This is an optimization exercise on Yosys and OpenROAD, whose aim is small area, not a production implementation. RTL that was checked went through simulation tests only; none was proved equivalent to the original. Not every run is shown, and edits may drop behaviour that the tests do not exercise. Function not checked in run 4: the RTL went through the layout flow alone. The flow treats the clock pin as an ideal source, which a real chip does not have.

**Run 1: power grid**

Pins as bars on the die edge.
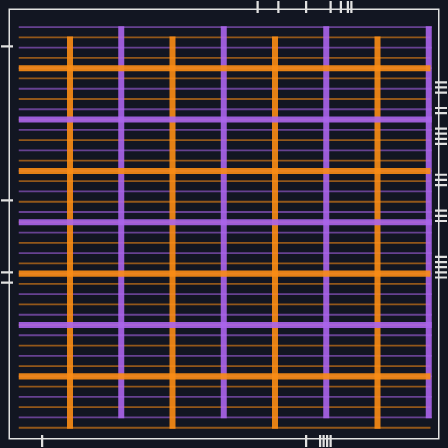
**Run 1: placement by cell class**

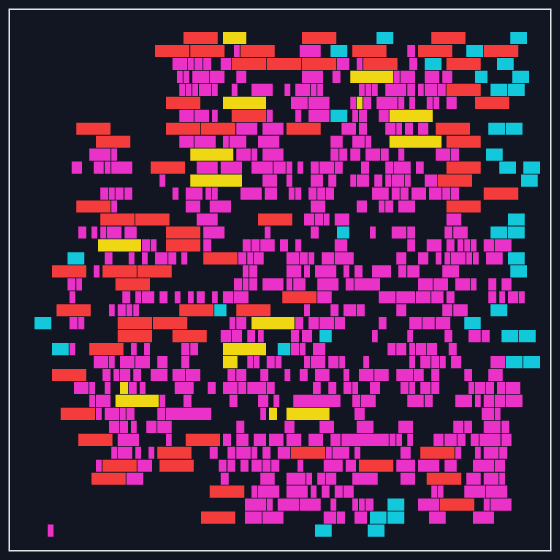
**Run 1: clock wires, drivers and flops**

Bar = 20 microns.
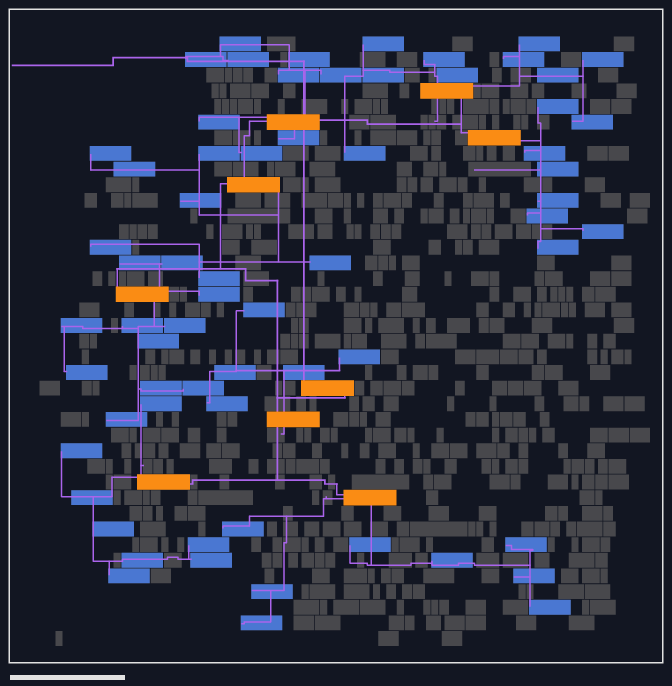
**Run 1: routed metal, one color a layer**

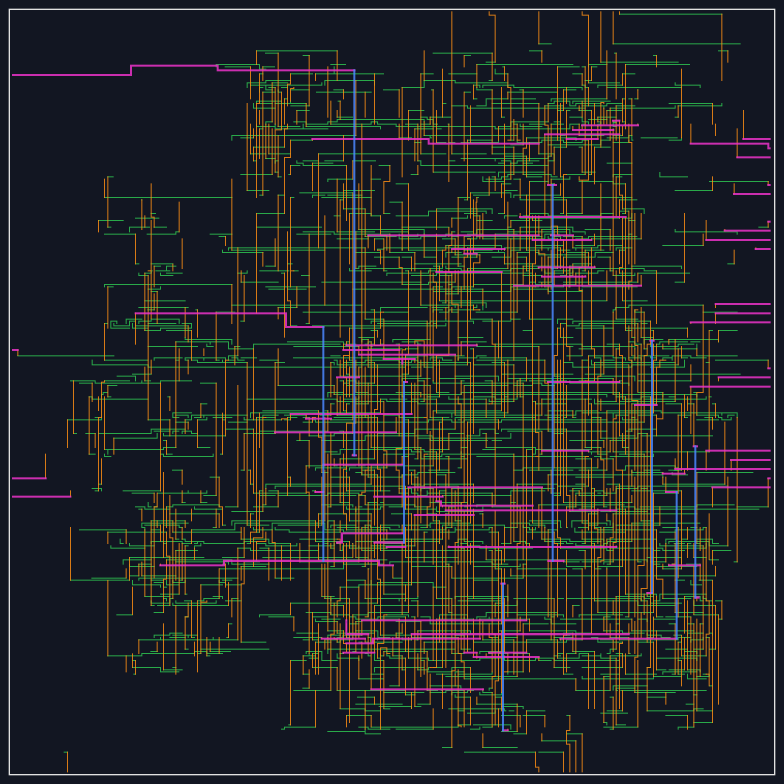
## design.v

```verilog
`timescale 1ns / 1ps
module clk_divider(
	input clk_in,
	input rst,
	output reg divided_clk,
	output tick
    );
parameter toggle_value = 4;
reg [2:0] cnt;
assign tick = (cnt==toggle_value) & ~divided_clk;
always@(posedge clk_in)
begin
	if (rst) begin
		cnt <= 0;
		divided_clk <= 0;
	end
	else begin
		if (cnt==toggle_value) begin
			cnt <= 0;
			divided_clk <= ~divided_clk;
		end
		else begin
			cnt <= cnt +1;
			divided_clk <= divided_clk;		
		end
	end
end
endmodule
`timescale 1ns / 1ps
module debouncer(
	input 		clk,
	input 		rst,
	input 		ce,
	input 		noisy_in,  
	output reg 	clean_out  
    );
reg noisy_in_reg;
reg clean_out_tmp1;  
reg clean_out_tmp2;  
always@(posedge clk)
begin
	if (rst==1'b1) begin
		noisy_in_reg <= 0;
		clean_out_tmp1 <= 0;
		clean_out_tmp2 <= 0;
		clean_out <= 0;
	end
	else if (ce) begin
		noisy_in_reg <= noisy_in; 
		clean_out_tmp1 <= noisy_in_reg;
		clean_out_tmp2 <= clean_out_tmp1;
		clean_out <= ~clean_out_tmp2 & clean_out_tmp1;  
	end
end
endmodule
`timescale 1ns / 1ps
module hockey(
    input clk,
    input rst,
    input ce,
    input BTNA,
    input BTNB,
    input [1:0] DIRA,
    input [1:0] DIRB,
    input [2:0] YA,
    input [2:0] YB,
    output reg LEDA,
    output reg LEDB,
    output reg [4:0] LEDX,
    output reg [6:0] SSD7,
    output reg [6:0] SSD6,
    output reg [6:0] SSD5,
    output reg [6:0] SSD4, 
    output reg [6:0] SSD3,
    output reg [6:0] SSD2,
    output reg [6:0] SSD1,
    output reg [6:0] SSD0   
    );
    reg [2:0] X_COORD;
	reg [2:0] Y_COORD;
    localparam [9:0] mytime = 10'b0001100100;
    reg [2:0] blink ;
    reg [9:0] counter;
    parameter IDLE   = 4'b0000;
    parameter DISP   = 4'b0001;
    parameter HIT_B  = 4'b0010;
    parameter HIT_A  = 4'b0011;
    parameter SEND_A = 4'b0100;
    parameter SEND_B = 4'b0101;
    parameter RESP_A = 4'b0110;
    parameter RESP_B = 4'b0111;
    parameter GOAL_A = 4'b1000;
    parameter GOAL_B = 4'b1001;
    parameter ENDstate = 4'b1010;
    reg [3:0] current_state;
    reg [3:0] next_state;
    reg [1:0] a_score;
    reg [1:0] b_score;
    reg turn;
    reg [1:0] dirY;
    always @(posedge clk)begin
        if (rst)begin
            counter <= 0;
            a_score <= 0;
            b_score <=0;
            X_COORD <= 0;
            Y_COORD <= 0;
            current_state <= IDLE;
            dirY <= 0;
            blink <= 0;
            turn <= 0;
        end 
        else if (ce) case(current_state)
            IDLE:
            begin
                if (BTNA == 1 && BTNB == 0)begin
                   turn <= 0;
                   current_state <= DISP;           
                end
                else if (BTNA == 0 && BTNB == 1)begin
                    turn <= 1;
                    current_state <= DISP;
                end
                else if (BTNA == 0 && BTNB == 0)begin
                    current_state <= IDLE;
                end
                else begin
                    current_state <= IDLE;
                end
            end
            DISP:
            begin
                if (counter < mytime) begin
                    counter <= counter + 1;
                    current_state <= DISP;
                end
                else begin
                    counter <= 0;
                    if (turn == 1)begin
                        current_state <= HIT_B;
                    end
                    else begin
                        current_state <= HIT_A;
                    end
                end
            end
            HIT_A:
            begin
                if (BTNA == 1 && YA < 5 )begin
                    X_COORD <= 0;
                    Y_COORD <= YA;
                    dirY <= DIRA;
                    current_state <= SEND_B;
                end
                else begin
                    current_state <= HIT_A;
                end
            end
            HIT_B:
            begin
                if (BTNB == 1 && YB < 5)begin
                    X_COORD <= 4;
                    Y_COORD <= YB;
                    dirY <= DIRB;
                    current_state <= SEND_A;
                end
                else begin
                    current_state <= HIT_B;
                end
            end
            SEND_A:
            begin
                if (counter < mytime) begin
                    counter <= counter + 1;
                    current_state <= SEND_A;
                end 
                else begin
                    counter <= 0;
                    if(dirY == 2'b10)begin
                        if(Y_COORD == 0)begin
                            dirY <= 2'b01;
                            Y_COORD <= Y_COORD + 1;
                            if(X_COORD > 1)begin
                                X_COORD <= X_COORD - 1;
                                current_state <= SEND_A;
                            end
                            else begin
                                X_COORD <= 0;
                                current_state <= RESP_A;
                            end
                        end
                        else begin
                            Y_COORD <= Y_COORD - 1;
                            if(X_COORD > 1)begin
                                X_COORD <= X_COORD - 1;
                                current_state <= SEND_A;
                            end
                            else begin
                                X_COORD <= 0;
                                current_state <= RESP_A;
                            end
                        end
                    end
                    else if(dirY == 2'b01)begin
                        if(Y_COORD == 4)begin
                            dirY <= 2'b10;
                            Y_COORD <= Y_COORD - 1;
                            if(X_COORD > 1)begin
                                X_COORD <= X_COORD - 1;
                                current_state <= SEND_A;
                            end
                            else begin
                                X_COORD <= 0;
                                current_state <= RESP_A;
                            end
                        end
                        else begin
                            Y_COORD <= Y_COORD + 1;
                            if(X_COORD > 1)begin
                                X_COORD <= X_COORD - 1;
                                current_state <= SEND_A;
                            end
                            else begin
                                X_COORD <= 0;
                                current_state <= RESP_A;
                            end
                        end
                    end
                    else if (dirY == 2'b00)begin
                        if(X_COORD > 1)begin
                            X_COORD <= X_COORD - 1;
                            current_state <= SEND_A;
                        end
                        else begin
                            X_COORD <= 0;
                            current_state <= RESP_A;
                        end
                    end
                    else begin
                        if(X_COORD > 1)begin
                            X_COORD <= X_COORD + 1;
                            current_state <= SEND_A;
                        end
                        else begin
                            X_COORD <= 0;
                            current_state <= RESP_A;
                        end
                    end
                end
            end
            RESP_A:
            begin
                if (counter < mytime) begin
                    if(BTNA == 1 && Y_COORD == YA)begin
                        X_COORD <= 1;
                        counter <= 0;
                        if(DIRA == 2'b00)begin
                            dirY <= DIRA;
                            current_state <= SEND_B;
                        end
                        else if(DIRA == 2'b01)begin
                            if(Y_COORD == 4)begin
                                dirY <= 2'b10;
                                Y_COORD <= Y_COORD - 1;
                                current_state <= SEND_B;
                            end
                            else begin
                                dirY <= DIRA;
                                Y_COORD <= Y_COORD + 1;
                                current_state <= SEND_B;
                            end
                        end
                        else if(DIRA == 2'b10)begin
                            if(Y_COORD == 0)begin
                                dirY <= 2'b01;
                                Y_COORD <= Y_COORD + 1;
                                current_state <= SEND_B;
                            end
                            else begin
                                dirY <= DIRA;
                                Y_COORD <= Y_COORD -1;
                                current_state <= SEND_B;
                            end
                        end
                        else begin
                            dirY <= DIRA;
                            current_state <= SEND_B;
                        end
                    end
                    else begin
                        counter <= counter + 1;
                        current_state <= RESP_A;
                    end
                end 
                else begin
                    counter <= 0;
                    b_score <= b_score + 1;
                    current_state <= GOAL_B;                                       
               end
            end
            GOAL_B:
            begin
                if (counter < mytime) begin
                    counter <= counter + 1;
                    current_state <= GOAL_B;
                end 
                else begin
                    counter <= 0;
                    if(b_score == 3)begin
                        turn <= 1;
                        counter <= 0;
                        current_state <= ENDstate;
                    end
                    else begin
                        current_state <= HIT_A;
                    end
                end
            end
            SEND_B:
            begin
                if (counter < mytime) begin
                    counter <= counter + 1;
                    current_state <= SEND_B;
                end 
                else begin
                    counter <= 0;
                    if(dirY == 2'b10)begin
                        if(Y_COORD == 0)begin
                            dirY <= 2'b01;
                            Y_COORD <= Y_COORD + 1;
                            if(X_COORD < 3)begin
                                X_COORD <= X_COORD + 1;
                                current_state <= SEND_B;
                            end
                            else begin
                                X_COORD <= 4;
                                current_state <= RESP_B;
                            end
                        end
                        else begin
                            Y_COORD <= Y_COORD - 1;
                            if(X_COORD < 3)begin
                                X_COORD <= X_COORD + 1;
                                current_state <= SEND_B;
                            end
                            else begin
                                X_COORD <= 4;
                                current_state <= RESP_B;
                            end
                        end
                    end
                    else if(dirY == 2'b01)begin
                        if(Y_COORD == 4)begin
                            dirY <= 2'b10;
                            Y_COORD <= Y_COORD - 1;
                            if(X_COORD < 3)begin
                                X_COORD <= X_COORD + 1;
                                current_state <= SEND_B;
                            end
                            else begin
                                X_COORD <= 4;
                                current_state <= RESP_B;
                            end
                        end
                        else begin
                            Y_COORD <= Y_COORD + 1;
                            if(X_COORD < 3)begin
                                X_COORD <= X_COORD + 1;
                                current_state <= SEND_B;
                            end
                            else begin
                                X_COORD <= 4;
                                current_state <= RESP_B;
                            end
                        end
                    end
                    else if (dirY == 2'b00)begin
                        if(X_COORD < 3)begin
                            X_COORD <= X_COORD + 1;
                            current_state <= SEND_B;
                        end
                        else begin
                            X_COORD <= 4;
                            current_state <= RESP_B;
                        end
                    end
                    else begin
                        if(X_COORD < 3)begin
                            X_COORD <= X_COORD + 1;
                            current_state <= SEND_B;
                        end
                        else begin
                            X_COORD <= 4;
                            current_state <= RESP_B;
                        end
                    end
                end
            end
            RESP_B:
            begin
                if (counter < mytime) begin
                    if (BTNB == 1 && Y_COORD == YB)begin
                        X_COORD <= 3;
                        counter <= 0;
                        if (DIRB == 2'b00)begin
                            dirY <= DIRB;
                            current_state <= SEND_A;
                        end
                        if (DIRB == 2'b01)begin
                            if (Y_COORD == 4) begin
                                dirY <= 2'b10;
                                Y_COORD <= Y_COORD - 1;
                                current_state <= SEND_A;
                            end
                            else begin
                                dirY <= DIRB;
                                Y_COORD <= Y_COORD + 1;
                                current_state <= SEND_A;
                            end
                        end
                        if (DIRB == 2'b10) begin
                            if (Y_COORD == 0) begin
                                dirY <= 2'b01;
                                Y_COORD <= Y_COORD + 1;
                                current_state <= SEND_A;
                            end
                            else begin
                                dirY <= DIRB;
                                Y_COORD <= Y_COORD - 1;
                                current_state <= SEND_A;
                            end
                        end
                        else begin
                            dirY <= DIRB;
                            current_state <= SEND_A;
                        end
                    end
                    else begin
                        counter <= counter + 1;
                        current_state <= RESP_B;
                    end
                end
                else begin
                    counter <= 0;
                    a_score <= a_score + 1;
                    current_state <= GOAL_A;
                end
            end
            GOAL_A:
            begin
                if (counter < mytime) begin
                    counter <= counter + 1;
                    current_state <= GOAL_A;
                end    
                else begin
                    counter <= 0;
                    if (a_score == 3) begin
                        turn <= 0;
                        counter <= 0;
                        current_state <= ENDstate;
                    end
                    else begin
                        current_state <= HIT_B;
                    end
                end
            end
            ENDstate:
            begin
                current_state <= ENDstate;
                if(counter < (mytime/2))begin
                    counter <= 1+ counter;
                    blink <= 0;
                end
                else if (counter< mytime)begin
                    counter <= counter + 1;
                    blink <= 1;
                end
                else begin
                    counter <= 0;
                    blink <= 0;
                end        
            end
            default:
            begin
                current_state <= ENDstate;
                if(counter < (mytime/2))begin
                    counter <= 1+ counter;
                    blink <= 0;
                end
                else if (counter< mytime)begin
                    counter <= counter + 1;
                    blink <= 1;
                end
                else begin
                    counter <= 0;
                    blink <= 0;
                end        
            end
        endcase
    end
    always @ (*)
    begin
        SSD3 = 7'b1111111;
        SSD5 = 7'b1111111;
        SSD6 = 7'b1111111;
        SSD7 = 7'b1111111;
        case (current_state)
            IDLE:
            begin
                SSD0 = 7'b1100000;
                SSD1 = 7'b1111110;
                SSD2 = 7'b0001000;
                SSD4 = 7'b1111111;
            end
            DISP:
            begin
                SSD0 = 7'b0000001;
                SSD1 = 7'b1111110;
                SSD2 = 7'b0000001;
                SSD4 = 7'b1111111;
            end
            HIT_A:
            begin
                if(YA < 3'b101)
                begin
                    if(YA == 3'b000)
                    begin
                        SSD0 = 7'b1111111;
                        SSD1 = 7'b1111111;
                        SSD2 = 7'b1111111;
                        SSD4 = 7'b0000001;
                    end
                    else if(YA == 3'b001)
                    begin
                        SSD0 = 7'b1111111;
                        SSD1 = 7'b1111111;
                        SSD2 = 7'b1111111;
                        SSD4 = 7'b1001111;
                    end
                    else if(YA == 3'b010)
                    begin
                        SSD0 = 7'b1111111;
                        SSD1 = 7'b1111111;
                        SSD2 = 7'b1111111;
                        SSD4 = 7'b0010010;
                    end
                    else if(YA == 3'b011)
                    begin
                        SSD0 = 7'b1111111;
                        SSD1 = 7'b1111111;
                        SSD2 = 7'b1111111;
                        SSD4 = 7'b0000110;
                    end
                    else if(YA == 3'b100)
                    begin
                        SSD0 = 7'b1111111;
                        SSD1 = 7'b1111111;
                        SSD2 = 7'b1111111;
                        SSD4 = 7'b1001100;
                    end
                    else
                    begin
                        SSD0 = 7'b1111111;
                        SSD1 = 7'b1111111;
                        SSD2 = 7'b1111111;
                        SSD4 = 7'b1001100;
                    end
                end
                else
                begin
                    SSD0 = 7'b1111111;
                    SSD1 = 7'b1111111;
                    SSD2 = 7'b1111111;
                    SSD4 = 7'b1111110;
                end
            end
            HIT_B:
            begin
                if(YB < 3'b101)
                begin
                    if(YB == 3'b000)
                    begin
                        SSD0 = 7'b1111111;
                        SSD1 = 7'b1111111;
                        SSD2 = 7'b1111111;
                        SSD4 = 7'b0000001;
                    end
                    else if(YB == 3'b001)
                    begin
                        SSD0 = 7'b1111111;
                        SSD1 = 7'b1111111;
                        SSD2 = 7'b1111111;
                        SSD4 = 7'b1001111;
                    end
                    else if(YB == 3'b010)
                    begin
                        SSD0 = 7'b1111111;
                        SSD1 = 7'b1111111;
                        SSD2 = 7'b1111111;
                        SSD4 = 7'b0010010;
                    end
                    else if(YB == 3'b011)
                    begin
                        SSD0 = 7'b1111111;
                        SSD1 = 7'b1111111;
                        SSD2 = 7'b1111111;
                        SSD4 = 7'b0000110;
                    end
                    else if(YB == 3'b100)
                    begin
                        SSD0 = 7'b1111111;
                        SSD1 = 7'b1111111;
                        SSD2 = 7'b1111111;
                        SSD4 = 7'b1001100;
                    end
                    else
                    begin
                        SSD0 = 7'b1111111;
                        SSD1 = 7'b1111111;
                        SSD2 = 7'b1111111;
                        SSD4 = 7'b1001100;
                    end
                end
                else
                begin
                    SSD0 = 7'b1111111;
                    SSD1 = 7'b1111111;
                    SSD2 = 7'b1111111;
                    SSD4 = 7'b1111110;
                end
            end
            RESP_A:
            begin
                if(Y_COORD == 3'b000)
                begin
                    SSD0 = 7'b1111111;
                    SSD1 = 7'b1111111;
                    SSD2 = 7'b1111111;
                    SSD4 = 7'b0000001;
                end
                else if(Y_COORD == 3'b001)
                begin
                    SSD0 = 7'b1111111;
                    SSD1 = 7'b1111111;
                    SSD2 = 7'b1111111;
                    SSD4 = 7'b1001111;
                end
                else if(Y_COORD == 3'b010)
                begin
                    SSD0 = 7'b1111111;
                    SSD1 = 7'b1111111;
                    SSD2 = 7'b1111111;
                    SSD4 = 7'b0010010;
                end
                else if(Y_COORD == 3'b011)
                begin
                    SSD0 = 7'b1111111;
                    SSD1 = 7'b1111111;
                    SSD2 = 7'b1111111;
                    SSD4 = 7'b0000110;
                end
                else if(Y_COORD == 3'b100)
                begin
                    SSD0 = 7'b1111111;
                    SSD1 = 7'b1111111;
                    SSD2 = 7'b1111111;
                    SSD4 = 7'b1001100;
                end
                else
                    begin
                        SSD0 = 7'b1111111;
                        SSD1 = 7'b1111111;
                        SSD2 = 7'b1111111;
                        SSD4 = 7'b1001100;
                    end
            end
            RESP_B:
            begin
                if(Y_COORD == 3'b000)
                begin
                    SSD0 = 7'b1111111;
                    SSD1 = 7'b1111111;
                    SSD2 = 7'b1111111;
                    SSD4 = 7'b0000001;
                end
                else if(Y_COORD == 3'b001)
                begin
                    SSD0 = 7'b1111111;
                    SSD1 = 7'b1111111;
                    SSD2 = 7'b1111111;
                    SSD4 = 7'b1001111;
                end
                else if(Y_COORD == 3'b010)
                begin
                    SSD0 = 7'b1111111;
                    SSD1 = 7'b1111111;
                    SSD2 = 7'b1111111;
                    SSD4 = 7'b0010010;
                end
                else if(Y_COORD == 3'b011)
                begin
                    SSD0 = 7'b1111111;
                    SSD1 = 7'b1111111;
                    SSD2 = 7'b1111111;
                    SSD4 = 7'b0000110;
                end
                else if(Y_COORD == 3'b100)
                begin
                    SSD0 = 7'b1111111;
                    SSD1 = 7'b1111111;
                    SSD2 = 7'b1111111;
                    SSD4 = 7'b1001100;
                end
                else
                    begin
                        SSD0 = 7'b1111111;
                        SSD1 = 7'b1111111;
                        SSD2 = 7'b1111111;
                        SSD4 = 7'b1001100;
                    end
            end
            SEND_A:
            begin
                if(Y_COORD == 3'b000)
                begin
                    SSD0 = 7'b1111111;
                    SSD1 = 7'b1111111;
                    SSD2 = 7'b1111111;
                    SSD4 = 7'b0000001;
                end
                else if(Y_COORD == 3'b001)
                begin
                    SSD0 = 7'b1111111;
                    SSD1 = 7'b1111111;
                    SSD2 = 7'b1111111;
                    SSD4 = 7'b1001111;
                end
                else if(Y_COORD == 3'b010)
                begin
                    SSD0 = 7'b1111111;
                    SSD1 = 7'b1111111;
                    SSD2 = 7'b1111111;
                    SSD4 = 7'b0010010;
                end
                else if(Y_COORD == 3'b011)
                begin
                    SSD0 = 7'b1111111;
                    SSD1 = 7'b1111111;
                    SSD2 = 7'b1111111;
                    SSD4 = 7'b0000110;
                end
                else if(Y_COORD == 3'b100)
                begin
                    SSD0 = 7'b1111111;
                    SSD1 = 7'b1111111;
                    SSD2 = 7'b1111111;
                    SSD4 = 7'b1001100;
                end
                else
                    begin
                        SSD0 = 7'b1111111;
                        SSD1 = 7'b1111111;
                        SSD2 = 7'b1111111;
                        SSD4 = 7'b1001100;
                    end
            end
            SEND_B:
            begin
                if(Y_COORD == 3'b000)
                begin
                    SSD0 = 7'b1111111;
                    SSD1 = 7'b1111111;
                    SSD2 = 7'b1111111;
                    SSD4 = 7'b0000001;
                end
                else if(Y_COORD == 3'b001)
                begin
                    SSD0 = 7'b1111111;
                    SSD1 = 7'b1111111;
                    SSD2 = 7'b1111111;
                    SSD4 = 7'b1001111;
                end
                else if(Y_COORD == 3'b010)
                begin
                    SSD0 = 7'b1111111;
                    SSD1 = 7'b1111111;
                    SSD2 = 7'b1111111;
                    SSD4 = 7'b0010010;
                end
                else if(Y_COORD == 3'b011)
                begin
                    SSD0 = 7'b1111111;
                    SSD1 = 7'b1111111;
                    SSD2 = 7'b1111111;
                    SSD4 = 7'b0000110;
                end
                else if(Y_COORD == 3'b100)
                begin
                    SSD0 = 7'b1111111;
                    SSD1 = 7'b1111111;
                    SSD2 = 7'b1111111;
                    SSD4 = 7'b1001100;
                end
                else 
                    begin
                        SSD0 = 7'b1111111;
                        SSD1 = 7'b1111111;
                        SSD2 = 7'b1111111;
                        SSD4 = 7'b1001100;
                    end
            end
            GOAL_A:
            begin
                if(a_score == 3'b000)
                begin
                    SSD2 = 7'b0000001;
                end
                else if(a_score == 3'b001)
                begin
                    SSD2 = 7'b1001111;
                end
                else if(a_score == 3'b010)
                begin
                    SSD2 = 7'b0010010;
                end
                else if(a_score == 3'b011)
                begin
                    SSD2 = 7'b0000110;
                end
                else
                begin
                    SSD2 = 7'b0000110;
                    SSD4 = 7'b1111111;
                    SSD1 = 7'b1111110;
                    SSD0 = 7'b0000001;
                end
                if(b_score == 3'b000)
                begin
                    SSD4 = 7'b1111111;
                    SSD1 = 7'b1111110;
                    SSD0 = 7'b0000001;
                end
                else if(b_score == 3'b001)
                begin
                    SSD4 = 7'b1111111;
                    SSD1 = 7'b1111110;
                    SSD0 = 7'b1001111;
                end
                else if(b_score == 3'b010)
                begin
                    SSD4 = 7'b1111111;
                    SSD1 = 7'b1111110;
                    SSD0 = 7'b0010010;
                end
                else if(b_score == 3'b011)
                begin
                    SSD4 = 7'b1111111;
                    SSD1 = 7'b1111110;
                    SSD0 = 7'b0000110;
                end
                else
                begin
                    SSD2 = 7'b0000110;
                    SSD4 = 7'b1111111;
                    SSD1 = 7'b1111110;
                    SSD0 = 7'b0000110;
                end
            end
            GOAL_B:
            begin
                if(a_score == 3'b000)
                begin
                    SSD2 = 7'b0000001;
                end
                else if(a_score == 3'b001)
                begin
                    SSD2 = 7'b1001111;
                end
                else if(a_score == 3'b010)
                begin
                    SSD2 = 7'b0010010;
                end
                else if(a_score == 3'b011)
                begin
                    SSD2 = 7'b0000110;
                end
                else 
                begin
                    SSD2 = 7'b0000110;
                    SSD4 = 7'b1111111;
                    SSD1 = 7'b1111110;
                    SSD0 = 7'b0000001;
                end
                if(b_score == 3'b000)
                begin
                    SSD4 = 7'b1111111;
                    SSD1 = 7'b1111110;
                    SSD0 = 7'b0000001;
                end
                else if(b_score == 3'b001)
                begin
                    SSD4 = 7'b1111111;
                    SSD1 = 7'b1111110;
                    SSD0 = 7'b1001111;
                end
                else if(b_score == 3'b010)
                begin
                    SSD4 = 7'b1111111;
                    SSD1 = 7'b1111110;
                    SSD0 = 7'b0010010;
                end
                else if(b_score == 3'b011)
                begin
                    SSD4 = 7'b1111111;
                    SSD1 = 7'b1111110;
                    SSD0 = 7'b0000110;
                end
                else 
                begin
                    SSD2 = 7'b0000110;
                    SSD4 = 7'b1111111;
                    SSD1 = 7'b1111110;
                    SSD0 = 7'b0000001;
                end
            end
            ENDstate:
            begin
                if(a_score == 3)
                begin
                    SSD4 = 7'b0001000;
                    SSD2 = 7'b0000110;
                    SSD1 = 7'b1111110;
                    if(b_score == 3'b000)
                    begin
                        SSD0 = 7'b0000001;
                    end
                    else if(b_score == 3'b001)
                    begin
                        SSD0 = 7'b1001111;
                    end
                    else if(b_score == 3'b010)
                    begin
                        SSD0 = 7'b0010010;
                    end
                    else
                    begin
                        SSD0 = 7'b0010010;
                    end
                end
                else if(b_score == 3)
                begin
                    SSD4 = 7'b1100000;
                    SSD1 = 7'b1111110;
                    SSD0 = 7'b0000110;
                    if(a_score == 3'b000)
                    begin
                        SSD2 = 7'b0000001;
                    end
                    else if(a_score == 3'b001)
                    begin
                        SSD2 = 7'b1001111;
                    end
                    else if(a_score == 3'b010)
                    begin
                        SSD2 = 7'b0010010;
                    end
                    else
                    begin
                        SSD2 = 7'b0010010;
                    end
                end
                else if(b_score == 3)
                begin
                    SSD4 = 7'b1100000;
                    SSD1 = 7'b1111110;
                    SSD0 = 7'b0000110;
                    if(a_score == 3'b000)
                    begin
                        SSD2 = 7'b0000001;
                    end
                    else if(a_score == 3'b001)
                    begin
                        SSD2 = 7'b1001111;
                    end
                    else if(a_score == 3'b010)
                    begin
                        SSD2 = 7'b0010010;
                    end
                    else
                    begin
                        SSD2 = 7'b0010010;
                    end
                end
                else
                begin
                    SSD4 = 7'b1100000;
                    SSD1 = 7'b1111110;
                    SSD0 = 7'b0000110;
                    if(a_score == 3'b000)
                    begin
                        SSD2 = 7'b0000001;
                    end
                    else if(a_score == 3'b001)
                    begin
                        SSD2 = 7'b1001111;
                    end
                    else if(a_score == 3'b010)
                    begin
                        SSD2 = 7'b0010010;
                    end
                    else
                    begin
                        SSD2 = 7'b0010010;
                    end
                end
            end
            default:
            begin
                if(a_score == 3)
                begin
                    SSD4 = 7'b0001000;
                    SSD2 = 7'b0000110;
                    SSD1 = 7'b1111110;
                    if(b_score == 3'b000)
                    begin
                        SSD0 = 7'b0000001;
                    end
                    else if(b_score == 3'b001)
                    begin
                        SSD0 = 7'b1001111;
                    end
                    else if(b_score == 3'b010)
                    begin
                        SSD0 = 7'b0010010;
                    end
                    else
                    begin
                        SSD0 = 7'b0010010;
                    end
                end
                else if(b_score == 3)
                begin
                    SSD4 = 7'b1100000;
                    SSD1 = 7'b1111110;
                    SSD0 = 7'b0000110;
                    if(a_score == 3'b000)
                    begin
                        SSD2 = 7'b0000001;
                    end
                    else if(a_score == 3'b001)
                    begin
                        SSD2 = 7'b1001111;
                    end
                    else if(a_score == 3'b010)
                    begin
                        SSD2 = 7'b0010010;
                    end
                    else
                    begin
                        SSD2 = 7'b0010010;
                    end
                end
                else if(b_score == 3)
                begin
                    SSD4 = 7'b1100000;
                    SSD1 = 7'b1111110;
                    SSD0 = 7'b0000110;
                    if(a_score == 3'b000)
                    begin
                        SSD2 = 7'b0000001;
                    end
                    else if(a_score == 3'b001)
                    begin
                        SSD2 = 7'b1001111;
                    end
                    else if(a_score == 3'b010)
                    begin
                        SSD2 = 7'b0010010;
                    end
                    else
                    begin
                        SSD2 = 7'b0010010;
                    end
                end
                else
                begin
                    SSD4 = 7'b1100000;
                    SSD1 = 7'b1111110;
                    SSD0 = 7'b0000110;
                    if(a_score == 3'b000)
                    begin
                        SSD2 = 7'b0000001;
                    end
                    else if(a_score == 3'b001)
                    begin
                        SSD2 = 7'b1001111;
                    end
                    else if(a_score == 3'b010)
                    begin
                        SSD2 = 7'b0010010;
                    end
                    else
                    begin
                        SSD2 = 7'b0010010;
                    end
                end
            end
        endcase
    end
    always @ (*)
    begin
        case(current_state)
        IDLE:
        begin
            LEDA = 1;
            LEDB = 1;
            LEDX[0]= 0;
            LEDX[1]= 0;
            LEDX[2]= 0;
            LEDX[3]= 0;
            LEDX[4]= 0;
        end
        DISP:
        begin
            LEDA = 0;
            LEDB = 0;
            LEDX[0]= 1;
            LEDX[1]= 1;
            LEDX[2]= 1;
            LEDX[3]= 1;
            LEDX[4]= 1;
        end
        HIT_B:
        begin
            LEDA = 0;
            LEDB = 1;
            LEDX[0]= 0;
            LEDX[1]= 0;
            LEDX[2]= 0;
            LEDX[3]= 0;
            LEDX[4]= 0;
        end
        HIT_A:
        begin
            LEDA = 1;
            LEDB = 0;
            LEDX[0]= 0;
            LEDX[1]= 0;
            LEDX[2]= 0;
            LEDX[3]= 0;
            LEDX[4]= 0;
        end
        GOAL_A:
        begin
            LEDA = 0;
            LEDB = 0;
            LEDX[0]= 1;
            LEDX[1]= 1;
            LEDX[2]= 1;
            LEDX[3]= 1;
            LEDX[4]= 1;
        end
        GOAL_B:
        begin
            LEDA = 0;
            LEDB = 0;
            LEDX[0]= 1;
            LEDX[1]= 1;
            LEDX[2]= 1;
            LEDX[3]= 1;
            LEDX[4]= 1;
        end
        SEND_A:
        begin
            if(X_COORD == 3'b000)
            begin
                LEDA = 0;
                LEDB = 0;
                LEDX[0]= 0;
                LEDX[1]= 0;
                LEDX[2]= 0;
                LEDX[3]= 0;
                LEDX[4]= 1;
            end
            else if(X_COORD == 3'b001)
            begin
                LEDA = 0;
                LEDB = 0;
                LEDX[0]= 0;
                LEDX[1]= 0;
                LEDX[2]= 0;
                LEDX[3]= 1;
                LEDX[4]= 0;
            end
           else if(X_COORD == 3'b010)
            begin
                LEDA = 0;
                LEDB = 0;
                LEDX[0]= 0;
                LEDX[1]= 0;
                LEDX[2]= 1;
                LEDX[3]= 0;
                LEDX[4]= 0;
            end
            else if(X_COORD == 3'b011)
            begin
                LEDA = 0;
                LEDB = 0;
                LEDX[0]= 0;
                LEDX[1]= 1;
                LEDX[2]= 0;
                LEDX[3]= 0;
                LEDX[4]= 0;
            end
            else if(X_COORD == 3'b100)
            begin
                LEDA = 0;
                LEDB = 0;
                LEDX[0]= 1;
                LEDX[1]= 0;
                LEDX[2]= 0;
                LEDX[3]= 0;
                LEDX[4]= 0;
            end
            else
            begin
                LEDA = 0;
                LEDB = 0;
                LEDX[0]= 1;
                LEDX[1]= 0;
                LEDX[2]= 0;
                LEDX[3]= 0;
                LEDX[4]= 0;
            end
        end
        SEND_B:
        begin
            if(X_COORD == 3'b000)
            begin
                LEDA = 0;
                LEDB = 0;
                LEDX[0]= 0;
                LEDX[1]= 0;
                LEDX[2]= 0;
                LEDX[3]= 0;
                LEDX[4]= 1;
            end
            else if(X_COORD == 3'b001)
            begin
                LEDA = 0;
                LEDB = 0;
                LEDX[0]= 0;
                LEDX[1]= 0;
                LEDX[2]= 0;
                LEDX[3]= 1;
                LEDX[4]= 0;
            end
            else if(X_COORD == 3'b010)
            begin
                LEDA = 0;
                LEDB = 0;
                LEDX[0]= 0;
                LEDX[1]= 0;
                LEDX[2]= 1;
                LEDX[3]= 0;
                LEDX[4]= 0;
            end
            else if(X_COORD == 3'b011)
            begin
                LEDA = 0;
                LEDB = 0;
                LEDX[0]= 0;
                LEDX[1]= 1;
                LEDX[2]= 0;
                LEDX[3]= 0;
                LEDX[4]= 0;
            end
            else if(X_COORD == 3'b100)
            begin
                LEDA = 0;
                LEDB = 0;
                LEDX[0]= 1;
                LEDX[1]= 0;
                LEDX[2]= 0;
                LEDX[3]= 0;
                LEDX[4]= 0;
            end
            else
            begin
                LEDA = 0;
                LEDB = 0;
                LEDX[0]= 1;
                LEDX[1]= 0;
                LEDX[2]= 0;
                LEDX[3]= 0;
                LEDX[4]= 0;
            end
        end
        RESP_A:
        begin
            LEDA = 1;
            LEDB = 0;
            LEDX[0]= 0;
            LEDX[1]= 0;
            LEDX[2]= 0;
            LEDX[3]= 0;
            LEDX[4]= 1;
        end
        RESP_B:
        begin
            LEDA = 0;
            LEDB = 1;
            LEDX[0]= 1;
            LEDX[1]= 0;
            LEDX[2]= 0;
            LEDX[3]= 0;
            LEDX[4]= 0;
        end
        ENDstate:
        begin
            LEDA = 0;
            LEDB = 0;
            if(blink == 0)
            begin
                LEDX[0]= 1;
                LEDX[1]= 0;
                LEDX[2]= 1;
                LEDX[3]= 0;
                LEDX[4]= 1;
            end
            else if(blink == 1)
            begin
                LEDX[0]= 0;
                LEDX[1]= 1;
                LEDX[2]= 0;
                LEDX[3]= 1;
                LEDX[4]= 0;   
            end   
            else
            begin
                LEDX[0]= 0;
                LEDX[1]= 1;
                LEDX[2]= 0;
                LEDX[3]= 1;
                LEDX[4]= 0;   
            end                       
        end
        default:
        begin
            LEDA = 0;
            LEDB = 0;
            if(blink == 0)
            begin
                LEDX[0]= 1;
                LEDX[1]= 0;
                LEDX[2]= 1;
                LEDX[3]= 0;
                LEDX[4]= 1;
            end
            else if(blink == 1)
            begin
                LEDX[0]= 0;
                LEDX[1]= 1;
                LEDX[2]= 0;
                LEDX[3]= 1;
                LEDX[4]= 0;   
            end   
            else
            begin
                LEDX[0]= 0;
                LEDX[1]= 1;
                LEDX[2]= 0;
                LEDX[3]= 1;
                LEDX[4]= 0;   
            end  
        end
        endcase
    end
endmodule
`timescale 1ns / 1ps
module ssd(
    input clk,
    input rst,
    input [6:0] SSD7,
    input [6:0] SSD6,
    input [6:0] SSD5,
    input [6:0] SSD4,
    input [6:0] SSD3,
    input [6:0] SSD2,
    input [6:0] SSD1,
    input [6:0] SSD0,
    output reg a_out,
    output reg b_out,
    output reg c_out,
    output reg d_out,
    output reg e_out,
    output reg f_out,
    output reg g_out,
    output reg p_out,
	output reg [7:0] an
          );
reg [2:0] state; 
reg [6:0] counter; 
always @ (posedge clk) begin  
	if(rst) begin	 
		state <= 0;  
		counter <= 0;
	end 
	else begin  
		if(counter == 7'd99) begin	  
			state <= state + 1;
			counter <= 0;
		end
		else
			counter <= counter + 1;  
	end
end
always@(posedge clk)
begin
	if(rst) 
	begin
		an[7:0] <= 8'b11111111;
		a_out <= 1;
		b_out  <= 1;
		c_out  <= 1;
		d_out  <= 1;
		e_out  <= 1;
		f_out  <= 1;
		g_out  <= 1;
		p_out  <= 1;
	end
	else
	begin
	   case(state)
	   0:
	   begin
            an[7:0] <= 8'b11111110;
            a_out  <= SSD0[6];
            b_out  <= SSD0[5];
            c_out  <= SSD0[4];
            d_out  <= SSD0[3];
            e_out  <= SSD0[2];
            f_out  <= SSD0[1];
            g_out  <= SSD0[0];
	   end
	   1:
	   begin
            an[7:0] <= 8'b11111101;
            a_out  <= SSD1[6];
            b_out  <= SSD1[5];
            c_out  <= SSD1[4];
            d_out  <= SSD1[3];
            e_out  <= SSD1[2];
            f_out  <= SSD1[1];
            g_out  <= SSD1[0];
	   end
	   2:
	   begin
            an[7:0] <= 8'b11111011;
            a_out  <= SSD2[6];
            b_out  <= SSD2[5];
            c_out  <= SSD2[4];
            d_out  <= SSD2[3];
            e_out  <= SSD2[2];
            f_out  <= SSD2[1];
            g_out  <= SSD2[0];
	   end
	   3:
	   begin
            an[7:0] <= 8'b11110111;
            a_out  <= SSD3[6];
            b_out  <= SSD3[5];
            c_out  <= SSD3[4];
            d_out  <= SSD3[3];
            e_out  <= SSD3[2];
            f_out  <= SSD3[1];
            g_out  <= SSD3[0];
	   end
	   4:
	   begin
            an[7:0] <= 8'b11101111;
            a_out  <= SSD4[6];
            b_out  <= SSD4[5];
            c_out  <= SSD4[4];
            d_out  <= SSD4[3];
            e_out  <= SSD4[2];
            f_out  <= SSD4[1];
            g_out  <= SSD4[0];
	   end
	   5:
	   begin
            an[7:0] <= 8'b11011111;
            a_out  <= SSD5[6];
            b_out  <= SSD5[5];
            c_out  <= SSD5[4];
            d_out  <= SSD5[3];
            e_out  <= SSD5[2];
            f_out  <= SSD5[1];
            g_out  <= SSD5[0];
	   end
	   6:
	   begin
            an[7:0] <= 8'b10111111;
            a_out  <= SSD6[6];
            b_out  <= SSD6[5];
            c_out  <= SSD6[4];
            d_out  <= SSD6[3];
            e_out  <= SSD6[2];
            f_out  <= SSD6[1];
            g_out  <= SSD6[0];
	   end
	   7:
	   begin
            an[7:0] <= 8'b01111111;
            a_out  <= SSD7[6];
            b_out  <= SSD7[5];
            c_out  <= SSD7[4];
            d_out  <= SSD7[3];
            e_out  <= SSD7[2];
            f_out  <= SSD7[1];
            g_out  <= SSD7[0];
	   end
	   endcase
	end
end
endmodule
`timescale 1ns / 1ps
module top_module(
    input clk,
    input rst,
    input BTNA,
    input BTNB,
    input [1:0] DIRA,
    input [1:0] DIRB,
    input [2:0] YA,
    input [2:0] YB,
    output LEDA,
    output LEDB,
    output [4:0] LEDX,
    output a_out,b_out,c_out,d_out,e_out,f_out,g_out,p_out,
    output [7:0]an
);
wire clock ,tick ,btn_a ,btn_b;
wire [6:0] ssd0;
wire [6:0] ssd1;
wire [6:0] ssd2;
wire [6:0] ssd3;
wire [6:0] ssd4;
wire [6:0] ssd5;
wire [6:0] ssd6;
wire [6:0] ssd7;
clk_divider dividermodule (clk,rst,clock,tick);
debouncer A (clk,rst,tick,BTNA,btn_a);
debouncer B (clk,rst,tick,BTNB,btn_b);
hockey mymodule (clk,rst,tick,btn_a,btn_b,DIRA,DIRB,YA,YB,LEDA,LEDB,LEDX,ssd7,ssd6,ssd5,ssd4,ssd3,ssd2,ssd1,ssd0);
ssd displa_ssd (clk,rst,ssd7,ssd6,ssd5,ssd4,ssd3,ssd2,ssd1,ssd0,a_out,b_out,c_out,d_out,e_out,f_out,g_out,p_out,an);
endmodule
```

## run.sh

```bash
#!/bin/bash
# synth_recipe.tcl (not shown) runs the flow's synth.tcl, then flattens the netlist and writes it again
# the make line also repeats each setting of config.mk as NAME=value (left out here)
make -C /OpenROAD-flow-scripts/flow DESIGN_CONFIG=/design/flow/config.mk WORK_HOME=/design/flow/orfs CLKGATE_MAP_FILE= SYNTH_SCRIPT=/design/flow/synth_recipe.tcl finish
```

## config.mk

```make
export PLATFORM = sky130hd
export DESIGN_NAME = top_module
export DESIGN_NICKNAME = top_module
export VERILOG_FILES = /design/flow/design.v
export SDC_FILE = /design/flow/constraint.sdc
export NUM_CORES = 4
export LEC_CHECK = 0
export CAP_MARGIN = 20
export CORE_MARGIN = 2
export CORE_UTILIZATION = 40
export PLACE_DENSITY = 0.6
export SLEW_MARGIN = 20
```

## constraint.sdc

```tcl
create_clock -name core_clock -period 5.0 [get_ports {clk}]
set_input_delay 1.0000 -clock core_clock [delete_from_list [all_inputs] [get_ports {clk}]]
set_output_delay 1.0000 -clock core_clock [all_outputs]
set_load 0.01 [all_outputs]
```

==> results.py, run 1 <==
metrics = {
    "placement": {
        "gp_congestion": 0.901,
        "dpl-instance-area_sq_um": 5160,
        "hpwl_mm": 9.61,
        "portBuffers": 35,
    },
    "critical_path": {
        "end_kind": "output port",
        "cp.arrival_ps": 2790,
        "worstSetupPathType": "flip-flop to output port",
        "path_max_fanout": 20,
        "crit_required_ps": 4000,
        "crit_path_start_kind": "flip-flop",
        "crit_path_end": "LEDX[0]",
        "rr_endpoint": "mymodule.Y_COORD[2]$_SDFFE_PP0P_",
        "critPathLaunch": "mymodule.current_state[3]$_SDFFE_PP0P_",
        "reg2reg_slack_ps": 2330,
        "rr_worst_depth": 5,
        "reg2reg_from": "mymodule.current_state[3]$_SDFFE_PP0P_",
    },
    "synthesis": {
        "synth_cells": 612,
        "synth_nets": 662,
        "syn_avg_cell_area_sq_um": 7.81,
        "synth_edf_count": 0,
        "yosysWarnings": 4,
        "synth-seq-cells": 65,
        "seq_area_frac_synth_pct": 27.2,
        "async_reset_ff_share_pct": 0,
        "synthFlopType": "dfxtp_1",
        "yosysUniqueCellTypes": 87,
        "syn_area_sq_um": 4780,
    },
    "clock_network": {
        "hold_buffers": 0,
        "clk_path_buf_depth": 2,
        "htreeDepth": 3,
        "clockRootBuffer": "clkbuf_16",
        "cts_made_buffers": 9,
        "postCtsSetupRepairBufs": 0,
        "cts_resized": 0,
        "clk_pin_slew_ps": 50,
        "tritoncts": "done",
        "clock_sinks": 65,
    },
    "floorplanning": {
        "io_pins": 37,
        "die-area_sq_um": 12800,
        "start_util_pct": 41.3,
    },
    "routing": {
        "drc_errors": 0,
        "vias_per_cell": 5.91,
        "drt_iter0_drc": 378,
        "drt.antenna.violating_nets": 0,
        "firstDrtPassIters": 5,
    },
    "final_layout": {
        "top_regs": "mymodule.counter: 10 flops, displa_ssd.an: 8 flops, displa_ssd.counter: 7 flops",
        "top_register": "mymodule.counter",
        "fill_cells": 1153,
        "largest_reg_flops": 10,
        "final_nets": 673,
        "syn_to_final_growth_pct": 14.7,
        "insertedDiodeCount": 0,
        "drive_above_1_share_pct": 7.01,
    },
    "global_routing": {
        "antenna_found_initial": 0,
        "grt-ovfl-total": 0,
        "grt_pass1_wl_mm": 21.5,
        "grt_max_degree": 37,
        "grt_pass1_vias": 4216,
    },
    "timing": {
        "worst_pin_slew_ps": 898,
        "drv_slew": 0,
        "final.min_clock_period_ps": 3790,
        "max_freq_mhz": 264,
        "setup_tns_ps": 0,
        "rsz0062_at_grt": "no",
        "timing.final.crit_share_pct": 75.9,
        "relSlewSlack_pct": 39.9,
        "hold_violations": 0,
        "finalSetupViolations": 0,
    },
    "flow_run": {
        "max_cap_viol_count": 0,
    },
    "hold_path": {
        "min_path_type": "flip-flop to flip-flop",
        "whs_path_depth": 1,
    },
    "run_status": {
        "outcome": "finished clean",
    },
}
About 'power grid':
Purple is VDD. Orange is VSS.
7 straps on met5. 37 signal pins sit on the boundary.
Die Height: 113 microns
die width: 113 microns

About 'placement by cell class':
Yellow is clock drivers and dummy loads, cells 16, share of their area 6.1%. Red is flip-flops, cells 65, share of their area 25%. Cyan is other buffers and delay cells, cells 40, share of their area 7.3%. Magenta is all other logic, cells 507, share of their area 62%.
placement row count: 39
sequential share of cell area: 23.7%
design area: 5480 sq um
Finished Core Util: 47.4%
core area: 11600 sq um

About 'clock wires, drivers and flops':
Purple is clock wires, length 999 microns. Orange is cells driving clock nets, count 9. Blue is flip-flops, count 65.
There are 10 routed clock nets. Position of the flops: widely spread.
clock skew: 8.94 ps
clock latency (worst-skew pair): 340 ps

About 'routed metal, one color a layer':
Blue is met4, wire length 275 microns. Magenta is met3, wire length 838 microns. Orange is met2, wire length 5950 microns. Green is met1, wire length 6230 microns.
Total GRT Usage: 20.9%
drt wl/cell: 17.2 microns
via count: 4555
Post-Route WL: 13.3 mm

## run 1: how the worst min path moves through the flow
| stage | startpoint | to |
|---|---|---|
| 6_report | displa_ssd.counter[0]$_SDFF_PP0_ | displa_ssd.counter[0]$_SDFF_PP0_ |
| 5_1_grt | B.clean_out_tmp2$_SDFFE_PP0P_ | B.clean_out_tmp2$_SDFFE_PP0P_ |
| 4_1_cts | B.clean_out_tmp2$_SDFFE_PP0P_ | B.clean_out_tmp2$_SDFFE_PP0P_ |
| 3_5_place_dp | displa_ssd.counter[0]$_SDFF_PP0_ | displa_ssd.counter[0]$_SDFF_PP0_ |
| 3_3_place_gp | displa_ssd.counter[0]$_SDFF_PP0_ | displa_ssd.counter[0]$_SDFF_PP0_ |
| 2_1_floorplan | displa_ssd.counter[0]$_SDFF_PP0_ | displa_ssd.counter[0]$_SDFF_PP0_ |
## run 1: per-layer routing
metal	vias to the layer above	global-route usage (%)	wire length [microns]
met5	-	0	0
met2	150	32.2	5950
li1	2220	-	-
met3	18	4.82	838
met4	0	7.97	274
met1	2167	28.4	6230
## run 1: critical path, stage by stage (launching register included)
cell and delay [ps]:
dfxtp_1 720, nand2b_1 640, nor2_1 190, o21ai_0 280, o211ai_1 130, clkdlybuf4s50_1 490
## run 1: kinds of logic (layout without fill, tap and decap cells)
family                     count (synthesis)  in the layout  synth area share (%)
and+or+nand+nor                          232            232                  24.5
AOI/OAI and AO/OA                        168            168                  24.5
buffers and inverters                     68             84                  6.12
DFF                                       65             65                  27.2
adders and majority gates                 36             36                  9.42
xor gates and xnor gates                  31             31                  5.68
muxes                                     11             11                  2.43
other                                      1              1                0.0784
## run 1: metrics by stage
| stage | setup WS, ps | hold WS (ps) | cells |
|---|---|---|---|
| finish | 1210 | 445 | 771 |
| detailed placement | 1590 | 439 | 755 |
| floorplan | 2450 | 413 | 612 |
| CTS | 1230 | 451 | 771 |
| global route | 1030 | 481 | 771 |
| global placement | 1680 | 422 | 755 |
## run 1: layout make-up
class | instances | area, sq um | area share (%)
Multi-Input combinational cell | 479 | 3190 | 58.1
Sequential cell | 65 | 1300 | 23.7
Timing Repair Buffer | 40 | 388 | 7.08
Clock buffer | 11 | 243 | 4.43
Tap cell | 143 | 179 | 3.26
Inverter | 28 | 105 | 1.92
Clock inverter | 5 | 78.8 | 1.44
## run 1: cell usage after synthesis (3+ instances only)
library cell	instances	share of area, %
nor2_1	70	5.5
dfxtp_1	65	27
a21oi_1	54	5.7
nand2_1	51	4.0
ha_1	36	9.4
o21ai_0	29	3.0
inv_1	26	2.0
nor3_1	25	2.6
xnor2_1	23	4.2
clkbuf_1	16	1.3
nand3_1	16	1.7
buf_2	14	1.5
nand2b_1	11	1.4
mux2i_1	9	1.9
nor2b_1	8	1.0
o211ai_1	8	1.3
xor2_1	8	1.5
a21o_1	7	1.1
nand3b_1	7	1.1
nand4_1	6	0.79
a31oi_1	5	0.65
buf_1	5	0.39
nor4_1	5	0.65
o2111ai_1	5	0.92
o22ai_1	5	0.65
o32ai_1	5	0.92
or2_2	5	0.65
a211oi_1	4	0.63
and3_1	4	0.52
or3_1	4	0.52
and2_1	3	0.39
o21a_1	3	0.47
o31ai_1	3	0.47
## run 1: layout by cell type, fill, tap and decap left out, drive strengths merged, types with 6 or more instances in the layout
cell           Yosys  layout
a21oi             54      54
nand2b            11      11
dfxtp             65      65
nand2             51      51
a21o               7       7
nor2              71      71
nor3              26      26
xor2               8       8
nand3b             7       7
nand4              6       6
ha                36      36
nand3             17      17
mux2i              9       9
clkdlybuf4s50      0      35
nor2b              8       8
inv               26      26
o21ai             32      32
o211ai             8       8
xnor2             23      23
clkbuf            18      11
## Run 2: files that changed since run 1, shown whole
==> design.v <==
`timescale 1ns / 1ps
module clk_divider(
	input clk_in,
	input rst,
	output tick,
	output reg [2:0] digit,
	output [2:0] digit_nx,
	output reg first
    );
reg [3:0] p;
reg [3:0] t;
wire p9 = p[3] & p[0];
wire t9 = t[3] & t[0];
wire c99 = p9 & t9;
assign tick = ~p[2] & p[1] & p[0];
wire [3:0] p_inc = {p[3] ^ (p[2] & p[1] & p[0]), p[2] ^ (p[1] & p[0]), p[1] ^ p[0], ~p[0]};
wire [3:0] t_inc = {t[3] ^ (t[2] & t[1] & t[0]), t[2] ^ (t[1] & t[0]), t[1] ^ t[0], ~t[0]};
assign digit_nx = c99 ? {digit[2] ^ (digit[1] & digit[0]), digit[1] ^ digit[0], ~digit[0]} : digit;
always @(posedge clk_in) begin
	first <= rst;
	if (rst) begin
		p <= 4'd9;
		t <= 4'd9;
		digit <= 3'd7;
	end
	else begin
		p <= p9 ? 4'd0 : p_inc;
		if (p9) t <= t9 ? 4'd0 : t_inc;
		digit <= digit_nx;
	end
end
endmodule
`timescale 1ns / 1ps
module debouncer(
	input 		clk,
	input 		rst,
	input 		ce,
	input 		noisy_in,  
	output reg 	clean_out  
    );
reg noisy_in_reg;
reg clean_out_tmp1;
reg clean_out_tmp2;
always @(posedge clk) begin
	if (rst) begin
		noisy_in_reg <= 0;
		clean_out_tmp1 <= 0;
		clean_out_tmp2 <= 0;
		clean_out <= 0;
	end
	else if (ce) begin
		noisy_in_reg <= noisy_in;
		clean_out_tmp1 <= noisy_in_reg;
		clean_out_tmp2 <= clean_out_tmp1;
		clean_out <= ~clean_out_tmp2 & clean_out_tmp1;
	end
end
endmodule
`timescale 1ns / 1ps
module hockey(
    input clk,
    input rst,
    input ce,
    input BTNA,
    input BTNB,
    input [1:0] DIRA,
    input [1:0] DIRB,
    input [2:0] YA,
    input [2:0] YB,
    output LEDA,
    output LEDB,
    output [4:0] LEDX,
    input [2:0] digit_nx,     
    output reg [3:0] sym_nx   
    );
    localparam [3:0] IDLE   = 4'b1100;
    localparam [3:0] HIT_A  = 4'b0100;
    localparam [3:0] HIT_B  = 4'b0000;
    localparam [3:0] RESP_A = 4'b0101;
    localparam [3:0] RESP_B = 4'b0001;
    localparam [3:0] SEND_A = 4'b0111;
    localparam [3:0] SEND_B = 4'b0011;
    localparam [3:0] GOAL_A = 4'b0110;
    localparam [3:0] GOAL_B = 4'b0010;
    localparam [3:0] ENDST  = 4'b1010;
    localparam [6:0] CNT0 = 7'd13;
    reg [3:0] st;
    reg [6:0] cnt;
    reg [2:0] X;
    reg [2:0] Y;
    reg [1:0] dirY;
    reg [1:0] a_score;
    reg [1:0] b_score;
    wire done = cnt[6] & cnt[5] & cnt[4] & cnt[0];
    wire blink = cnt[6];
    wire e = st[3];
    wire s = st[2];
    wire is_idle = e & s;
    wire is_end  = e & ~s;
    wire is_hit  = ~e & ~st[1] & ~st[0];
    wire is_resp = ~st[1] & st[0];
    wire is_send = st[1] & st[0];
    wire is_goal = ~e & st[1] & ~st[0];
    wire is_sc   = st[1] & ~st[0];         
    wire is_mov  = st[0];                  
    wire btn  = s ? BTNA : BTNB;           
    wire [2:0] yin = s ? YA : YB;
    wire [1:0] din = s ? DIRA : DIRB;
    wire [1:0] score = s ? a_score : b_score;
    wire serve = btn & ~(yin[2] & (yin[1] | yin[0]));
    wire ret   = btn & (Y == yin);
    wire [1:0] d = is_resp ? din : dirY;
    reg [2:0] my;
    reg [1:0] md;
    always @(*) begin
        my = Y;
        md = d;
        if (d == 2'b10) begin
            if (Y == 3'd0) begin md = 2'b01; my = 3'd1; end
            else my = {1'b0, ~(Y[1] ^ Y[0]), ~Y[0]};
        end
        else if (d == 2'b01) begin
            if (Y[2]) begin md = 2'b10; my = 3'd3; end
            else my = {Y[1] & Y[0], Y[1] ^ Y[0], ~Y[0]};
        end
        if (is_resp & ~s & (DIRB == 2'b01)) md = 2'b01;
    end
    wire up = s ? is_resp | (dirY == 2'b11) : is_send;
    wire up_b = ~s | is_resp;
    wire [2:0] x_up = {X[2] ^ (X[1] & X[0]), X[1] ^ X[0], ~X[0] & (X[2] | X[1] | up_b)};
    wire [2:0] x_dn = {X[2] & (X[1] | X[0]), ~(X[1] ^ X[0]), ~X[0]};
    wire last = s ? ~X[2] & ~X[1] : X[1] & X[0];
    wire step = is_send ? done : (is_resp & ~done & ret);
    wire [6:0] cnt_inc;
    assign cnt_inc[0] = ~cnt[0];
    genvar i;
    generate for (i = 1; i < 7; i = i + 1) begin : g_inc
        assign cnt_inc[i] = cnt[i] ^ (&cnt[i-1:0]);
    end endgenerate
    always @(posedge clk) begin
        if (rst) begin
            st <= IDLE;
            cnt <= CNT0;
            X <= 0;
            Y <= 0;
            dirY <= 0;
            a_score <= 0;
            b_score <= 0;
        end
        else if (ce) begin
            cnt <= (is_hit | is_idle | done | step) ? CNT0 : cnt_inc;
            if (is_hit & serve) begin
                X <= s ? 3'd0 : 3'd4;
                Y <= yin;
                dirY <= din;
                st <= {1'b0, ~s, 2'b11};    
            end
            if (step) begin
                X <= up ? x_up : x_dn;
                Y <= my;
                dirY <= md;
                if (is_resp) st <= {1'b0, ~s, 2'b11};    
                else if (last) st <= {1'b0, s, 2'b01};   
            end
            if (is_resp & done) begin
                st <= {1'b0, ~s, 2'b10};                 
                if (s) b_score <= {b_score[1] ^ b_score[0], ~b_score[0]};
                else a_score <= {a_score[1] ^ a_score[0], ~a_score[0]};
            end
            if (is_goal & done)
                st <= (score == 2'd3) ? ENDST : {1'b0, ~s, 2'b00};
            if (is_idle) begin
                if (BTNA & ~BTNB) st <= GOAL_B;
                else if (~BTNA & BTNB) st <= GOAL_A;
            end
        end
    end
    assign LEDA = ~st[1] & s & (~e | ~st[0]) & ~is_send | is_idle;
    assign LEDB = ~e & ~s & ~st[1] | is_idle;
    wire [2:0] xm = X;
    assign LEDX = is_goal ? 5'b11111 :
                  is_end  ? (blink ? 5'b01010 : 5'b10101) :
                  is_mov  ? {xm == 3'd0, xm == 3'd1, xm == 3'd2, xm == 3'd3, xm[2]} :
                  5'b00000;
    localparam [3:0] S_DASH  = 4'd5;
    localparam [3:0] S_BLANK = 4'd8;
    localparam [3:0] S_A     = 4'd9;
    localparam [3:0] S_B     = 4'd10;
    always @(*) begin
        sym_nx = S_BLANK;
        case (digit_nx)
        3'd0: sym_nx = is_idle ? S_B : is_sc ? {2'b00, b_score} : S_BLANK;
        3'd1: sym_nx = (is_idle | is_sc) ? S_DASH : S_BLANK;
        3'd2: sym_nx = is_idle ? S_A : is_sc ? {2'b00, a_score} : S_BLANK;
        3'd4: sym_nx = is_hit ? {1'b0, yin} : is_mov ? {1'b0, Y} :
                       is_end ? ((a_score == 2'd3) ? S_A : S_B) : S_BLANK;
        default: sym_nx = S_BLANK;
        endcase
    end
endmodule
`timescale 1ns / 1ps
module ssd(
    input clk,
    input rst,
    input first,
    input [2:0] digit,
    input [3:0] sym_nx,
    output a_out,
    output b_out,
    output c_out,
    output d_out,
    output e_out,
    output f_out,
    output g_out,
    output p_out,
    output [7:0] an
    );
reg [3:0] sym;
reg [6:0] seg;
always @(posedge clk) begin
	if (rst) sym <= 4'd8;
	else sym <= sym_nx;
end
wire [2:0] n = sym[2:0];
wire dsh = n[2] & (n[1] | n[0]);
wire [6:0] dig;
assign dig[6] = (n == 3'd1) | (n == 3'd4) | dsh;            
assign dig[5] = dsh;                                       
assign dig[4] = (n == 3'd2) | dsh;                          
assign dig[3] = (n == 3'd1) | (n == 3'd4) | dsh;            
assign dig[2] = (n == 3'd1) | (n == 3'd3) | (n == 3'd4) | dsh;  
assign dig[1] = (n == 3'd1) | (n == 3'd2) | (n == 3'd3) | dsh;  
assign dig[0] = ~n[2] & ~n[1];                              
always @(*) begin
	if (~sym[3]) seg = dig;
	else if (sym[1:0] == 2'd1) seg = 7'b0001000;
	else if (sym[1:0] == 2'd2) seg = 7'b1100000;
	else seg = 7'b1111111;
end
assign {a_out, b_out, c_out, d_out, e_out, f_out, g_out} = seg;
assign p_out = 1'b1;
genvar i;
generate for (i = 0; i < 8; i = i + 1) begin : g_an
	assign an[i] = first | (digit != i);
end endgenerate
endmodule
`timescale 1ns / 1ps
module top_module(
    input clk,
    input rst,
    input BTNA,
    input BTNB,
    input [1:0] DIRA,
    input [1:0] DIRB,
    input [2:0] YA,
    input [2:0] YB,
    output LEDA,
    output LEDB,
    output [4:0] LEDX,
    output a_out,b_out,c_out,d_out,e_out,f_out,g_out,p_out,
    output [7:0]an
);
wire tick, first, btn_a, btn_b;
wire [2:0] digit, digit_nx;
wire [3:0] sym_nx;
clk_divider dividermodule (.clk_in(clk), .rst(rst), .tick(tick), .digit(digit), .digit_nx(digit_nx), .first(first));
debouncer A (clk, rst, tick, BTNA, btn_a);
debouncer B (clk, rst, tick, BTNB, btn_b);
hockey mymodule (.clk(clk), .rst(rst), .ce(tick), .BTNA(btn_a), .BTNB(btn_b),
    .DIRA(DIRA), .DIRB(DIRB), .YA(YA), .YB(YB),
    .LEDA(LEDA), .LEDB(LEDB), .LEDX(LEDX),
    .digit_nx(digit_nx), .sym_nx(sym_nx));
ssd displa_ssd (.clk(clk), .rst(rst), .first(first), .digit(digit), .sym_nx(sym_nx),
    .a_out(a_out), .b_out(b_out), .c_out(c_out), .d_out(d_out), .e_out(e_out),
    .f_out(f_out), .g_out(g_out), .p_out(p_out), .an(an));
endmodule
==> config.mk <==
export PLATFORM = sky130hd
export DESIGN_NAME = top_module
export DESIGN_NICKNAME = top_module
export VERILOG_FILES = /design/flow/design.v
export SDC_FILE = /design/flow/constraint.sdc
export NUM_CORES = 4
export LEC_CHECK = 0
export ABC_AREA = 1
export CAP_MARGIN = 20
export CORE_MARGIN = 2
export CORE_UTILIZATION = 40
export PLACE_DENSITY = 0.6
export SLEW_MARGIN = 20
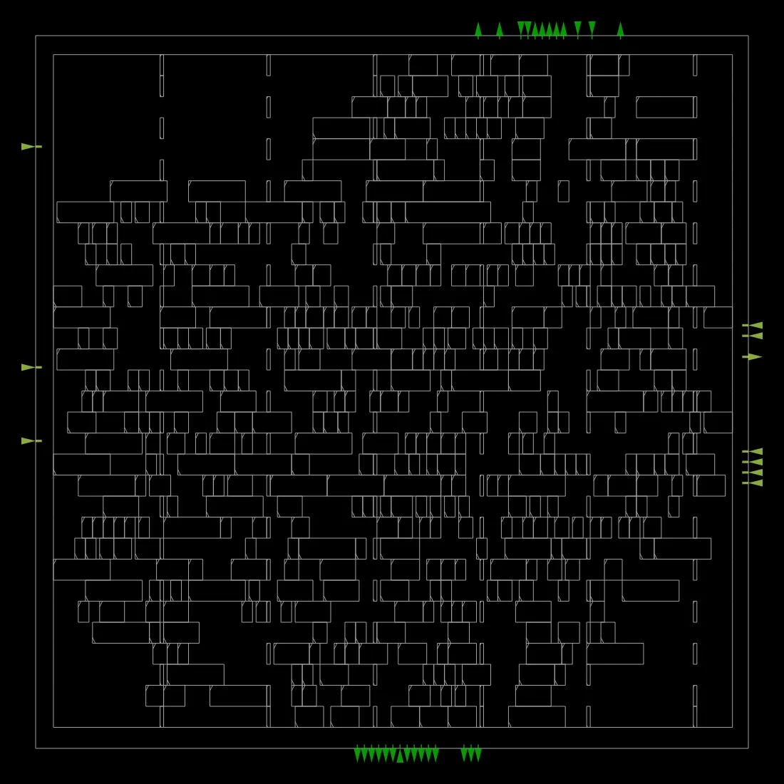
**Above:** run 2 (placement view).
placement row count: 32
Finished Core Util: 47.6%

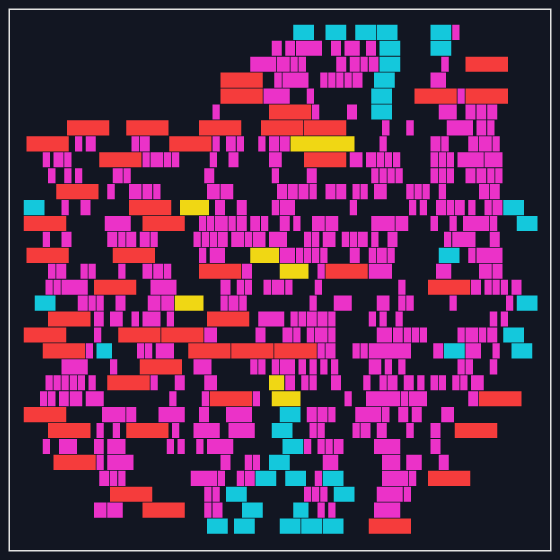
**Above:** run 2 (placement by cell class).
Magenta is all other logic, cells 404, share of their area 60%. Yellow is clock drivers and dummy loads, cells 7, share of their area 3.0%. Cyan is other buffers and delay cells, cells 37, share of their area 10%. Red is flip-flops, cells 47, share of their area 27%.
sequential share of cell area: 25.8%
design area: 3640 sq um
core area: 7650 sq um

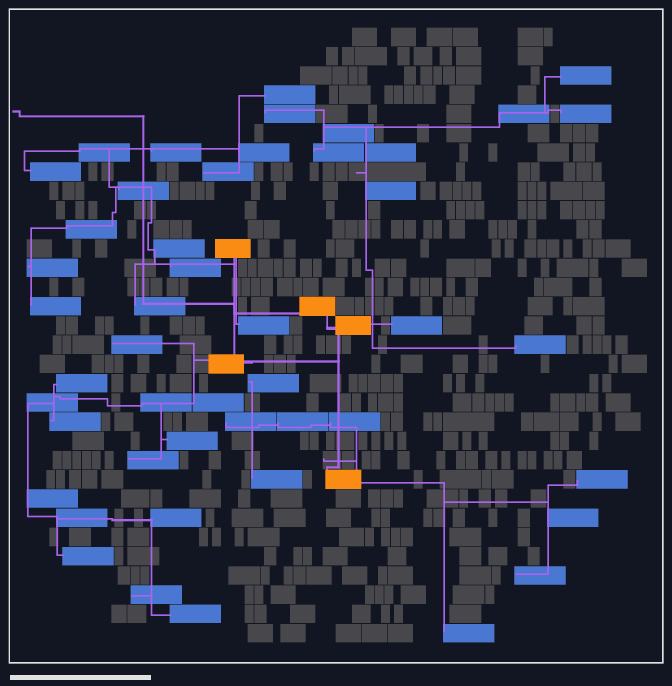
**Above:** run 2 (clock wires, drivers and flops).
Bar = 20 microns.
Orange is cells driving clock nets, count 5. Purple is clock wires, length 647 microns. Blue is flip-flops, count 47.
Position of the flops: widely spread.
clock latency (worst-skew pair): 300 ps
clock skew: 4.02 ps

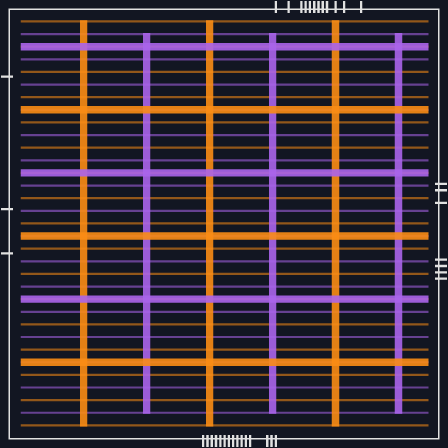
**Above:** run 2 (power grid).
Pins as bars on the die edge.
Purple is VDD. Orange is VSS.
The core has 32 rows. 37 signal pins sit on the boundary.
die width: 92.2 microns
Die Height: 92.2 microns

==> run 2 against run 1 <==
Clock skew is 4.9 ps lower. Global-route usage is 2.5 points lower. Cell count is 23% lower. Maximum frequency is 9.0% higher. Flip-flop and latch count is 18 lower. Synthesized cell count is 24% lower. Wire length is 44% lower. Critical path depth stayed put. Non-clock buffer count is 3 lower. Clock-buffer cell count is 6 lower. Largest cell class unchanged. Highest routed layer unchanged.
==> results.py, run 2 <==
metrics = {
    "clock_network": {
        "hold_buffers": 0,
        "postCtsSetupRepairBufs": 0,
        "tritoncts": "done",
        "htreeDepth": 2,
        "clock_sinks": 47,
        "cts_made_buffers": 5,
    },
    "global_routing": {
        "grt_max_degree": 25,
        "gr-usage-all-layers_pct": 18.4,
        "grt_pass1_vias": 2879,
        "antenna_found_initial": 0,
    },
    "placement": {
        "placed_cells": 590,
        "hpwl_mm": 5.64,
        "portBuffers": 35,
        "dpl-instance-area_sq_um": 3530,
    },
    "timing": {
        "rsz0062_at_grt": "no",
        "relSlewSlack_pct": 43.1,
        "worst_pin_slew_ps": 852,
        "final.min_clock_period_ps": 3480,
        "timing.final.crit_share_pct": 69.6,
        "drv_slew": 0,
    },
    "floorplanning": {
        "io_pins": 37,
    },
    "routing": {
        "wl_mm": 7.48,
        "wire_per_inst_microns": 12.5,
        "vias": 3028,
        "drc_errors": 0,
        "drt_iter0_drc": 157,
    },
    "final_layout": {
        "largest_reg_flops": 7,
        "layout_common_cells": "nand2_1 (106), inv_1 (61), nor2_1 (48)",
        "drive_above_1_share_pct": 6.26,
        "final_common_cell": "nand2_1",
        "top_register": "mymodule.cnt",
        "fin_cells": 597,
    },
    "synthesis": {
        "synth.most_common_cell": "nand2_1",
        "yosysTopAreaCellShare_pct": 30.2,
        "synth_top_family_by_area": "simple AND/OR/NAND/NOR gates",
        "syn_avg_cell_area_sq_um": 6.72,
        "yosys.area_share.simple_pct": 30.1,
        "synthMuxAreaShare_pct": 0,
        "synthFlopType": "dfxtp_1",
        "seq_area_frac_synth_pct": 30.2,
        "synth_area_leaders": "dfxtp_1 (30%), nand2_1 (13%), ha_1 (10%)",
    },
    "run_status": {
        "outcome": "finished clean",
    },
    "critical_path": {
        "end_kind": "output port",
        "path_max_fanout": 24,
        "crit_path_start_kind": "flip-flop",
        "cp.arrival_ps": 2480,
    },
}
[run 2: cell count changes after synthesis, moves of 11 or more]
cell and change:
a21oi_1 -30, buf_2 -12, clkbuf_1 -11, dfxtp_1 -18, ha_1 -11, inv_1 +35
nand2_1 +55, nand2b_1 -11, nand3_1 +14, nor2_1 -22, nor3_1 -20, xnor2_1 -22
[run 2: path summary, 6_finish.rpt]
| check | start | to | slack (ps) | cells past startpoint |
|---|---|---|---|---|
| hold reg to reg | dividermodule.p[0]$_SDFF_PP1_ | dividermodule.p[0]$_SDFF_PP1_ | 450 | 1 |
| setup reg to reg | mymodule.st[2]$_SDFFE_PP1P_ | mymodule.Y[0]$_SDFFE_PP0P_ | 2240 | 12 |
| hold / removal | dividermodule.p[0]$_SDFF_PP1_ | dividermodule.p[0]$_SDFF_PP1_ | 450 | 1 |
| setup / recovery | mymodule.st[2]$_SDFFE_PP1P_ | LEDX[4] | 1520 | 5 |
[run 2: metrics by stage]
step / hold WS (ps) / setup WS (ps)
detailed placement: 430 / 1880
floorplan: 408 / 2720
global placement: 427 / 1950
global route: 465 / 1360
finish: 446 / 1520
CTS: 452 / 1560
[run 2: worst max-delay path, cell delays in order (launching register included)]
cell             delay, ps
dfxtp_1                890
nor2_1                 260
nor3_1                 320
nand2_1                 90
nand2_1                 80
clkdlybuf4s50_1        530
[run 2: layout make-up]
type                    instances  area (sq um)
clock buffers                   5          68.8
clock inverters                 2          37.5
well taps                     102           128
inverters                      65           249
flip-flops and latches         47           941
repair buffers                 37           365
multi-input cells             339          1850
fillers                       795          4010
[run 2: cells by family (layout without fill, tap and decap cells)]
group / Yosys count / after routing
XOR/XNOR: 6 / 6
other: 1 / 1
buffers and inverters: 77 / 109
AO/OA/AOI/OAI: 94 / 94
flip-flops: 47 / 47
AND/OR/NAND/NOR: 213 / 213
adder cells (fa/ha/maj): 25 / 25
[run 2: routing by layer]
| metal | vias to the layer above | share of wire (%) | GRT usage, % |
|---|---|---|---|
| met5 | - | 0 | 0 |
| met3 | 13 | 3.2 | 2.47 |
| met4 | 0 | 1.9 | 5.35 |
| li1 | 1569 | - | - |
| met2 | 53 | 49 | 32.8 |
| met1 | 1393 | 46 | 23.1 |
--- run 3 (diff from run 2) ---
==> flow/run.sh (new file) <==
#!/bin/bash
# Own layout flow: the standard ORFS flow with
#  - synthesis: the standard script with an area-oriented ABC mapping (flow/synth.tcl),
#  - port buffers of the smallest buffer cell (buf_1) instead of the default choice,
#  - CTS without dummy loads.
# Each tool's full output is in the ORFS logs under orfs/logs; make's own output
# goes to flow_make.log in this folder.
set -euo pipefail
W=$(pwd)
F=$W/flow
bash "$W/standard.sh" \
  "SYNTH_SCRIPT=$F/synth.tcl" \
  "ADDER_MAP_FILE=" \
  "BUFFER_PORTS_ARGS=-buffer_cell sky130_fd_sc_hd__buf_1" \
  "CTS_ARGS=-sink_clustering_enable -repair_clock_nets -dont_use_dummy_load" \
  finish > "$W/flow_make.log" 2>&1
==> flow/area.abc (new file) <==
strash
dc2
dch -f
map -a
strash
dc2
dch -f
map -a
topo
==> flow/synth.tcl (new file) <==
# The standard synthesis (synth_recipe.tcl), with only the combinational
# technology mapping changed: ABC runs an area-oriented script instead of
# ORFS's, and adders are left to ABC instead of being mapped to ha/fa cells.
# Registers, their names and their cell types are those of the standard run.
set own_abc_script [file join [file dirname [file normalize [info script]]] area.abc]
proc synth {args} { yosys synth -nofsm -noshare {*}$args }
proc abc {args} {
  set i [lsearch -exact $args -script]
  if { $i >= 0 } {
    set args [lreplace $args $i [expr { $i + 1 }] -script $::own_abc_script]
  }
  yosys abc {*}$args
}
source $::env(SCRIPTS_DIR)/synth.tcl
# left out here: clear keep_hierarchy, flatten, clean up, hide names made inside functions, write 1_2_yosys.v
==> standard.sh (new file) <==
#!/bin/bash
# synth_recipe.tcl (not shown) runs the flow's synth.tcl, then flattens the netlist and writes it again
# the make line also repeats each setting of config.mk as NAME=value (left out here)
make -C /OpenROAD-flow-scripts/flow DESIGN_CONFIG=/design/flow/config.mk WORK_HOME=/design/flow/orfs CLKGATE_MAP_FILE= SYNTH_SCRIPT=/design/flow/synth_recipe.tcl "${@:-finish}"
--- a/config.mk
+++ b/config.mk
@@ -7,3 +7,2 @@
 export LEC_CHECK = 0
-export ABC_AREA = 1
 export CAP_MARGIN = 20
removed: run.sh
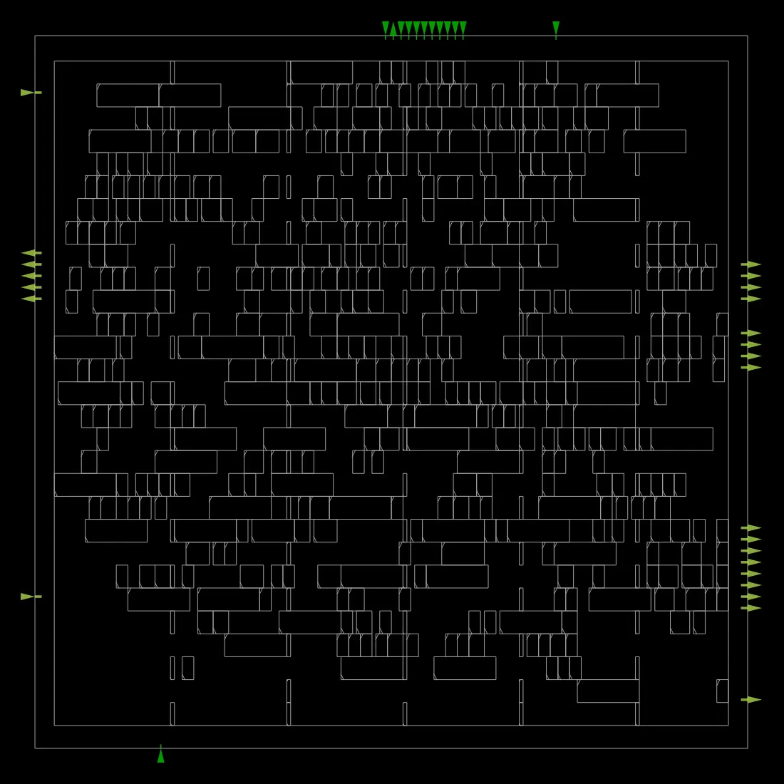
**Above:** run 3 (placement view).
Filler cells: 695
Finished Core Util: 46.1%
Non-Filler Instances: 521

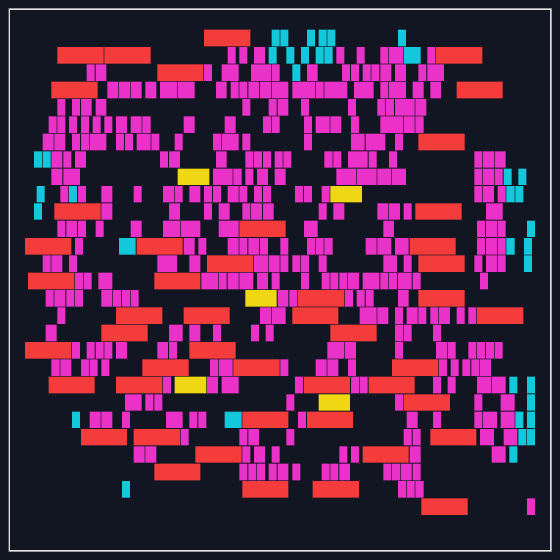
**Above:** run 3 (placement by cell class).
Cyan is other buffers and delay cells, cells 38, share of their area 5.5%. Red is flip-flops, cells 47, share of their area 33%. Magenta is all other logic, cells 354, share of their area 59%. Yellow is cells driving clock nets, cells 5, share of their area 2.4%.
design area: 2910 sq um
placement row count: 29

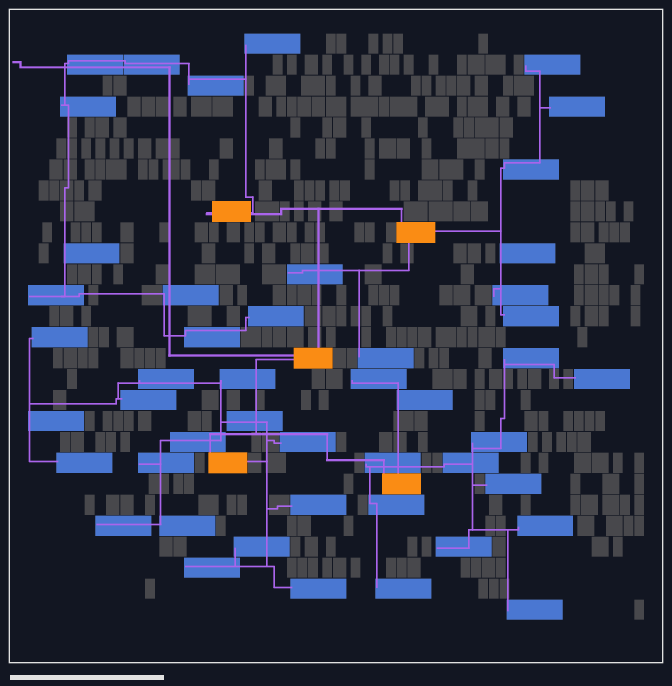
**Above:** run 3 (clock wires, drivers and flops).
Bar = 20 microns.
Orange is cells driving clock nets, count 5. Purple is clock wires, length 636 microns. Blue is flip-flops, count 47.
There are 6 routed clock nets. Position of the flops: widely spread.
clock skew: 25.3 ps

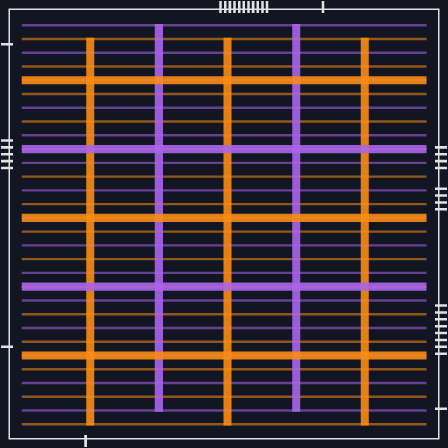
**Above:** run 3 (power grid).
Pins as bars on the die edge.
Purple is VDD. Orange is VSS.
30 met1 rails follow the rows. 37 signal pins sit on the boundary. 5 straps on met4.
Die Height: 84.6 microns
die width: 84.6 microns
core area: 6310 sq um

==> run 3 against run 2 <==
Still clean on timing, DRC and antenna. Critical path depth grew 5. Final area down 20%. Sequential share of layout area is 6.5 points higher.
==> results.py, run 3 <==
metrics = {
    "clock_network": {
        "cts_made_buffers": 5,
        "htreeDepth": 2,
        "cts_resized": 0,
        "clock_sinks": 47,
        "worstSkewPairLatency_ps": 310,
        "tritoncts": "done",
        "clk_pin_slew_ps": 80,
        "hold_buffers": 0,
        "clk_path_buf_depth": 2,
        "clockRootBuffer": "clkbuf_8",
        "postCtsSetupRepairBufs": 0,
    },
    "timing": {
        "holdWs_ps": 434,
        "rsz0062_at_grt": "no",
        "timing.final.crit_share_pct": 74.3,
        "hold_violations": 0,
        "relSlewSlack_pct": 33.6,
        "setup_tns_ps": 0,
        "worst_pin_slew_ps": 986,
        "finalSetupViolations": 0,
        "drv_slew": 0,
        "max_freq_mhz": 269,
        "final.min_clock_period_ps": 3720,
    },
    "global_routing": {
        "grt-ovfl-total": 0,
        "grt_max_degree": 20,
        "grt_pass1_vias": 2466,
        "grt_pass1_wl_mm": 11.0,
        "gr-usage-all-layers_pct": 18.4,
        "antenna_found_initial": 0,
    },
    "final_layout": {
        "final_nets": 460,
        "multi_input_area_sq_um": 1370,
        "regArea_sq_um": 941,
        "top_register": "mymodule.cnt",
        "drive_above_1_share_pct": 2.93,
        "final_common_cell": "clkinv_1",
        "syn_to_final_growth_pct": 12.0,
        "insertedDiodeCount": 0,
        "layout_common_cells": "clkinv_1 (74), nor2_1 (68), nand2_1 (59)",
        "largest_reg_flops": 7,
    },
    "hold_path": {
        "min_path_type": "flip-flop to flip-flop",
    },
    "routing": {
        "wl_mm": 6.14,
        "drc_errors": 0,
        "vias_per_cell": 5.21,
        "drt.antenna.violating_nets": 0,
        "wire_per_inst_microns": 11.8,
        "vias": 2717,
        "firstDrtPassIters": 5,
        "drt_iter0_drc": 133,
    },
    "flow_run": {
        "max_cap_viol_count": 0,
    },
    "synthesis": {
        "synth_cells": 402,
        "yosysUniqueCellTypes": 29,
        "synth_nets": 416,
        "yosys.area.top_type": "dfxtp_1",
        "syn_avg_cell_area_sq_um": 6.47,
        "synth_area_leaders": "dfxtp_1 (36%), clkinv_1 (11%), nor2_1 (9.8%)",
        "synth_edf_count": 0,
        "yosysTopAreaCellShare_pct": 36.2,
        "synth.most_common_cell": "clkinv_1",
        "synthFlopType": "dfxtp_1",
        "seq_area_frac_synth_pct": 36.2,
        "synth_common_cells": "clkinv_1 (74), nor2_1 (68), nand2_1 (59)",
        "synth-seq-cells": 47,
        "async_reset_ff_share_pct": 0,
        "syn_area_sq_um": 2600,
        "yosysWarnings": 4,
    },
    "critical_path": {
        "crit_family": "compound AO/OA/AOI/OAI gates",
        "worstSetupPathType": "flip-flop to flip-flop",
        "max_stage_delay_ps": 860,
        "path_buf_inv": 1,
        "critical_path.cell_chain": "clkinv_1 -> or2_2 -> o21ai_0 -> xor2_1 -> nand4_1 -> nand2_1 -> o21ai_0 -> or2_2 -> o21ai_0 -> a21oi_1",
        "slowest_stage": "o21ai_0",
        "path_max_fanout": 18,
        "end_kind": "flip-flop",
        "cp.arrival_ps": 3930,
        "crit_path_start_kind": "flip-flop",
        "critPathMostFrequentCell": "o21ai_0",
        "crit_required_ps": 5220,
    },
    "floorplanning": {
        "io_pins": 37,
        "die-area_sq_um": 7160,
        "start_util_pct": 41.2,
    },
    "placement": {
        "hpwl_mm": 4.59,
        "gp_congestion": 0.915,
        "dpl-instance-area_sq_um": 2840,
        "portBuffers": 35,
    },
    "run_status": {
        "outcome": "finished clean",
    },
}
-- run 3: cell types whose count changed in the layout (fill, tap and decap cells not counted), moves of 20 or more --
cell and delta:
nor2_1 +20, ha_1 -25, buf_1 +35, nand2_1 -47
nand3_1 -22, clkinv_1 +74, clkdlybuf4s50_1 -35, inv_1 -61
-- run 3: path summary, 6_finish.rpt --
kind,endpoint,from,slack (ps),cells past startpoint
min reg2reg,dividermodule.p[0]$_SDFF_PP1_,dividermodule.p[0]$_SDFF_PP1_,430,1
max,mymodule.Y[1]$_SDFFE_PP0P_,mymodule.st[2]$_SDFFE_PP1P_,1280,10
max reg2reg,mymodule.Y[1]$_SDFFE_PP0P_,mymodule.st[2]$_SDFFE_PP1P_,1280,10
min,dividermodule.p[0]$_SDFF_PP1_,dividermodule.p[0]$_SDFF_PP1_,430,1
-- run 3: cell families after synthesis --
group,share of synthesized area [%]
flip-flops,36.2
other,0.144
buffers and inverters,11.0
multiplexers,1.16
AO/OA/AOI/OAI,23.2
AND/OR/NAND/NOR,27.3
XOR/XNOR,1.01
-- run 3: through the flow --
stage / instances / worst slack [ps] / util, %
global placement: 516 / 1540 / 45.0
floorplan: 402 / 2040 / -
global route: 521 / 899 / 46.1
CTS: 521 / 1340 / 46.1
finish: 521 / 1280 / 46.1
detailed placement: 516 / 1330 / 45.0
-- run 3: layout make-up --
type                    instances  share of cell area, %
clock buffers                   5                   2.36
inverters                      74                   9.54
well taps                      77                   3.31
repair buffers                 38                   5.29
multi-input cells             280                   47.2
flip-flops and latches         47                   32.3
-- run 3: metal layers --
layer  global-route usage [%]  up-vias  share of wire (%)
met2                     29.5       65                 44
met1                     25.0     1204                 50
met5                        0        -                  0
met4                     5.34        0               0.90
met3                     3.83        4                4.9
li1                         -     1444                  -
--- run 4 (changed files replaced; the others as in run 3) ---
==> design.v <==
`timescale 1ns / 1ps
module clk_divider(
	input clk_in,
	input rst,
	output tick,
	output reg [2:0] digit,
	output [2:0] digit_nx,
	output first
    );
reg [3:0] p;
reg [3:0] t;
wire p9 = p[3] & p[0];
wire t9 = t[3] & t[0];
wire c99 = p9 & t9;
assign tick = ~p[2] & p[1] & p[0];
assign first = p[3] & p[2];
wire [3:0] p_inc = {p[3] ^ (p[2] & p[1] & p[0]), p[2] ^ (p[1] & p[0]), p[1] ^ p[0], ~p[0]};
wire [3:0] t_inc = {t[3] ^ (t[2] & t[1] & t[0]), t[2] ^ (t[1] & t[0]), t[1] ^ t[0], ~t[0]};
assign digit_nx = c99 ? {digit[2] ^ (digit[1] & digit[0]), digit[1] ^ digit[0], ~digit[0]} : digit;
always @(posedge clk_in) begin
	if (rst) begin
		p <= 4'd15;
		t <= 4'd9;
		digit <= 3'd7;
	end
	else begin
		p <= p9 ? 4'd0 : p_inc;
		if (p9) t <= t9 ? 4'd0 : t_inc;
		digit <= digit_nx;
	end
end
endmodule
`timescale 1ns / 1ps
module debouncer(
	input 		clk,
	input 		rst,
	input 		ce,
	input 		noisy_in,  
	output 		clean_out  
    );
reg noisy_in_reg;
reg clean_out_tmp1;
reg clean_out_tmp2;
reg clean_out_tmp3;
assign clean_out = clean_out_tmp2 & ~clean_out_tmp3;
always @(posedge clk) begin
	if (rst) begin
		noisy_in_reg <= 0;
		clean_out_tmp1 <= 0;
		clean_out_tmp2 <= 0;
		clean_out_tmp3 <= 0;
	end
	else if (ce) begin
		noisy_in_reg <= noisy_in;
		clean_out_tmp1 <= noisy_in_reg;
		clean_out_tmp2 <= clean_out_tmp1;
		clean_out_tmp3 <= clean_out_tmp2;
	end
end
endmodule
`timescale 1ns / 1ps
module hockey(
    input clk,
    input rst,
    input ce,
    input BTNA,
    input BTNB,
    input [1:0] DIRA,
    input [1:0] DIRB,
    input [2:0] YA,
    input [2:0] YB,
    output LEDA,
    output LEDB,
    output [4:0] LEDX,
    input [2:0] digit_nx,     
    output reg [3:0] sym_nx   
    );
    localparam [6:0] CNT0 = 7'd13;
    reg e, s, p1, p0;
    reg [6:0] cnt;
    reg [2:0] X;
    reg [2:0] Y;
    reg [1:0] dirY;
    reg [1:0] a_score;
    reg [1:0] b_score;
    wire done  = cnt[6] & cnt[5] & cnt[4] & cnt[0];
    wire blink = cnt[6];
    wire is_idle = e & ~p1;
    wire is_end  = e & p1;
    wire hit  = ~e & ~p1 & ~p0;
    wire resp = ~p1 & p0;
    wire send = p1 & p0;
    wire goal = ~e & p1 & ~p0;
    wire sc   = p1 & ~p0;                  
    wire mov  = p0;                        
    wire btn = s ? BTNA : BTNB;
    wire [2:0] yin = s ? YA : YB;
    wire [1:0] din = s ? DIRA : DIRB;
    wire score3 = s ? (a_score[1] & a_score[0]) : (b_score[1] & b_score[0]);
    wire serve = btn & ~(yin[2] & (yin[1] | yin[0]));
    wire ret   = btn & (Y == yin);
    wire last  = s ? ~X[2] & ~X[1] : X[1] & X[0];
    wire step  = send & done | resp & ~done & ret;
    wire [1:0] d = resp ? din : dirY;
    wire y0 = ~Y[2] & ~Y[1] & ~Y[0];
    wire [2:0] my = (d == 2'b10) ? (y0 ? 3'd1 : {1'b0, ~(Y[1] ^ Y[0]), ~Y[0]}) :
                    (d == 2'b01) ? (Y[2] ? 3'd3 : {Y[1] & Y[0], Y[1] ^ Y[0], ~Y[0]}) : Y;
    wire [1:0] md = (d == 2'b10) ? (y0 ? 2'b01 : 2'b10) :
                    (d == 2'b01) ? ((Y[2] & ~(resp & ~s)) ? 2'b10 : 2'b01) : d;
    wire up = s ? resp | (dirY == 2'b11) : send;
    wire [2:0] mx = up ? {X[2] ^ (X[1] & X[0]), X[1] ^ X[0], ~X[0] & (X[2] | X[1] | ~s | resp)}
                       : {X[2] & (X[1] | X[0]), ~(X[1] ^ X[0]), ~X[0]};
    wire flip = hit & serve | resp & (done | ret) | goal & done;
    always @(posedge clk) begin
        if (rst) begin
            e <= 1'b1; s <= 1'b1; p1 <= 1'b0; p0 <= 1'b0;
            cnt <= CNT0;
            X <= 0;
            Y <= 0;
            dirY <= 0;
            a_score <= 0;
            b_score <= 0;
        end
        else if (ce) begin
            e  <= is_idle & ~(BTNA ^ BTNB) | goal & done & score3 | is_end;
            s  <= is_idle ? ~BTNA | BTNB : s ^ flip;
            p1 <= is_idle ? BTNA ^ BTNB :
                  hit ? serve :
                  send ? ~(done & last) :
                  resp ? done | ret :
                  goal ? ~done | score3 : 1'b1;
            p0 <= hit ? serve : send ? 1'b1 : resp ? ~done : 1'b0;
            cnt <= (~p1 & ~p0 | done | resp & ret) ? CNT0 : cnt + 7'd1;
            if (hit & serve) begin
                X <= s ? 3'd0 : 3'd4;
                Y <= yin;
                dirY <= din;
            end
            if (step) begin
                X <= mx;
                Y <= my;
                dirY <= md;
            end
            if (resp & done) begin
                if (s) b_score <= b_score + 2'd1;
                else a_score <= a_score + 2'd1;
            end
        end
    end
    assign LEDA = ~p1 & s & ~(e & p0) | is_idle;
    assign LEDB = ~p1 & ~s & ~e | is_idle;
    assign LEDX = goal ? 5'b11111 :
                  is_end ? (blink ? 5'b01010 : 5'b10101) :
                  mov ? {X == 3'd0, X == 3'd1, X == 3'd2, X == 3'd3, X[2]} :
                  5'b00000;
    localparam [3:0] S_DASH  = 4'd5;
    localparam [3:0] S_BLANK = 4'd8;
    localparam [3:0] S_A     = 4'd9;
    localparam [3:0] S_B     = 4'd10;
    always @(*) begin
        case (digit_nx)
        3'd0: sym_nx = is_idle ? S_B : sc ? {2'b00, b_score} : S_BLANK;
        3'd1: sym_nx = (is_idle | sc) ? S_DASH : S_BLANK;
        3'd2: sym_nx = is_idle ? S_A : sc ? {2'b00, a_score} : S_BLANK;
        3'd4: sym_nx = hit ? {1'b0, yin} : mov ? {1'b0, Y} :
                       is_end ? (s ? S_B : S_A) : S_BLANK;
        default: sym_nx = S_BLANK;
        endcase
    end
endmodule
`timescale 1ns / 1ps
module ssd(
    input clk,
    input rst,
    input first,
    input [2:0] digit,
    input [3:0] sym_nx,
    output a_out,
    output b_out,
    output c_out,
    output d_out,
    output e_out,
    output f_out,
    output g_out,
    output p_out,
    output [7:0] an
    );
reg [3:0] sym;
reg [6:0] seg;
always @(posedge clk) begin
	if (rst) sym <= 4'd8;
	else sym <= sym_nx;
end
wire [2:0] n = sym[2:0];
wire dsh = n[2] & (n[1] | n[0]);
wire [6:0] dig;
assign dig[6] = (n == 3'd1) | (n == 3'd4) | dsh;            
assign dig[5] = dsh;                                       
assign dig[4] = (n == 3'd2) | dsh;                          
assign dig[3] = (n == 3'd1) | (n == 3'd4) | dsh;            
assign dig[2] = (n == 3'd1) | (n == 3'd3) | (n == 3'd4) | dsh;  
assign dig[1] = (n == 3'd1) | (n == 3'd2) | (n == 3'd3) | dsh;  
assign dig[0] = ~n[2] & ~n[1];                              
always @(*) begin
	if (~sym[3]) seg = dig;
	else if (sym[1:0] == 2'd1) seg = 7'b0001000;
	else if (sym[1:0] == 2'd2) seg = 7'b1100000;
	else seg = 7'b1111111;
end
assign {a_out, b_out, c_out, d_out, e_out, f_out, g_out} = seg;
assign p_out = 1'b1;
genvar i;
generate for (i = 0; i < 8; i = i + 1) begin : g_an
	assign an[i] = first | (digit != i);
end endgenerate
endmodule
`timescale 1ns / 1ps
module top_module(
    input clk,
    input rst,
    input BTNA,
    input BTNB,
    input [1:0] DIRA,
    input [1:0] DIRB,
    input [2:0] YA,
    input [2:0] YB,
    output LEDA,
    output LEDB,
    output [4:0] LEDX,
    output a_out,b_out,c_out,d_out,e_out,f_out,g_out,p_out,
    output [7:0]an
);
wire tick, first, btn_a, btn_b;
wire [2:0] digit, digit_nx;
wire [3:0] sym_nx;
clk_divider dividermodule (.clk_in(clk), .rst(rst), .tick(tick), .digit(digit), .digit_nx(digit_nx), .first(first));
debouncer A (clk, rst, tick, BTNA, btn_a);
debouncer B (clk, rst, tick, BTNB, btn_b);
hockey mymodule (.clk(clk), .rst(rst), .ce(tick), .BTNA(btn_a), .BTNB(btn_b),
    .DIRA(DIRA), .DIRB(DIRB), .YA(YA), .YB(YB),
    .LEDA(LEDA), .LEDB(LEDB), .LEDX(LEDX),
    .digit_nx(digit_nx), .sym_nx(sym_nx));
ssd displa_ssd (.clk(clk), .rst(rst), .first(first), .digit(digit), .sym_nx(sym_nx),
    .a_out(a_out), .b_out(b_out), .c_out(c_out), .d_out(d_out), .e_out(e_out),
    .f_out(f_out), .g_out(g_out), .p_out(p_out), .an(an));
endmodule
==> flow/run.sh <==
#!/bin/bash
# Own layout flow: the standard ORFS flow with
#  - synthesis: the standard script with an area-oriented ABC mapping (flow/synth.tcl),
#  - port buffers of the smallest buffer cell (buf_1) instead of the default choice,
#  - CTS with small clock buffers and no dummy loads.
# Each tool's full output is in the ORFS logs under orfs/logs; make's own output
# goes to flow_make.log in this folder.
set -euo pipefail
W=$(pwd)
F=$W/flow
CTS_BUFS=${CTS_BUFS:-"sky130_fd_sc_hd__clkbuf_4"}
CTS_CLUSTER=${CTS_CLUSTER:-"-sink_clustering_size 50 -sink_clustering_max_diameter 200"}
[[ -f "$F/cts.sh" ]] && source "$F/cts.sh"
bash "$W/standard.sh" \
  "SYNTH_SCRIPT=$F/synth.tcl" \
  "ADDER_MAP_FILE=" \
  "BUFFER_PORTS_ARGS=-buffer_cell sky130_fd_sc_hd__buf_1" \
  "CTS_ARGS=-sink_clustering_enable -repair_clock_nets -dont_use_dummy_load -buf_list {$CTS_BUFS} $CTS_CLUSTER" \
  finish > "$W/flow_make.log" 2>&1
==> flow/area.abc <==
strash
&get -n
&deepsyn -J 300
&put
map -a
topo
==> flow/cts.sh <==
CTS_BUFS="sky130_fd_sc_hd__clkbuf_2 sky130_fd_sc_hd__clkbuf_4 sky130_fd_sc_hd__clkbuf_8"; CTS_CLUSTER="-sink_clustering_size 25 -sink_clustering_max_diameter 100"
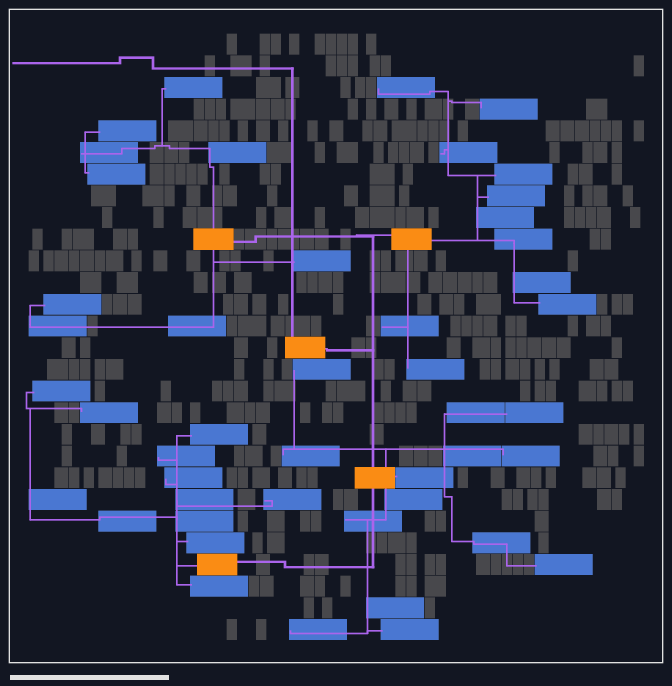
**Above:** run 4 (clock wires, drivers and flops).
Bar = 20 microns.
Orange is cells driving clock nets, count 5. Purple is clock wires, length 565 microns. Blue is flip-flops, count 46.
Position of the flops: widely spread.
clock skew: 15.1 ps

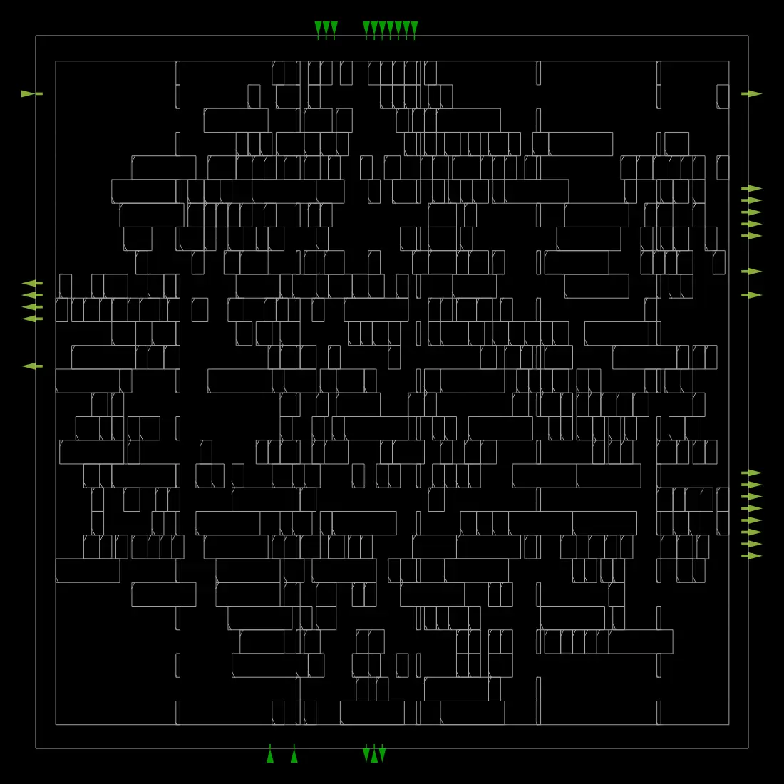
**Above:** run 4 (placement view).
sequential share of cell area: 34.0%
Filler cells: 646
tapcell count: 75
core area: 5890 sq um

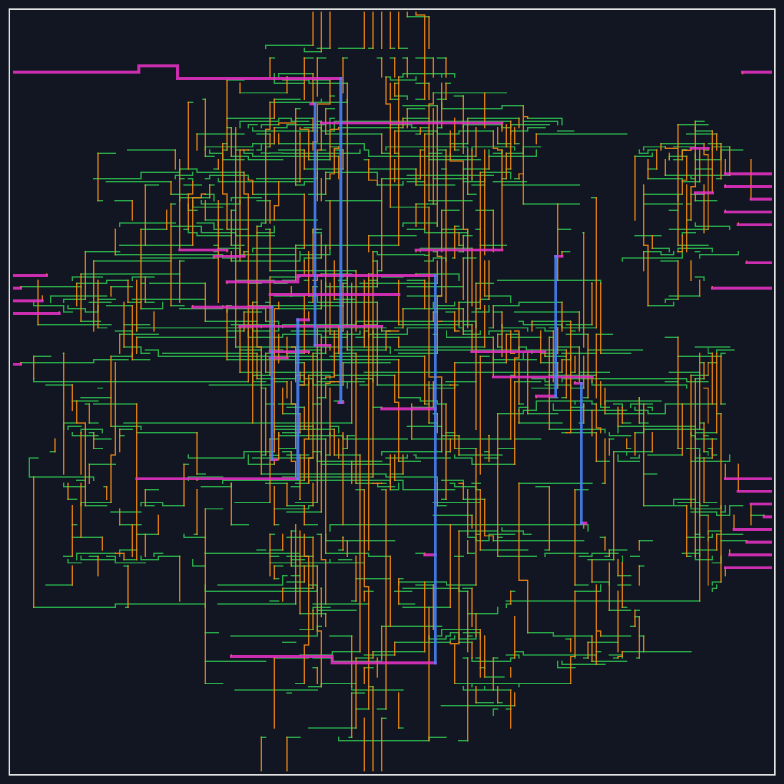
**Above:** run 4 (routed metal, one color a layer).
Blue is met4, wire length 165 microns. Magenta is met3, wire length 287 microns. Green is met1, wire length 2740 microns. Orange is met2, wire length 2520 microns.
Total GRT Usage: 18.2%
Post-Route WL: 5.71 mm

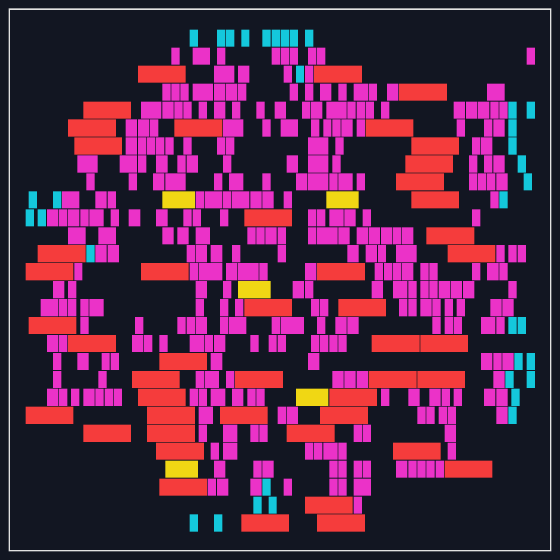
**Above:** run 4 (placement by cell class).
Yellow is cells driving clock nets, cells 5, share of their area 2.6%. Magenta is all other logic, cells 324, share of their area 57%. Red is flip-flops, cells 46, share of their area 35%. Cyan is other buffers and delay cells, cells 35, share of their area 5.0%.
placement row count: 28
Finished Core Util: 46.0%
design area: 2710 sq um

==> run 4 against run 3 <==
Still clean on timing, DRC and antenna. Critical path depth up 4. Flip-flop and latch count is 1 lower. Die area decreased by 6.6%. Utilization is 0.11 points lower. Worst hold slack improved by 23 ps.
==> results.py, run 4 <==
metrics = {
    "synthesis": {
        "yosysWarnings": 4,
        "syn_area_sq_um": 2420,
        "synth_edf_count": 0,
        "syn_avg_cell_area_sq_um": 6.53,
        "yosysTopAreaCellShare_pct": 38.0,
        "synth_common_cells": "nor2_1 (66), clkinv_1 (64), nand2_1 (59)",
        "synth_area_leaders": "dfxtp_1 (38%), nor2_1 (10%), clkinv_1 (9.9%)",
        "synthFlopType": "dfxtp_1",
        "async_reset_ff_share_pct": 0,
        "yosysUniqueCellTypes": 32,
        "synth_cells": 371,
        "synth.most_common_cell": "nor2_1",
    },
    "clock_network": {
        "clk_pin_slew_ps": 90,
        "htreeDepth": 2,
        "clockRootBuffer": "clkbuf_8",
        "tritoncts": "done",
        "clock_sinks": 46,
        "cts_resized": 0,
        "worstSkewPairLatency_ps": 300,
        "postCtsSetupRepairBufs": 0,
    },
    "global_routing": {
        "grt-ovfl-total": 0,
        "grt_max_degree": 19,
        "grt_pass1_wl_mm": 9.38,
    },
    "timing": {
        "final.min_clock_period_ps": 3390,
        "timing.final.crit_share_pct": 67.8,
        "worst_pin_slew_ps": 757,
        "relSlewSlack_pct": 49.1,
        "setup_tns_ps": 0,
        "finalSetupViolations": 0,
        "max_freq_mhz": 295,
        "final.setup.worst_slack_ps": 1610,
        "hold_violations": 0,
    },
    "floorplanning": {
        "start_util_pct": 41.1,
        "io_pins": 37,
        "die-area_sq_um": 6690,
        "die_x_microns": 81.8,
    },
    "final_layout": {
        "final_nets": 426,
        "syn_to_final_growth_pct": 11.8,
        "regArea_sq_um": 921,
        "largest_reg_flops": 7,
        "layout_common_cells": "nor2_1 (66), clkinv_1 (64), nand2_1 (59)",
        "top_register": "mymodule.cnt",
        "multi_input_area_sq_um": 1250,
        "drive_above_1_share_pct": 2.93,
        "final_common_cell": "nor2_1",
    },
    "critical_path": {
        "cp.arrival_ps": 3570,
        "worstSetupPathType": "flip-flop to flip-flop",
        "crit_path_start_kind": "flip-flop",
        "path_max_fanout": 10,
    },
    "placement": {
        "hpwl_mm": 4.48,
        "place_ws_ps": 1460,
        "gp_congestion": 0.931,
    },
    "run_status": {
        "outcome": "finished clean",
    },
    "flow_run": {
        "max_cap_viol_count": 0,
    },
    "routing": {
        "wl_met1_mm": 2.74,
        "drc_errors": 0,
        "routed-wl-met2_mm": 2.52,
        "drt.antenna.violating_nets": 0,
        "firstDrtPassIters": 5,
    },
    "hold_path": {
        "min_path_type": "flip-flop to flip-flop",
    },
}
-- run 4: cell types whose count changed in the layout (fill, tap and decap cells not counted), moves of 5 or more --
cell / change
a21oi_1: -5
nand3_1: +5
nand4_1: -8
clkinv_1: -10
o21ai_0: -6
o211ai_1: -5
-- run 4: per-layer routing --
metal / vias up / global-route usage, %
li1: 1340 / -
met1: 1121 / 23.1
met2: 66 / 28.7
met3: 16 / 4.51
met4: 0 / 8.83
met5: - / 0
-- run 4: path summary, 6_finish.rpt --
kind                                 start                            end  slack (ps)  cells past startpoint
max reg2reg        mymodule.s$_SDFFE_PP1P_     mymodule.Y[1]$_SDFFE_PP0P_        1610                     14
min          dividermodule.p[0]$_SDFF_PP1_  dividermodule.p[0]$_SDFF_PP1_         460                      1
max                mymodule.s$_SDFFE_PP1P_     mymodule.Y[1]$_SDFFE_PP0P_        1610                     14
min reg2reg  dividermodule.p[0]$_SDFF_PP1_  dividermodule.p[0]$_SDFF_PP1_         460                      1
-- run 4: critical path, cell delays in order, from the launching register on --
cell and delay [ps]:
dfxtp_1 540, clkinv_1 370, a21oi_1 340, o21ai_0 130, o41ai_1 360, a21oi_1 130, nor2_1 170, nand2_1 170
or3b_2 530, nand2_1 100, nor2_1 50, clkinv_1 70, nor2_1 40, a31oi_1 160, o21ai_0 100
-- run 4: through the flow --
stage               instance area (sq um)  hold slack, ps  instances  util (%)
finish                               2710             457        485      46.0
global route                         2710             489        485      46.0
CTS                                  2710             464        485      46.0
detailed placement                   2640             441        480      44.8
global placement                     2640             436        480      44.8
floorplan                            2420             417        371         -
-- run 4: area by class of cell --
| class | count | share of cell area [%] |
|---|---|---|
| clock buffers | 5 | 2.54 |
| inverters | 64 | 8.87 |
| multi-input cells | 260 | 46.3 |
| flip-flops and latches | 46 | 34.0 |
| well taps | 75 | 3.47 |
| repair buffers | 35 | 4.85 |
-- run 4: kinds of logic (layout without fill, tap and decap cells) --
logic type / Yosys count / in the layout / share of synthesized area [%]
and+or+nand+nor: 164 / 164 / 28.0
AOI/OAI and AO/OA: 92 / 92 / 22.5
buffers and inverters: 65 / 104 / 10.2
DFF: 46 / 46 / 38.0
xor gates and xnor gates: 3 / 3 / 1.09
other: 1 / 1 / 0.155
--- run 5 (diff from run 4) ---
--- a/design.v
+++ b/design.v
@@ -133,3 +133,3 @@
             cnt <= (~p1 & ~p0 | done | resp & ret) ? CNT0 : cnt + 7'd1;
-            if (hit & serve) begin
+            if (~p0) begin
                 X <= s ? 3'd0 : 3'd4;
@@ -138,3 +138,3 @@
             end
-            if (step) begin
+            else if (step) begin
                 X <= mx;
--- a/flow/run.sh
+++ b/flow/run.sh
@@ -10,5 +10,4 @@
 F=$W/flow
-CTS_BUFS=${CTS_BUFS:-"sky130_fd_sc_hd__clkbuf_4"}
-CTS_CLUSTER=${CTS_CLUSTER:-"-sink_clustering_size 50 -sink_clustering_max_diameter 200"}
-[[ -f "$F/cts.sh" ]] && source "$F/cts.sh"
+CTS_BUFS=${CTS_BUFS:-"sky130_fd_sc_hd__clkbuf_8"}
+CTS_CLUSTER=${CTS_CLUSTER:-"-sink_clustering_size 25 -sink_clustering_max_diameter 100"}
 bash "$W/standard.sh" \
==> flow/area.abc (replaced) <==
strash
&get -n
&deepsyn -J 300
&put
dch -f
amap
topo
removed: flow/cts.sh
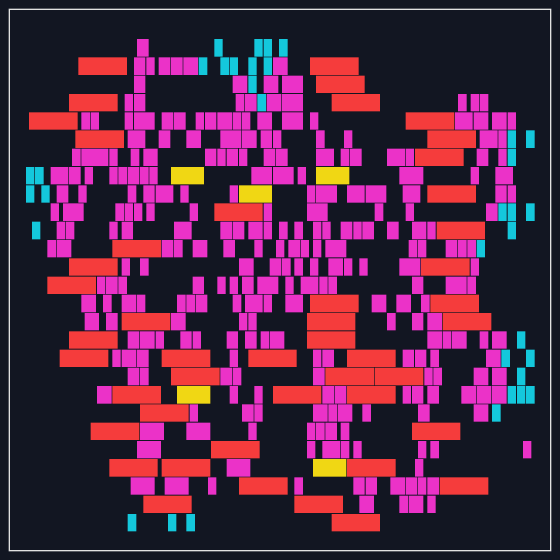
**Above:** run 5 (placement by cell class).
Yellow is cells driving clock nets, cells 5, share of their area 2.7%. Red is flip-flops, cells 46, share of their area 36%. Magenta is all other logic, cells 276, share of their area 56%. Cyan is other buffers and delay cells, cells 35, share of their area 5.2%.
Finished Core Util: 47.0%
core area: 5570 sq um
placement row count: 27
sequential share of cell area: 35.1%

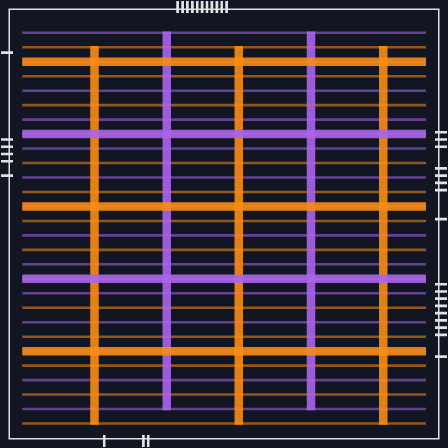
**Above:** run 5 (power grid).
Pins as bars on the die edge.
Orange is VSS. Purple is VDD.
37 signal pins sit on the boundary. 5 straps on met4. 5 straps on met5. The core has 27 rows.
Die Height: 80.4 microns
die width: 80.4 microns

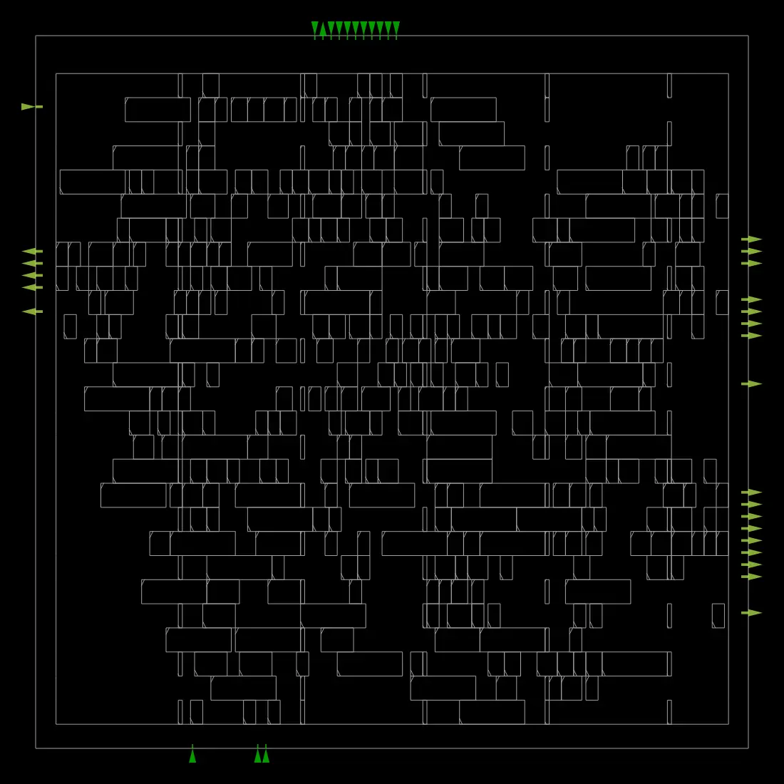
**Above:** run 5 (placement view).
Filler cells: 606
seq_cells: 46
tapcell count: 72

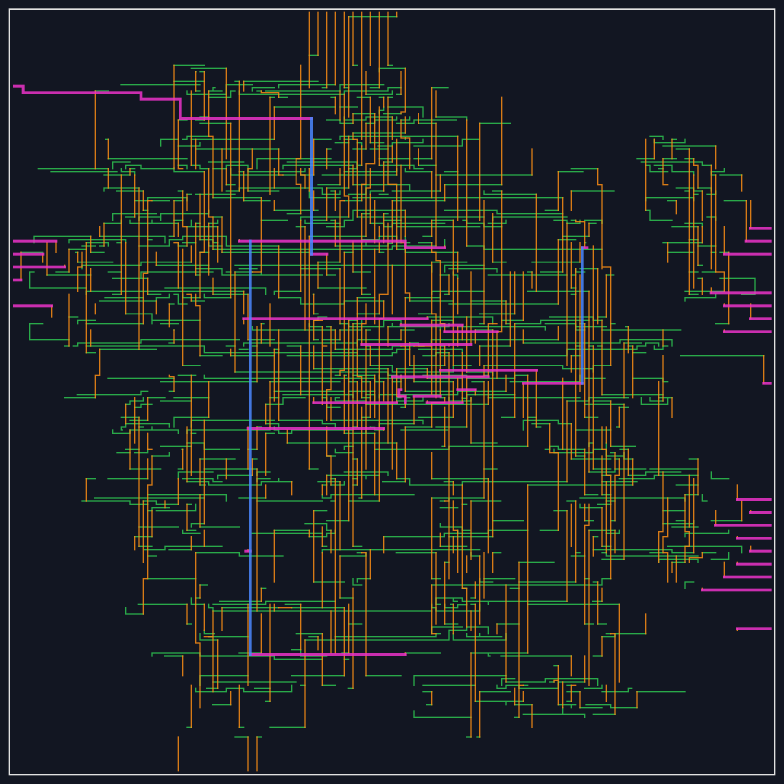
**Above:** run 5 (routed metal, one color a layer).
Green is met1, wire length 2770 microns. Orange is met2, wire length 2510 microns. Magenta is met3, wire length 259 microns. Blue is met4, wire length 72.1 microns.
Post-Route WL: 5.61 mm
Total GRT Usage: 18.4%
via count: 2373
drt wl/cell: 12.9 microns

==> run 5 against run 4 <==
First-iteration DRC count down 4.6%. Maximum frequency decreased by 8.7%. Clock skew rose by 1.1 ps. Sequential share of layout area is 1.1 points higher. Critical path type unchanged. Critical endpoint unchanged. Largest cell class unchanged.
==> results.py, run 5 <==
metrics = {
    "hold_path": {
        "whs_path_depth": 1,
        "worst_hold_path.endpoint": "mymodule.a_score[1]$_SDFFE_PP0P_",
        "min_path_type": "flip-flop to flip-flop",
        "hp-start": "mymodule.a_score[1]$_SDFFE_PP0P_",
    },
    "synthesis": {
        "syn_avg_cell_area_sq_um": 7.24,
        "synth-seq-cells": 46,
        "synth_common_cells": "nor2_1 (59), dfxtp_1 (46), clkinv_1 (42)",
        "yosysUniqueCellTypes": 35,
        "yosys.area.top_type": "dfxtp_1",
        "async_reset_ff_share_pct": 0,
        "synth_nets": 337,
        "synth_area_leaders": "dfxtp_1 (39%), nor2_1 (9.5%), clkinv_1 (6.7%)",
        "synthFlopType": "dfxtp_1",
        "synth_edf_count": 0,
        "synth.most_common_cell": "nor2_1",
        "yosysWarnings": 4,
        "synth_cells": 323,
        "yosysTopAreaCellShare_pct": 39.4,
        "seq_area_frac_synth_pct": 39.4,
        "syn_area_sq_um": 2340,
    },
    "placement": {
        "place_ws_ps": 1360,
        "portBuffers": 35,
        "placed_cells": 429,
        "gp_congestion": 0.884,
        "hpwl_mm": 4.34,
    },
    "clock_network": {
        "worstSkewPairLatency_ps": 300,
        "cts_resized": 0,
        "cts_made_buffers": 5,
        "clk_path_buf_depth": 2,
        "clock_sinks": 46,
        "tritoncts": "done",
        "postCtsSetupRepairBufs": 0,
        "clk_pin_slew_ps": 90,
        "hold_buffers": 0,
        "clockRootBuffer": "clkbuf_8",
        "htreeDepth": 2,
    },
    "final_layout": {
        "fin_cells": 434,
        "largest_reg_flops": 7,
        "final_common_cell": "nor2_1",
        "layout_common_cells": "nor2_1 (59), dfxtp_1 (46), clkinv_1 (42)",
        "top_register": "mymodule.cnt",
        "drive_above_1_share_pct": 1.38,
        "insertedDiodeCount": 0,
        "syn_to_final_growth_pct": 12.1,
        "final_nets": 378,
    },
    "global_routing": {
        "grt_pass1_vias": 2097,
        "grt_max_degree": 19,
        "grt_pass1_wl_mm": 9.46,
        "grt-ovfl-total": 0,
        "antenna_found_initial": 0,
    },
    "timing": {
        "final.min_clock_period_ps": 3710,
        "timing.final.crit_share_pct": 74.2,
        "drv_slew": 0,
        "worst_pin_slew_ps": 776,
        "setup_tns_ps": 0,
        "relSlewSlack_pct": 48.1,
        "rsz0062_at_grt": "no",
        "fin_skew_ps": 16.2,
        "hold_violations": 0,
        "finalSetupViolations": 0,
        "final.setup.worst_slack_ps": 1290,
        "max_freq_mhz": 269,
    },
    "critical_path": {
        "crit_required_ps": 5200,
        "cp.arrival_ps": 3920,
        "path_max_fanout": 14,
        "reg2reg_from": "mymodule.s$_SDFFE_PP1P_",
        "rr_endpoint": "mymodule.Y[1]$_SDFFE_PP0P_",
        "rr_worst_depth": 14,
        "crit_path_start_kind": "flip-flop",
        "worstSetupPathType": "flip-flop to flip-flop",
        "end_kind": "flip-flop",
        "reg2reg_slack_ps": 1290,
    },
    "run_status": {
        "outcome": "finished clean",
    },
    "floorplanning": {
        "io_pins": 37,
        "die-area_sq_um": 6470,
        "start_util_pct": 41.9,
    },
    "routing": {
        "drt.antenna.violating_nets": 0,
        "firstDrtPassIters": 4,
        "vias_per_cell": 5.47,
        "drc_errors": 0,
        "drt_iter0_drc": 146,
    },
    "flow_run": {
        "max_cap_viol_count": 0,
    },
}
## run 5: changes by cell type after synthesis, moves of 6 or more
cell / change
or3_1: +8
a21oi_1: -6
clkinv_1: -22
and3_1: +7
nand2_1: -31
nor2_1: -7
nand3_1: -9
a32o_1: +7
o21ai_0: -9
## run 5: worst max-delay path, cell delays in order, from the launching register on
cell      delay, ps
dfxtp_1         630
clkinv_1        470
o22ai_1         490
a21oi_1         130
o221ai_1         80
a211o_1         130
a31oi_1         110
nor3_1          360
clkinv_1        230
nand2_1         160
clkinv_1        110
o21ai_0         170
a21oi_1         120
or2_0           270
o221ai_1        170
## run 5: logic make-up after synthesis
logic type | Yosys count | synth area share [%]
flip-flops | 46 | 39.4
other | 1 | 0.160
buffers and inverters | 43 | 7.07
AO/OA/AOI/OAI | 97 | 27.2
AND/OR/NAND/NOR | 136 | 26.1
## run 5: final cells by class
type | count | area (sq um)
Clock buffer | 5 | 68.8
Fill cell | 606 | 2950
Inverter | 42 | 158
Multi-Input combinational cell | 234 | 1250
Sequential cell | 46 | 921
Tap cell | 72 | 90.1
Timing Repair Buffer | 35 | 131
## run 5: through the flow
stage | hold WS [ps] | instance area (sq um)
2_1_floorplan | 416 | 2340
3_3_place_gp | 437 | 2550
6_report | 460 | 2620
5_1_grt | 486 | 2620
3_5_place_dp | 447 | 2550
4_1_cts | 464 | 2620
## run 5: worst max path at each step
stage,start,end,slack [ps],cells past startpoint
4_1_cts,mymodule.s$_SDFFE_PP1P_,mymodule.Y[1]$_SDFFE_PP0P_,1320,14
3_5_place_dp,mymodule.s$_SDFFE_PP1P_,mymodule.Y[1]$_SDFFE_PP0P_,1360,14
5_1_grt,mymodule.s$_SDFFE_PP1P_,mymodule.Y[0]$_SDFFE_PP0P_,710,14
3_3_place_gp,mymodule.s$_SDFFE_PP1P_,mymodule.Y[0]$_SDFFE_PP0P_,1500,14
6_report,mymodule.s$_SDFFE_PP1P_,mymodule.Y[1]$_SDFFE_PP0P_,1290,14
2_1_floorplan,YA[0],mymodule.Y[0]$_SDFFE_PP0P_,2000,13
## run 5: routing by layer
metal	global-route usage [%]	up-vias	routed length, microns
met3	3.48	7	259
met1	25.2	1079	2770
met4	6.44	0	72
met5	0	-	0
li1	-	1232	-
met2	28.8	55	2510
--- run 6 (diff from run 5) ---
--- a/design.v
+++ b/design.v
@@ -80,3 +80,3 @@
     reg [6:0] cnt;
-    reg [2:0] X;
+    reg [1:0] X;
     reg [2:0] Y;
@@ -88,3 +88,3 @@
     wire is_idle = e & ~p1;
-    wire is_end  = e & p1;
+    wire is_end  = e & p1 & ~p0;
     wire hit  = ~e & ~p1 & ~p0;
@@ -101,3 +101,3 @@
     wire ret   = btn & (Y == yin);
-    wire last  = s ? ~X[2] & ~X[1] : X[1] & X[0];
+    wire last  = s ? ~e & ~X[1] : X[1] & X[0];
     wire step  = send & done | resp & ~done & ret;
@@ -109,5 +109,5 @@
                     (d == 2'b01) ? ((Y[2] & ~(resp & ~s)) ? 2'b10 : 2'b01) : d;
-    wire up = s ? resp | (dirY == 2'b11) : send;
-    wire [2:0] mx = up ? {X[2] ^ (X[1] & X[0]), X[1] ^ X[0], ~X[0] & (X[2] | X[1] | ~s | resp)}
-                       : {X[2] & (X[1] | X[0]), ~(X[1] ^ X[0]), ~X[0]};
+    wire up = ~s | (dirY == 2'b11);
+    wire [2:0] mx = up ? {e ^ (X[1] & X[0]), X[1] ^ X[0], ~X[0] & (e | X[1] | ~s)}
+                       : {e & (X[1] | X[0]), ~(X[1] ^ X[0]), ~X[0]};
     wire flip = hit & serve | resp & (done | ret) | goal & done;
@@ -117,5 +117,2 @@
             cnt <= CNT0;
-            X <= 0;
-            Y <= 0;
-            dirY <= 0;
             a_score <= 0;
@@ -124,3 +121,4 @@
         else if (ce) begin
-            e  <= is_idle & ~(BTNA ^ BTNB) | goal & done & score3 | is_end;
+            e  <= is_idle & ~(BTNA ^ BTNB) | goal & done & score3 | is_end |
+                  hit & serve & ~s | send & (done ? ~last & mx[2] : e);
             s  <= is_idle ? ~BTNA | BTNB : s ^ flip;
@@ -134,3 +132,3 @@
             if (~p0) begin
-                X <= s ? 3'd0 : 3'd4;
+                X <= 2'd0;
                 Y <= yin;
@@ -139,3 +137,3 @@
             else if (step) begin
-                X <= mx;
+                X <= resp ? {~s, 1'b1} : mx[1:0];
                 Y <= my;
@@ -149,12 +147,14 @@
     end
-    assign LEDA = ~p1 & s & ~(e & p0) | is_idle;
-    assign LEDB = ~p1 & ~s & ~e | is_idle;
+    assign LEDA = ~p1 & s;
+    assign LEDB = ~p1 & (~s | e);
+    wire [2:0] xc = {e, X};
     assign LEDX = goal ? 5'b11111 :
                   is_end ? (blink ? 5'b01010 : 5'b10101) :
-                  mov ? {X == 3'd0, X == 3'd1, X == 3'd2, X == 3'd3, X[2]} :
+                  send ? {xc == 3'd0, xc == 3'd1, xc == 3'd2, xc == 3'd3, e} :
+                  resp ? {s, 3'b000, ~s} :
                   5'b00000;
     localparam [3:0] S_DASH  = 4'd5;
-    localparam [3:0] S_BLANK = 4'd8;
-    localparam [3:0] S_A     = 4'd9;
-    localparam [3:0] S_B     = 4'd10;
+    localparam [3:0] S_BLANK = 4'd12;
+    localparam [3:0] S_A     = 4'd10;
+    localparam [3:0] S_B     = 4'd8;
     always @(*) begin
@@ -188,23 +188,14 @@
 reg [3:0] sym;
-reg [6:0] seg;
+wire [6:0] seg;
 always @(posedge clk) begin
-	if (rst) sym <= 4'd8;
+	if (rst) sym <= 4'd12;
 	else sym <= sym_nx;
 end
-wire [2:0] n = sym[2:0];
-wire dsh = n[2] & (n[1] | n[0]);
-wire [6:0] dig;
-assign dig[6] = (n == 3'd1) | (n == 3'd4) | dsh;            
-assign dig[5] = dsh;                                       
-assign dig[4] = (n == 3'd2) | dsh;                          
-assign dig[3] = (n == 3'd1) | (n == 3'd4) | dsh;            
-assign dig[2] = (n == 3'd1) | (n == 3'd3) | (n == 3'd4) | dsh;  
-assign dig[1] = (n == 3'd1) | (n == 3'd2) | (n == 3'd3) | dsh;  
-assign dig[0] = ~n[2] & ~n[1];                              
-always @(*) begin
-	if (~sym[3]) seg = dig;
-	else if (sym[1:0] == 2'd1) seg = 7'b0001000;
-	else if (sym[1:0] == 2'd2) seg = 7'b1100000;
-	else seg = 7'b1111111;
-end
+assign seg[6] = (sym[3] & ~sym[1]) | (sym[2]) | (~sym[1] & sym[0]);
+assign seg[5] = (sym[3] & ~sym[1]) | (sym[2] & sym[1]) | (sym[2] & sym[0]);
+assign seg[4] = (~sym[3] & sym[1] & ~sym[0]) | (sym[3] & sym[2]) | (sym[2] & sym[0]);
+assign seg[3] = (sym[3] & sym[1]) | (sym[2]) | (~sym[1] & sym[0]);
+assign seg[2] = (sym[2]) | (sym[0]);
+assign seg[1] = (~sym[3] & sym[1]) | (sym[3] & sym[2]) | (sym[0]);
+assign seg[0] = (~sym[3] & ~sym[2] & ~sym[1]) | (sym[3] & sym[2]);
 assign {a_out, b_out, c_out, d_out, e_out, f_out, g_out} = seg;
--- a/config.mk
+++ b/config.mk
@@ -9,4 +9,4 @@
 export CORE_MARGIN = 2
-export CORE_UTILIZATION = 40
-export PLACE_DENSITY = 0.6
+export CORE_UTILIZATION = 60
+export PLACE_DENSITY = 0.75
 export SLEW_MARGIN = 20
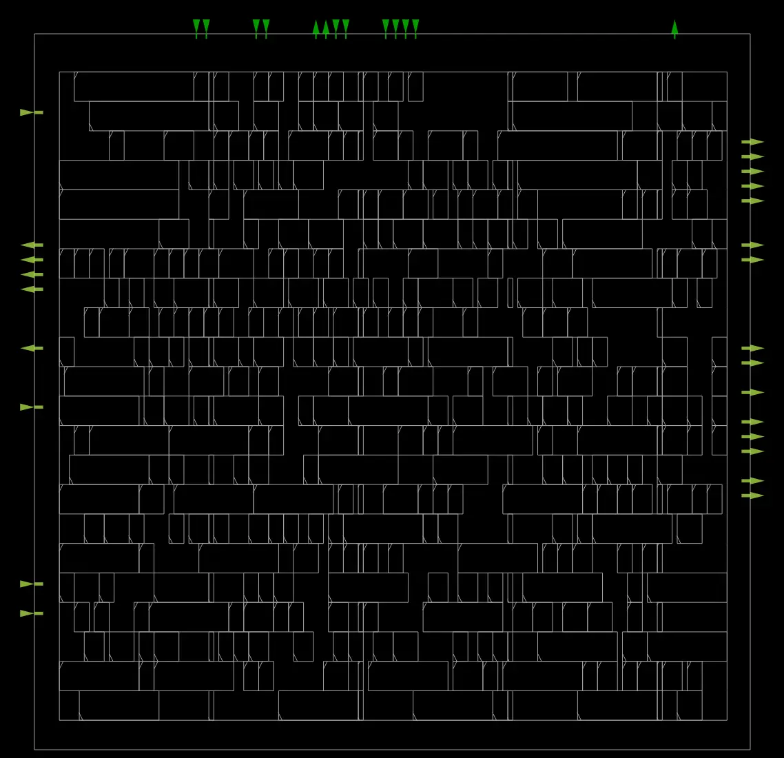
**Above:** run 6 (placement view).
sequential share of cell area: 37.9%
Filler cells: 329
seq_cells: 45
Non-Filler Instances: 401
Finished Core Util: 69.5%

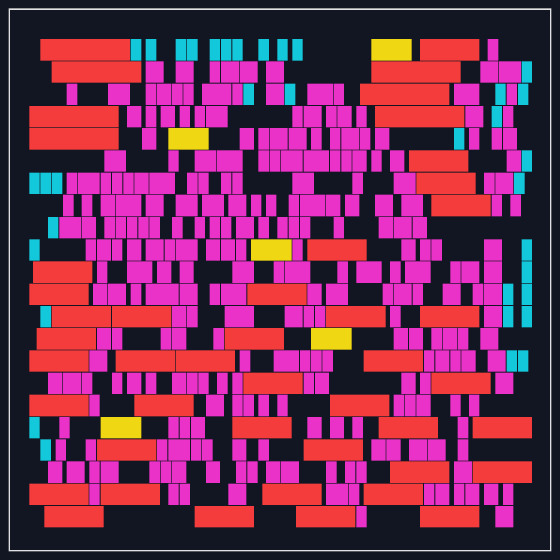
**Above:** run 6 (placement by cell class).
Cyan is other buffers and delay cells, cells 35, share of their area 5.2%. Magenta is all other logic, cells 268, share of their area 53%. Red is flip-flops, cells 45, share of their area 39%. Yellow is cells driving clock nets, cells 5, share of their area 2.7%.
core area: 3690 sq um
design area: 2560 sq um
placement row count: 22

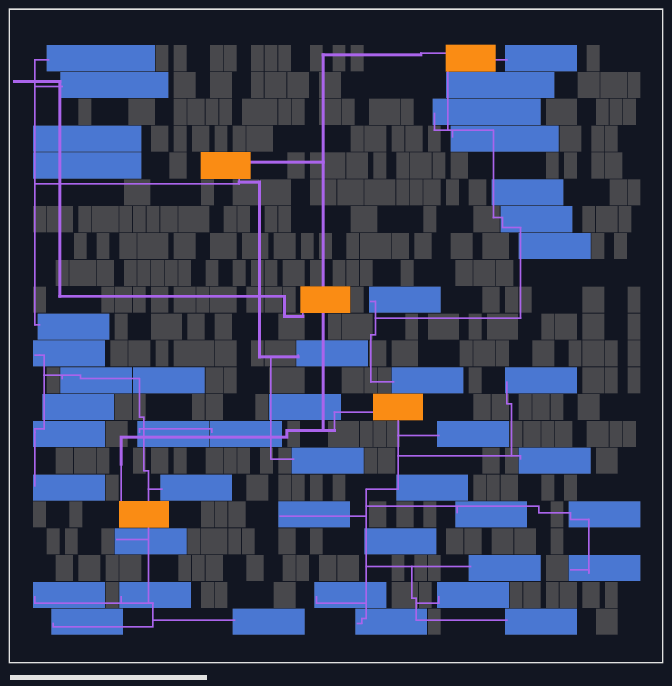
**Above:** run 6 (clock wires, drivers and flops).
Bar = 20 microns.
Blue is flip-flops, count 45. Purple is clock wires, length 542 microns. Orange is cells driving clock nets, count 5.
There are 6 routed clock nets. Position of the flops: widely spread.
clock latency (worst-skew pair): 310 ps
clock skew: 21.7 ps

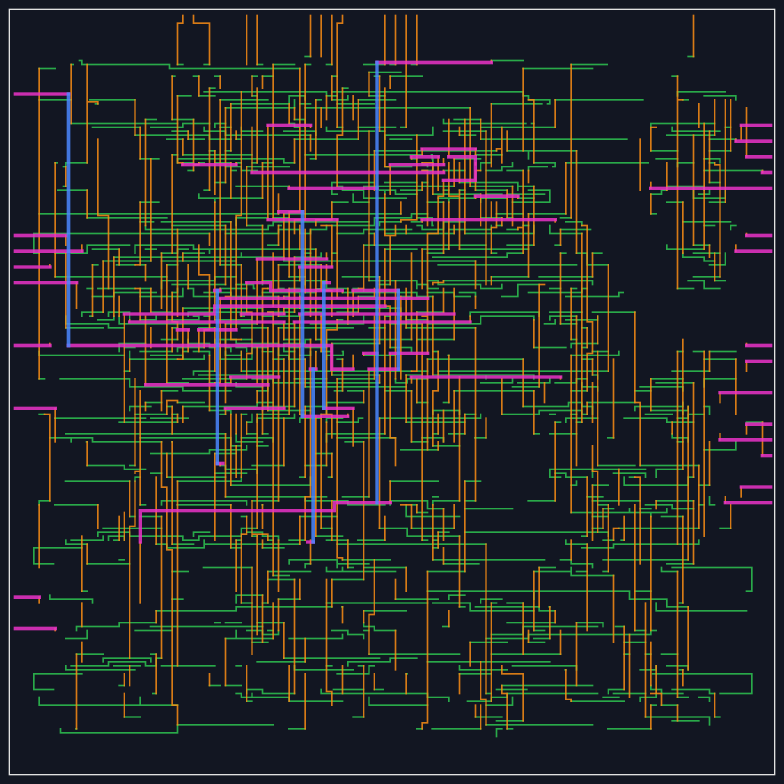
**Above:** run 6 (routed metal, one color a layer).
Green is met1, wire length 2490 microns. Magenta is met3, wire length 376 microns. Orange is met2, wire length 2240 microns. Blue is met4, wire length 125 microns.
via count: 2329
Post-Route WL: 5.23 mm
drt wl/cell: 13.0 microns
Total GRT Usage: 26.4%

==> run 6 against run 5 <==
Still clean. Cell count is 7.6% lower. Sequential share of layout area is 2.7 points higher. Critical path depth is 6 lower. Register-to-register slack lost 130 ps.
==> results.py, run 6 <==
metrics = {
    "synthesis": {
        "synth_fa_ha_area_share_pct": 0,
        "synth_common_cells": "nor2_1 (59), clkinv_1 (50), dfxtp_1 (38)",
        "synth-seq-cells": 45,
        "yosysUniqueCellTypes": 37,
        "synth_xor_xnor_area_share_pct": 0,
        "synth_nets": 328,
        "synth.most_common_cell": "nor2_1",
        "seq_area_frac_synth_pct": 42.0,
        "yosys.area.top_type": "dfxtp_1",
        "async_reset_ff_share_pct": 0,
        "syn_area_sq_um": 2310,
        "synth_compound_area_share_pct": 25.9,
        "synth_cells": 314,
        "yosys.area_share.simple_pct": 23.5,
        "synth_edf_count": 7,
        "synth_area_leaders": "dfxtp_1 (33%), nor2_1 (9.6%), edfxtp_1 (9.1%)",
        "yosysWarnings": 4,
        "synthFlopType": "dfxtp_1",
        "syn_avg_cell_area_sq_um": 7.36,
        "synth_top_family_by_area": "compound AO/OA/AOI/OAI gates",
        "synthMuxAreaShare_pct": 0,
        "yosysTopAreaCellShare_pct": 32.9,
    },
    "hold_path": {
        "worst_hold_path.endpoint": "dividermodule.p[0]$_SDFF_PP1_",
        "whs_path_depth": 1,
        "min_path_type": "flip-flop to flip-flop",
        "hp-start": "dividermodule.p[0]$_SDFF_PP1_",
    },
    "final_layout": {
        "final_common_cell": "nor2_1",
        "top_register": "mymodule.cnt",
        "layout_common_cells": "nor2_1 (59), clkinv_1 (50), dfxtp_1 (38)",
        "drive_above_1_share_pct": 1.42,
        "largest_reg_flops": 7,
        "final_nets": 369,
        "syn_to_final_growth_pct": 10.9,
        "insertedDiodeCount": 0,
    },
    "timing": {
        "hold_violations": 0,
        "final.setup.worst_slack_ps": 1160,
        "max_freq_mhz": 260,
        "timing.final.crit_share_pct": 76.9,
        "holdWs_ps": 438,
        "relSlewSlack_pct": 47.7,
        "worst_pin_slew_ps": 778,
        "finalSetupViolations": 0,
        "setup_tns_ps": 0,
        "drv_slew": 0,
        "rsz0062_at_grt": "no",
        "final.min_clock_period_ps": 3840,
    },
    "clock_network": {
        "clock_sinks": 45,
        "clk_path_buf_depth": 2,
        "clk_pin_slew_ps": 90,
        "tritoncts": "done",
        "cts_resized": 0,
        "hold_buffers": 0,
        "cts_made_buffers": 5,
        "clockRootBuffer": "clkbuf_8",
        "postCtsSetupRepairBufs": 0,
        "htreeDepth": 2,
    },
    "global_routing": {
        "grt_max_degree": 17,
        "grt-ovfl-total": 0,
        "antenna_found_initial": 0,
        "grt_use_met1_pct": 35.1,
        "grt_pass1_vias": 2036,
        "top_usage_layer": "met2",
        "grt.met3_usage_pct": 6.30,
        "grt_util_met2_pct": 41.5,
        "grt_pass1_wl_mm": 8.91,
    },
    "critical_path": {
        "crit_required_ps": 4970,
        "rr_endpoint": "mymodule.Y[2]$_DFFE_PP_",
        "crit_path_start_kind": "flip-flop",
        "reg2reg_from": "mymodule.s$_SDFFE_PP1P_",
        "end_kind": "flip-flop",
        "worstSetupPathType": "flip-flop to flip-flop",
        "cp.arrival_ps": 3810,
        "rr_worst_depth": 8,
        "path_max_fanout": 16,
        "reg2reg_slack_ps": 1160,
    },
    "floorplanning": {
        "die_y_microns": 66.1,
        "die_x_microns": 66.1,
        "die-area_sq_um": 4370,
        "io_pins": 37,
        "start_util_pct": 62.7,
    },
    "run_status": {
        "outcome": "finished clean",
    },
    "placement": {
        "portBuffers": 35,
        "gp_congestion": 0.903,
        "hpwl_mm": 3.90,
        "place_ws_ps": 1240,
    },
    "routing": {
        "vias_per_cell": 5.81,
        "drt.antenna.violating_nets": 0,
        "drc_errors": 0,
        "drt_iter0_drc": 140,
        "firstDrtPassIters": 5,
    },
    "flow_run": {
        "max_cap_viol_count": 0,
    },
}
[run 6: cell type report]
| class | instances | area, sq um |
|---|---|---|
| multi-input combinational | 218 | 1150 |
| timing repair buffer | 35 | 131 |
| sequential | 45 | 971 |
| clock buffer | 5 | 68.8 |
| fill | 329 | 1120 |
| tap | 48 | 60.1 |
| inverter | 50 | 188 |
[run 6: worst max-delay path, stage by stage (launching register included)]
cell and delay [ps]:
dfxtp_1 670, clkinv_1 460, o22ai_1 430, clkinv_1 150, a221oi_1 310, nor4b_1 340
nor2_1 110, a211oi_1 690, nor2b_1 350
[run 6: worst max path at each step]
| stage | start | to | slack (ps) | depth (start not counted) |
|---|---|---|---|---|
| 2_1_floorplan | YA[0] | mymodule.Y[0]$_DFFE_PP_ | 1890 | 7 |
| 3_3_place_gp | mymodule.s$_SDFFE_PP1P_ | mymodule.Y[0]$_DFFE_PP_ | 1370 | 8 |
| 3_5_place_dp | mymodule.s$_SDFFE_PP1P_ | mymodule.Y[1]$_DFFE_PP_ | 1240 | 8 |
| 4_1_cts | mymodule.s$_SDFFE_PP1P_ | mymodule.Y[2]$_DFFE_PP_ | 1220 | 8 |
| 5_1_grt | mymodule.s$_SDFFE_PP1P_ | mymodule.Y[1]$_DFFE_PP_ | 840 | 8 |
| 6_report | mymodule.s$_SDFFE_PP1P_ | mymodule.Y[2]$_DFFE_PP_ | 1160 | 8 |
[run 6: metrics by stage]
stage | utilization (%) | cell area [sq um] | instances
2_1_floorplan | - | 2310 | 314
3_3_place_gp | 67.7 | 2500 | 396
3_5_place_dp | 67.7 | 2500 | 396
4_1_cts | 69.5 | 2560 | 401
5_1_grt | 69.5 | 2560 | 401
6_report | 69.5 | 2560 | 401
[run 6: logic make-up after synthesis]
group,count (synthesis)
buf+inv,51
flops,45
other cells,1
compound gates,94
simple gates,123
[run 6: layer usage]
layer / up-vias / part of all wire [%]
met2: 100 / 43
met4: 0 / 2.4
met5: - / 0
met3: 16 / 7.2
li1: 1192 / -
met1: 1021 / 48
--- run 7 (diff from run 6) ---
--- a/flow/run.sh
+++ b/flow/run.sh
@@ -10,3 +10,3 @@
 F=$W/flow
-CTS_BUFS=${CTS_BUFS:-"sky130_fd_sc_hd__clkbuf_8"}
+CTS_BUFS="sky130_fd_sc_hd__clkbuf_4"
 CTS_CLUSTER=${CTS_CLUSTER:-"-sink_clustering_size 25 -sink_clustering_max_diameter 100"}
@@ -17,2 +17,3 @@
   "CTS_ARGS=-sink_clustering_enable -repair_clock_nets -dont_use_dummy_load -buf_list {$CTS_BUFS} $CTS_CLUSTER" \
+  "POST_CTS_TCL=$F/post_cts.tcl" \
   finish > "$W/flow_make.log" 2>&1
==> flow/post_cts.tcl (new file) <==
set own_max_fanout 12
set own_changed 0
foreach inst [get_cells *] {
  set master [get_property $inst ref_name]
  if { $master != "sky130_fd_sc_hd__clkbuf_4" } { continue }
  set net [get_nets -of_objects [get_pins [get_full_name $inst]/X]]
  set fanout [expr { [llength [get_pins -of_objects $net]] - 1 }]
  if { $fanout > $own_max_fanout } {
    puts "post_cts: [get_full_name $inst] drives $fanout pins, upsizing to clkbuf_8"
    replace_cell $inst sky130_fd_sc_hd__clkbuf_8
    incr own_changed
  }
}
if { $own_changed > 0 } {
  detailed_placement
  check_placement -verbose
  estimate_parasitics -placement
}
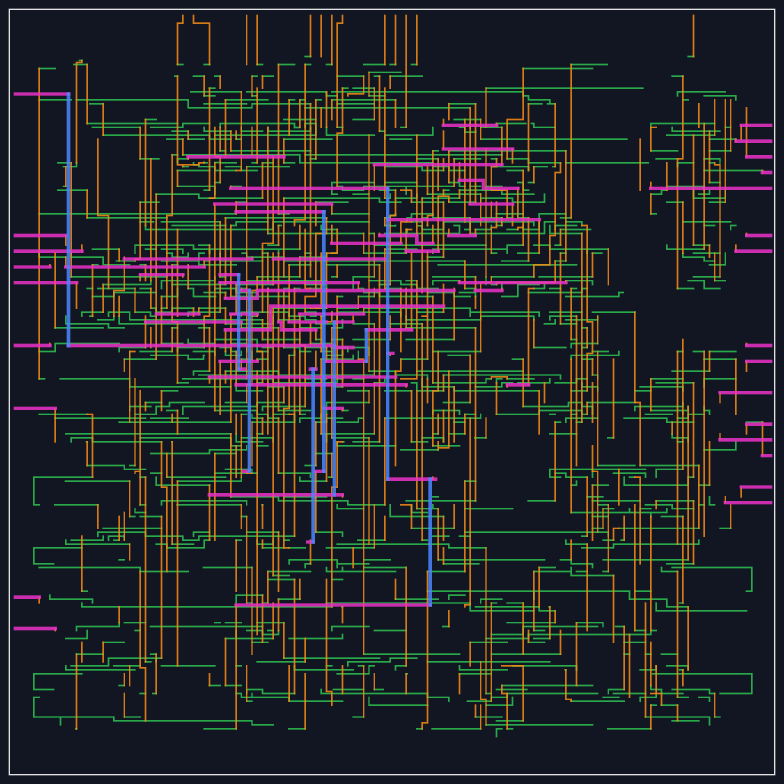
**Above:** run 7 (routed metal, one color a layer).
Magenta is met3, wire length 416 microns. Green is met1, wire length 2460 microns. Blue is met4, wire length 137 microns. Orange is met2, wire length 2220 microns.
via count: 2325
Post-Route WL: 5.23 mm
drt wl/cell: 13.1 microns

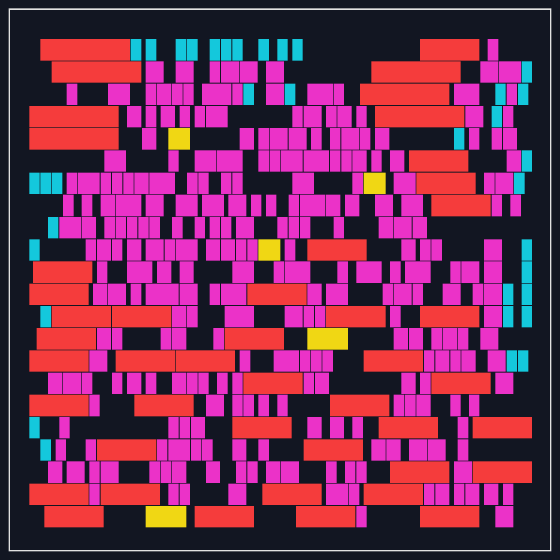
**Above:** run 7 (placement by cell class).
Cyan is other buffers and delay cells, cells 35, share of their area 5.3%. Red is flip-flops, cells 45, share of their area 39%. Yellow is cells driving clock nets, cells 5, share of their area 2.0%. Magenta is all other logic, cells 268, share of their area 54%.
Finished Core Util: 69.0%
sequential share of cell area: 38.1%
design area: 2550 sq um

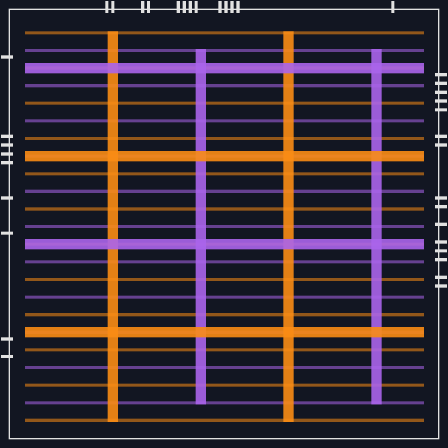
**Above:** run 7 (power grid).
Pins as bars on the die edge.
Orange is VSS. Purple is VDD.
4 straps on met5. 37 signal pins sit on the boundary.
Die Height: 66.1 microns
die width: 66.1 microns

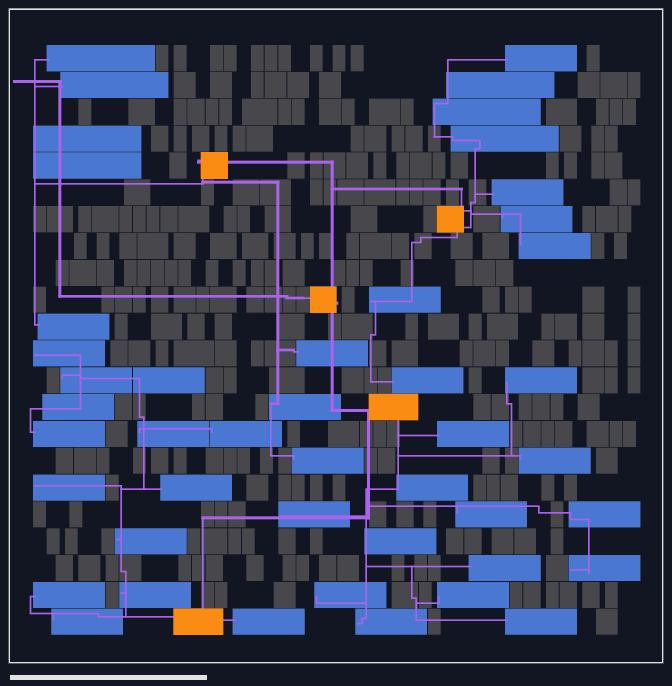
**Above:** run 7 (clock wires, drivers and flops).
Bar = 20 microns.
Orange is cells driving clock nets, count 5. Blue is flip-flops, count 45. Purple is clock wires, length 543 microns.
Position of the flops: widely spread. There are 6 routed clock nets.
clock skew: 21.4 ps
clock latency (worst-skew pair): 360 ps

==> run 7 against run 6 <==
Sequential share of layout area increased by 0.28 points. Critical path depth unchanged. Still clean. Cell count is the same. Non-clock buffer count stayed put. Clock skew hardly changed. Clock-buffer cell count unchanged. Utilization down 0.51 points. Worst setup slack got worse by 26 ps. Area after synthesis did not move. Die area stayed put. Flip-flop and latch count did not move.
==> results.py, run 7 <==
metrics = {
    "run_status": {
        "outcome": "finished clean",
    },
    "routing": {
        "firstDrtPassIters": 5,
        "drc_errors": 0,
        "drt_iter0_drc": 144,
        "drt.antenna.violating_nets": 0,
        "vias_per_cell": 5.80,
    },
    "synthesis": {
        "async_reset_ff_share_pct": 0,
        "synth_area_leaders": "dfxtp_1 (33%), nor2_1 (9.6%), edfxtp_1 (9.1%)",
        "synth_common_cells": "nor2_1 (59), clkinv_1 (50), dfxtp_1 (38)",
        "yosys.area.top_type": "dfxtp_1",
        "synth.most_common_cell": "nor2_1",
        "synth-seq-cells": 45,
        "synth_nets": 328,
        "seq_area_frac_synth_pct": 42.0,
        "syn_area_sq_um": 2310,
        "syn_avg_cell_area_sq_um": 7.36,
        "yosysWarnings": 4,
        "yosysTopAreaCellShare_pct": 32.9,
        "synth_cells": 314,
        "yosysUniqueCellTypes": 37,
        "synth_edf_count": 7,
        "synthFlopType": "dfxtp_1",
    },
    "timing": {
        "rsz0062_at_grt": "no",
        "timing.final.crit_share_pct": 77.4,
        "worst_pin_slew_ps": 776,
        "hold_violations": 0,
        "drv_slew": 0,
        "relSlewSlack_pct": 47.8,
        "holdWs_ps": 438,
        "setup_tns_ps": 0,
        "finalSetupViolations": 0,
        "final.min_clock_period_ps": 3870,
        "max_freq_mhz": 258,
    },
    "placement": {
        "hpwl_mm": 3.90,
        "dpl-instance-area_sq_um": 2500,
        "portBuffers": 35,
        "gp_congestion": 0.903,
    },
    "final_layout": {
        "top_register": "mymodule.cnt",
        "largest_reg_flops": 7,
        "syn_to_final_growth_pct": 10.1,
        "drive_above_1_share_pct": 1.42,
        "final_nets": 369,
        "final_common_cell": "nor2_1",
        "layout_common_cells": "nor2_1 (59), clkinv_1 (50), dfxtp_1 (38)",
        "insertedDiodeCount": 0,
    },
    "floorplanning": {
        "start_util_pct": 62.7,
        "num_rows": 22,
        "io_pins": 37,
        "die-area_sq_um": 4370,
        "core_sq_um": 3690,
    },
    "global_routing": {
        "grt_pass1_wl_mm": 8.94,
        "antenna_found_initial": 0,
        "grt-ovfl-total": 0,
        "grt_pass1_vias": 2028,
        "grt_max_degree": 17,
        "gr-usage-all-layers_pct": 26.4,
    },
    "critical_path": {
        "crit_required_ps": 5040,
        "crit_path_start_kind": "flip-flop",
        "critPathLaunch": "mymodule.s$_SDFFE_PP1P_",
        "path_max_fanout": 16,
        "path_buf_inv": 2,
        "end_kind": "flip-flop",
        "critPathMostFrequentCell": "clkinv_1",
        "slowest_stage": "dfxtp_1",
        "critical_path.cell_chain": "clkinv_1 -> o22ai_1 -> clkinv_1 -> a221oi_1 -> nor4b_1 -> nor2_1 -> a211oi_1 -> nor2b_1",
        "worstSetupPathType": "flip-flop to flip-flop",
        "cp.arrival_ps": 3910,
        "max_stage_delay_ps": 690,
        "crit_family": "compound AO/OA/AOI/OAI gates",
        "reg2reg_from": "mymodule.s$_SDFFE_PP1P_",
    },
    "hold_path": {
        "min_path_type": "flip-flop to flip-flop",
        "hp-start": "dividermodule.p[0]$_SDFF_PP1_",
    },
    "clock_network": {
        "clk_pin_slew_ps": 100,
        "tritoncts": "done",
        "clock_sinks": 45,
    },
    "flow_run": {
        "max_cap_viol_count": 0,
    },
}
## run 7: kinds of logic (layout without fill, tap and decap cells)
group	after synthesis	after routing	share of synthesized area (%)
compound gates	94	94	25.9
simple gates	123	123	23.5
other cells	1	1	0.162
buf+inv	51	90	8.44
flops	45	45	42.0
## run 7: stage by stage
stage	cells	util [%]	setup WS, ps
floorplan	314	-	1890
global placement	396	67.7	1370
detailed placement	396	67.7	1240
global route	401	69.0	828
finish	401	69.0	1130
## run 7: final timing paths
check | end | slack, ps | depth (start not counted)
setup / recovery | mymodule.Y[1]$_DFFE_PP_ | 1130 | 8
hold / removal | dividermodule.p[0]$_SDFF_PP1_ | 440 | 1
setup reg to reg | mymodule.Y[1]$_DFFE_PP_ | 1130 | 8
hold reg to reg | dividermodule.p[0]$_SDFF_PP1_ | 440 | 1
## run 7: worst register-to-register path, stage by stage (launching register included)
cell and delay (ps):
dfxtp_1 690, clkinv_1 460, o22ai_1 440, clkinv_1 150
a221oi_1 320, nor4b_1 330, nor2_1 110, a211oi_1 690
nor2b_1 360
## run 7: layout make-up
class | count | area, sq um
Multi-Input combinational cell | 218 | 1150
Fill cell | 336 | 1140
Sequential cell | 45 | 971
Inverter | 50 | 188
Timing Repair Buffer | 35 | 131
Tap cell | 48 | 60.1
Clock buffer | 5 | 50.0
## run 7: metal layers
| metal | up-vias | part of all wire, % | global-route usage, % |
|---|---|---|---|
| met5 | - | 0 | 0 |
| met4 | 0 | 2.6 | 11.0 |
| met3 | 21 | 7.9 | 5.96 |
| met2 | 111 | 42 | 40.9 |
| met1 | 1002 | 47 | 35.5 |
| li1 | 1191 | - | - |
--- run 8 (diff from run 7) ---
--- a/flow/run.sh
+++ b/flow/run.sh
@@ -4,3 +4,4 @@
 #  - port buffers of the smallest buffer cell (buf_1) instead of the default choice,
-#  - CTS with small clock buffers and no dummy loads.
+#  - CTS with clkbuf_4 buffers and no dummy loads; a leaf buffer that drives
+#    more than 12 flip-flops is then upsized to clkbuf_8 (flow/post_cts.tcl).
 # Each tool's full output is in the ORFS logs under orfs/logs; make's own output
@@ -11,3 +12,3 @@
 CTS_BUFS="sky130_fd_sc_hd__clkbuf_4"
-CTS_CLUSTER=${CTS_CLUSTER:-"-sink_clustering_size 25 -sink_clustering_max_diameter 100"}
+CTS_CLUSTER="-sink_clustering_size 25 -sink_clustering_max_diameter 100"
 bash "$W/standard.sh" \
==> flow/area.abc (replaced) <==
strash
&get -n
&deepsyn -J 300 -S @SEED@
&put
dch -f
amap
topo
==> flow/synth.tcl (replaced) <==
# The standard synthesis (synth_recipe.tcl), with only the combinational
# technology mapping changed: ABC runs an area-oriented script (deep AIG
# synthesis, then area mapping) instead of ORFS's, once per random seed of
# the deep synthesis, and the smallest result is kept; adders are left to
# ABC instead of being mapped to ha/fa cells (run.sh sets ADDER_MAP_FILE
# empty). Registers, their names and their cell types are those of the
# standard run. Every step is deterministic.
set own_flow_dir [file dirname [file normalize [info script]]]
set own_seeds {0 1 2 3 4 5 6 7}
proc synth {args} { yosys synth -nofsm -noshare {*}$args }
proc own_area {} {
  set out [tee -q -s result.string stat {*}$::lib_args]
  if { [regexp {Chip area for module[^:]*:\s*([0-9.]+)} $out -> a] } { return $a }
  error "own_area: no chip area in stat output"
}
proc abc {args} {
  set i [lsearch -exact $args -script]
  set template [read [open [file join $::own_flow_dir area.abc]]]
  yosys design -save own_pre_abc
  set best ""
  foreach seed $::own_seeds {
    set f [file join $::env(OBJECTS_DIR) own_area_$seed.abc]
    set fh [open $f w]
    puts -nonewline $fh [string map [list @SEED@ $seed] $template]
    close $fh
    set a2 [lreplace $args $i [expr { $i + 1 }] -script $f]
    yosys design -load own_pre_abc
    yosys abc {*}$a2
    set area [own_area]
    puts "own abc: seed $seed area $area"
    if { $best == "" || $area < $best } {
      set best $area
      yosys design -save own_best_abc
    }
  }
  yosys design -load own_best_abc
  puts "own abc: kept area $best"
}
source $::env(SCRIPTS_DIR)/synth.tcl
# left out here: clear keep_hierarchy, flatten, clean up, hide names made inside functions, write 1_2_yosys.v
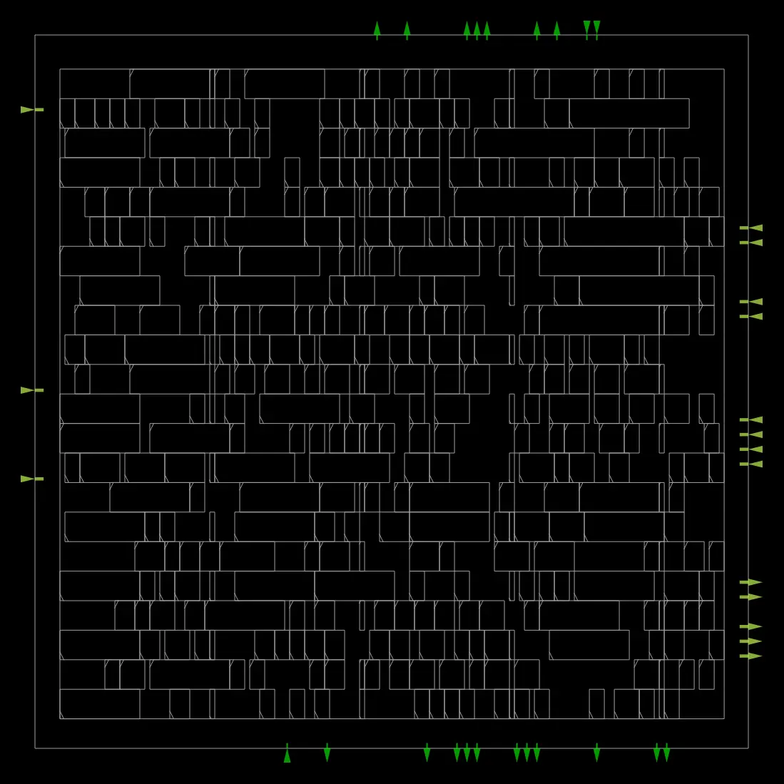
**Above:** run 8 (placement view).
Non-Filler Instances: 387
sequential share of cell area: 38.5%
core area: 3660 sq um

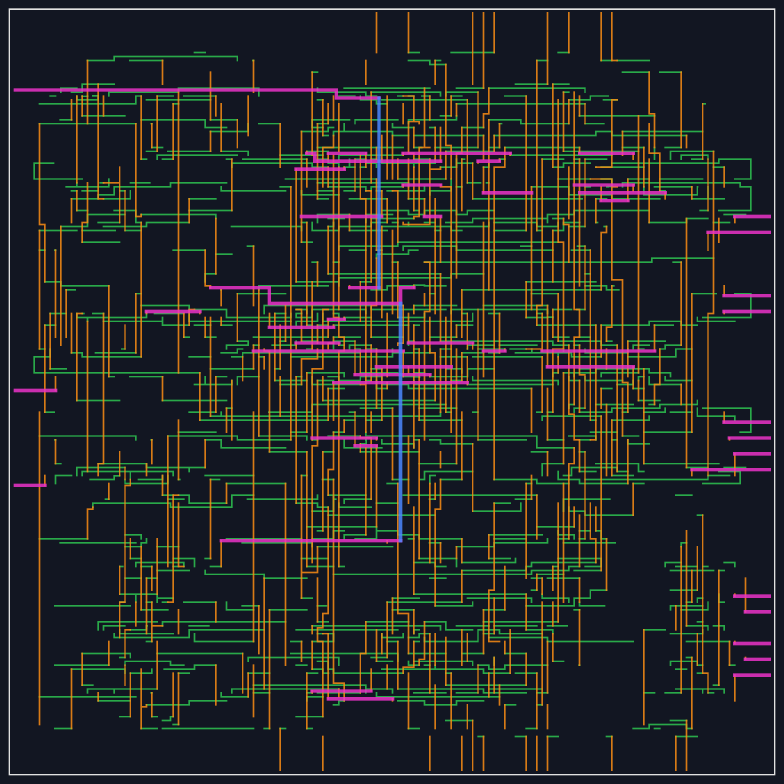
**Above:** run 8 (routed metal, one color a layer).
Blue is met4, wire length 36.7 microns. Green is met1, wire length 2410 microns. Orange is met2, wire length 2360 microns. Magenta is met3, wire length 282 microns.
drt wl/cell: 13.1 microns
Total GRT Usage: 25.3%
Post-Route WL: 5.09 mm
via count: 2288

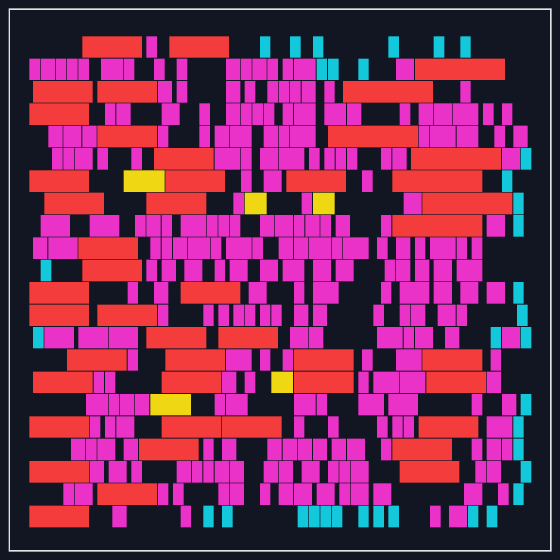
**Above:** run 8 (placement by cell class).
Red is flip-flops, cells 45, share of their area 39%. Magenta is all other logic, cells 254, share of their area 53%. Yellow is cells driving clock nets, cells 5, share of their area 2.0%. Cyan is other buffers and delay cells, cells 35, share of their area 5.3%.
design area: 2520 sq um
Finished Core Util: 68.8%

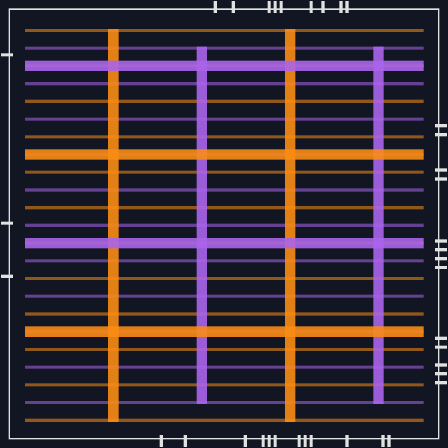
**Above:** run 8 (power grid).
Pins as bars on the die edge.
Orange is VSS. Purple is VDD.
The core has 22 rows. 4 straps on met5. 37 signal pins sit on the boundary. 4 straps on met4. 23 met1 rails follow the rows.
die width: 65.7 microns
Die Height: 65.7 microns

==> run 8 against run 7 <==
Still clean. Wire length down 2.8%. Worst setup slack better by 340 ps. Worst hold slack improved by 2.2 ps. Flip-flop and latch count unchanged. Non-clock buffer count stayed put. Cell count down 3.5%. Global-route usage shrank 1.1 points. First-iteration DRC count grew 57%. Clock-buffer cell count unchanged. Largest cell class unchanged.
==> results.py, run 8 <==
metrics = {
    "run_status": {
        "outcome": "finished clean",
    },
    "critical_path": {
        "end_kind": "flip-flop",
        "reg2reg_from": "mymodule.s$_SDFFE_PP1P_",
        "crit_required_ps": 5030,
        "worstSetupPathType": "flip-flop to flip-flop",
        "path_max_fanout": 15,
        "crit_path_start_kind": "flip-flop",
        "slowest_stage": "a211oi_1",
        "critPathLaunch": "mymodule.s$_SDFFE_PP1P_",
        "critical_path.cell_chain": "clkinv_1 -> o22ai_1 -> o22ai_1 -> a221oi_1 -> a21oi_1 -> a211oi_1 -> nor2b_1",
        "max_stage_delay_ps": 700,
    },
    "final_layout": {
        "top_register": "mymodule.cnt",
        "syn_to_final_growth_pct": 10.2,
        "final_common_cell": "nor2_1",
        "final_nets": 355,
        "largest_reg_flops": 7,
    },
    "timing": {
        "timing.final.crit_share_pct": 70.6,
        "rsz0062_at_grt": "no",
        "setup_tns_ps": 0,
        "finalSetupViolations": 0,
        "holdWs_ps": 440,
        "hold_violations": 0,
        "drv_slew": 0,
        "worst_pin_slew_ps": 827,
        "final.min_clock_period_ps": 3530,
    },
    "global_routing": {
        "grt_pass1_wl_mm": 8.67,
        "antenna_found_initial": 0,
        "grt_max_degree": 17,
        "grt_pass1_vias": 1978,
        "grt-ovfl-total": 0,
    },
    "placement": {
        "portBuffers": 35,
        "gp_congestion": 0.929,
        "hpwl_mm": 3.76,
    },
    "synthesis": {
        "synth_area_leaders": "dfxtp_1 (33%), edfxtp_1 (9.2%), nor2_1 (8.5%)",
        "yosys.area_share.simple_pct": 23.1,
        "yosys.area.top_type": "dfxtp_1",
        "synth_common_cells": "nor2_1 (52), dfxtp_1 (38), clkinv_1 (37)",
        "synth_xor_xnor_area_share_pct": 0,
        "synth_fa_ha_area_share_pct": 0,
        "synth.most_common_cell": "nor2_1",
        "synth_compound_area_share_pct": 27.8,
        "async_reset_ff_share_pct": 0,
        "synth_nets": 314,
        "synth_top_family_by_area": "compound AO/OA/AOI/OAI gates",
        "synth_edf_count": 7,
        "yosysTopAreaCellShare_pct": 33.3,
        "synth-seq-cells": 45,
        "syn_area_sq_um": 2280,
        "seq_area_frac_synth_pct": 42.5,
        "synthFlopType": "dfxtp_1",
        "yosysWarnings": 4,
        "synth_cells": 300,
        "yosysUniqueCellTypes": 35,
    },
    "clock_network": {
        "tritoncts": "done",
        "clock_sinks": 45,
        "clk_pin_slew_ps": 90,
    },
    "floorplanning": {
        "die-area_sq_um": 4320,
        "num_rows": 22,
        "start_util_pct": 62.4,
    },
    "hold_path": {
        "hp-start": "dividermodule.p[0]$_SDFF_PP1_",
        "min_path_type": "flip-flop to flip-flop",
    },
    "routing": {
        "firstDrtPassIters": 5,
        "drt_iter0_drc": 226,
    },
}
==> run 8: cell types whose count changed after synthesis, moves of 3 or more <==
cell | before | now
o21a_1 | 3 | 0
nor2_1 | 59 | 52
o21ai_0 | 34 | 31
a32o_1 | 1 | 6
clkinv_1 | 50 | 37
o22ai_1 | 15 | 9
a21oi_1 | 9 | 15
nand2_1 | 27 | 30
o221ai_1 | 1 | 6
==> run 8: final cells by class <==
class | count | area (sq um)
clock buffers | 5 | 50.0
fillers | 329 | 1140
inverters | 37 | 139
multi-input cells | 217 | 1170
flip-flops and latches | 45 | 971
well taps | 48 | 60.1
repair buffers | 35 | 131
==> run 8: worst max-delay path: cells and delay by family (launching register included) <==
kind	cells	cell delay, ps
compound gates	5	1790
flops	1	610
buf+inv	1	480
simple gates	1	330
==> run 8: kinds of logic after synthesis <==
logic type	after synthesis
AO/OA/AOI/OAI	97
buffers and inverters	38
flip-flops	45
other	1
AND/OR/NAND/NOR	119
==> run 8: layer usage <==
layer	GRT usage, %	share of wire [%]	vias up
li1	-	-	1175
met1	34.8	47	1028
met2	41.2	46	81
met3	4.62	5.5	4
met4	6.25	0.71	0
met5	0	0	-
==> run 8: final timing paths <==
kind / endpoint / slack, ps / cells past startpoint
min: dividermodule.p[0]$_SDFF_PP1_ / 440 / 1
max: mymodule.Y[1]$_DFFE_PP_ / 1470 / 7
max reg2reg: mymodule.Y[1]$_DFFE_PP_ / 1470 / 7
min reg2reg: dividermodule.p[0]$_SDFF_PP1_ / 440 / 1
==> run 8: through the flow <==
| stage | setup WS [ps] | cell area (sq um) | instances |
|---|---|---|---|
| floorplan | 2080 | 2280 | 300 |
| global placement | 1680 | 2470 | 382 |
| detailed placement | 1580 | 2470 | 382 |
| global route | 1160 | 2520 | 387 |
| finish | 1470 | 2520 | 387 |
--- run 9 (diff from run 8) ---
--- a/design.v
+++ b/design.v
@@ -9,10 +9,11 @@
     );
-reg [3:0] p;
+reg pa;
+reg [2:0] pb;
 reg [3:0] t;
-wire p9 = p[3] & p[0];
+wire p9 = pa & pb[2];
 wire t9 = t[3] & t[0];
 wire c99 = p9 & t9;
-assign tick = ~p[2] & p[1] & p[0];
-assign first = p[3] & p[2];
-wire [3:0] p_inc = {p[3] ^ (p[2] & p[1] & p[0]), p[2] ^ (p[1] & p[0]), p[1] ^ p[0], ~p[0]};
+assign tick = pa & pb[1] & pb[0];
+assign first = pb[2] & pb[1];
+wire [2:0] pb_nx = pb[2] ? 3'd0 : {pb[1] & pb[0], pb[1] ^ pb[0], ~pb[0]};
 wire [3:0] t_inc = {t[3] ^ (t[2] & t[1] & t[0]), t[2] ^ (t[1] & t[0]), t[1] ^ t[0], ~t[0]};
@@ -21,3 +22,4 @@
 	if (rst) begin
-		p <= 4'd15;
+		pa <= 1'b1;
+		pb <= 3'd6;
 		t <= 4'd9;
@@ -26,3 +28,4 @@
 	else begin
-		p <= p9 ? 4'd0 : p_inc;
+		pa <= ~pa;
+		pb <= pb_nx;
 		if (p9) t <= t9 ? 4'd0 : t_inc;
@@ -110,3 +113,3 @@
     wire up = ~s | (dirY == 2'b11);
-    wire [2:0] mx = up ? {e ^ (X[1] & X[0]), X[1] ^ X[0], ~X[0] & (e | X[1] | ~s)}
+    wire [2:0] mx = up ? {e ^ (X[1] & X[0]), X[1] ^ X[0], ~X[0]}
                        : {e & (X[1] | X[0]), ~(X[1] ^ X[0]), ~X[0]};
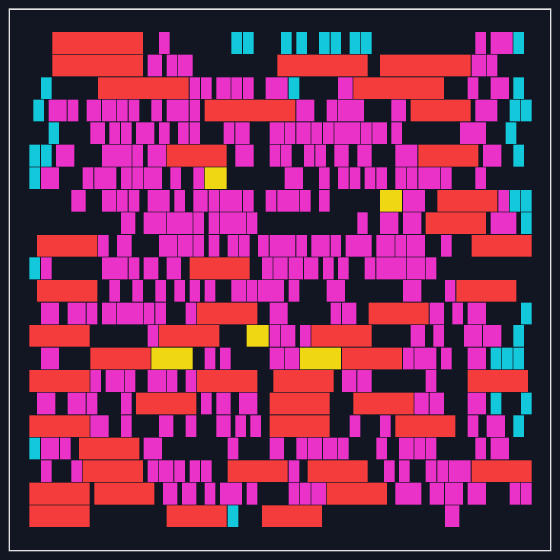
**Above:** run 9 (placement by cell class).
Red is flip-flops, cells 45, share of their area 40%. Magenta is all other logic, cells 259, share of their area 52%. Yellow is cells driving clock nets, cells 5, share of their area 2.1%. Cyan is other buffers and delay cells, cells 35, share of their area 5.4%.
sequential share of cell area: 39.2%
core area: 3630 sq um

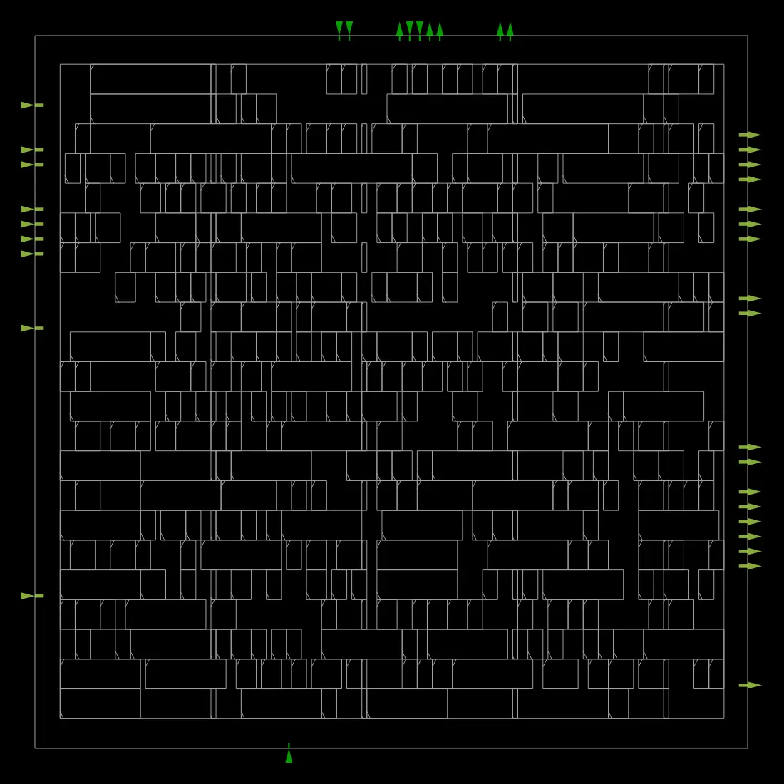
**Above:** run 9 (placement view).
Finished Core Util: 68.3%
Non-Filler Instances: 392
tapcell count: 48
Filler cells: 349

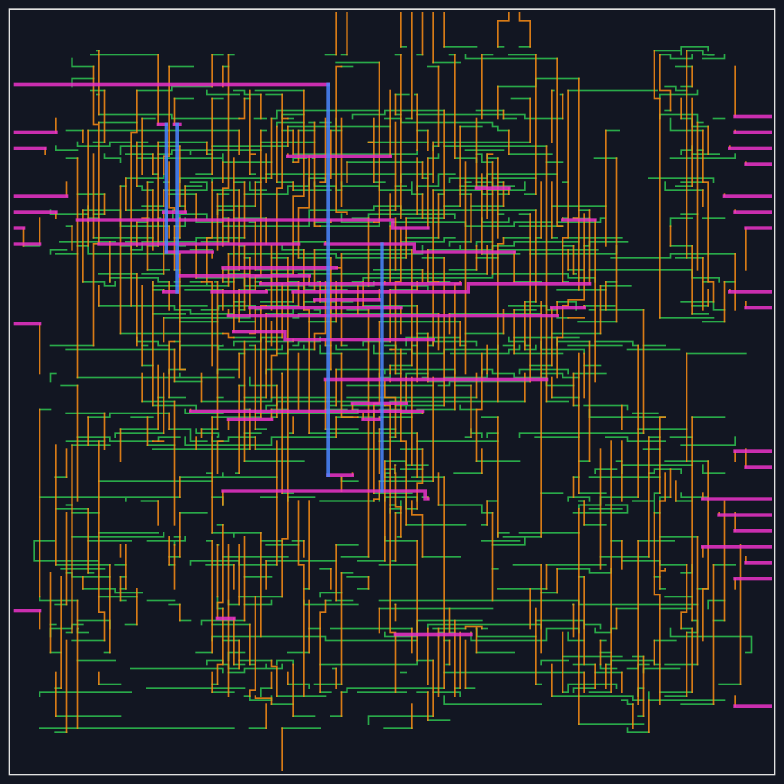
**Above:** run 9 (routed metal, one color a layer).
Orange is met2, wire length 2430 microns. Magenta is met3, wire length 403 microns. Green is met1, wire length 2320 microns. Blue is met4, wire length 79.6 microns.
via count: 2252
Post-Route WL: 5.23 mm
Total GRT Usage: 26.4%
drt wl/cell: 13.3 microns

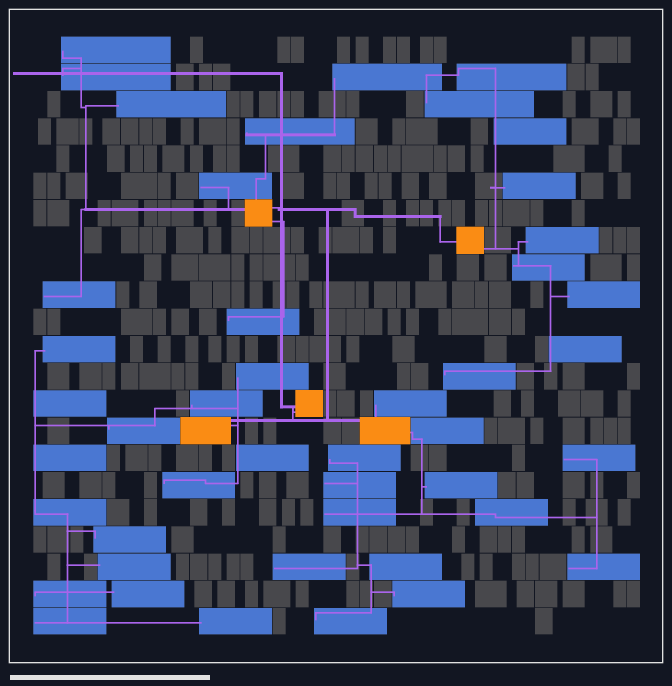
**Above:** run 9 (clock wires, drivers and flops).
Bar = 20 microns.
Blue is flip-flops, count 45. Orange is cells driving clock nets, count 5. Purple is clock wires, length 504 microns.
Position of the flops: widely spread.
clock latency (worst-skew pair): 340 ps
clock skew: 24.3 ps

==> run 9 against run 8 <==
Worst setup slack improved by 120 ps. Highest routed layer unchanged. Still clean. Cell count rose by 1.3%. Non-clock buffer count did not move. Die area is 1.6% lower. Flip-flop and latch count is the same. Utilization fell by 0.55 points. Wire length rose by 2.8%. Clock skew is 2.2 ps lower. Synthesized cell count increased by 1.7%.
==> results.py, run 9 <==
metrics = {
    "hold_path": {
        "worst_hold_path.endpoint": "dividermodule.pa$_SDFF_PP1_",
        "hp-start": "dividermodule.pa$_SDFF_PP1_",
        "min_path_type": "flip-flop to flip-flop",
    },
    "floorplanning": {
        "start_util_pct": 61.8,
        "die_x_microns": 65.2,
        "die_y_microns": 65.2,
    },
    "run_status": {
        "outcome": "finished clean",
    },
    "synthesis": {
        "synth_cells": 305,
        "yosys.area.top_type": "dfxtp_1",
        "yosysWarnings": 4,
        "yosysUniqueCellTypes": 36,
        "async_reset_ff_share_pct": 0,
        "syn_area_sq_um": 2250,
        "yosysTopAreaCellShare_pct": 33.9,
        "synth_area_leaders": "dfxtp_1 (34%), nor2_1 (11%), edfxtp_1 (9.4%)",
        "synth-seq-cells": 45,
        "synthFlopType": "dfxtp_1",
        "synth_common_cells": "nor2_1 (65), clkinv_1 (50), dfxtp_1 (38)",
        "synth.most_common_cell": "nor2_1",
    },
    "critical_path": {
        "rr_worst_depth": 8,
        "path_max_fanout": 16,
        "reg2reg_slack_ps": 1710,
        "max_stage_delay_ps": 710,
        "reg2reg_from": "mymodule.s$_SDFFE_PP1P_",
        "slowest_stage": "dfxtp_1",
        "cp.arrival_ps": 2410,
        "rr_endpoint": "mymodule.Y[0]$_DFFE_PP_",
    },
    "routing": {
        "drc_errors": 0,
        "drt.antenna.violating_nets": 0,
        "drt_iter0_drc": 181,
    },
    "timing": {
        "rsz0062_at_grt": "no",
        "timing.final.crit_share_pct": 68.1,
        "drv_slew": 0,
        "finalSetupViolations": 0,
        "hold_violations": 0,
        "relSlewSlack_pct": 60.3,
        "max_freq_mhz": 294,
    },
    "final_layout": {
        "syn_to_final_growth_pct": 10.4,
        "largest_reg_flops": 7,
        "drive_above_1_share_pct": 1.45,
        "insertedDiodeCount": 0,
    },
    "placement": {
        "dpl-instance-area_sq_um": 2430,
        "gp_congestion": 0.904,
    },
    "clock_network": {
        "tritoncts": "done",
        "clk_pin_slew_ps": 80,
    },
    "global_routing": {
        "grt_max_degree": 17,
        "antenna_found_initial": 0,
        "grt_pass1_wl_mm": 8.80,
    },
}
run 9: logic make-up after synthesis:
family | share of synthesized area (%)
and+or+nand+nor | 23.0
AOI/OAI and AO/OA | 25.0
buffers and inverters | 8.69
DFF | 43.2
other | 0.167
run 9: layer usage:
layer | part of all wire (%) | vias up | track usage (%)
li1 | - | 1156 | -
met1 | 44 | 997 | 33.7
met2 | 46 | 91 | 44.4
met3 | 7.7 | 8 | 5.82
met4 | 1.5 | 0 | 8.59
met5 | 0 | - | 0
run 9: worst max path at each step:
stage	slack (ps)	end	from	cells after the start
floorplan	2170	mymodule.Y[0]$_DFFE_PP_	YA[0]	7
global placement	1910	mymodule.Y[0]$_DFFE_PP_	YA[0]	8
detailed placement	1790	mymodule.Y[1]$_DFFE_PP_	mymodule.s$_SDFFE_PP1P_	8
global route	1370	mymodule.Y[2]$_DFFE_PP_	mymodule.s$_SDFFE_PP1P_	8
finish	1590	LEDX[0]	mymodule.p1$_SDFFE_PP0P_	5
run 9: cell type report:
class	count	area [sq um]
fill	349	1150
multi-input combinational	209	1080
sequential	45	971
inverter	50	188
timing repair buffer	35	131
tap	48	60.1
clock buffer	5	50.0
run 9: stage by stage:
stage	setup WS (ps)	hold slack [ps]	std cells
after global placement	1910	369	387
after global routing	1370	412	392
final	1590	389	392
after floorplan	2170	362	305
after detailed placement	1790	375	387
--- run 10 (diff from run 9) ---
--- a/flow/run.sh
+++ b/flow/run.sh
@@ -12,3 +12,3 @@
 CTS_BUFS="sky130_fd_sc_hd__clkbuf_4"
-CTS_CLUSTER="-sink_clustering_size 25 -sink_clustering_max_diameter 100"
+CTS_CLUSTER="-sink_clustering_size 10 -sink_clustering_max_diameter 60"
 bash "$W/standard.sh" \
==> flow/synth.tcl (replaced) <==
# The standard synthesis (synth_recipe.tcl), with only the combinational
# technology mapping changed: ABC runs an area-oriented script (deep AIG
# synthesis, then area mapping; flow/area.abc) instead of ORFS's, once per
# random seed of the deep synthesis, and the smallest result is kept. The
# seeds run as separate Yosys processes on the netlist as it stands before
# ABC, NUM_CORES at a time; each writes its log next to its result under
# objects/.../own_abc. Adders are left to ABC instead of being mapped to
# ha/fa cells (run.sh sets ADDER_MAP_FILE empty). Registers, their names and
# their cell types are those of the standard run. Every step is
# deterministic.
set own_flow_dir [file dirname [file normalize [info script]]]
set own_seeds {0 1 2 3 4 5 6 7 8 9 10 11 12 13 14 15 16 17 18 19 20 21 22 23}
proc synth {args} { yosys synth -nofsm -noshare {*}$args }
proc abc {args} {
  set i [lsearch -exact $args -script]
  set dir [file join $::env(OBJECTS_DIR) own_abc]
  file delete -force $dir
  file mkdir $dir
  yosys write_rtlil [file join $dir pre.il]
  set fh [open [file join $::own_flow_dir area.abc]]
  set template [read $fh]
  close $fh
  set jobs {}
  foreach seed $::own_seeds {
    set sf [file join $dir seed$seed.abc]
    set fh [open $sf w]
    puts -nonewline $fh [string map [list @SEED@ $seed] $template]
    close $fh
    set a2 [lreplace $args $i [expr { $i + 1 }] -script $sf]
    set ys [file join $dir seed$seed.ys]
    set fh [open $ys w]
    puts $fh "read_rtlil [file join $dir pre.il]"
    puts $fh "abc $a2"
    puts $fh "write_rtlil [file join $dir out$seed.il]"
    puts $fh "tee -q -o [file join $dir area$seed.txt] stat $::lib_args"
    close $fh
    lappend jobs $ys
  }
  set yosys_exe [expr { [info exists ::env(YOSYS_EXE)] ? $::env(YOSYS_EXE) : "yosys" }]
  set ncores [expr { [info exists ::env(NUM_CORES)] ? $::env(NUM_CORES) : 4 }]
  set fh [open [file join $dir jobs.txt] w]
  puts $fh [join $jobs "\n"]
  close $fh
  exec sh -c "xargs -P $ncores -I@ sh -c '\"$yosys_exe\" -q -l @.log -s @ > /dev/null 2>&1' < [file join $dir jobs.txt]"
  set best ""
  set best_seed ""
  foreach seed $::own_seeds {
    set fh [open [file join $dir area$seed.txt]]
    set out [read $fh]
    close $fh
    if { ![regexp {Chip area for module[^:]*:\s*([0-9.]+)} $out -> area] } {
      error "own abc: no area for seed $seed"
    }
    puts "own abc: seed $seed area $area"
    if { $best == "" || $area < $best } {
      set best $area
      set best_seed $seed
    }
  }
  puts "own abc: kept seed $best_seed, area $best"
  yosys design -reset
  yosys read_rtlil [file join $dir out$best_seed.il]
}
source $::env(SCRIPTS_DIR)/synth.tcl
# left out here: clear keep_hierarchy, flatten, clean up, hide names made inside functions, write 1_2_yosys.v
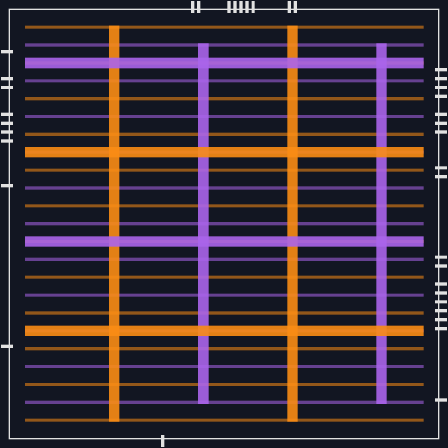
**Above:** run 10 (power grid).
Pins as bars on the die edge.
Orange is VSS. Purple is VDD.
37 signal pins sit on the boundary. The core has 22 rows. 4 straps on met5.
die width: 65.2 microns
Die Height: 65.2 microns

==> run 10 against run 9 <==
Synthesized cell count stayed put. Clock-buffer cell count stayed put. First-iteration DRC count stayed put. Largest cell class unchanged. Highest routed layer unchanged.
==> results.py, run 10 <==
metrics = {
    "run_status": {
        "outcome": "finished clean",
    },
    "clock_network": {
        "clock_sinks": 45,
        "worstSkewPairLatency_ps": 340,
        "tritoncts": "done",
    },
    "timing": {
        "drv_slew": 0,
        "final.min_clock_period_ps": 3410,
        "fin_skew_ps": 24.3,
        "timing.final.crit_share_pct": 68.1,
    },
    "final_layout": {
        "syn_to_final_growth_pct": 10.4,
        "multi_input_area_sq_um": 1080,
        "fill_cells": 349,
        "regArea_sq_um": 971,
        "drive_above_1_share_pct": 1.45,
        "top_register": "mymodule.cnt",
        "final_nets": 360,
    },
    "synthesis": {
        "synth_cells": 305,
        "synth.most_common_cell": "nor2_1",
        "synthFlopType": "dfxtp_1",
        "yosysWarnings": 4,
        "syn_area_sq_um": 2250,
        "yosysTopAreaCellShare_pct": 33.9,
        "async_reset_ff_share_pct": 0,
        "synth_nets": 319,
        "syn_avg_cell_area_sq_um": 7.36,
    },
    "placement": {
        "gp_congestion": 0.904,
    },
    "floorplanning": {
        "num_rows": 22,
        "core_sq_um": 3630,
        "io_pins": 37,
    },
    "routing": {
        "drt_iter0_drc": 181,
        "drc_errors": 0,
        "wl_mm": 5.23,
        "drt.antenna.violating_nets": 0,
    },
    "global_routing": {
        "grt-ovfl-total": 0,
        "gr-usage-all-layers_pct": 26.4,
        "antenna_found_initial": 0,
    },
    "critical_path": {
        "crit_path_start_kind": "flip-flop",
        "critical_path.cell_chain": "clkinv_1 -> nor2_1 -> o21ai_0 -> a21oi_1 -> buf_1",
    },
    "hold_path": {
        "min_path_type": "flip-flop to flip-flop",
    },
}
-- run 10: cell counts in the layout (fill, tap and decap cells not counted) --
No cell type changed its count.
-- run 10: final cells by class --
class	count	share of cell area [%]
clock buffer	5	2.02
inverter	50	7.57
sequential	45	39.2
tap	48	2.42
timing repair buffer	35	5.30
multi-input combinational	209	43.5
-- run 10: worst paths after layout --
path,start,slack [ps],to,cells past startpoint
hold reg to reg,dividermodule.pa$_SDFF_PP1_,390,dividermodule.pa$_SDFF_PP1_,1
setup / recovery,mymodule.p1$_SDFFE_PP0P_,1590,LEDX[0],5
hold / removal,dividermodule.pa$_SDFF_PP1_,390,dividermodule.pa$_SDFF_PP1_,1
setup reg to reg,mymodule.s$_SDFFE_PP1P_,1710,mymodule.Y[0]$_DFFE_PP_,8
-- run 10: worst max-delay path: cells and delay by family (launching register included) --
kind / cells / cell delay (ps)
flops: 1 / 710
buf+inv: 2 / 590
compound gates: 2 / 490
simple gates: 1 / 290
-- run 10: metrics by stage --
stage / cells / cell area, sq um / setup WS (ps) / utilization [%]
final: 392 / 2480 / 1590 / 68.3
after floorplan: 305 / 2250 / 2170 / -
after global routing: 392 / 2480 / 1370 / 68.3
after global placement: 387 / 2430 / 1910 / 66.9
after detailed placement: 387 / 2430 / 1790 / 66.9
-- run 10: logic make-up (layout without fill, tap and decap cells) --
kind of cell	Yosys count	in the layout	synth area share [%]
AO/OA/AOI/OAI	88	88	25.0
buffers and inverters	51	90	8.69
flip-flops	45	45	43.2
other	1	1	0.167
AND/OR/NAND/NOR	120	120	23.0
-- run 10: per-layer routing --
layer,track usage (%),vias up,routed length [microns]
met5,0,-,0
met1,33.7,997,2320
met4,8.59,0,79
li1,-,1156,-
met2,44.4,91,2430
met3,5.82,8,403
--- run 11 (diff from run 10) ---
--- a/flow/run.sh
+++ b/flow/run.sh
@@ -12,3 +12,3 @@
 CTS_BUFS="sky130_fd_sc_hd__clkbuf_4"
-CTS_CLUSTER="-sink_clustering_size 10 -sink_clustering_max_diameter 60"
+CTS_CLUSTER="-sink_clustering_size 25 -sink_clustering_max_diameter 100"
 bash "$W/standard.sh" \
==> run 11 against run 10 <==
Cell count unchanged. Utilization did not move. Synthesized cell count unchanged. Area after synthesis is the same. Worst setup slack did not move. Via count stayed put. Maximum frequency unchanged. Critical endpoint unchanged.
==> results.py, run 11 <==
metrics = {
    "timing": {
        "worst_pin_slew_ps": 595,
        "setup_tns_ps": 0,
        "final.min_clock_period_ps": 3410,
        "final.setup.worst_slack_ps": 1590,
        "finalSetupViolations": 0,
        "hold_violations": 0,
        "fin_skew_ps": 24.3,
        "drv_slew": 0,
        "holdWs_ps": 389,
        "max_freq_mhz": 294,
        "relSlewSlack_pct": 60.3,
    },
    "synthesis": {
        "async_reset_ff_share_pct": 0,
        "yosysUniqueCellTypes": 36,
        "syn_avg_cell_area_sq_um": 7.36,
        "synth_common_cells": "nor2_1 (65), clkinv_1 (50), dfxtp_1 (38)",
        "synth_edf_count": 7,
        "synthFlopType": "dfxtp_1",
        "yosysTopAreaCellShare_pct": 33.9,
        "synth-seq-cells": 45,
        "yosysWarnings": 4,
        "syn_area_sq_um": 2250,
        "seq_area_frac_synth_pct": 43.2,
        "synth_cells": 305,
        "synth_area_leaders": "dfxtp_1 (34%), nor2_1 (11%), edfxtp_1 (9.4%)",
        "synth_nets": 319,
    },
    "floorplanning": {
        "io_pins": 37,
        "die_y_microns": 65.2,
        "start_util_pct": 61.8,
        "core_sq_um": 3630,
        "die-area_sq_um": 4250,
        "die_x_microns": 65.2,
    },
    "placement": {
        "portBuffers": 35,
        "hpwl_mm": 3.99,
        "place_ws_ps": 1790,
        "gp_congestion": 0.904,
    },
    "clock_network": {
        "worstSkewPairLatency_ps": 340,
        "clk_pin_slew_ps": 80,
        "clock_sinks": 45,
        "tritoncts": "done",
    },
    "final_layout": {
        "top_register": "mymodule.cnt",
        "largest_reg_flops": 7,
        "final_common_cell": "nor2_1",
        "drive_above_1_share_pct": 1.45,
        "final_nets": 360,
        "layout_common_cells": "nor2_1 (65), clkinv_1 (50), dfxtp_1 (38)",
        "top_regs": "mymodule.cnt: 7 flops, displa_ssd.sym: 4 flops, dividermodule.t: 4 flops",
        "insertedDiodeCount": 0,
        "post-route-util_pct": 68.3,
        "syn_to_final_growth_pct": 10.4,
    },
    "hold_path": {
        "min_path_type": "flip-flop to flip-flop",
        "hp-start": "dividermodule.pa$_SDFF_PP1_",
        "worst_hold_path.endpoint": "dividermodule.pa$_SDFF_PP1_",
        "whs_path_depth": 1,
    },
    "routing": {
        "wl_mm": 5.23,
        "vias_per_cell": 5.74,
        "drc_errors": 0,
        "firstDrtPassIters": 5,
        "vias": 2252,
        "wire_per_inst_microns": 13.3,
        "drt_iter0_drc": 181,
    },
    "global_routing": {
        "grt_max_degree": 17,
        "antenna_found_initial": 0,
        "gr-usage-all-layers_pct": 26.4,
        "grt_pass1_vias": 2007,
        "grt-ovfl-total": 0,
    },
    "critical_path": {
        "cp.arrival_ps": 2410,
        "worstSetupPathType": "flip-flop to output port",
        "rr_worst_depth": 8,
        "end_kind": "output port",
        "crit_required_ps": 4000,
        "reg2reg_from": "mymodule.s$_SDFFE_PP1P_",
        "reg2reg_slack_ps": 1710,
        "rr_endpoint": "mymodule.Y[0]$_DFFE_PP_",
        "crit_path_start_kind": "flip-flop",
    },
    "run_status": {
        "outcome": "finished clean",
    },
    "flow_run": {
        "max_cap_viol_count": 0,
    },
}
run 11: per-layer routing:
layer / wire [microns] / global-route usage, % / part of all wire (%)
met4: 79 / 8.59 / 1.5
met1: 2320 / 33.7 / 44
met3: 403 / 5.82 / 7.7
met5: 0 / 0 / 0
met2: 2430 / 44.4 / 46
run 11: metrics by stage:
stage / cells / area [sq um]
floorplan: 305 / 2250
global placement: 387 / 2430
detailed placement: 387 / 2430
global route: 392 / 2480
finish: 392 / 2480
run 11: layout make-up:
| type | count | area [sq um] | area share [%] |
|---|---|---|---|
| repair buffers | 35 | 131 | 5.30 |
| flip-flops and latches | 45 | 971 | 39.2 |
| multi-input cells | 209 | 1080 | 43.5 |
| clock buffers | 5 | 50.0 | 2.02 |
| inverters | 50 | 188 | 7.57 |
| well taps | 48 | 60.1 | 2.42 |
run 11: worst max path at each step:
stage | from | to | depth (start not counted)
floorplan | YA[0] | mymodule.Y[0]$_DFFE_PP_ | 7
global placement | YA[0] | mymodule.Y[0]$_DFFE_PP_ | 8
detailed placement | mymodule.s$_SDFFE_PP1P_ | mymodule.Y[1]$_DFFE_PP_ | 8
global route | mymodule.s$_SDFFE_PP1P_ | mymodule.Y[2]$_DFFE_PP_ | 8
finish | mymodule.p1$_SDFFE_PP0P_ | LEDX[0] | 5
run 11: cells by family after synthesis:
logic type,after synthesis,share of synthesized area [%]
flip-flops,45,43.2
AO/OA/AOI/OAI,88,25.0
AND/OR/NAND/NOR,120,23.0
buffers and inverters,51,8.69
other,1,0.167
run 11: worst max-delay path, stage by stage, from the launching register on:
cell      delay (ps)
dfxtp_1          710
clkinv_1         420
nor2_1           290
o21ai_0          270
a21oi_1          220
buf_1            170
--- run 12 (diff from run 11) ---
--- a/flow/synth.tcl
+++ b/flow/synth.tcl
@@ -43,3 +43,4 @@
   close $fh
-  exec sh -c "xargs -P $ncores -I@ sh -c '\"$yosys_exe\" -q -l @.log -s @ > /dev/null 2>&1' < [file join $dir jobs.txt]"
+  # a seed whose run fails is left out (xargs then exits non-zero)
+  catch { exec sh -c "xargs -P $ncores -I@ sh -c '\"$yosys_exe\" -q -l @.log -s @ > /dev/null 2>&1' < [file join $dir jobs.txt]" }
   set best ""
@@ -47,3 +48,9 @@
   foreach seed $::own_seeds {
-    set fh [open [file join $dir area$seed.txt]]
+    set af [file join $dir area$seed.txt]
+    set of [file join $dir out$seed.il]
+    if { ![file exists $af] || ![file exists $of] } {
+      puts "own abc: seed $seed failed, left out"
+      continue
+    }
+    set fh [open $af]
     set out [read $fh]
@@ -51,3 +58,4 @@
     if { ![regexp {Chip area for module[^:]*:\s*([0-9.]+)} $out -> area] } {
-      error "own abc: no area for seed $seed"
+      puts "own abc: seed $seed gave no area, left out"
+      continue
     }
@@ -59,2 +67,3 @@
   }
+  if { $best_seed == "" } { error "own abc: every seed failed" }
   puts "own abc: kept seed $best_seed, area $best"
==> run 12 against run 11 <==
Still clean on timing, DRC and antenna. Synthesized cell count unchanged. Worst hold slack unchanged. Worst setup slack unchanged. Global-route usage unchanged. Non-clock buffer count unchanged. Flip-flop and latch count unchanged.
==> results.py, run 12 <==
metrics = {
    "final_layout": {
        "insertedDiodeCount": 0,
        "drive_above_1_share_pct": 1.45,
        "largest_reg_flops": 7,
        "post-route-util_pct": 68.3,
    },
    "synthesis": {
        "yosys.area_share.simple_pct": 23.0,
        "syn_avg_cell_area_sq_um": 7.36,
        "syn_area_sq_um": 2250,
        "yosys.area.top_type": "dfxtp_1",
        "synth_edf_count": 7,
        "synth_xor_xnor_area_share_pct": 0,
        "synth_compound_area_share_pct": 25.0,
        "synth_cells": 305,
        "yosysUniqueCellTypes": 36,
        "seq_area_frac_synth_pct": 43.2,
        "synth-seq-cells": 45,
    },
    "global_routing": {
        "grt_max_degree": 17,
        "gr-usage-all-layers_pct": 26.4,
        "top_usage_layer": "met2",
        "grt_use_met1_pct": 33.7,
    },
    "routing": {
        "wire_per_inst_microns": 13.3,
        "wl_mm": 5.23,
        "vias": 2252,
        "drc_errors": 0,
    },
    "clock_network": {
        "tritoncts": "done",
    },
    "critical_path": {
        "reg2reg_slack_ps": 1710,
        "slowest_stage": "dfxtp_1",
        "end_kind": "output port",
        "path_max_fanout": 16,
        "rr_endpoint": "mymodule.Y[0]$_DFFE_PP_",
    },
    "placement": {
        "place_ws_ps": 1790,
        "gp_congestion": 0.904,
    },
    "floorplanning": {
        "core_sq_um": 3630,
        "num_rows": 22,
        "die_y_microns": 65.2,
        "start_util_pct": 61.8,
    },
    "timing": {
        "rsz0062_at_grt": "no",
        "max_freq_mhz": 294,
        "finalSetupViolations": 0,
    },
    "run_status": {
        "outcome": "finished clean",
    },
}
==> run 12: cell counts after synthesis <==
No cell type changed its count.
==> run 12: cell families (layout without fill, tap and decap cells) <==
group | Yosys count | after routing
flip-flops | 45 | 45
AO/OA/AOI/OAI | 88 | 88
AND/OR/NAND/NOR | 120 | 120
other | 1 | 1
buffers and inverters | 51 | 90
==> run 12: area by class of cell <==
class	instances	area, sq um	share of cell area, %
multi-input combinational	209	1080	43.5
timing repair buffer	35	131	5.30
sequential	45	971	39.2
tap	48	60.1	2.42
clock buffer	5	50.0	2.02
inverter	50	188	7.57
==> run 12: worst max-delay path by stage <==
stage	from	to	cells after the start
floorplan	YA[0]	mymodule.Y[0]$_DFFE_PP_	7
global placement	YA[0]	mymodule.Y[0]$_DFFE_PP_	8
detailed placement	mymodule.s$_SDFFE_PP1P_	mymodule.Y[1]$_DFFE_PP_	8
global route	mymodule.s$_SDFFE_PP1P_	mymodule.Y[2]$_DFFE_PP_	8
finish	mymodule.p1$_SDFFE_PP0P_	LEDX[0]	5
==> run 12: worst max-delay path: cells and delay by family (launching register included) <==
family          cells  cell delay, ps
compound gates      2             490
flops               1             710
buf+inv             2             590
simple gates        1             290
==> run 12: metal layers <==
layer | vias to the layer above | share of wire (%) | wire, microns
li1 | 1156 | - | -
met1 | 997 | 44 | 2320
met2 | 91 | 46 | 2430
met3 | 8 | 7.7 | 403
met4 | 0 | 1.5 | 79
met5 | - | 0 | 0
==> run 12: through the flow <==
step,hold WS (ps),instance area [sq um],std cells
after detailed placement,375,2430,387
after global placement,369,2430,387
after floorplan,362,2250,305
after global routing,412,2480,392
final,389,2480,392

[what the ideal ports hide]
In the flow no input, the clock included, has a driving cell. The finished layouts below were timed again as built, in two steps. Step 1 sets driving cells, clkbuf_16 on the clock port and buf_2 on the other inputs (assumed; they add their load-dependent delay and slew). Step 2 adds t to the input delays and takes it off the output delays; t is the mean of the earliest and latest rising clock arrival at the registers after step 1. Input paths then give back, and output paths get back, about the clock's delay inside the block. Three values: no drivers, after step 1, after step 2; two values: the first two.
run | t (ns) | setup slack, ns | worst setup path after step 2 | latest minus earliest clock arrival (ns)
run 1 | 0.372 | 1.205 / 1.165 / 1.537 | register to output | 0.009 / 0.009
run 2 | 0.326 | 1.520 / 1.491 / 1.817 | register to output | 0.004 / 0.004
run 3 | 0.325 | 1.283 / 1.283 / 1.283 | register to register | 0.025 / 0.026
run 4 | 0.325 | 1.610 / 1.610 / 1.457 | input to register | 0.015 / 0.015
run 5 | 0.319 | 1.288 / 1.288 / 1.288 | register to register | 0.016 / 0.017
run 6 | 0.323 | 1.157 / 1.157 / 1.157 | register to register | 0.022 / 0.022
run 7 | 0.372 | 1.131 / 1.131 / 1.131 | register to register | 0.022 / 0.022
run 8 | 0.352 | 1.472 / 1.472 / 1.472 | register to register | 0.026 / 0.026
run 9 | 0.358 | 1.595 / 1.569 / 1.707 | register to register | 0.025 / 0.025
run 10 | 0.358 | 1.595 / 1.569 / 1.707 | register to register | 0.025 / 0.025
run 11 | 0.358 | 1.595 / 1.569 / 1.707 | register to register | 0.025 / 0.025
run 12 | 0.358 | 1.595 / 1.569 / 1.707 | register to register | 0.025 / 0.025
After both steps every run listed still meets setup and hold. The setup slack of run 4, which loses most, moves by 0.000 ns with the drivers and by -0.153 ns with both steps.
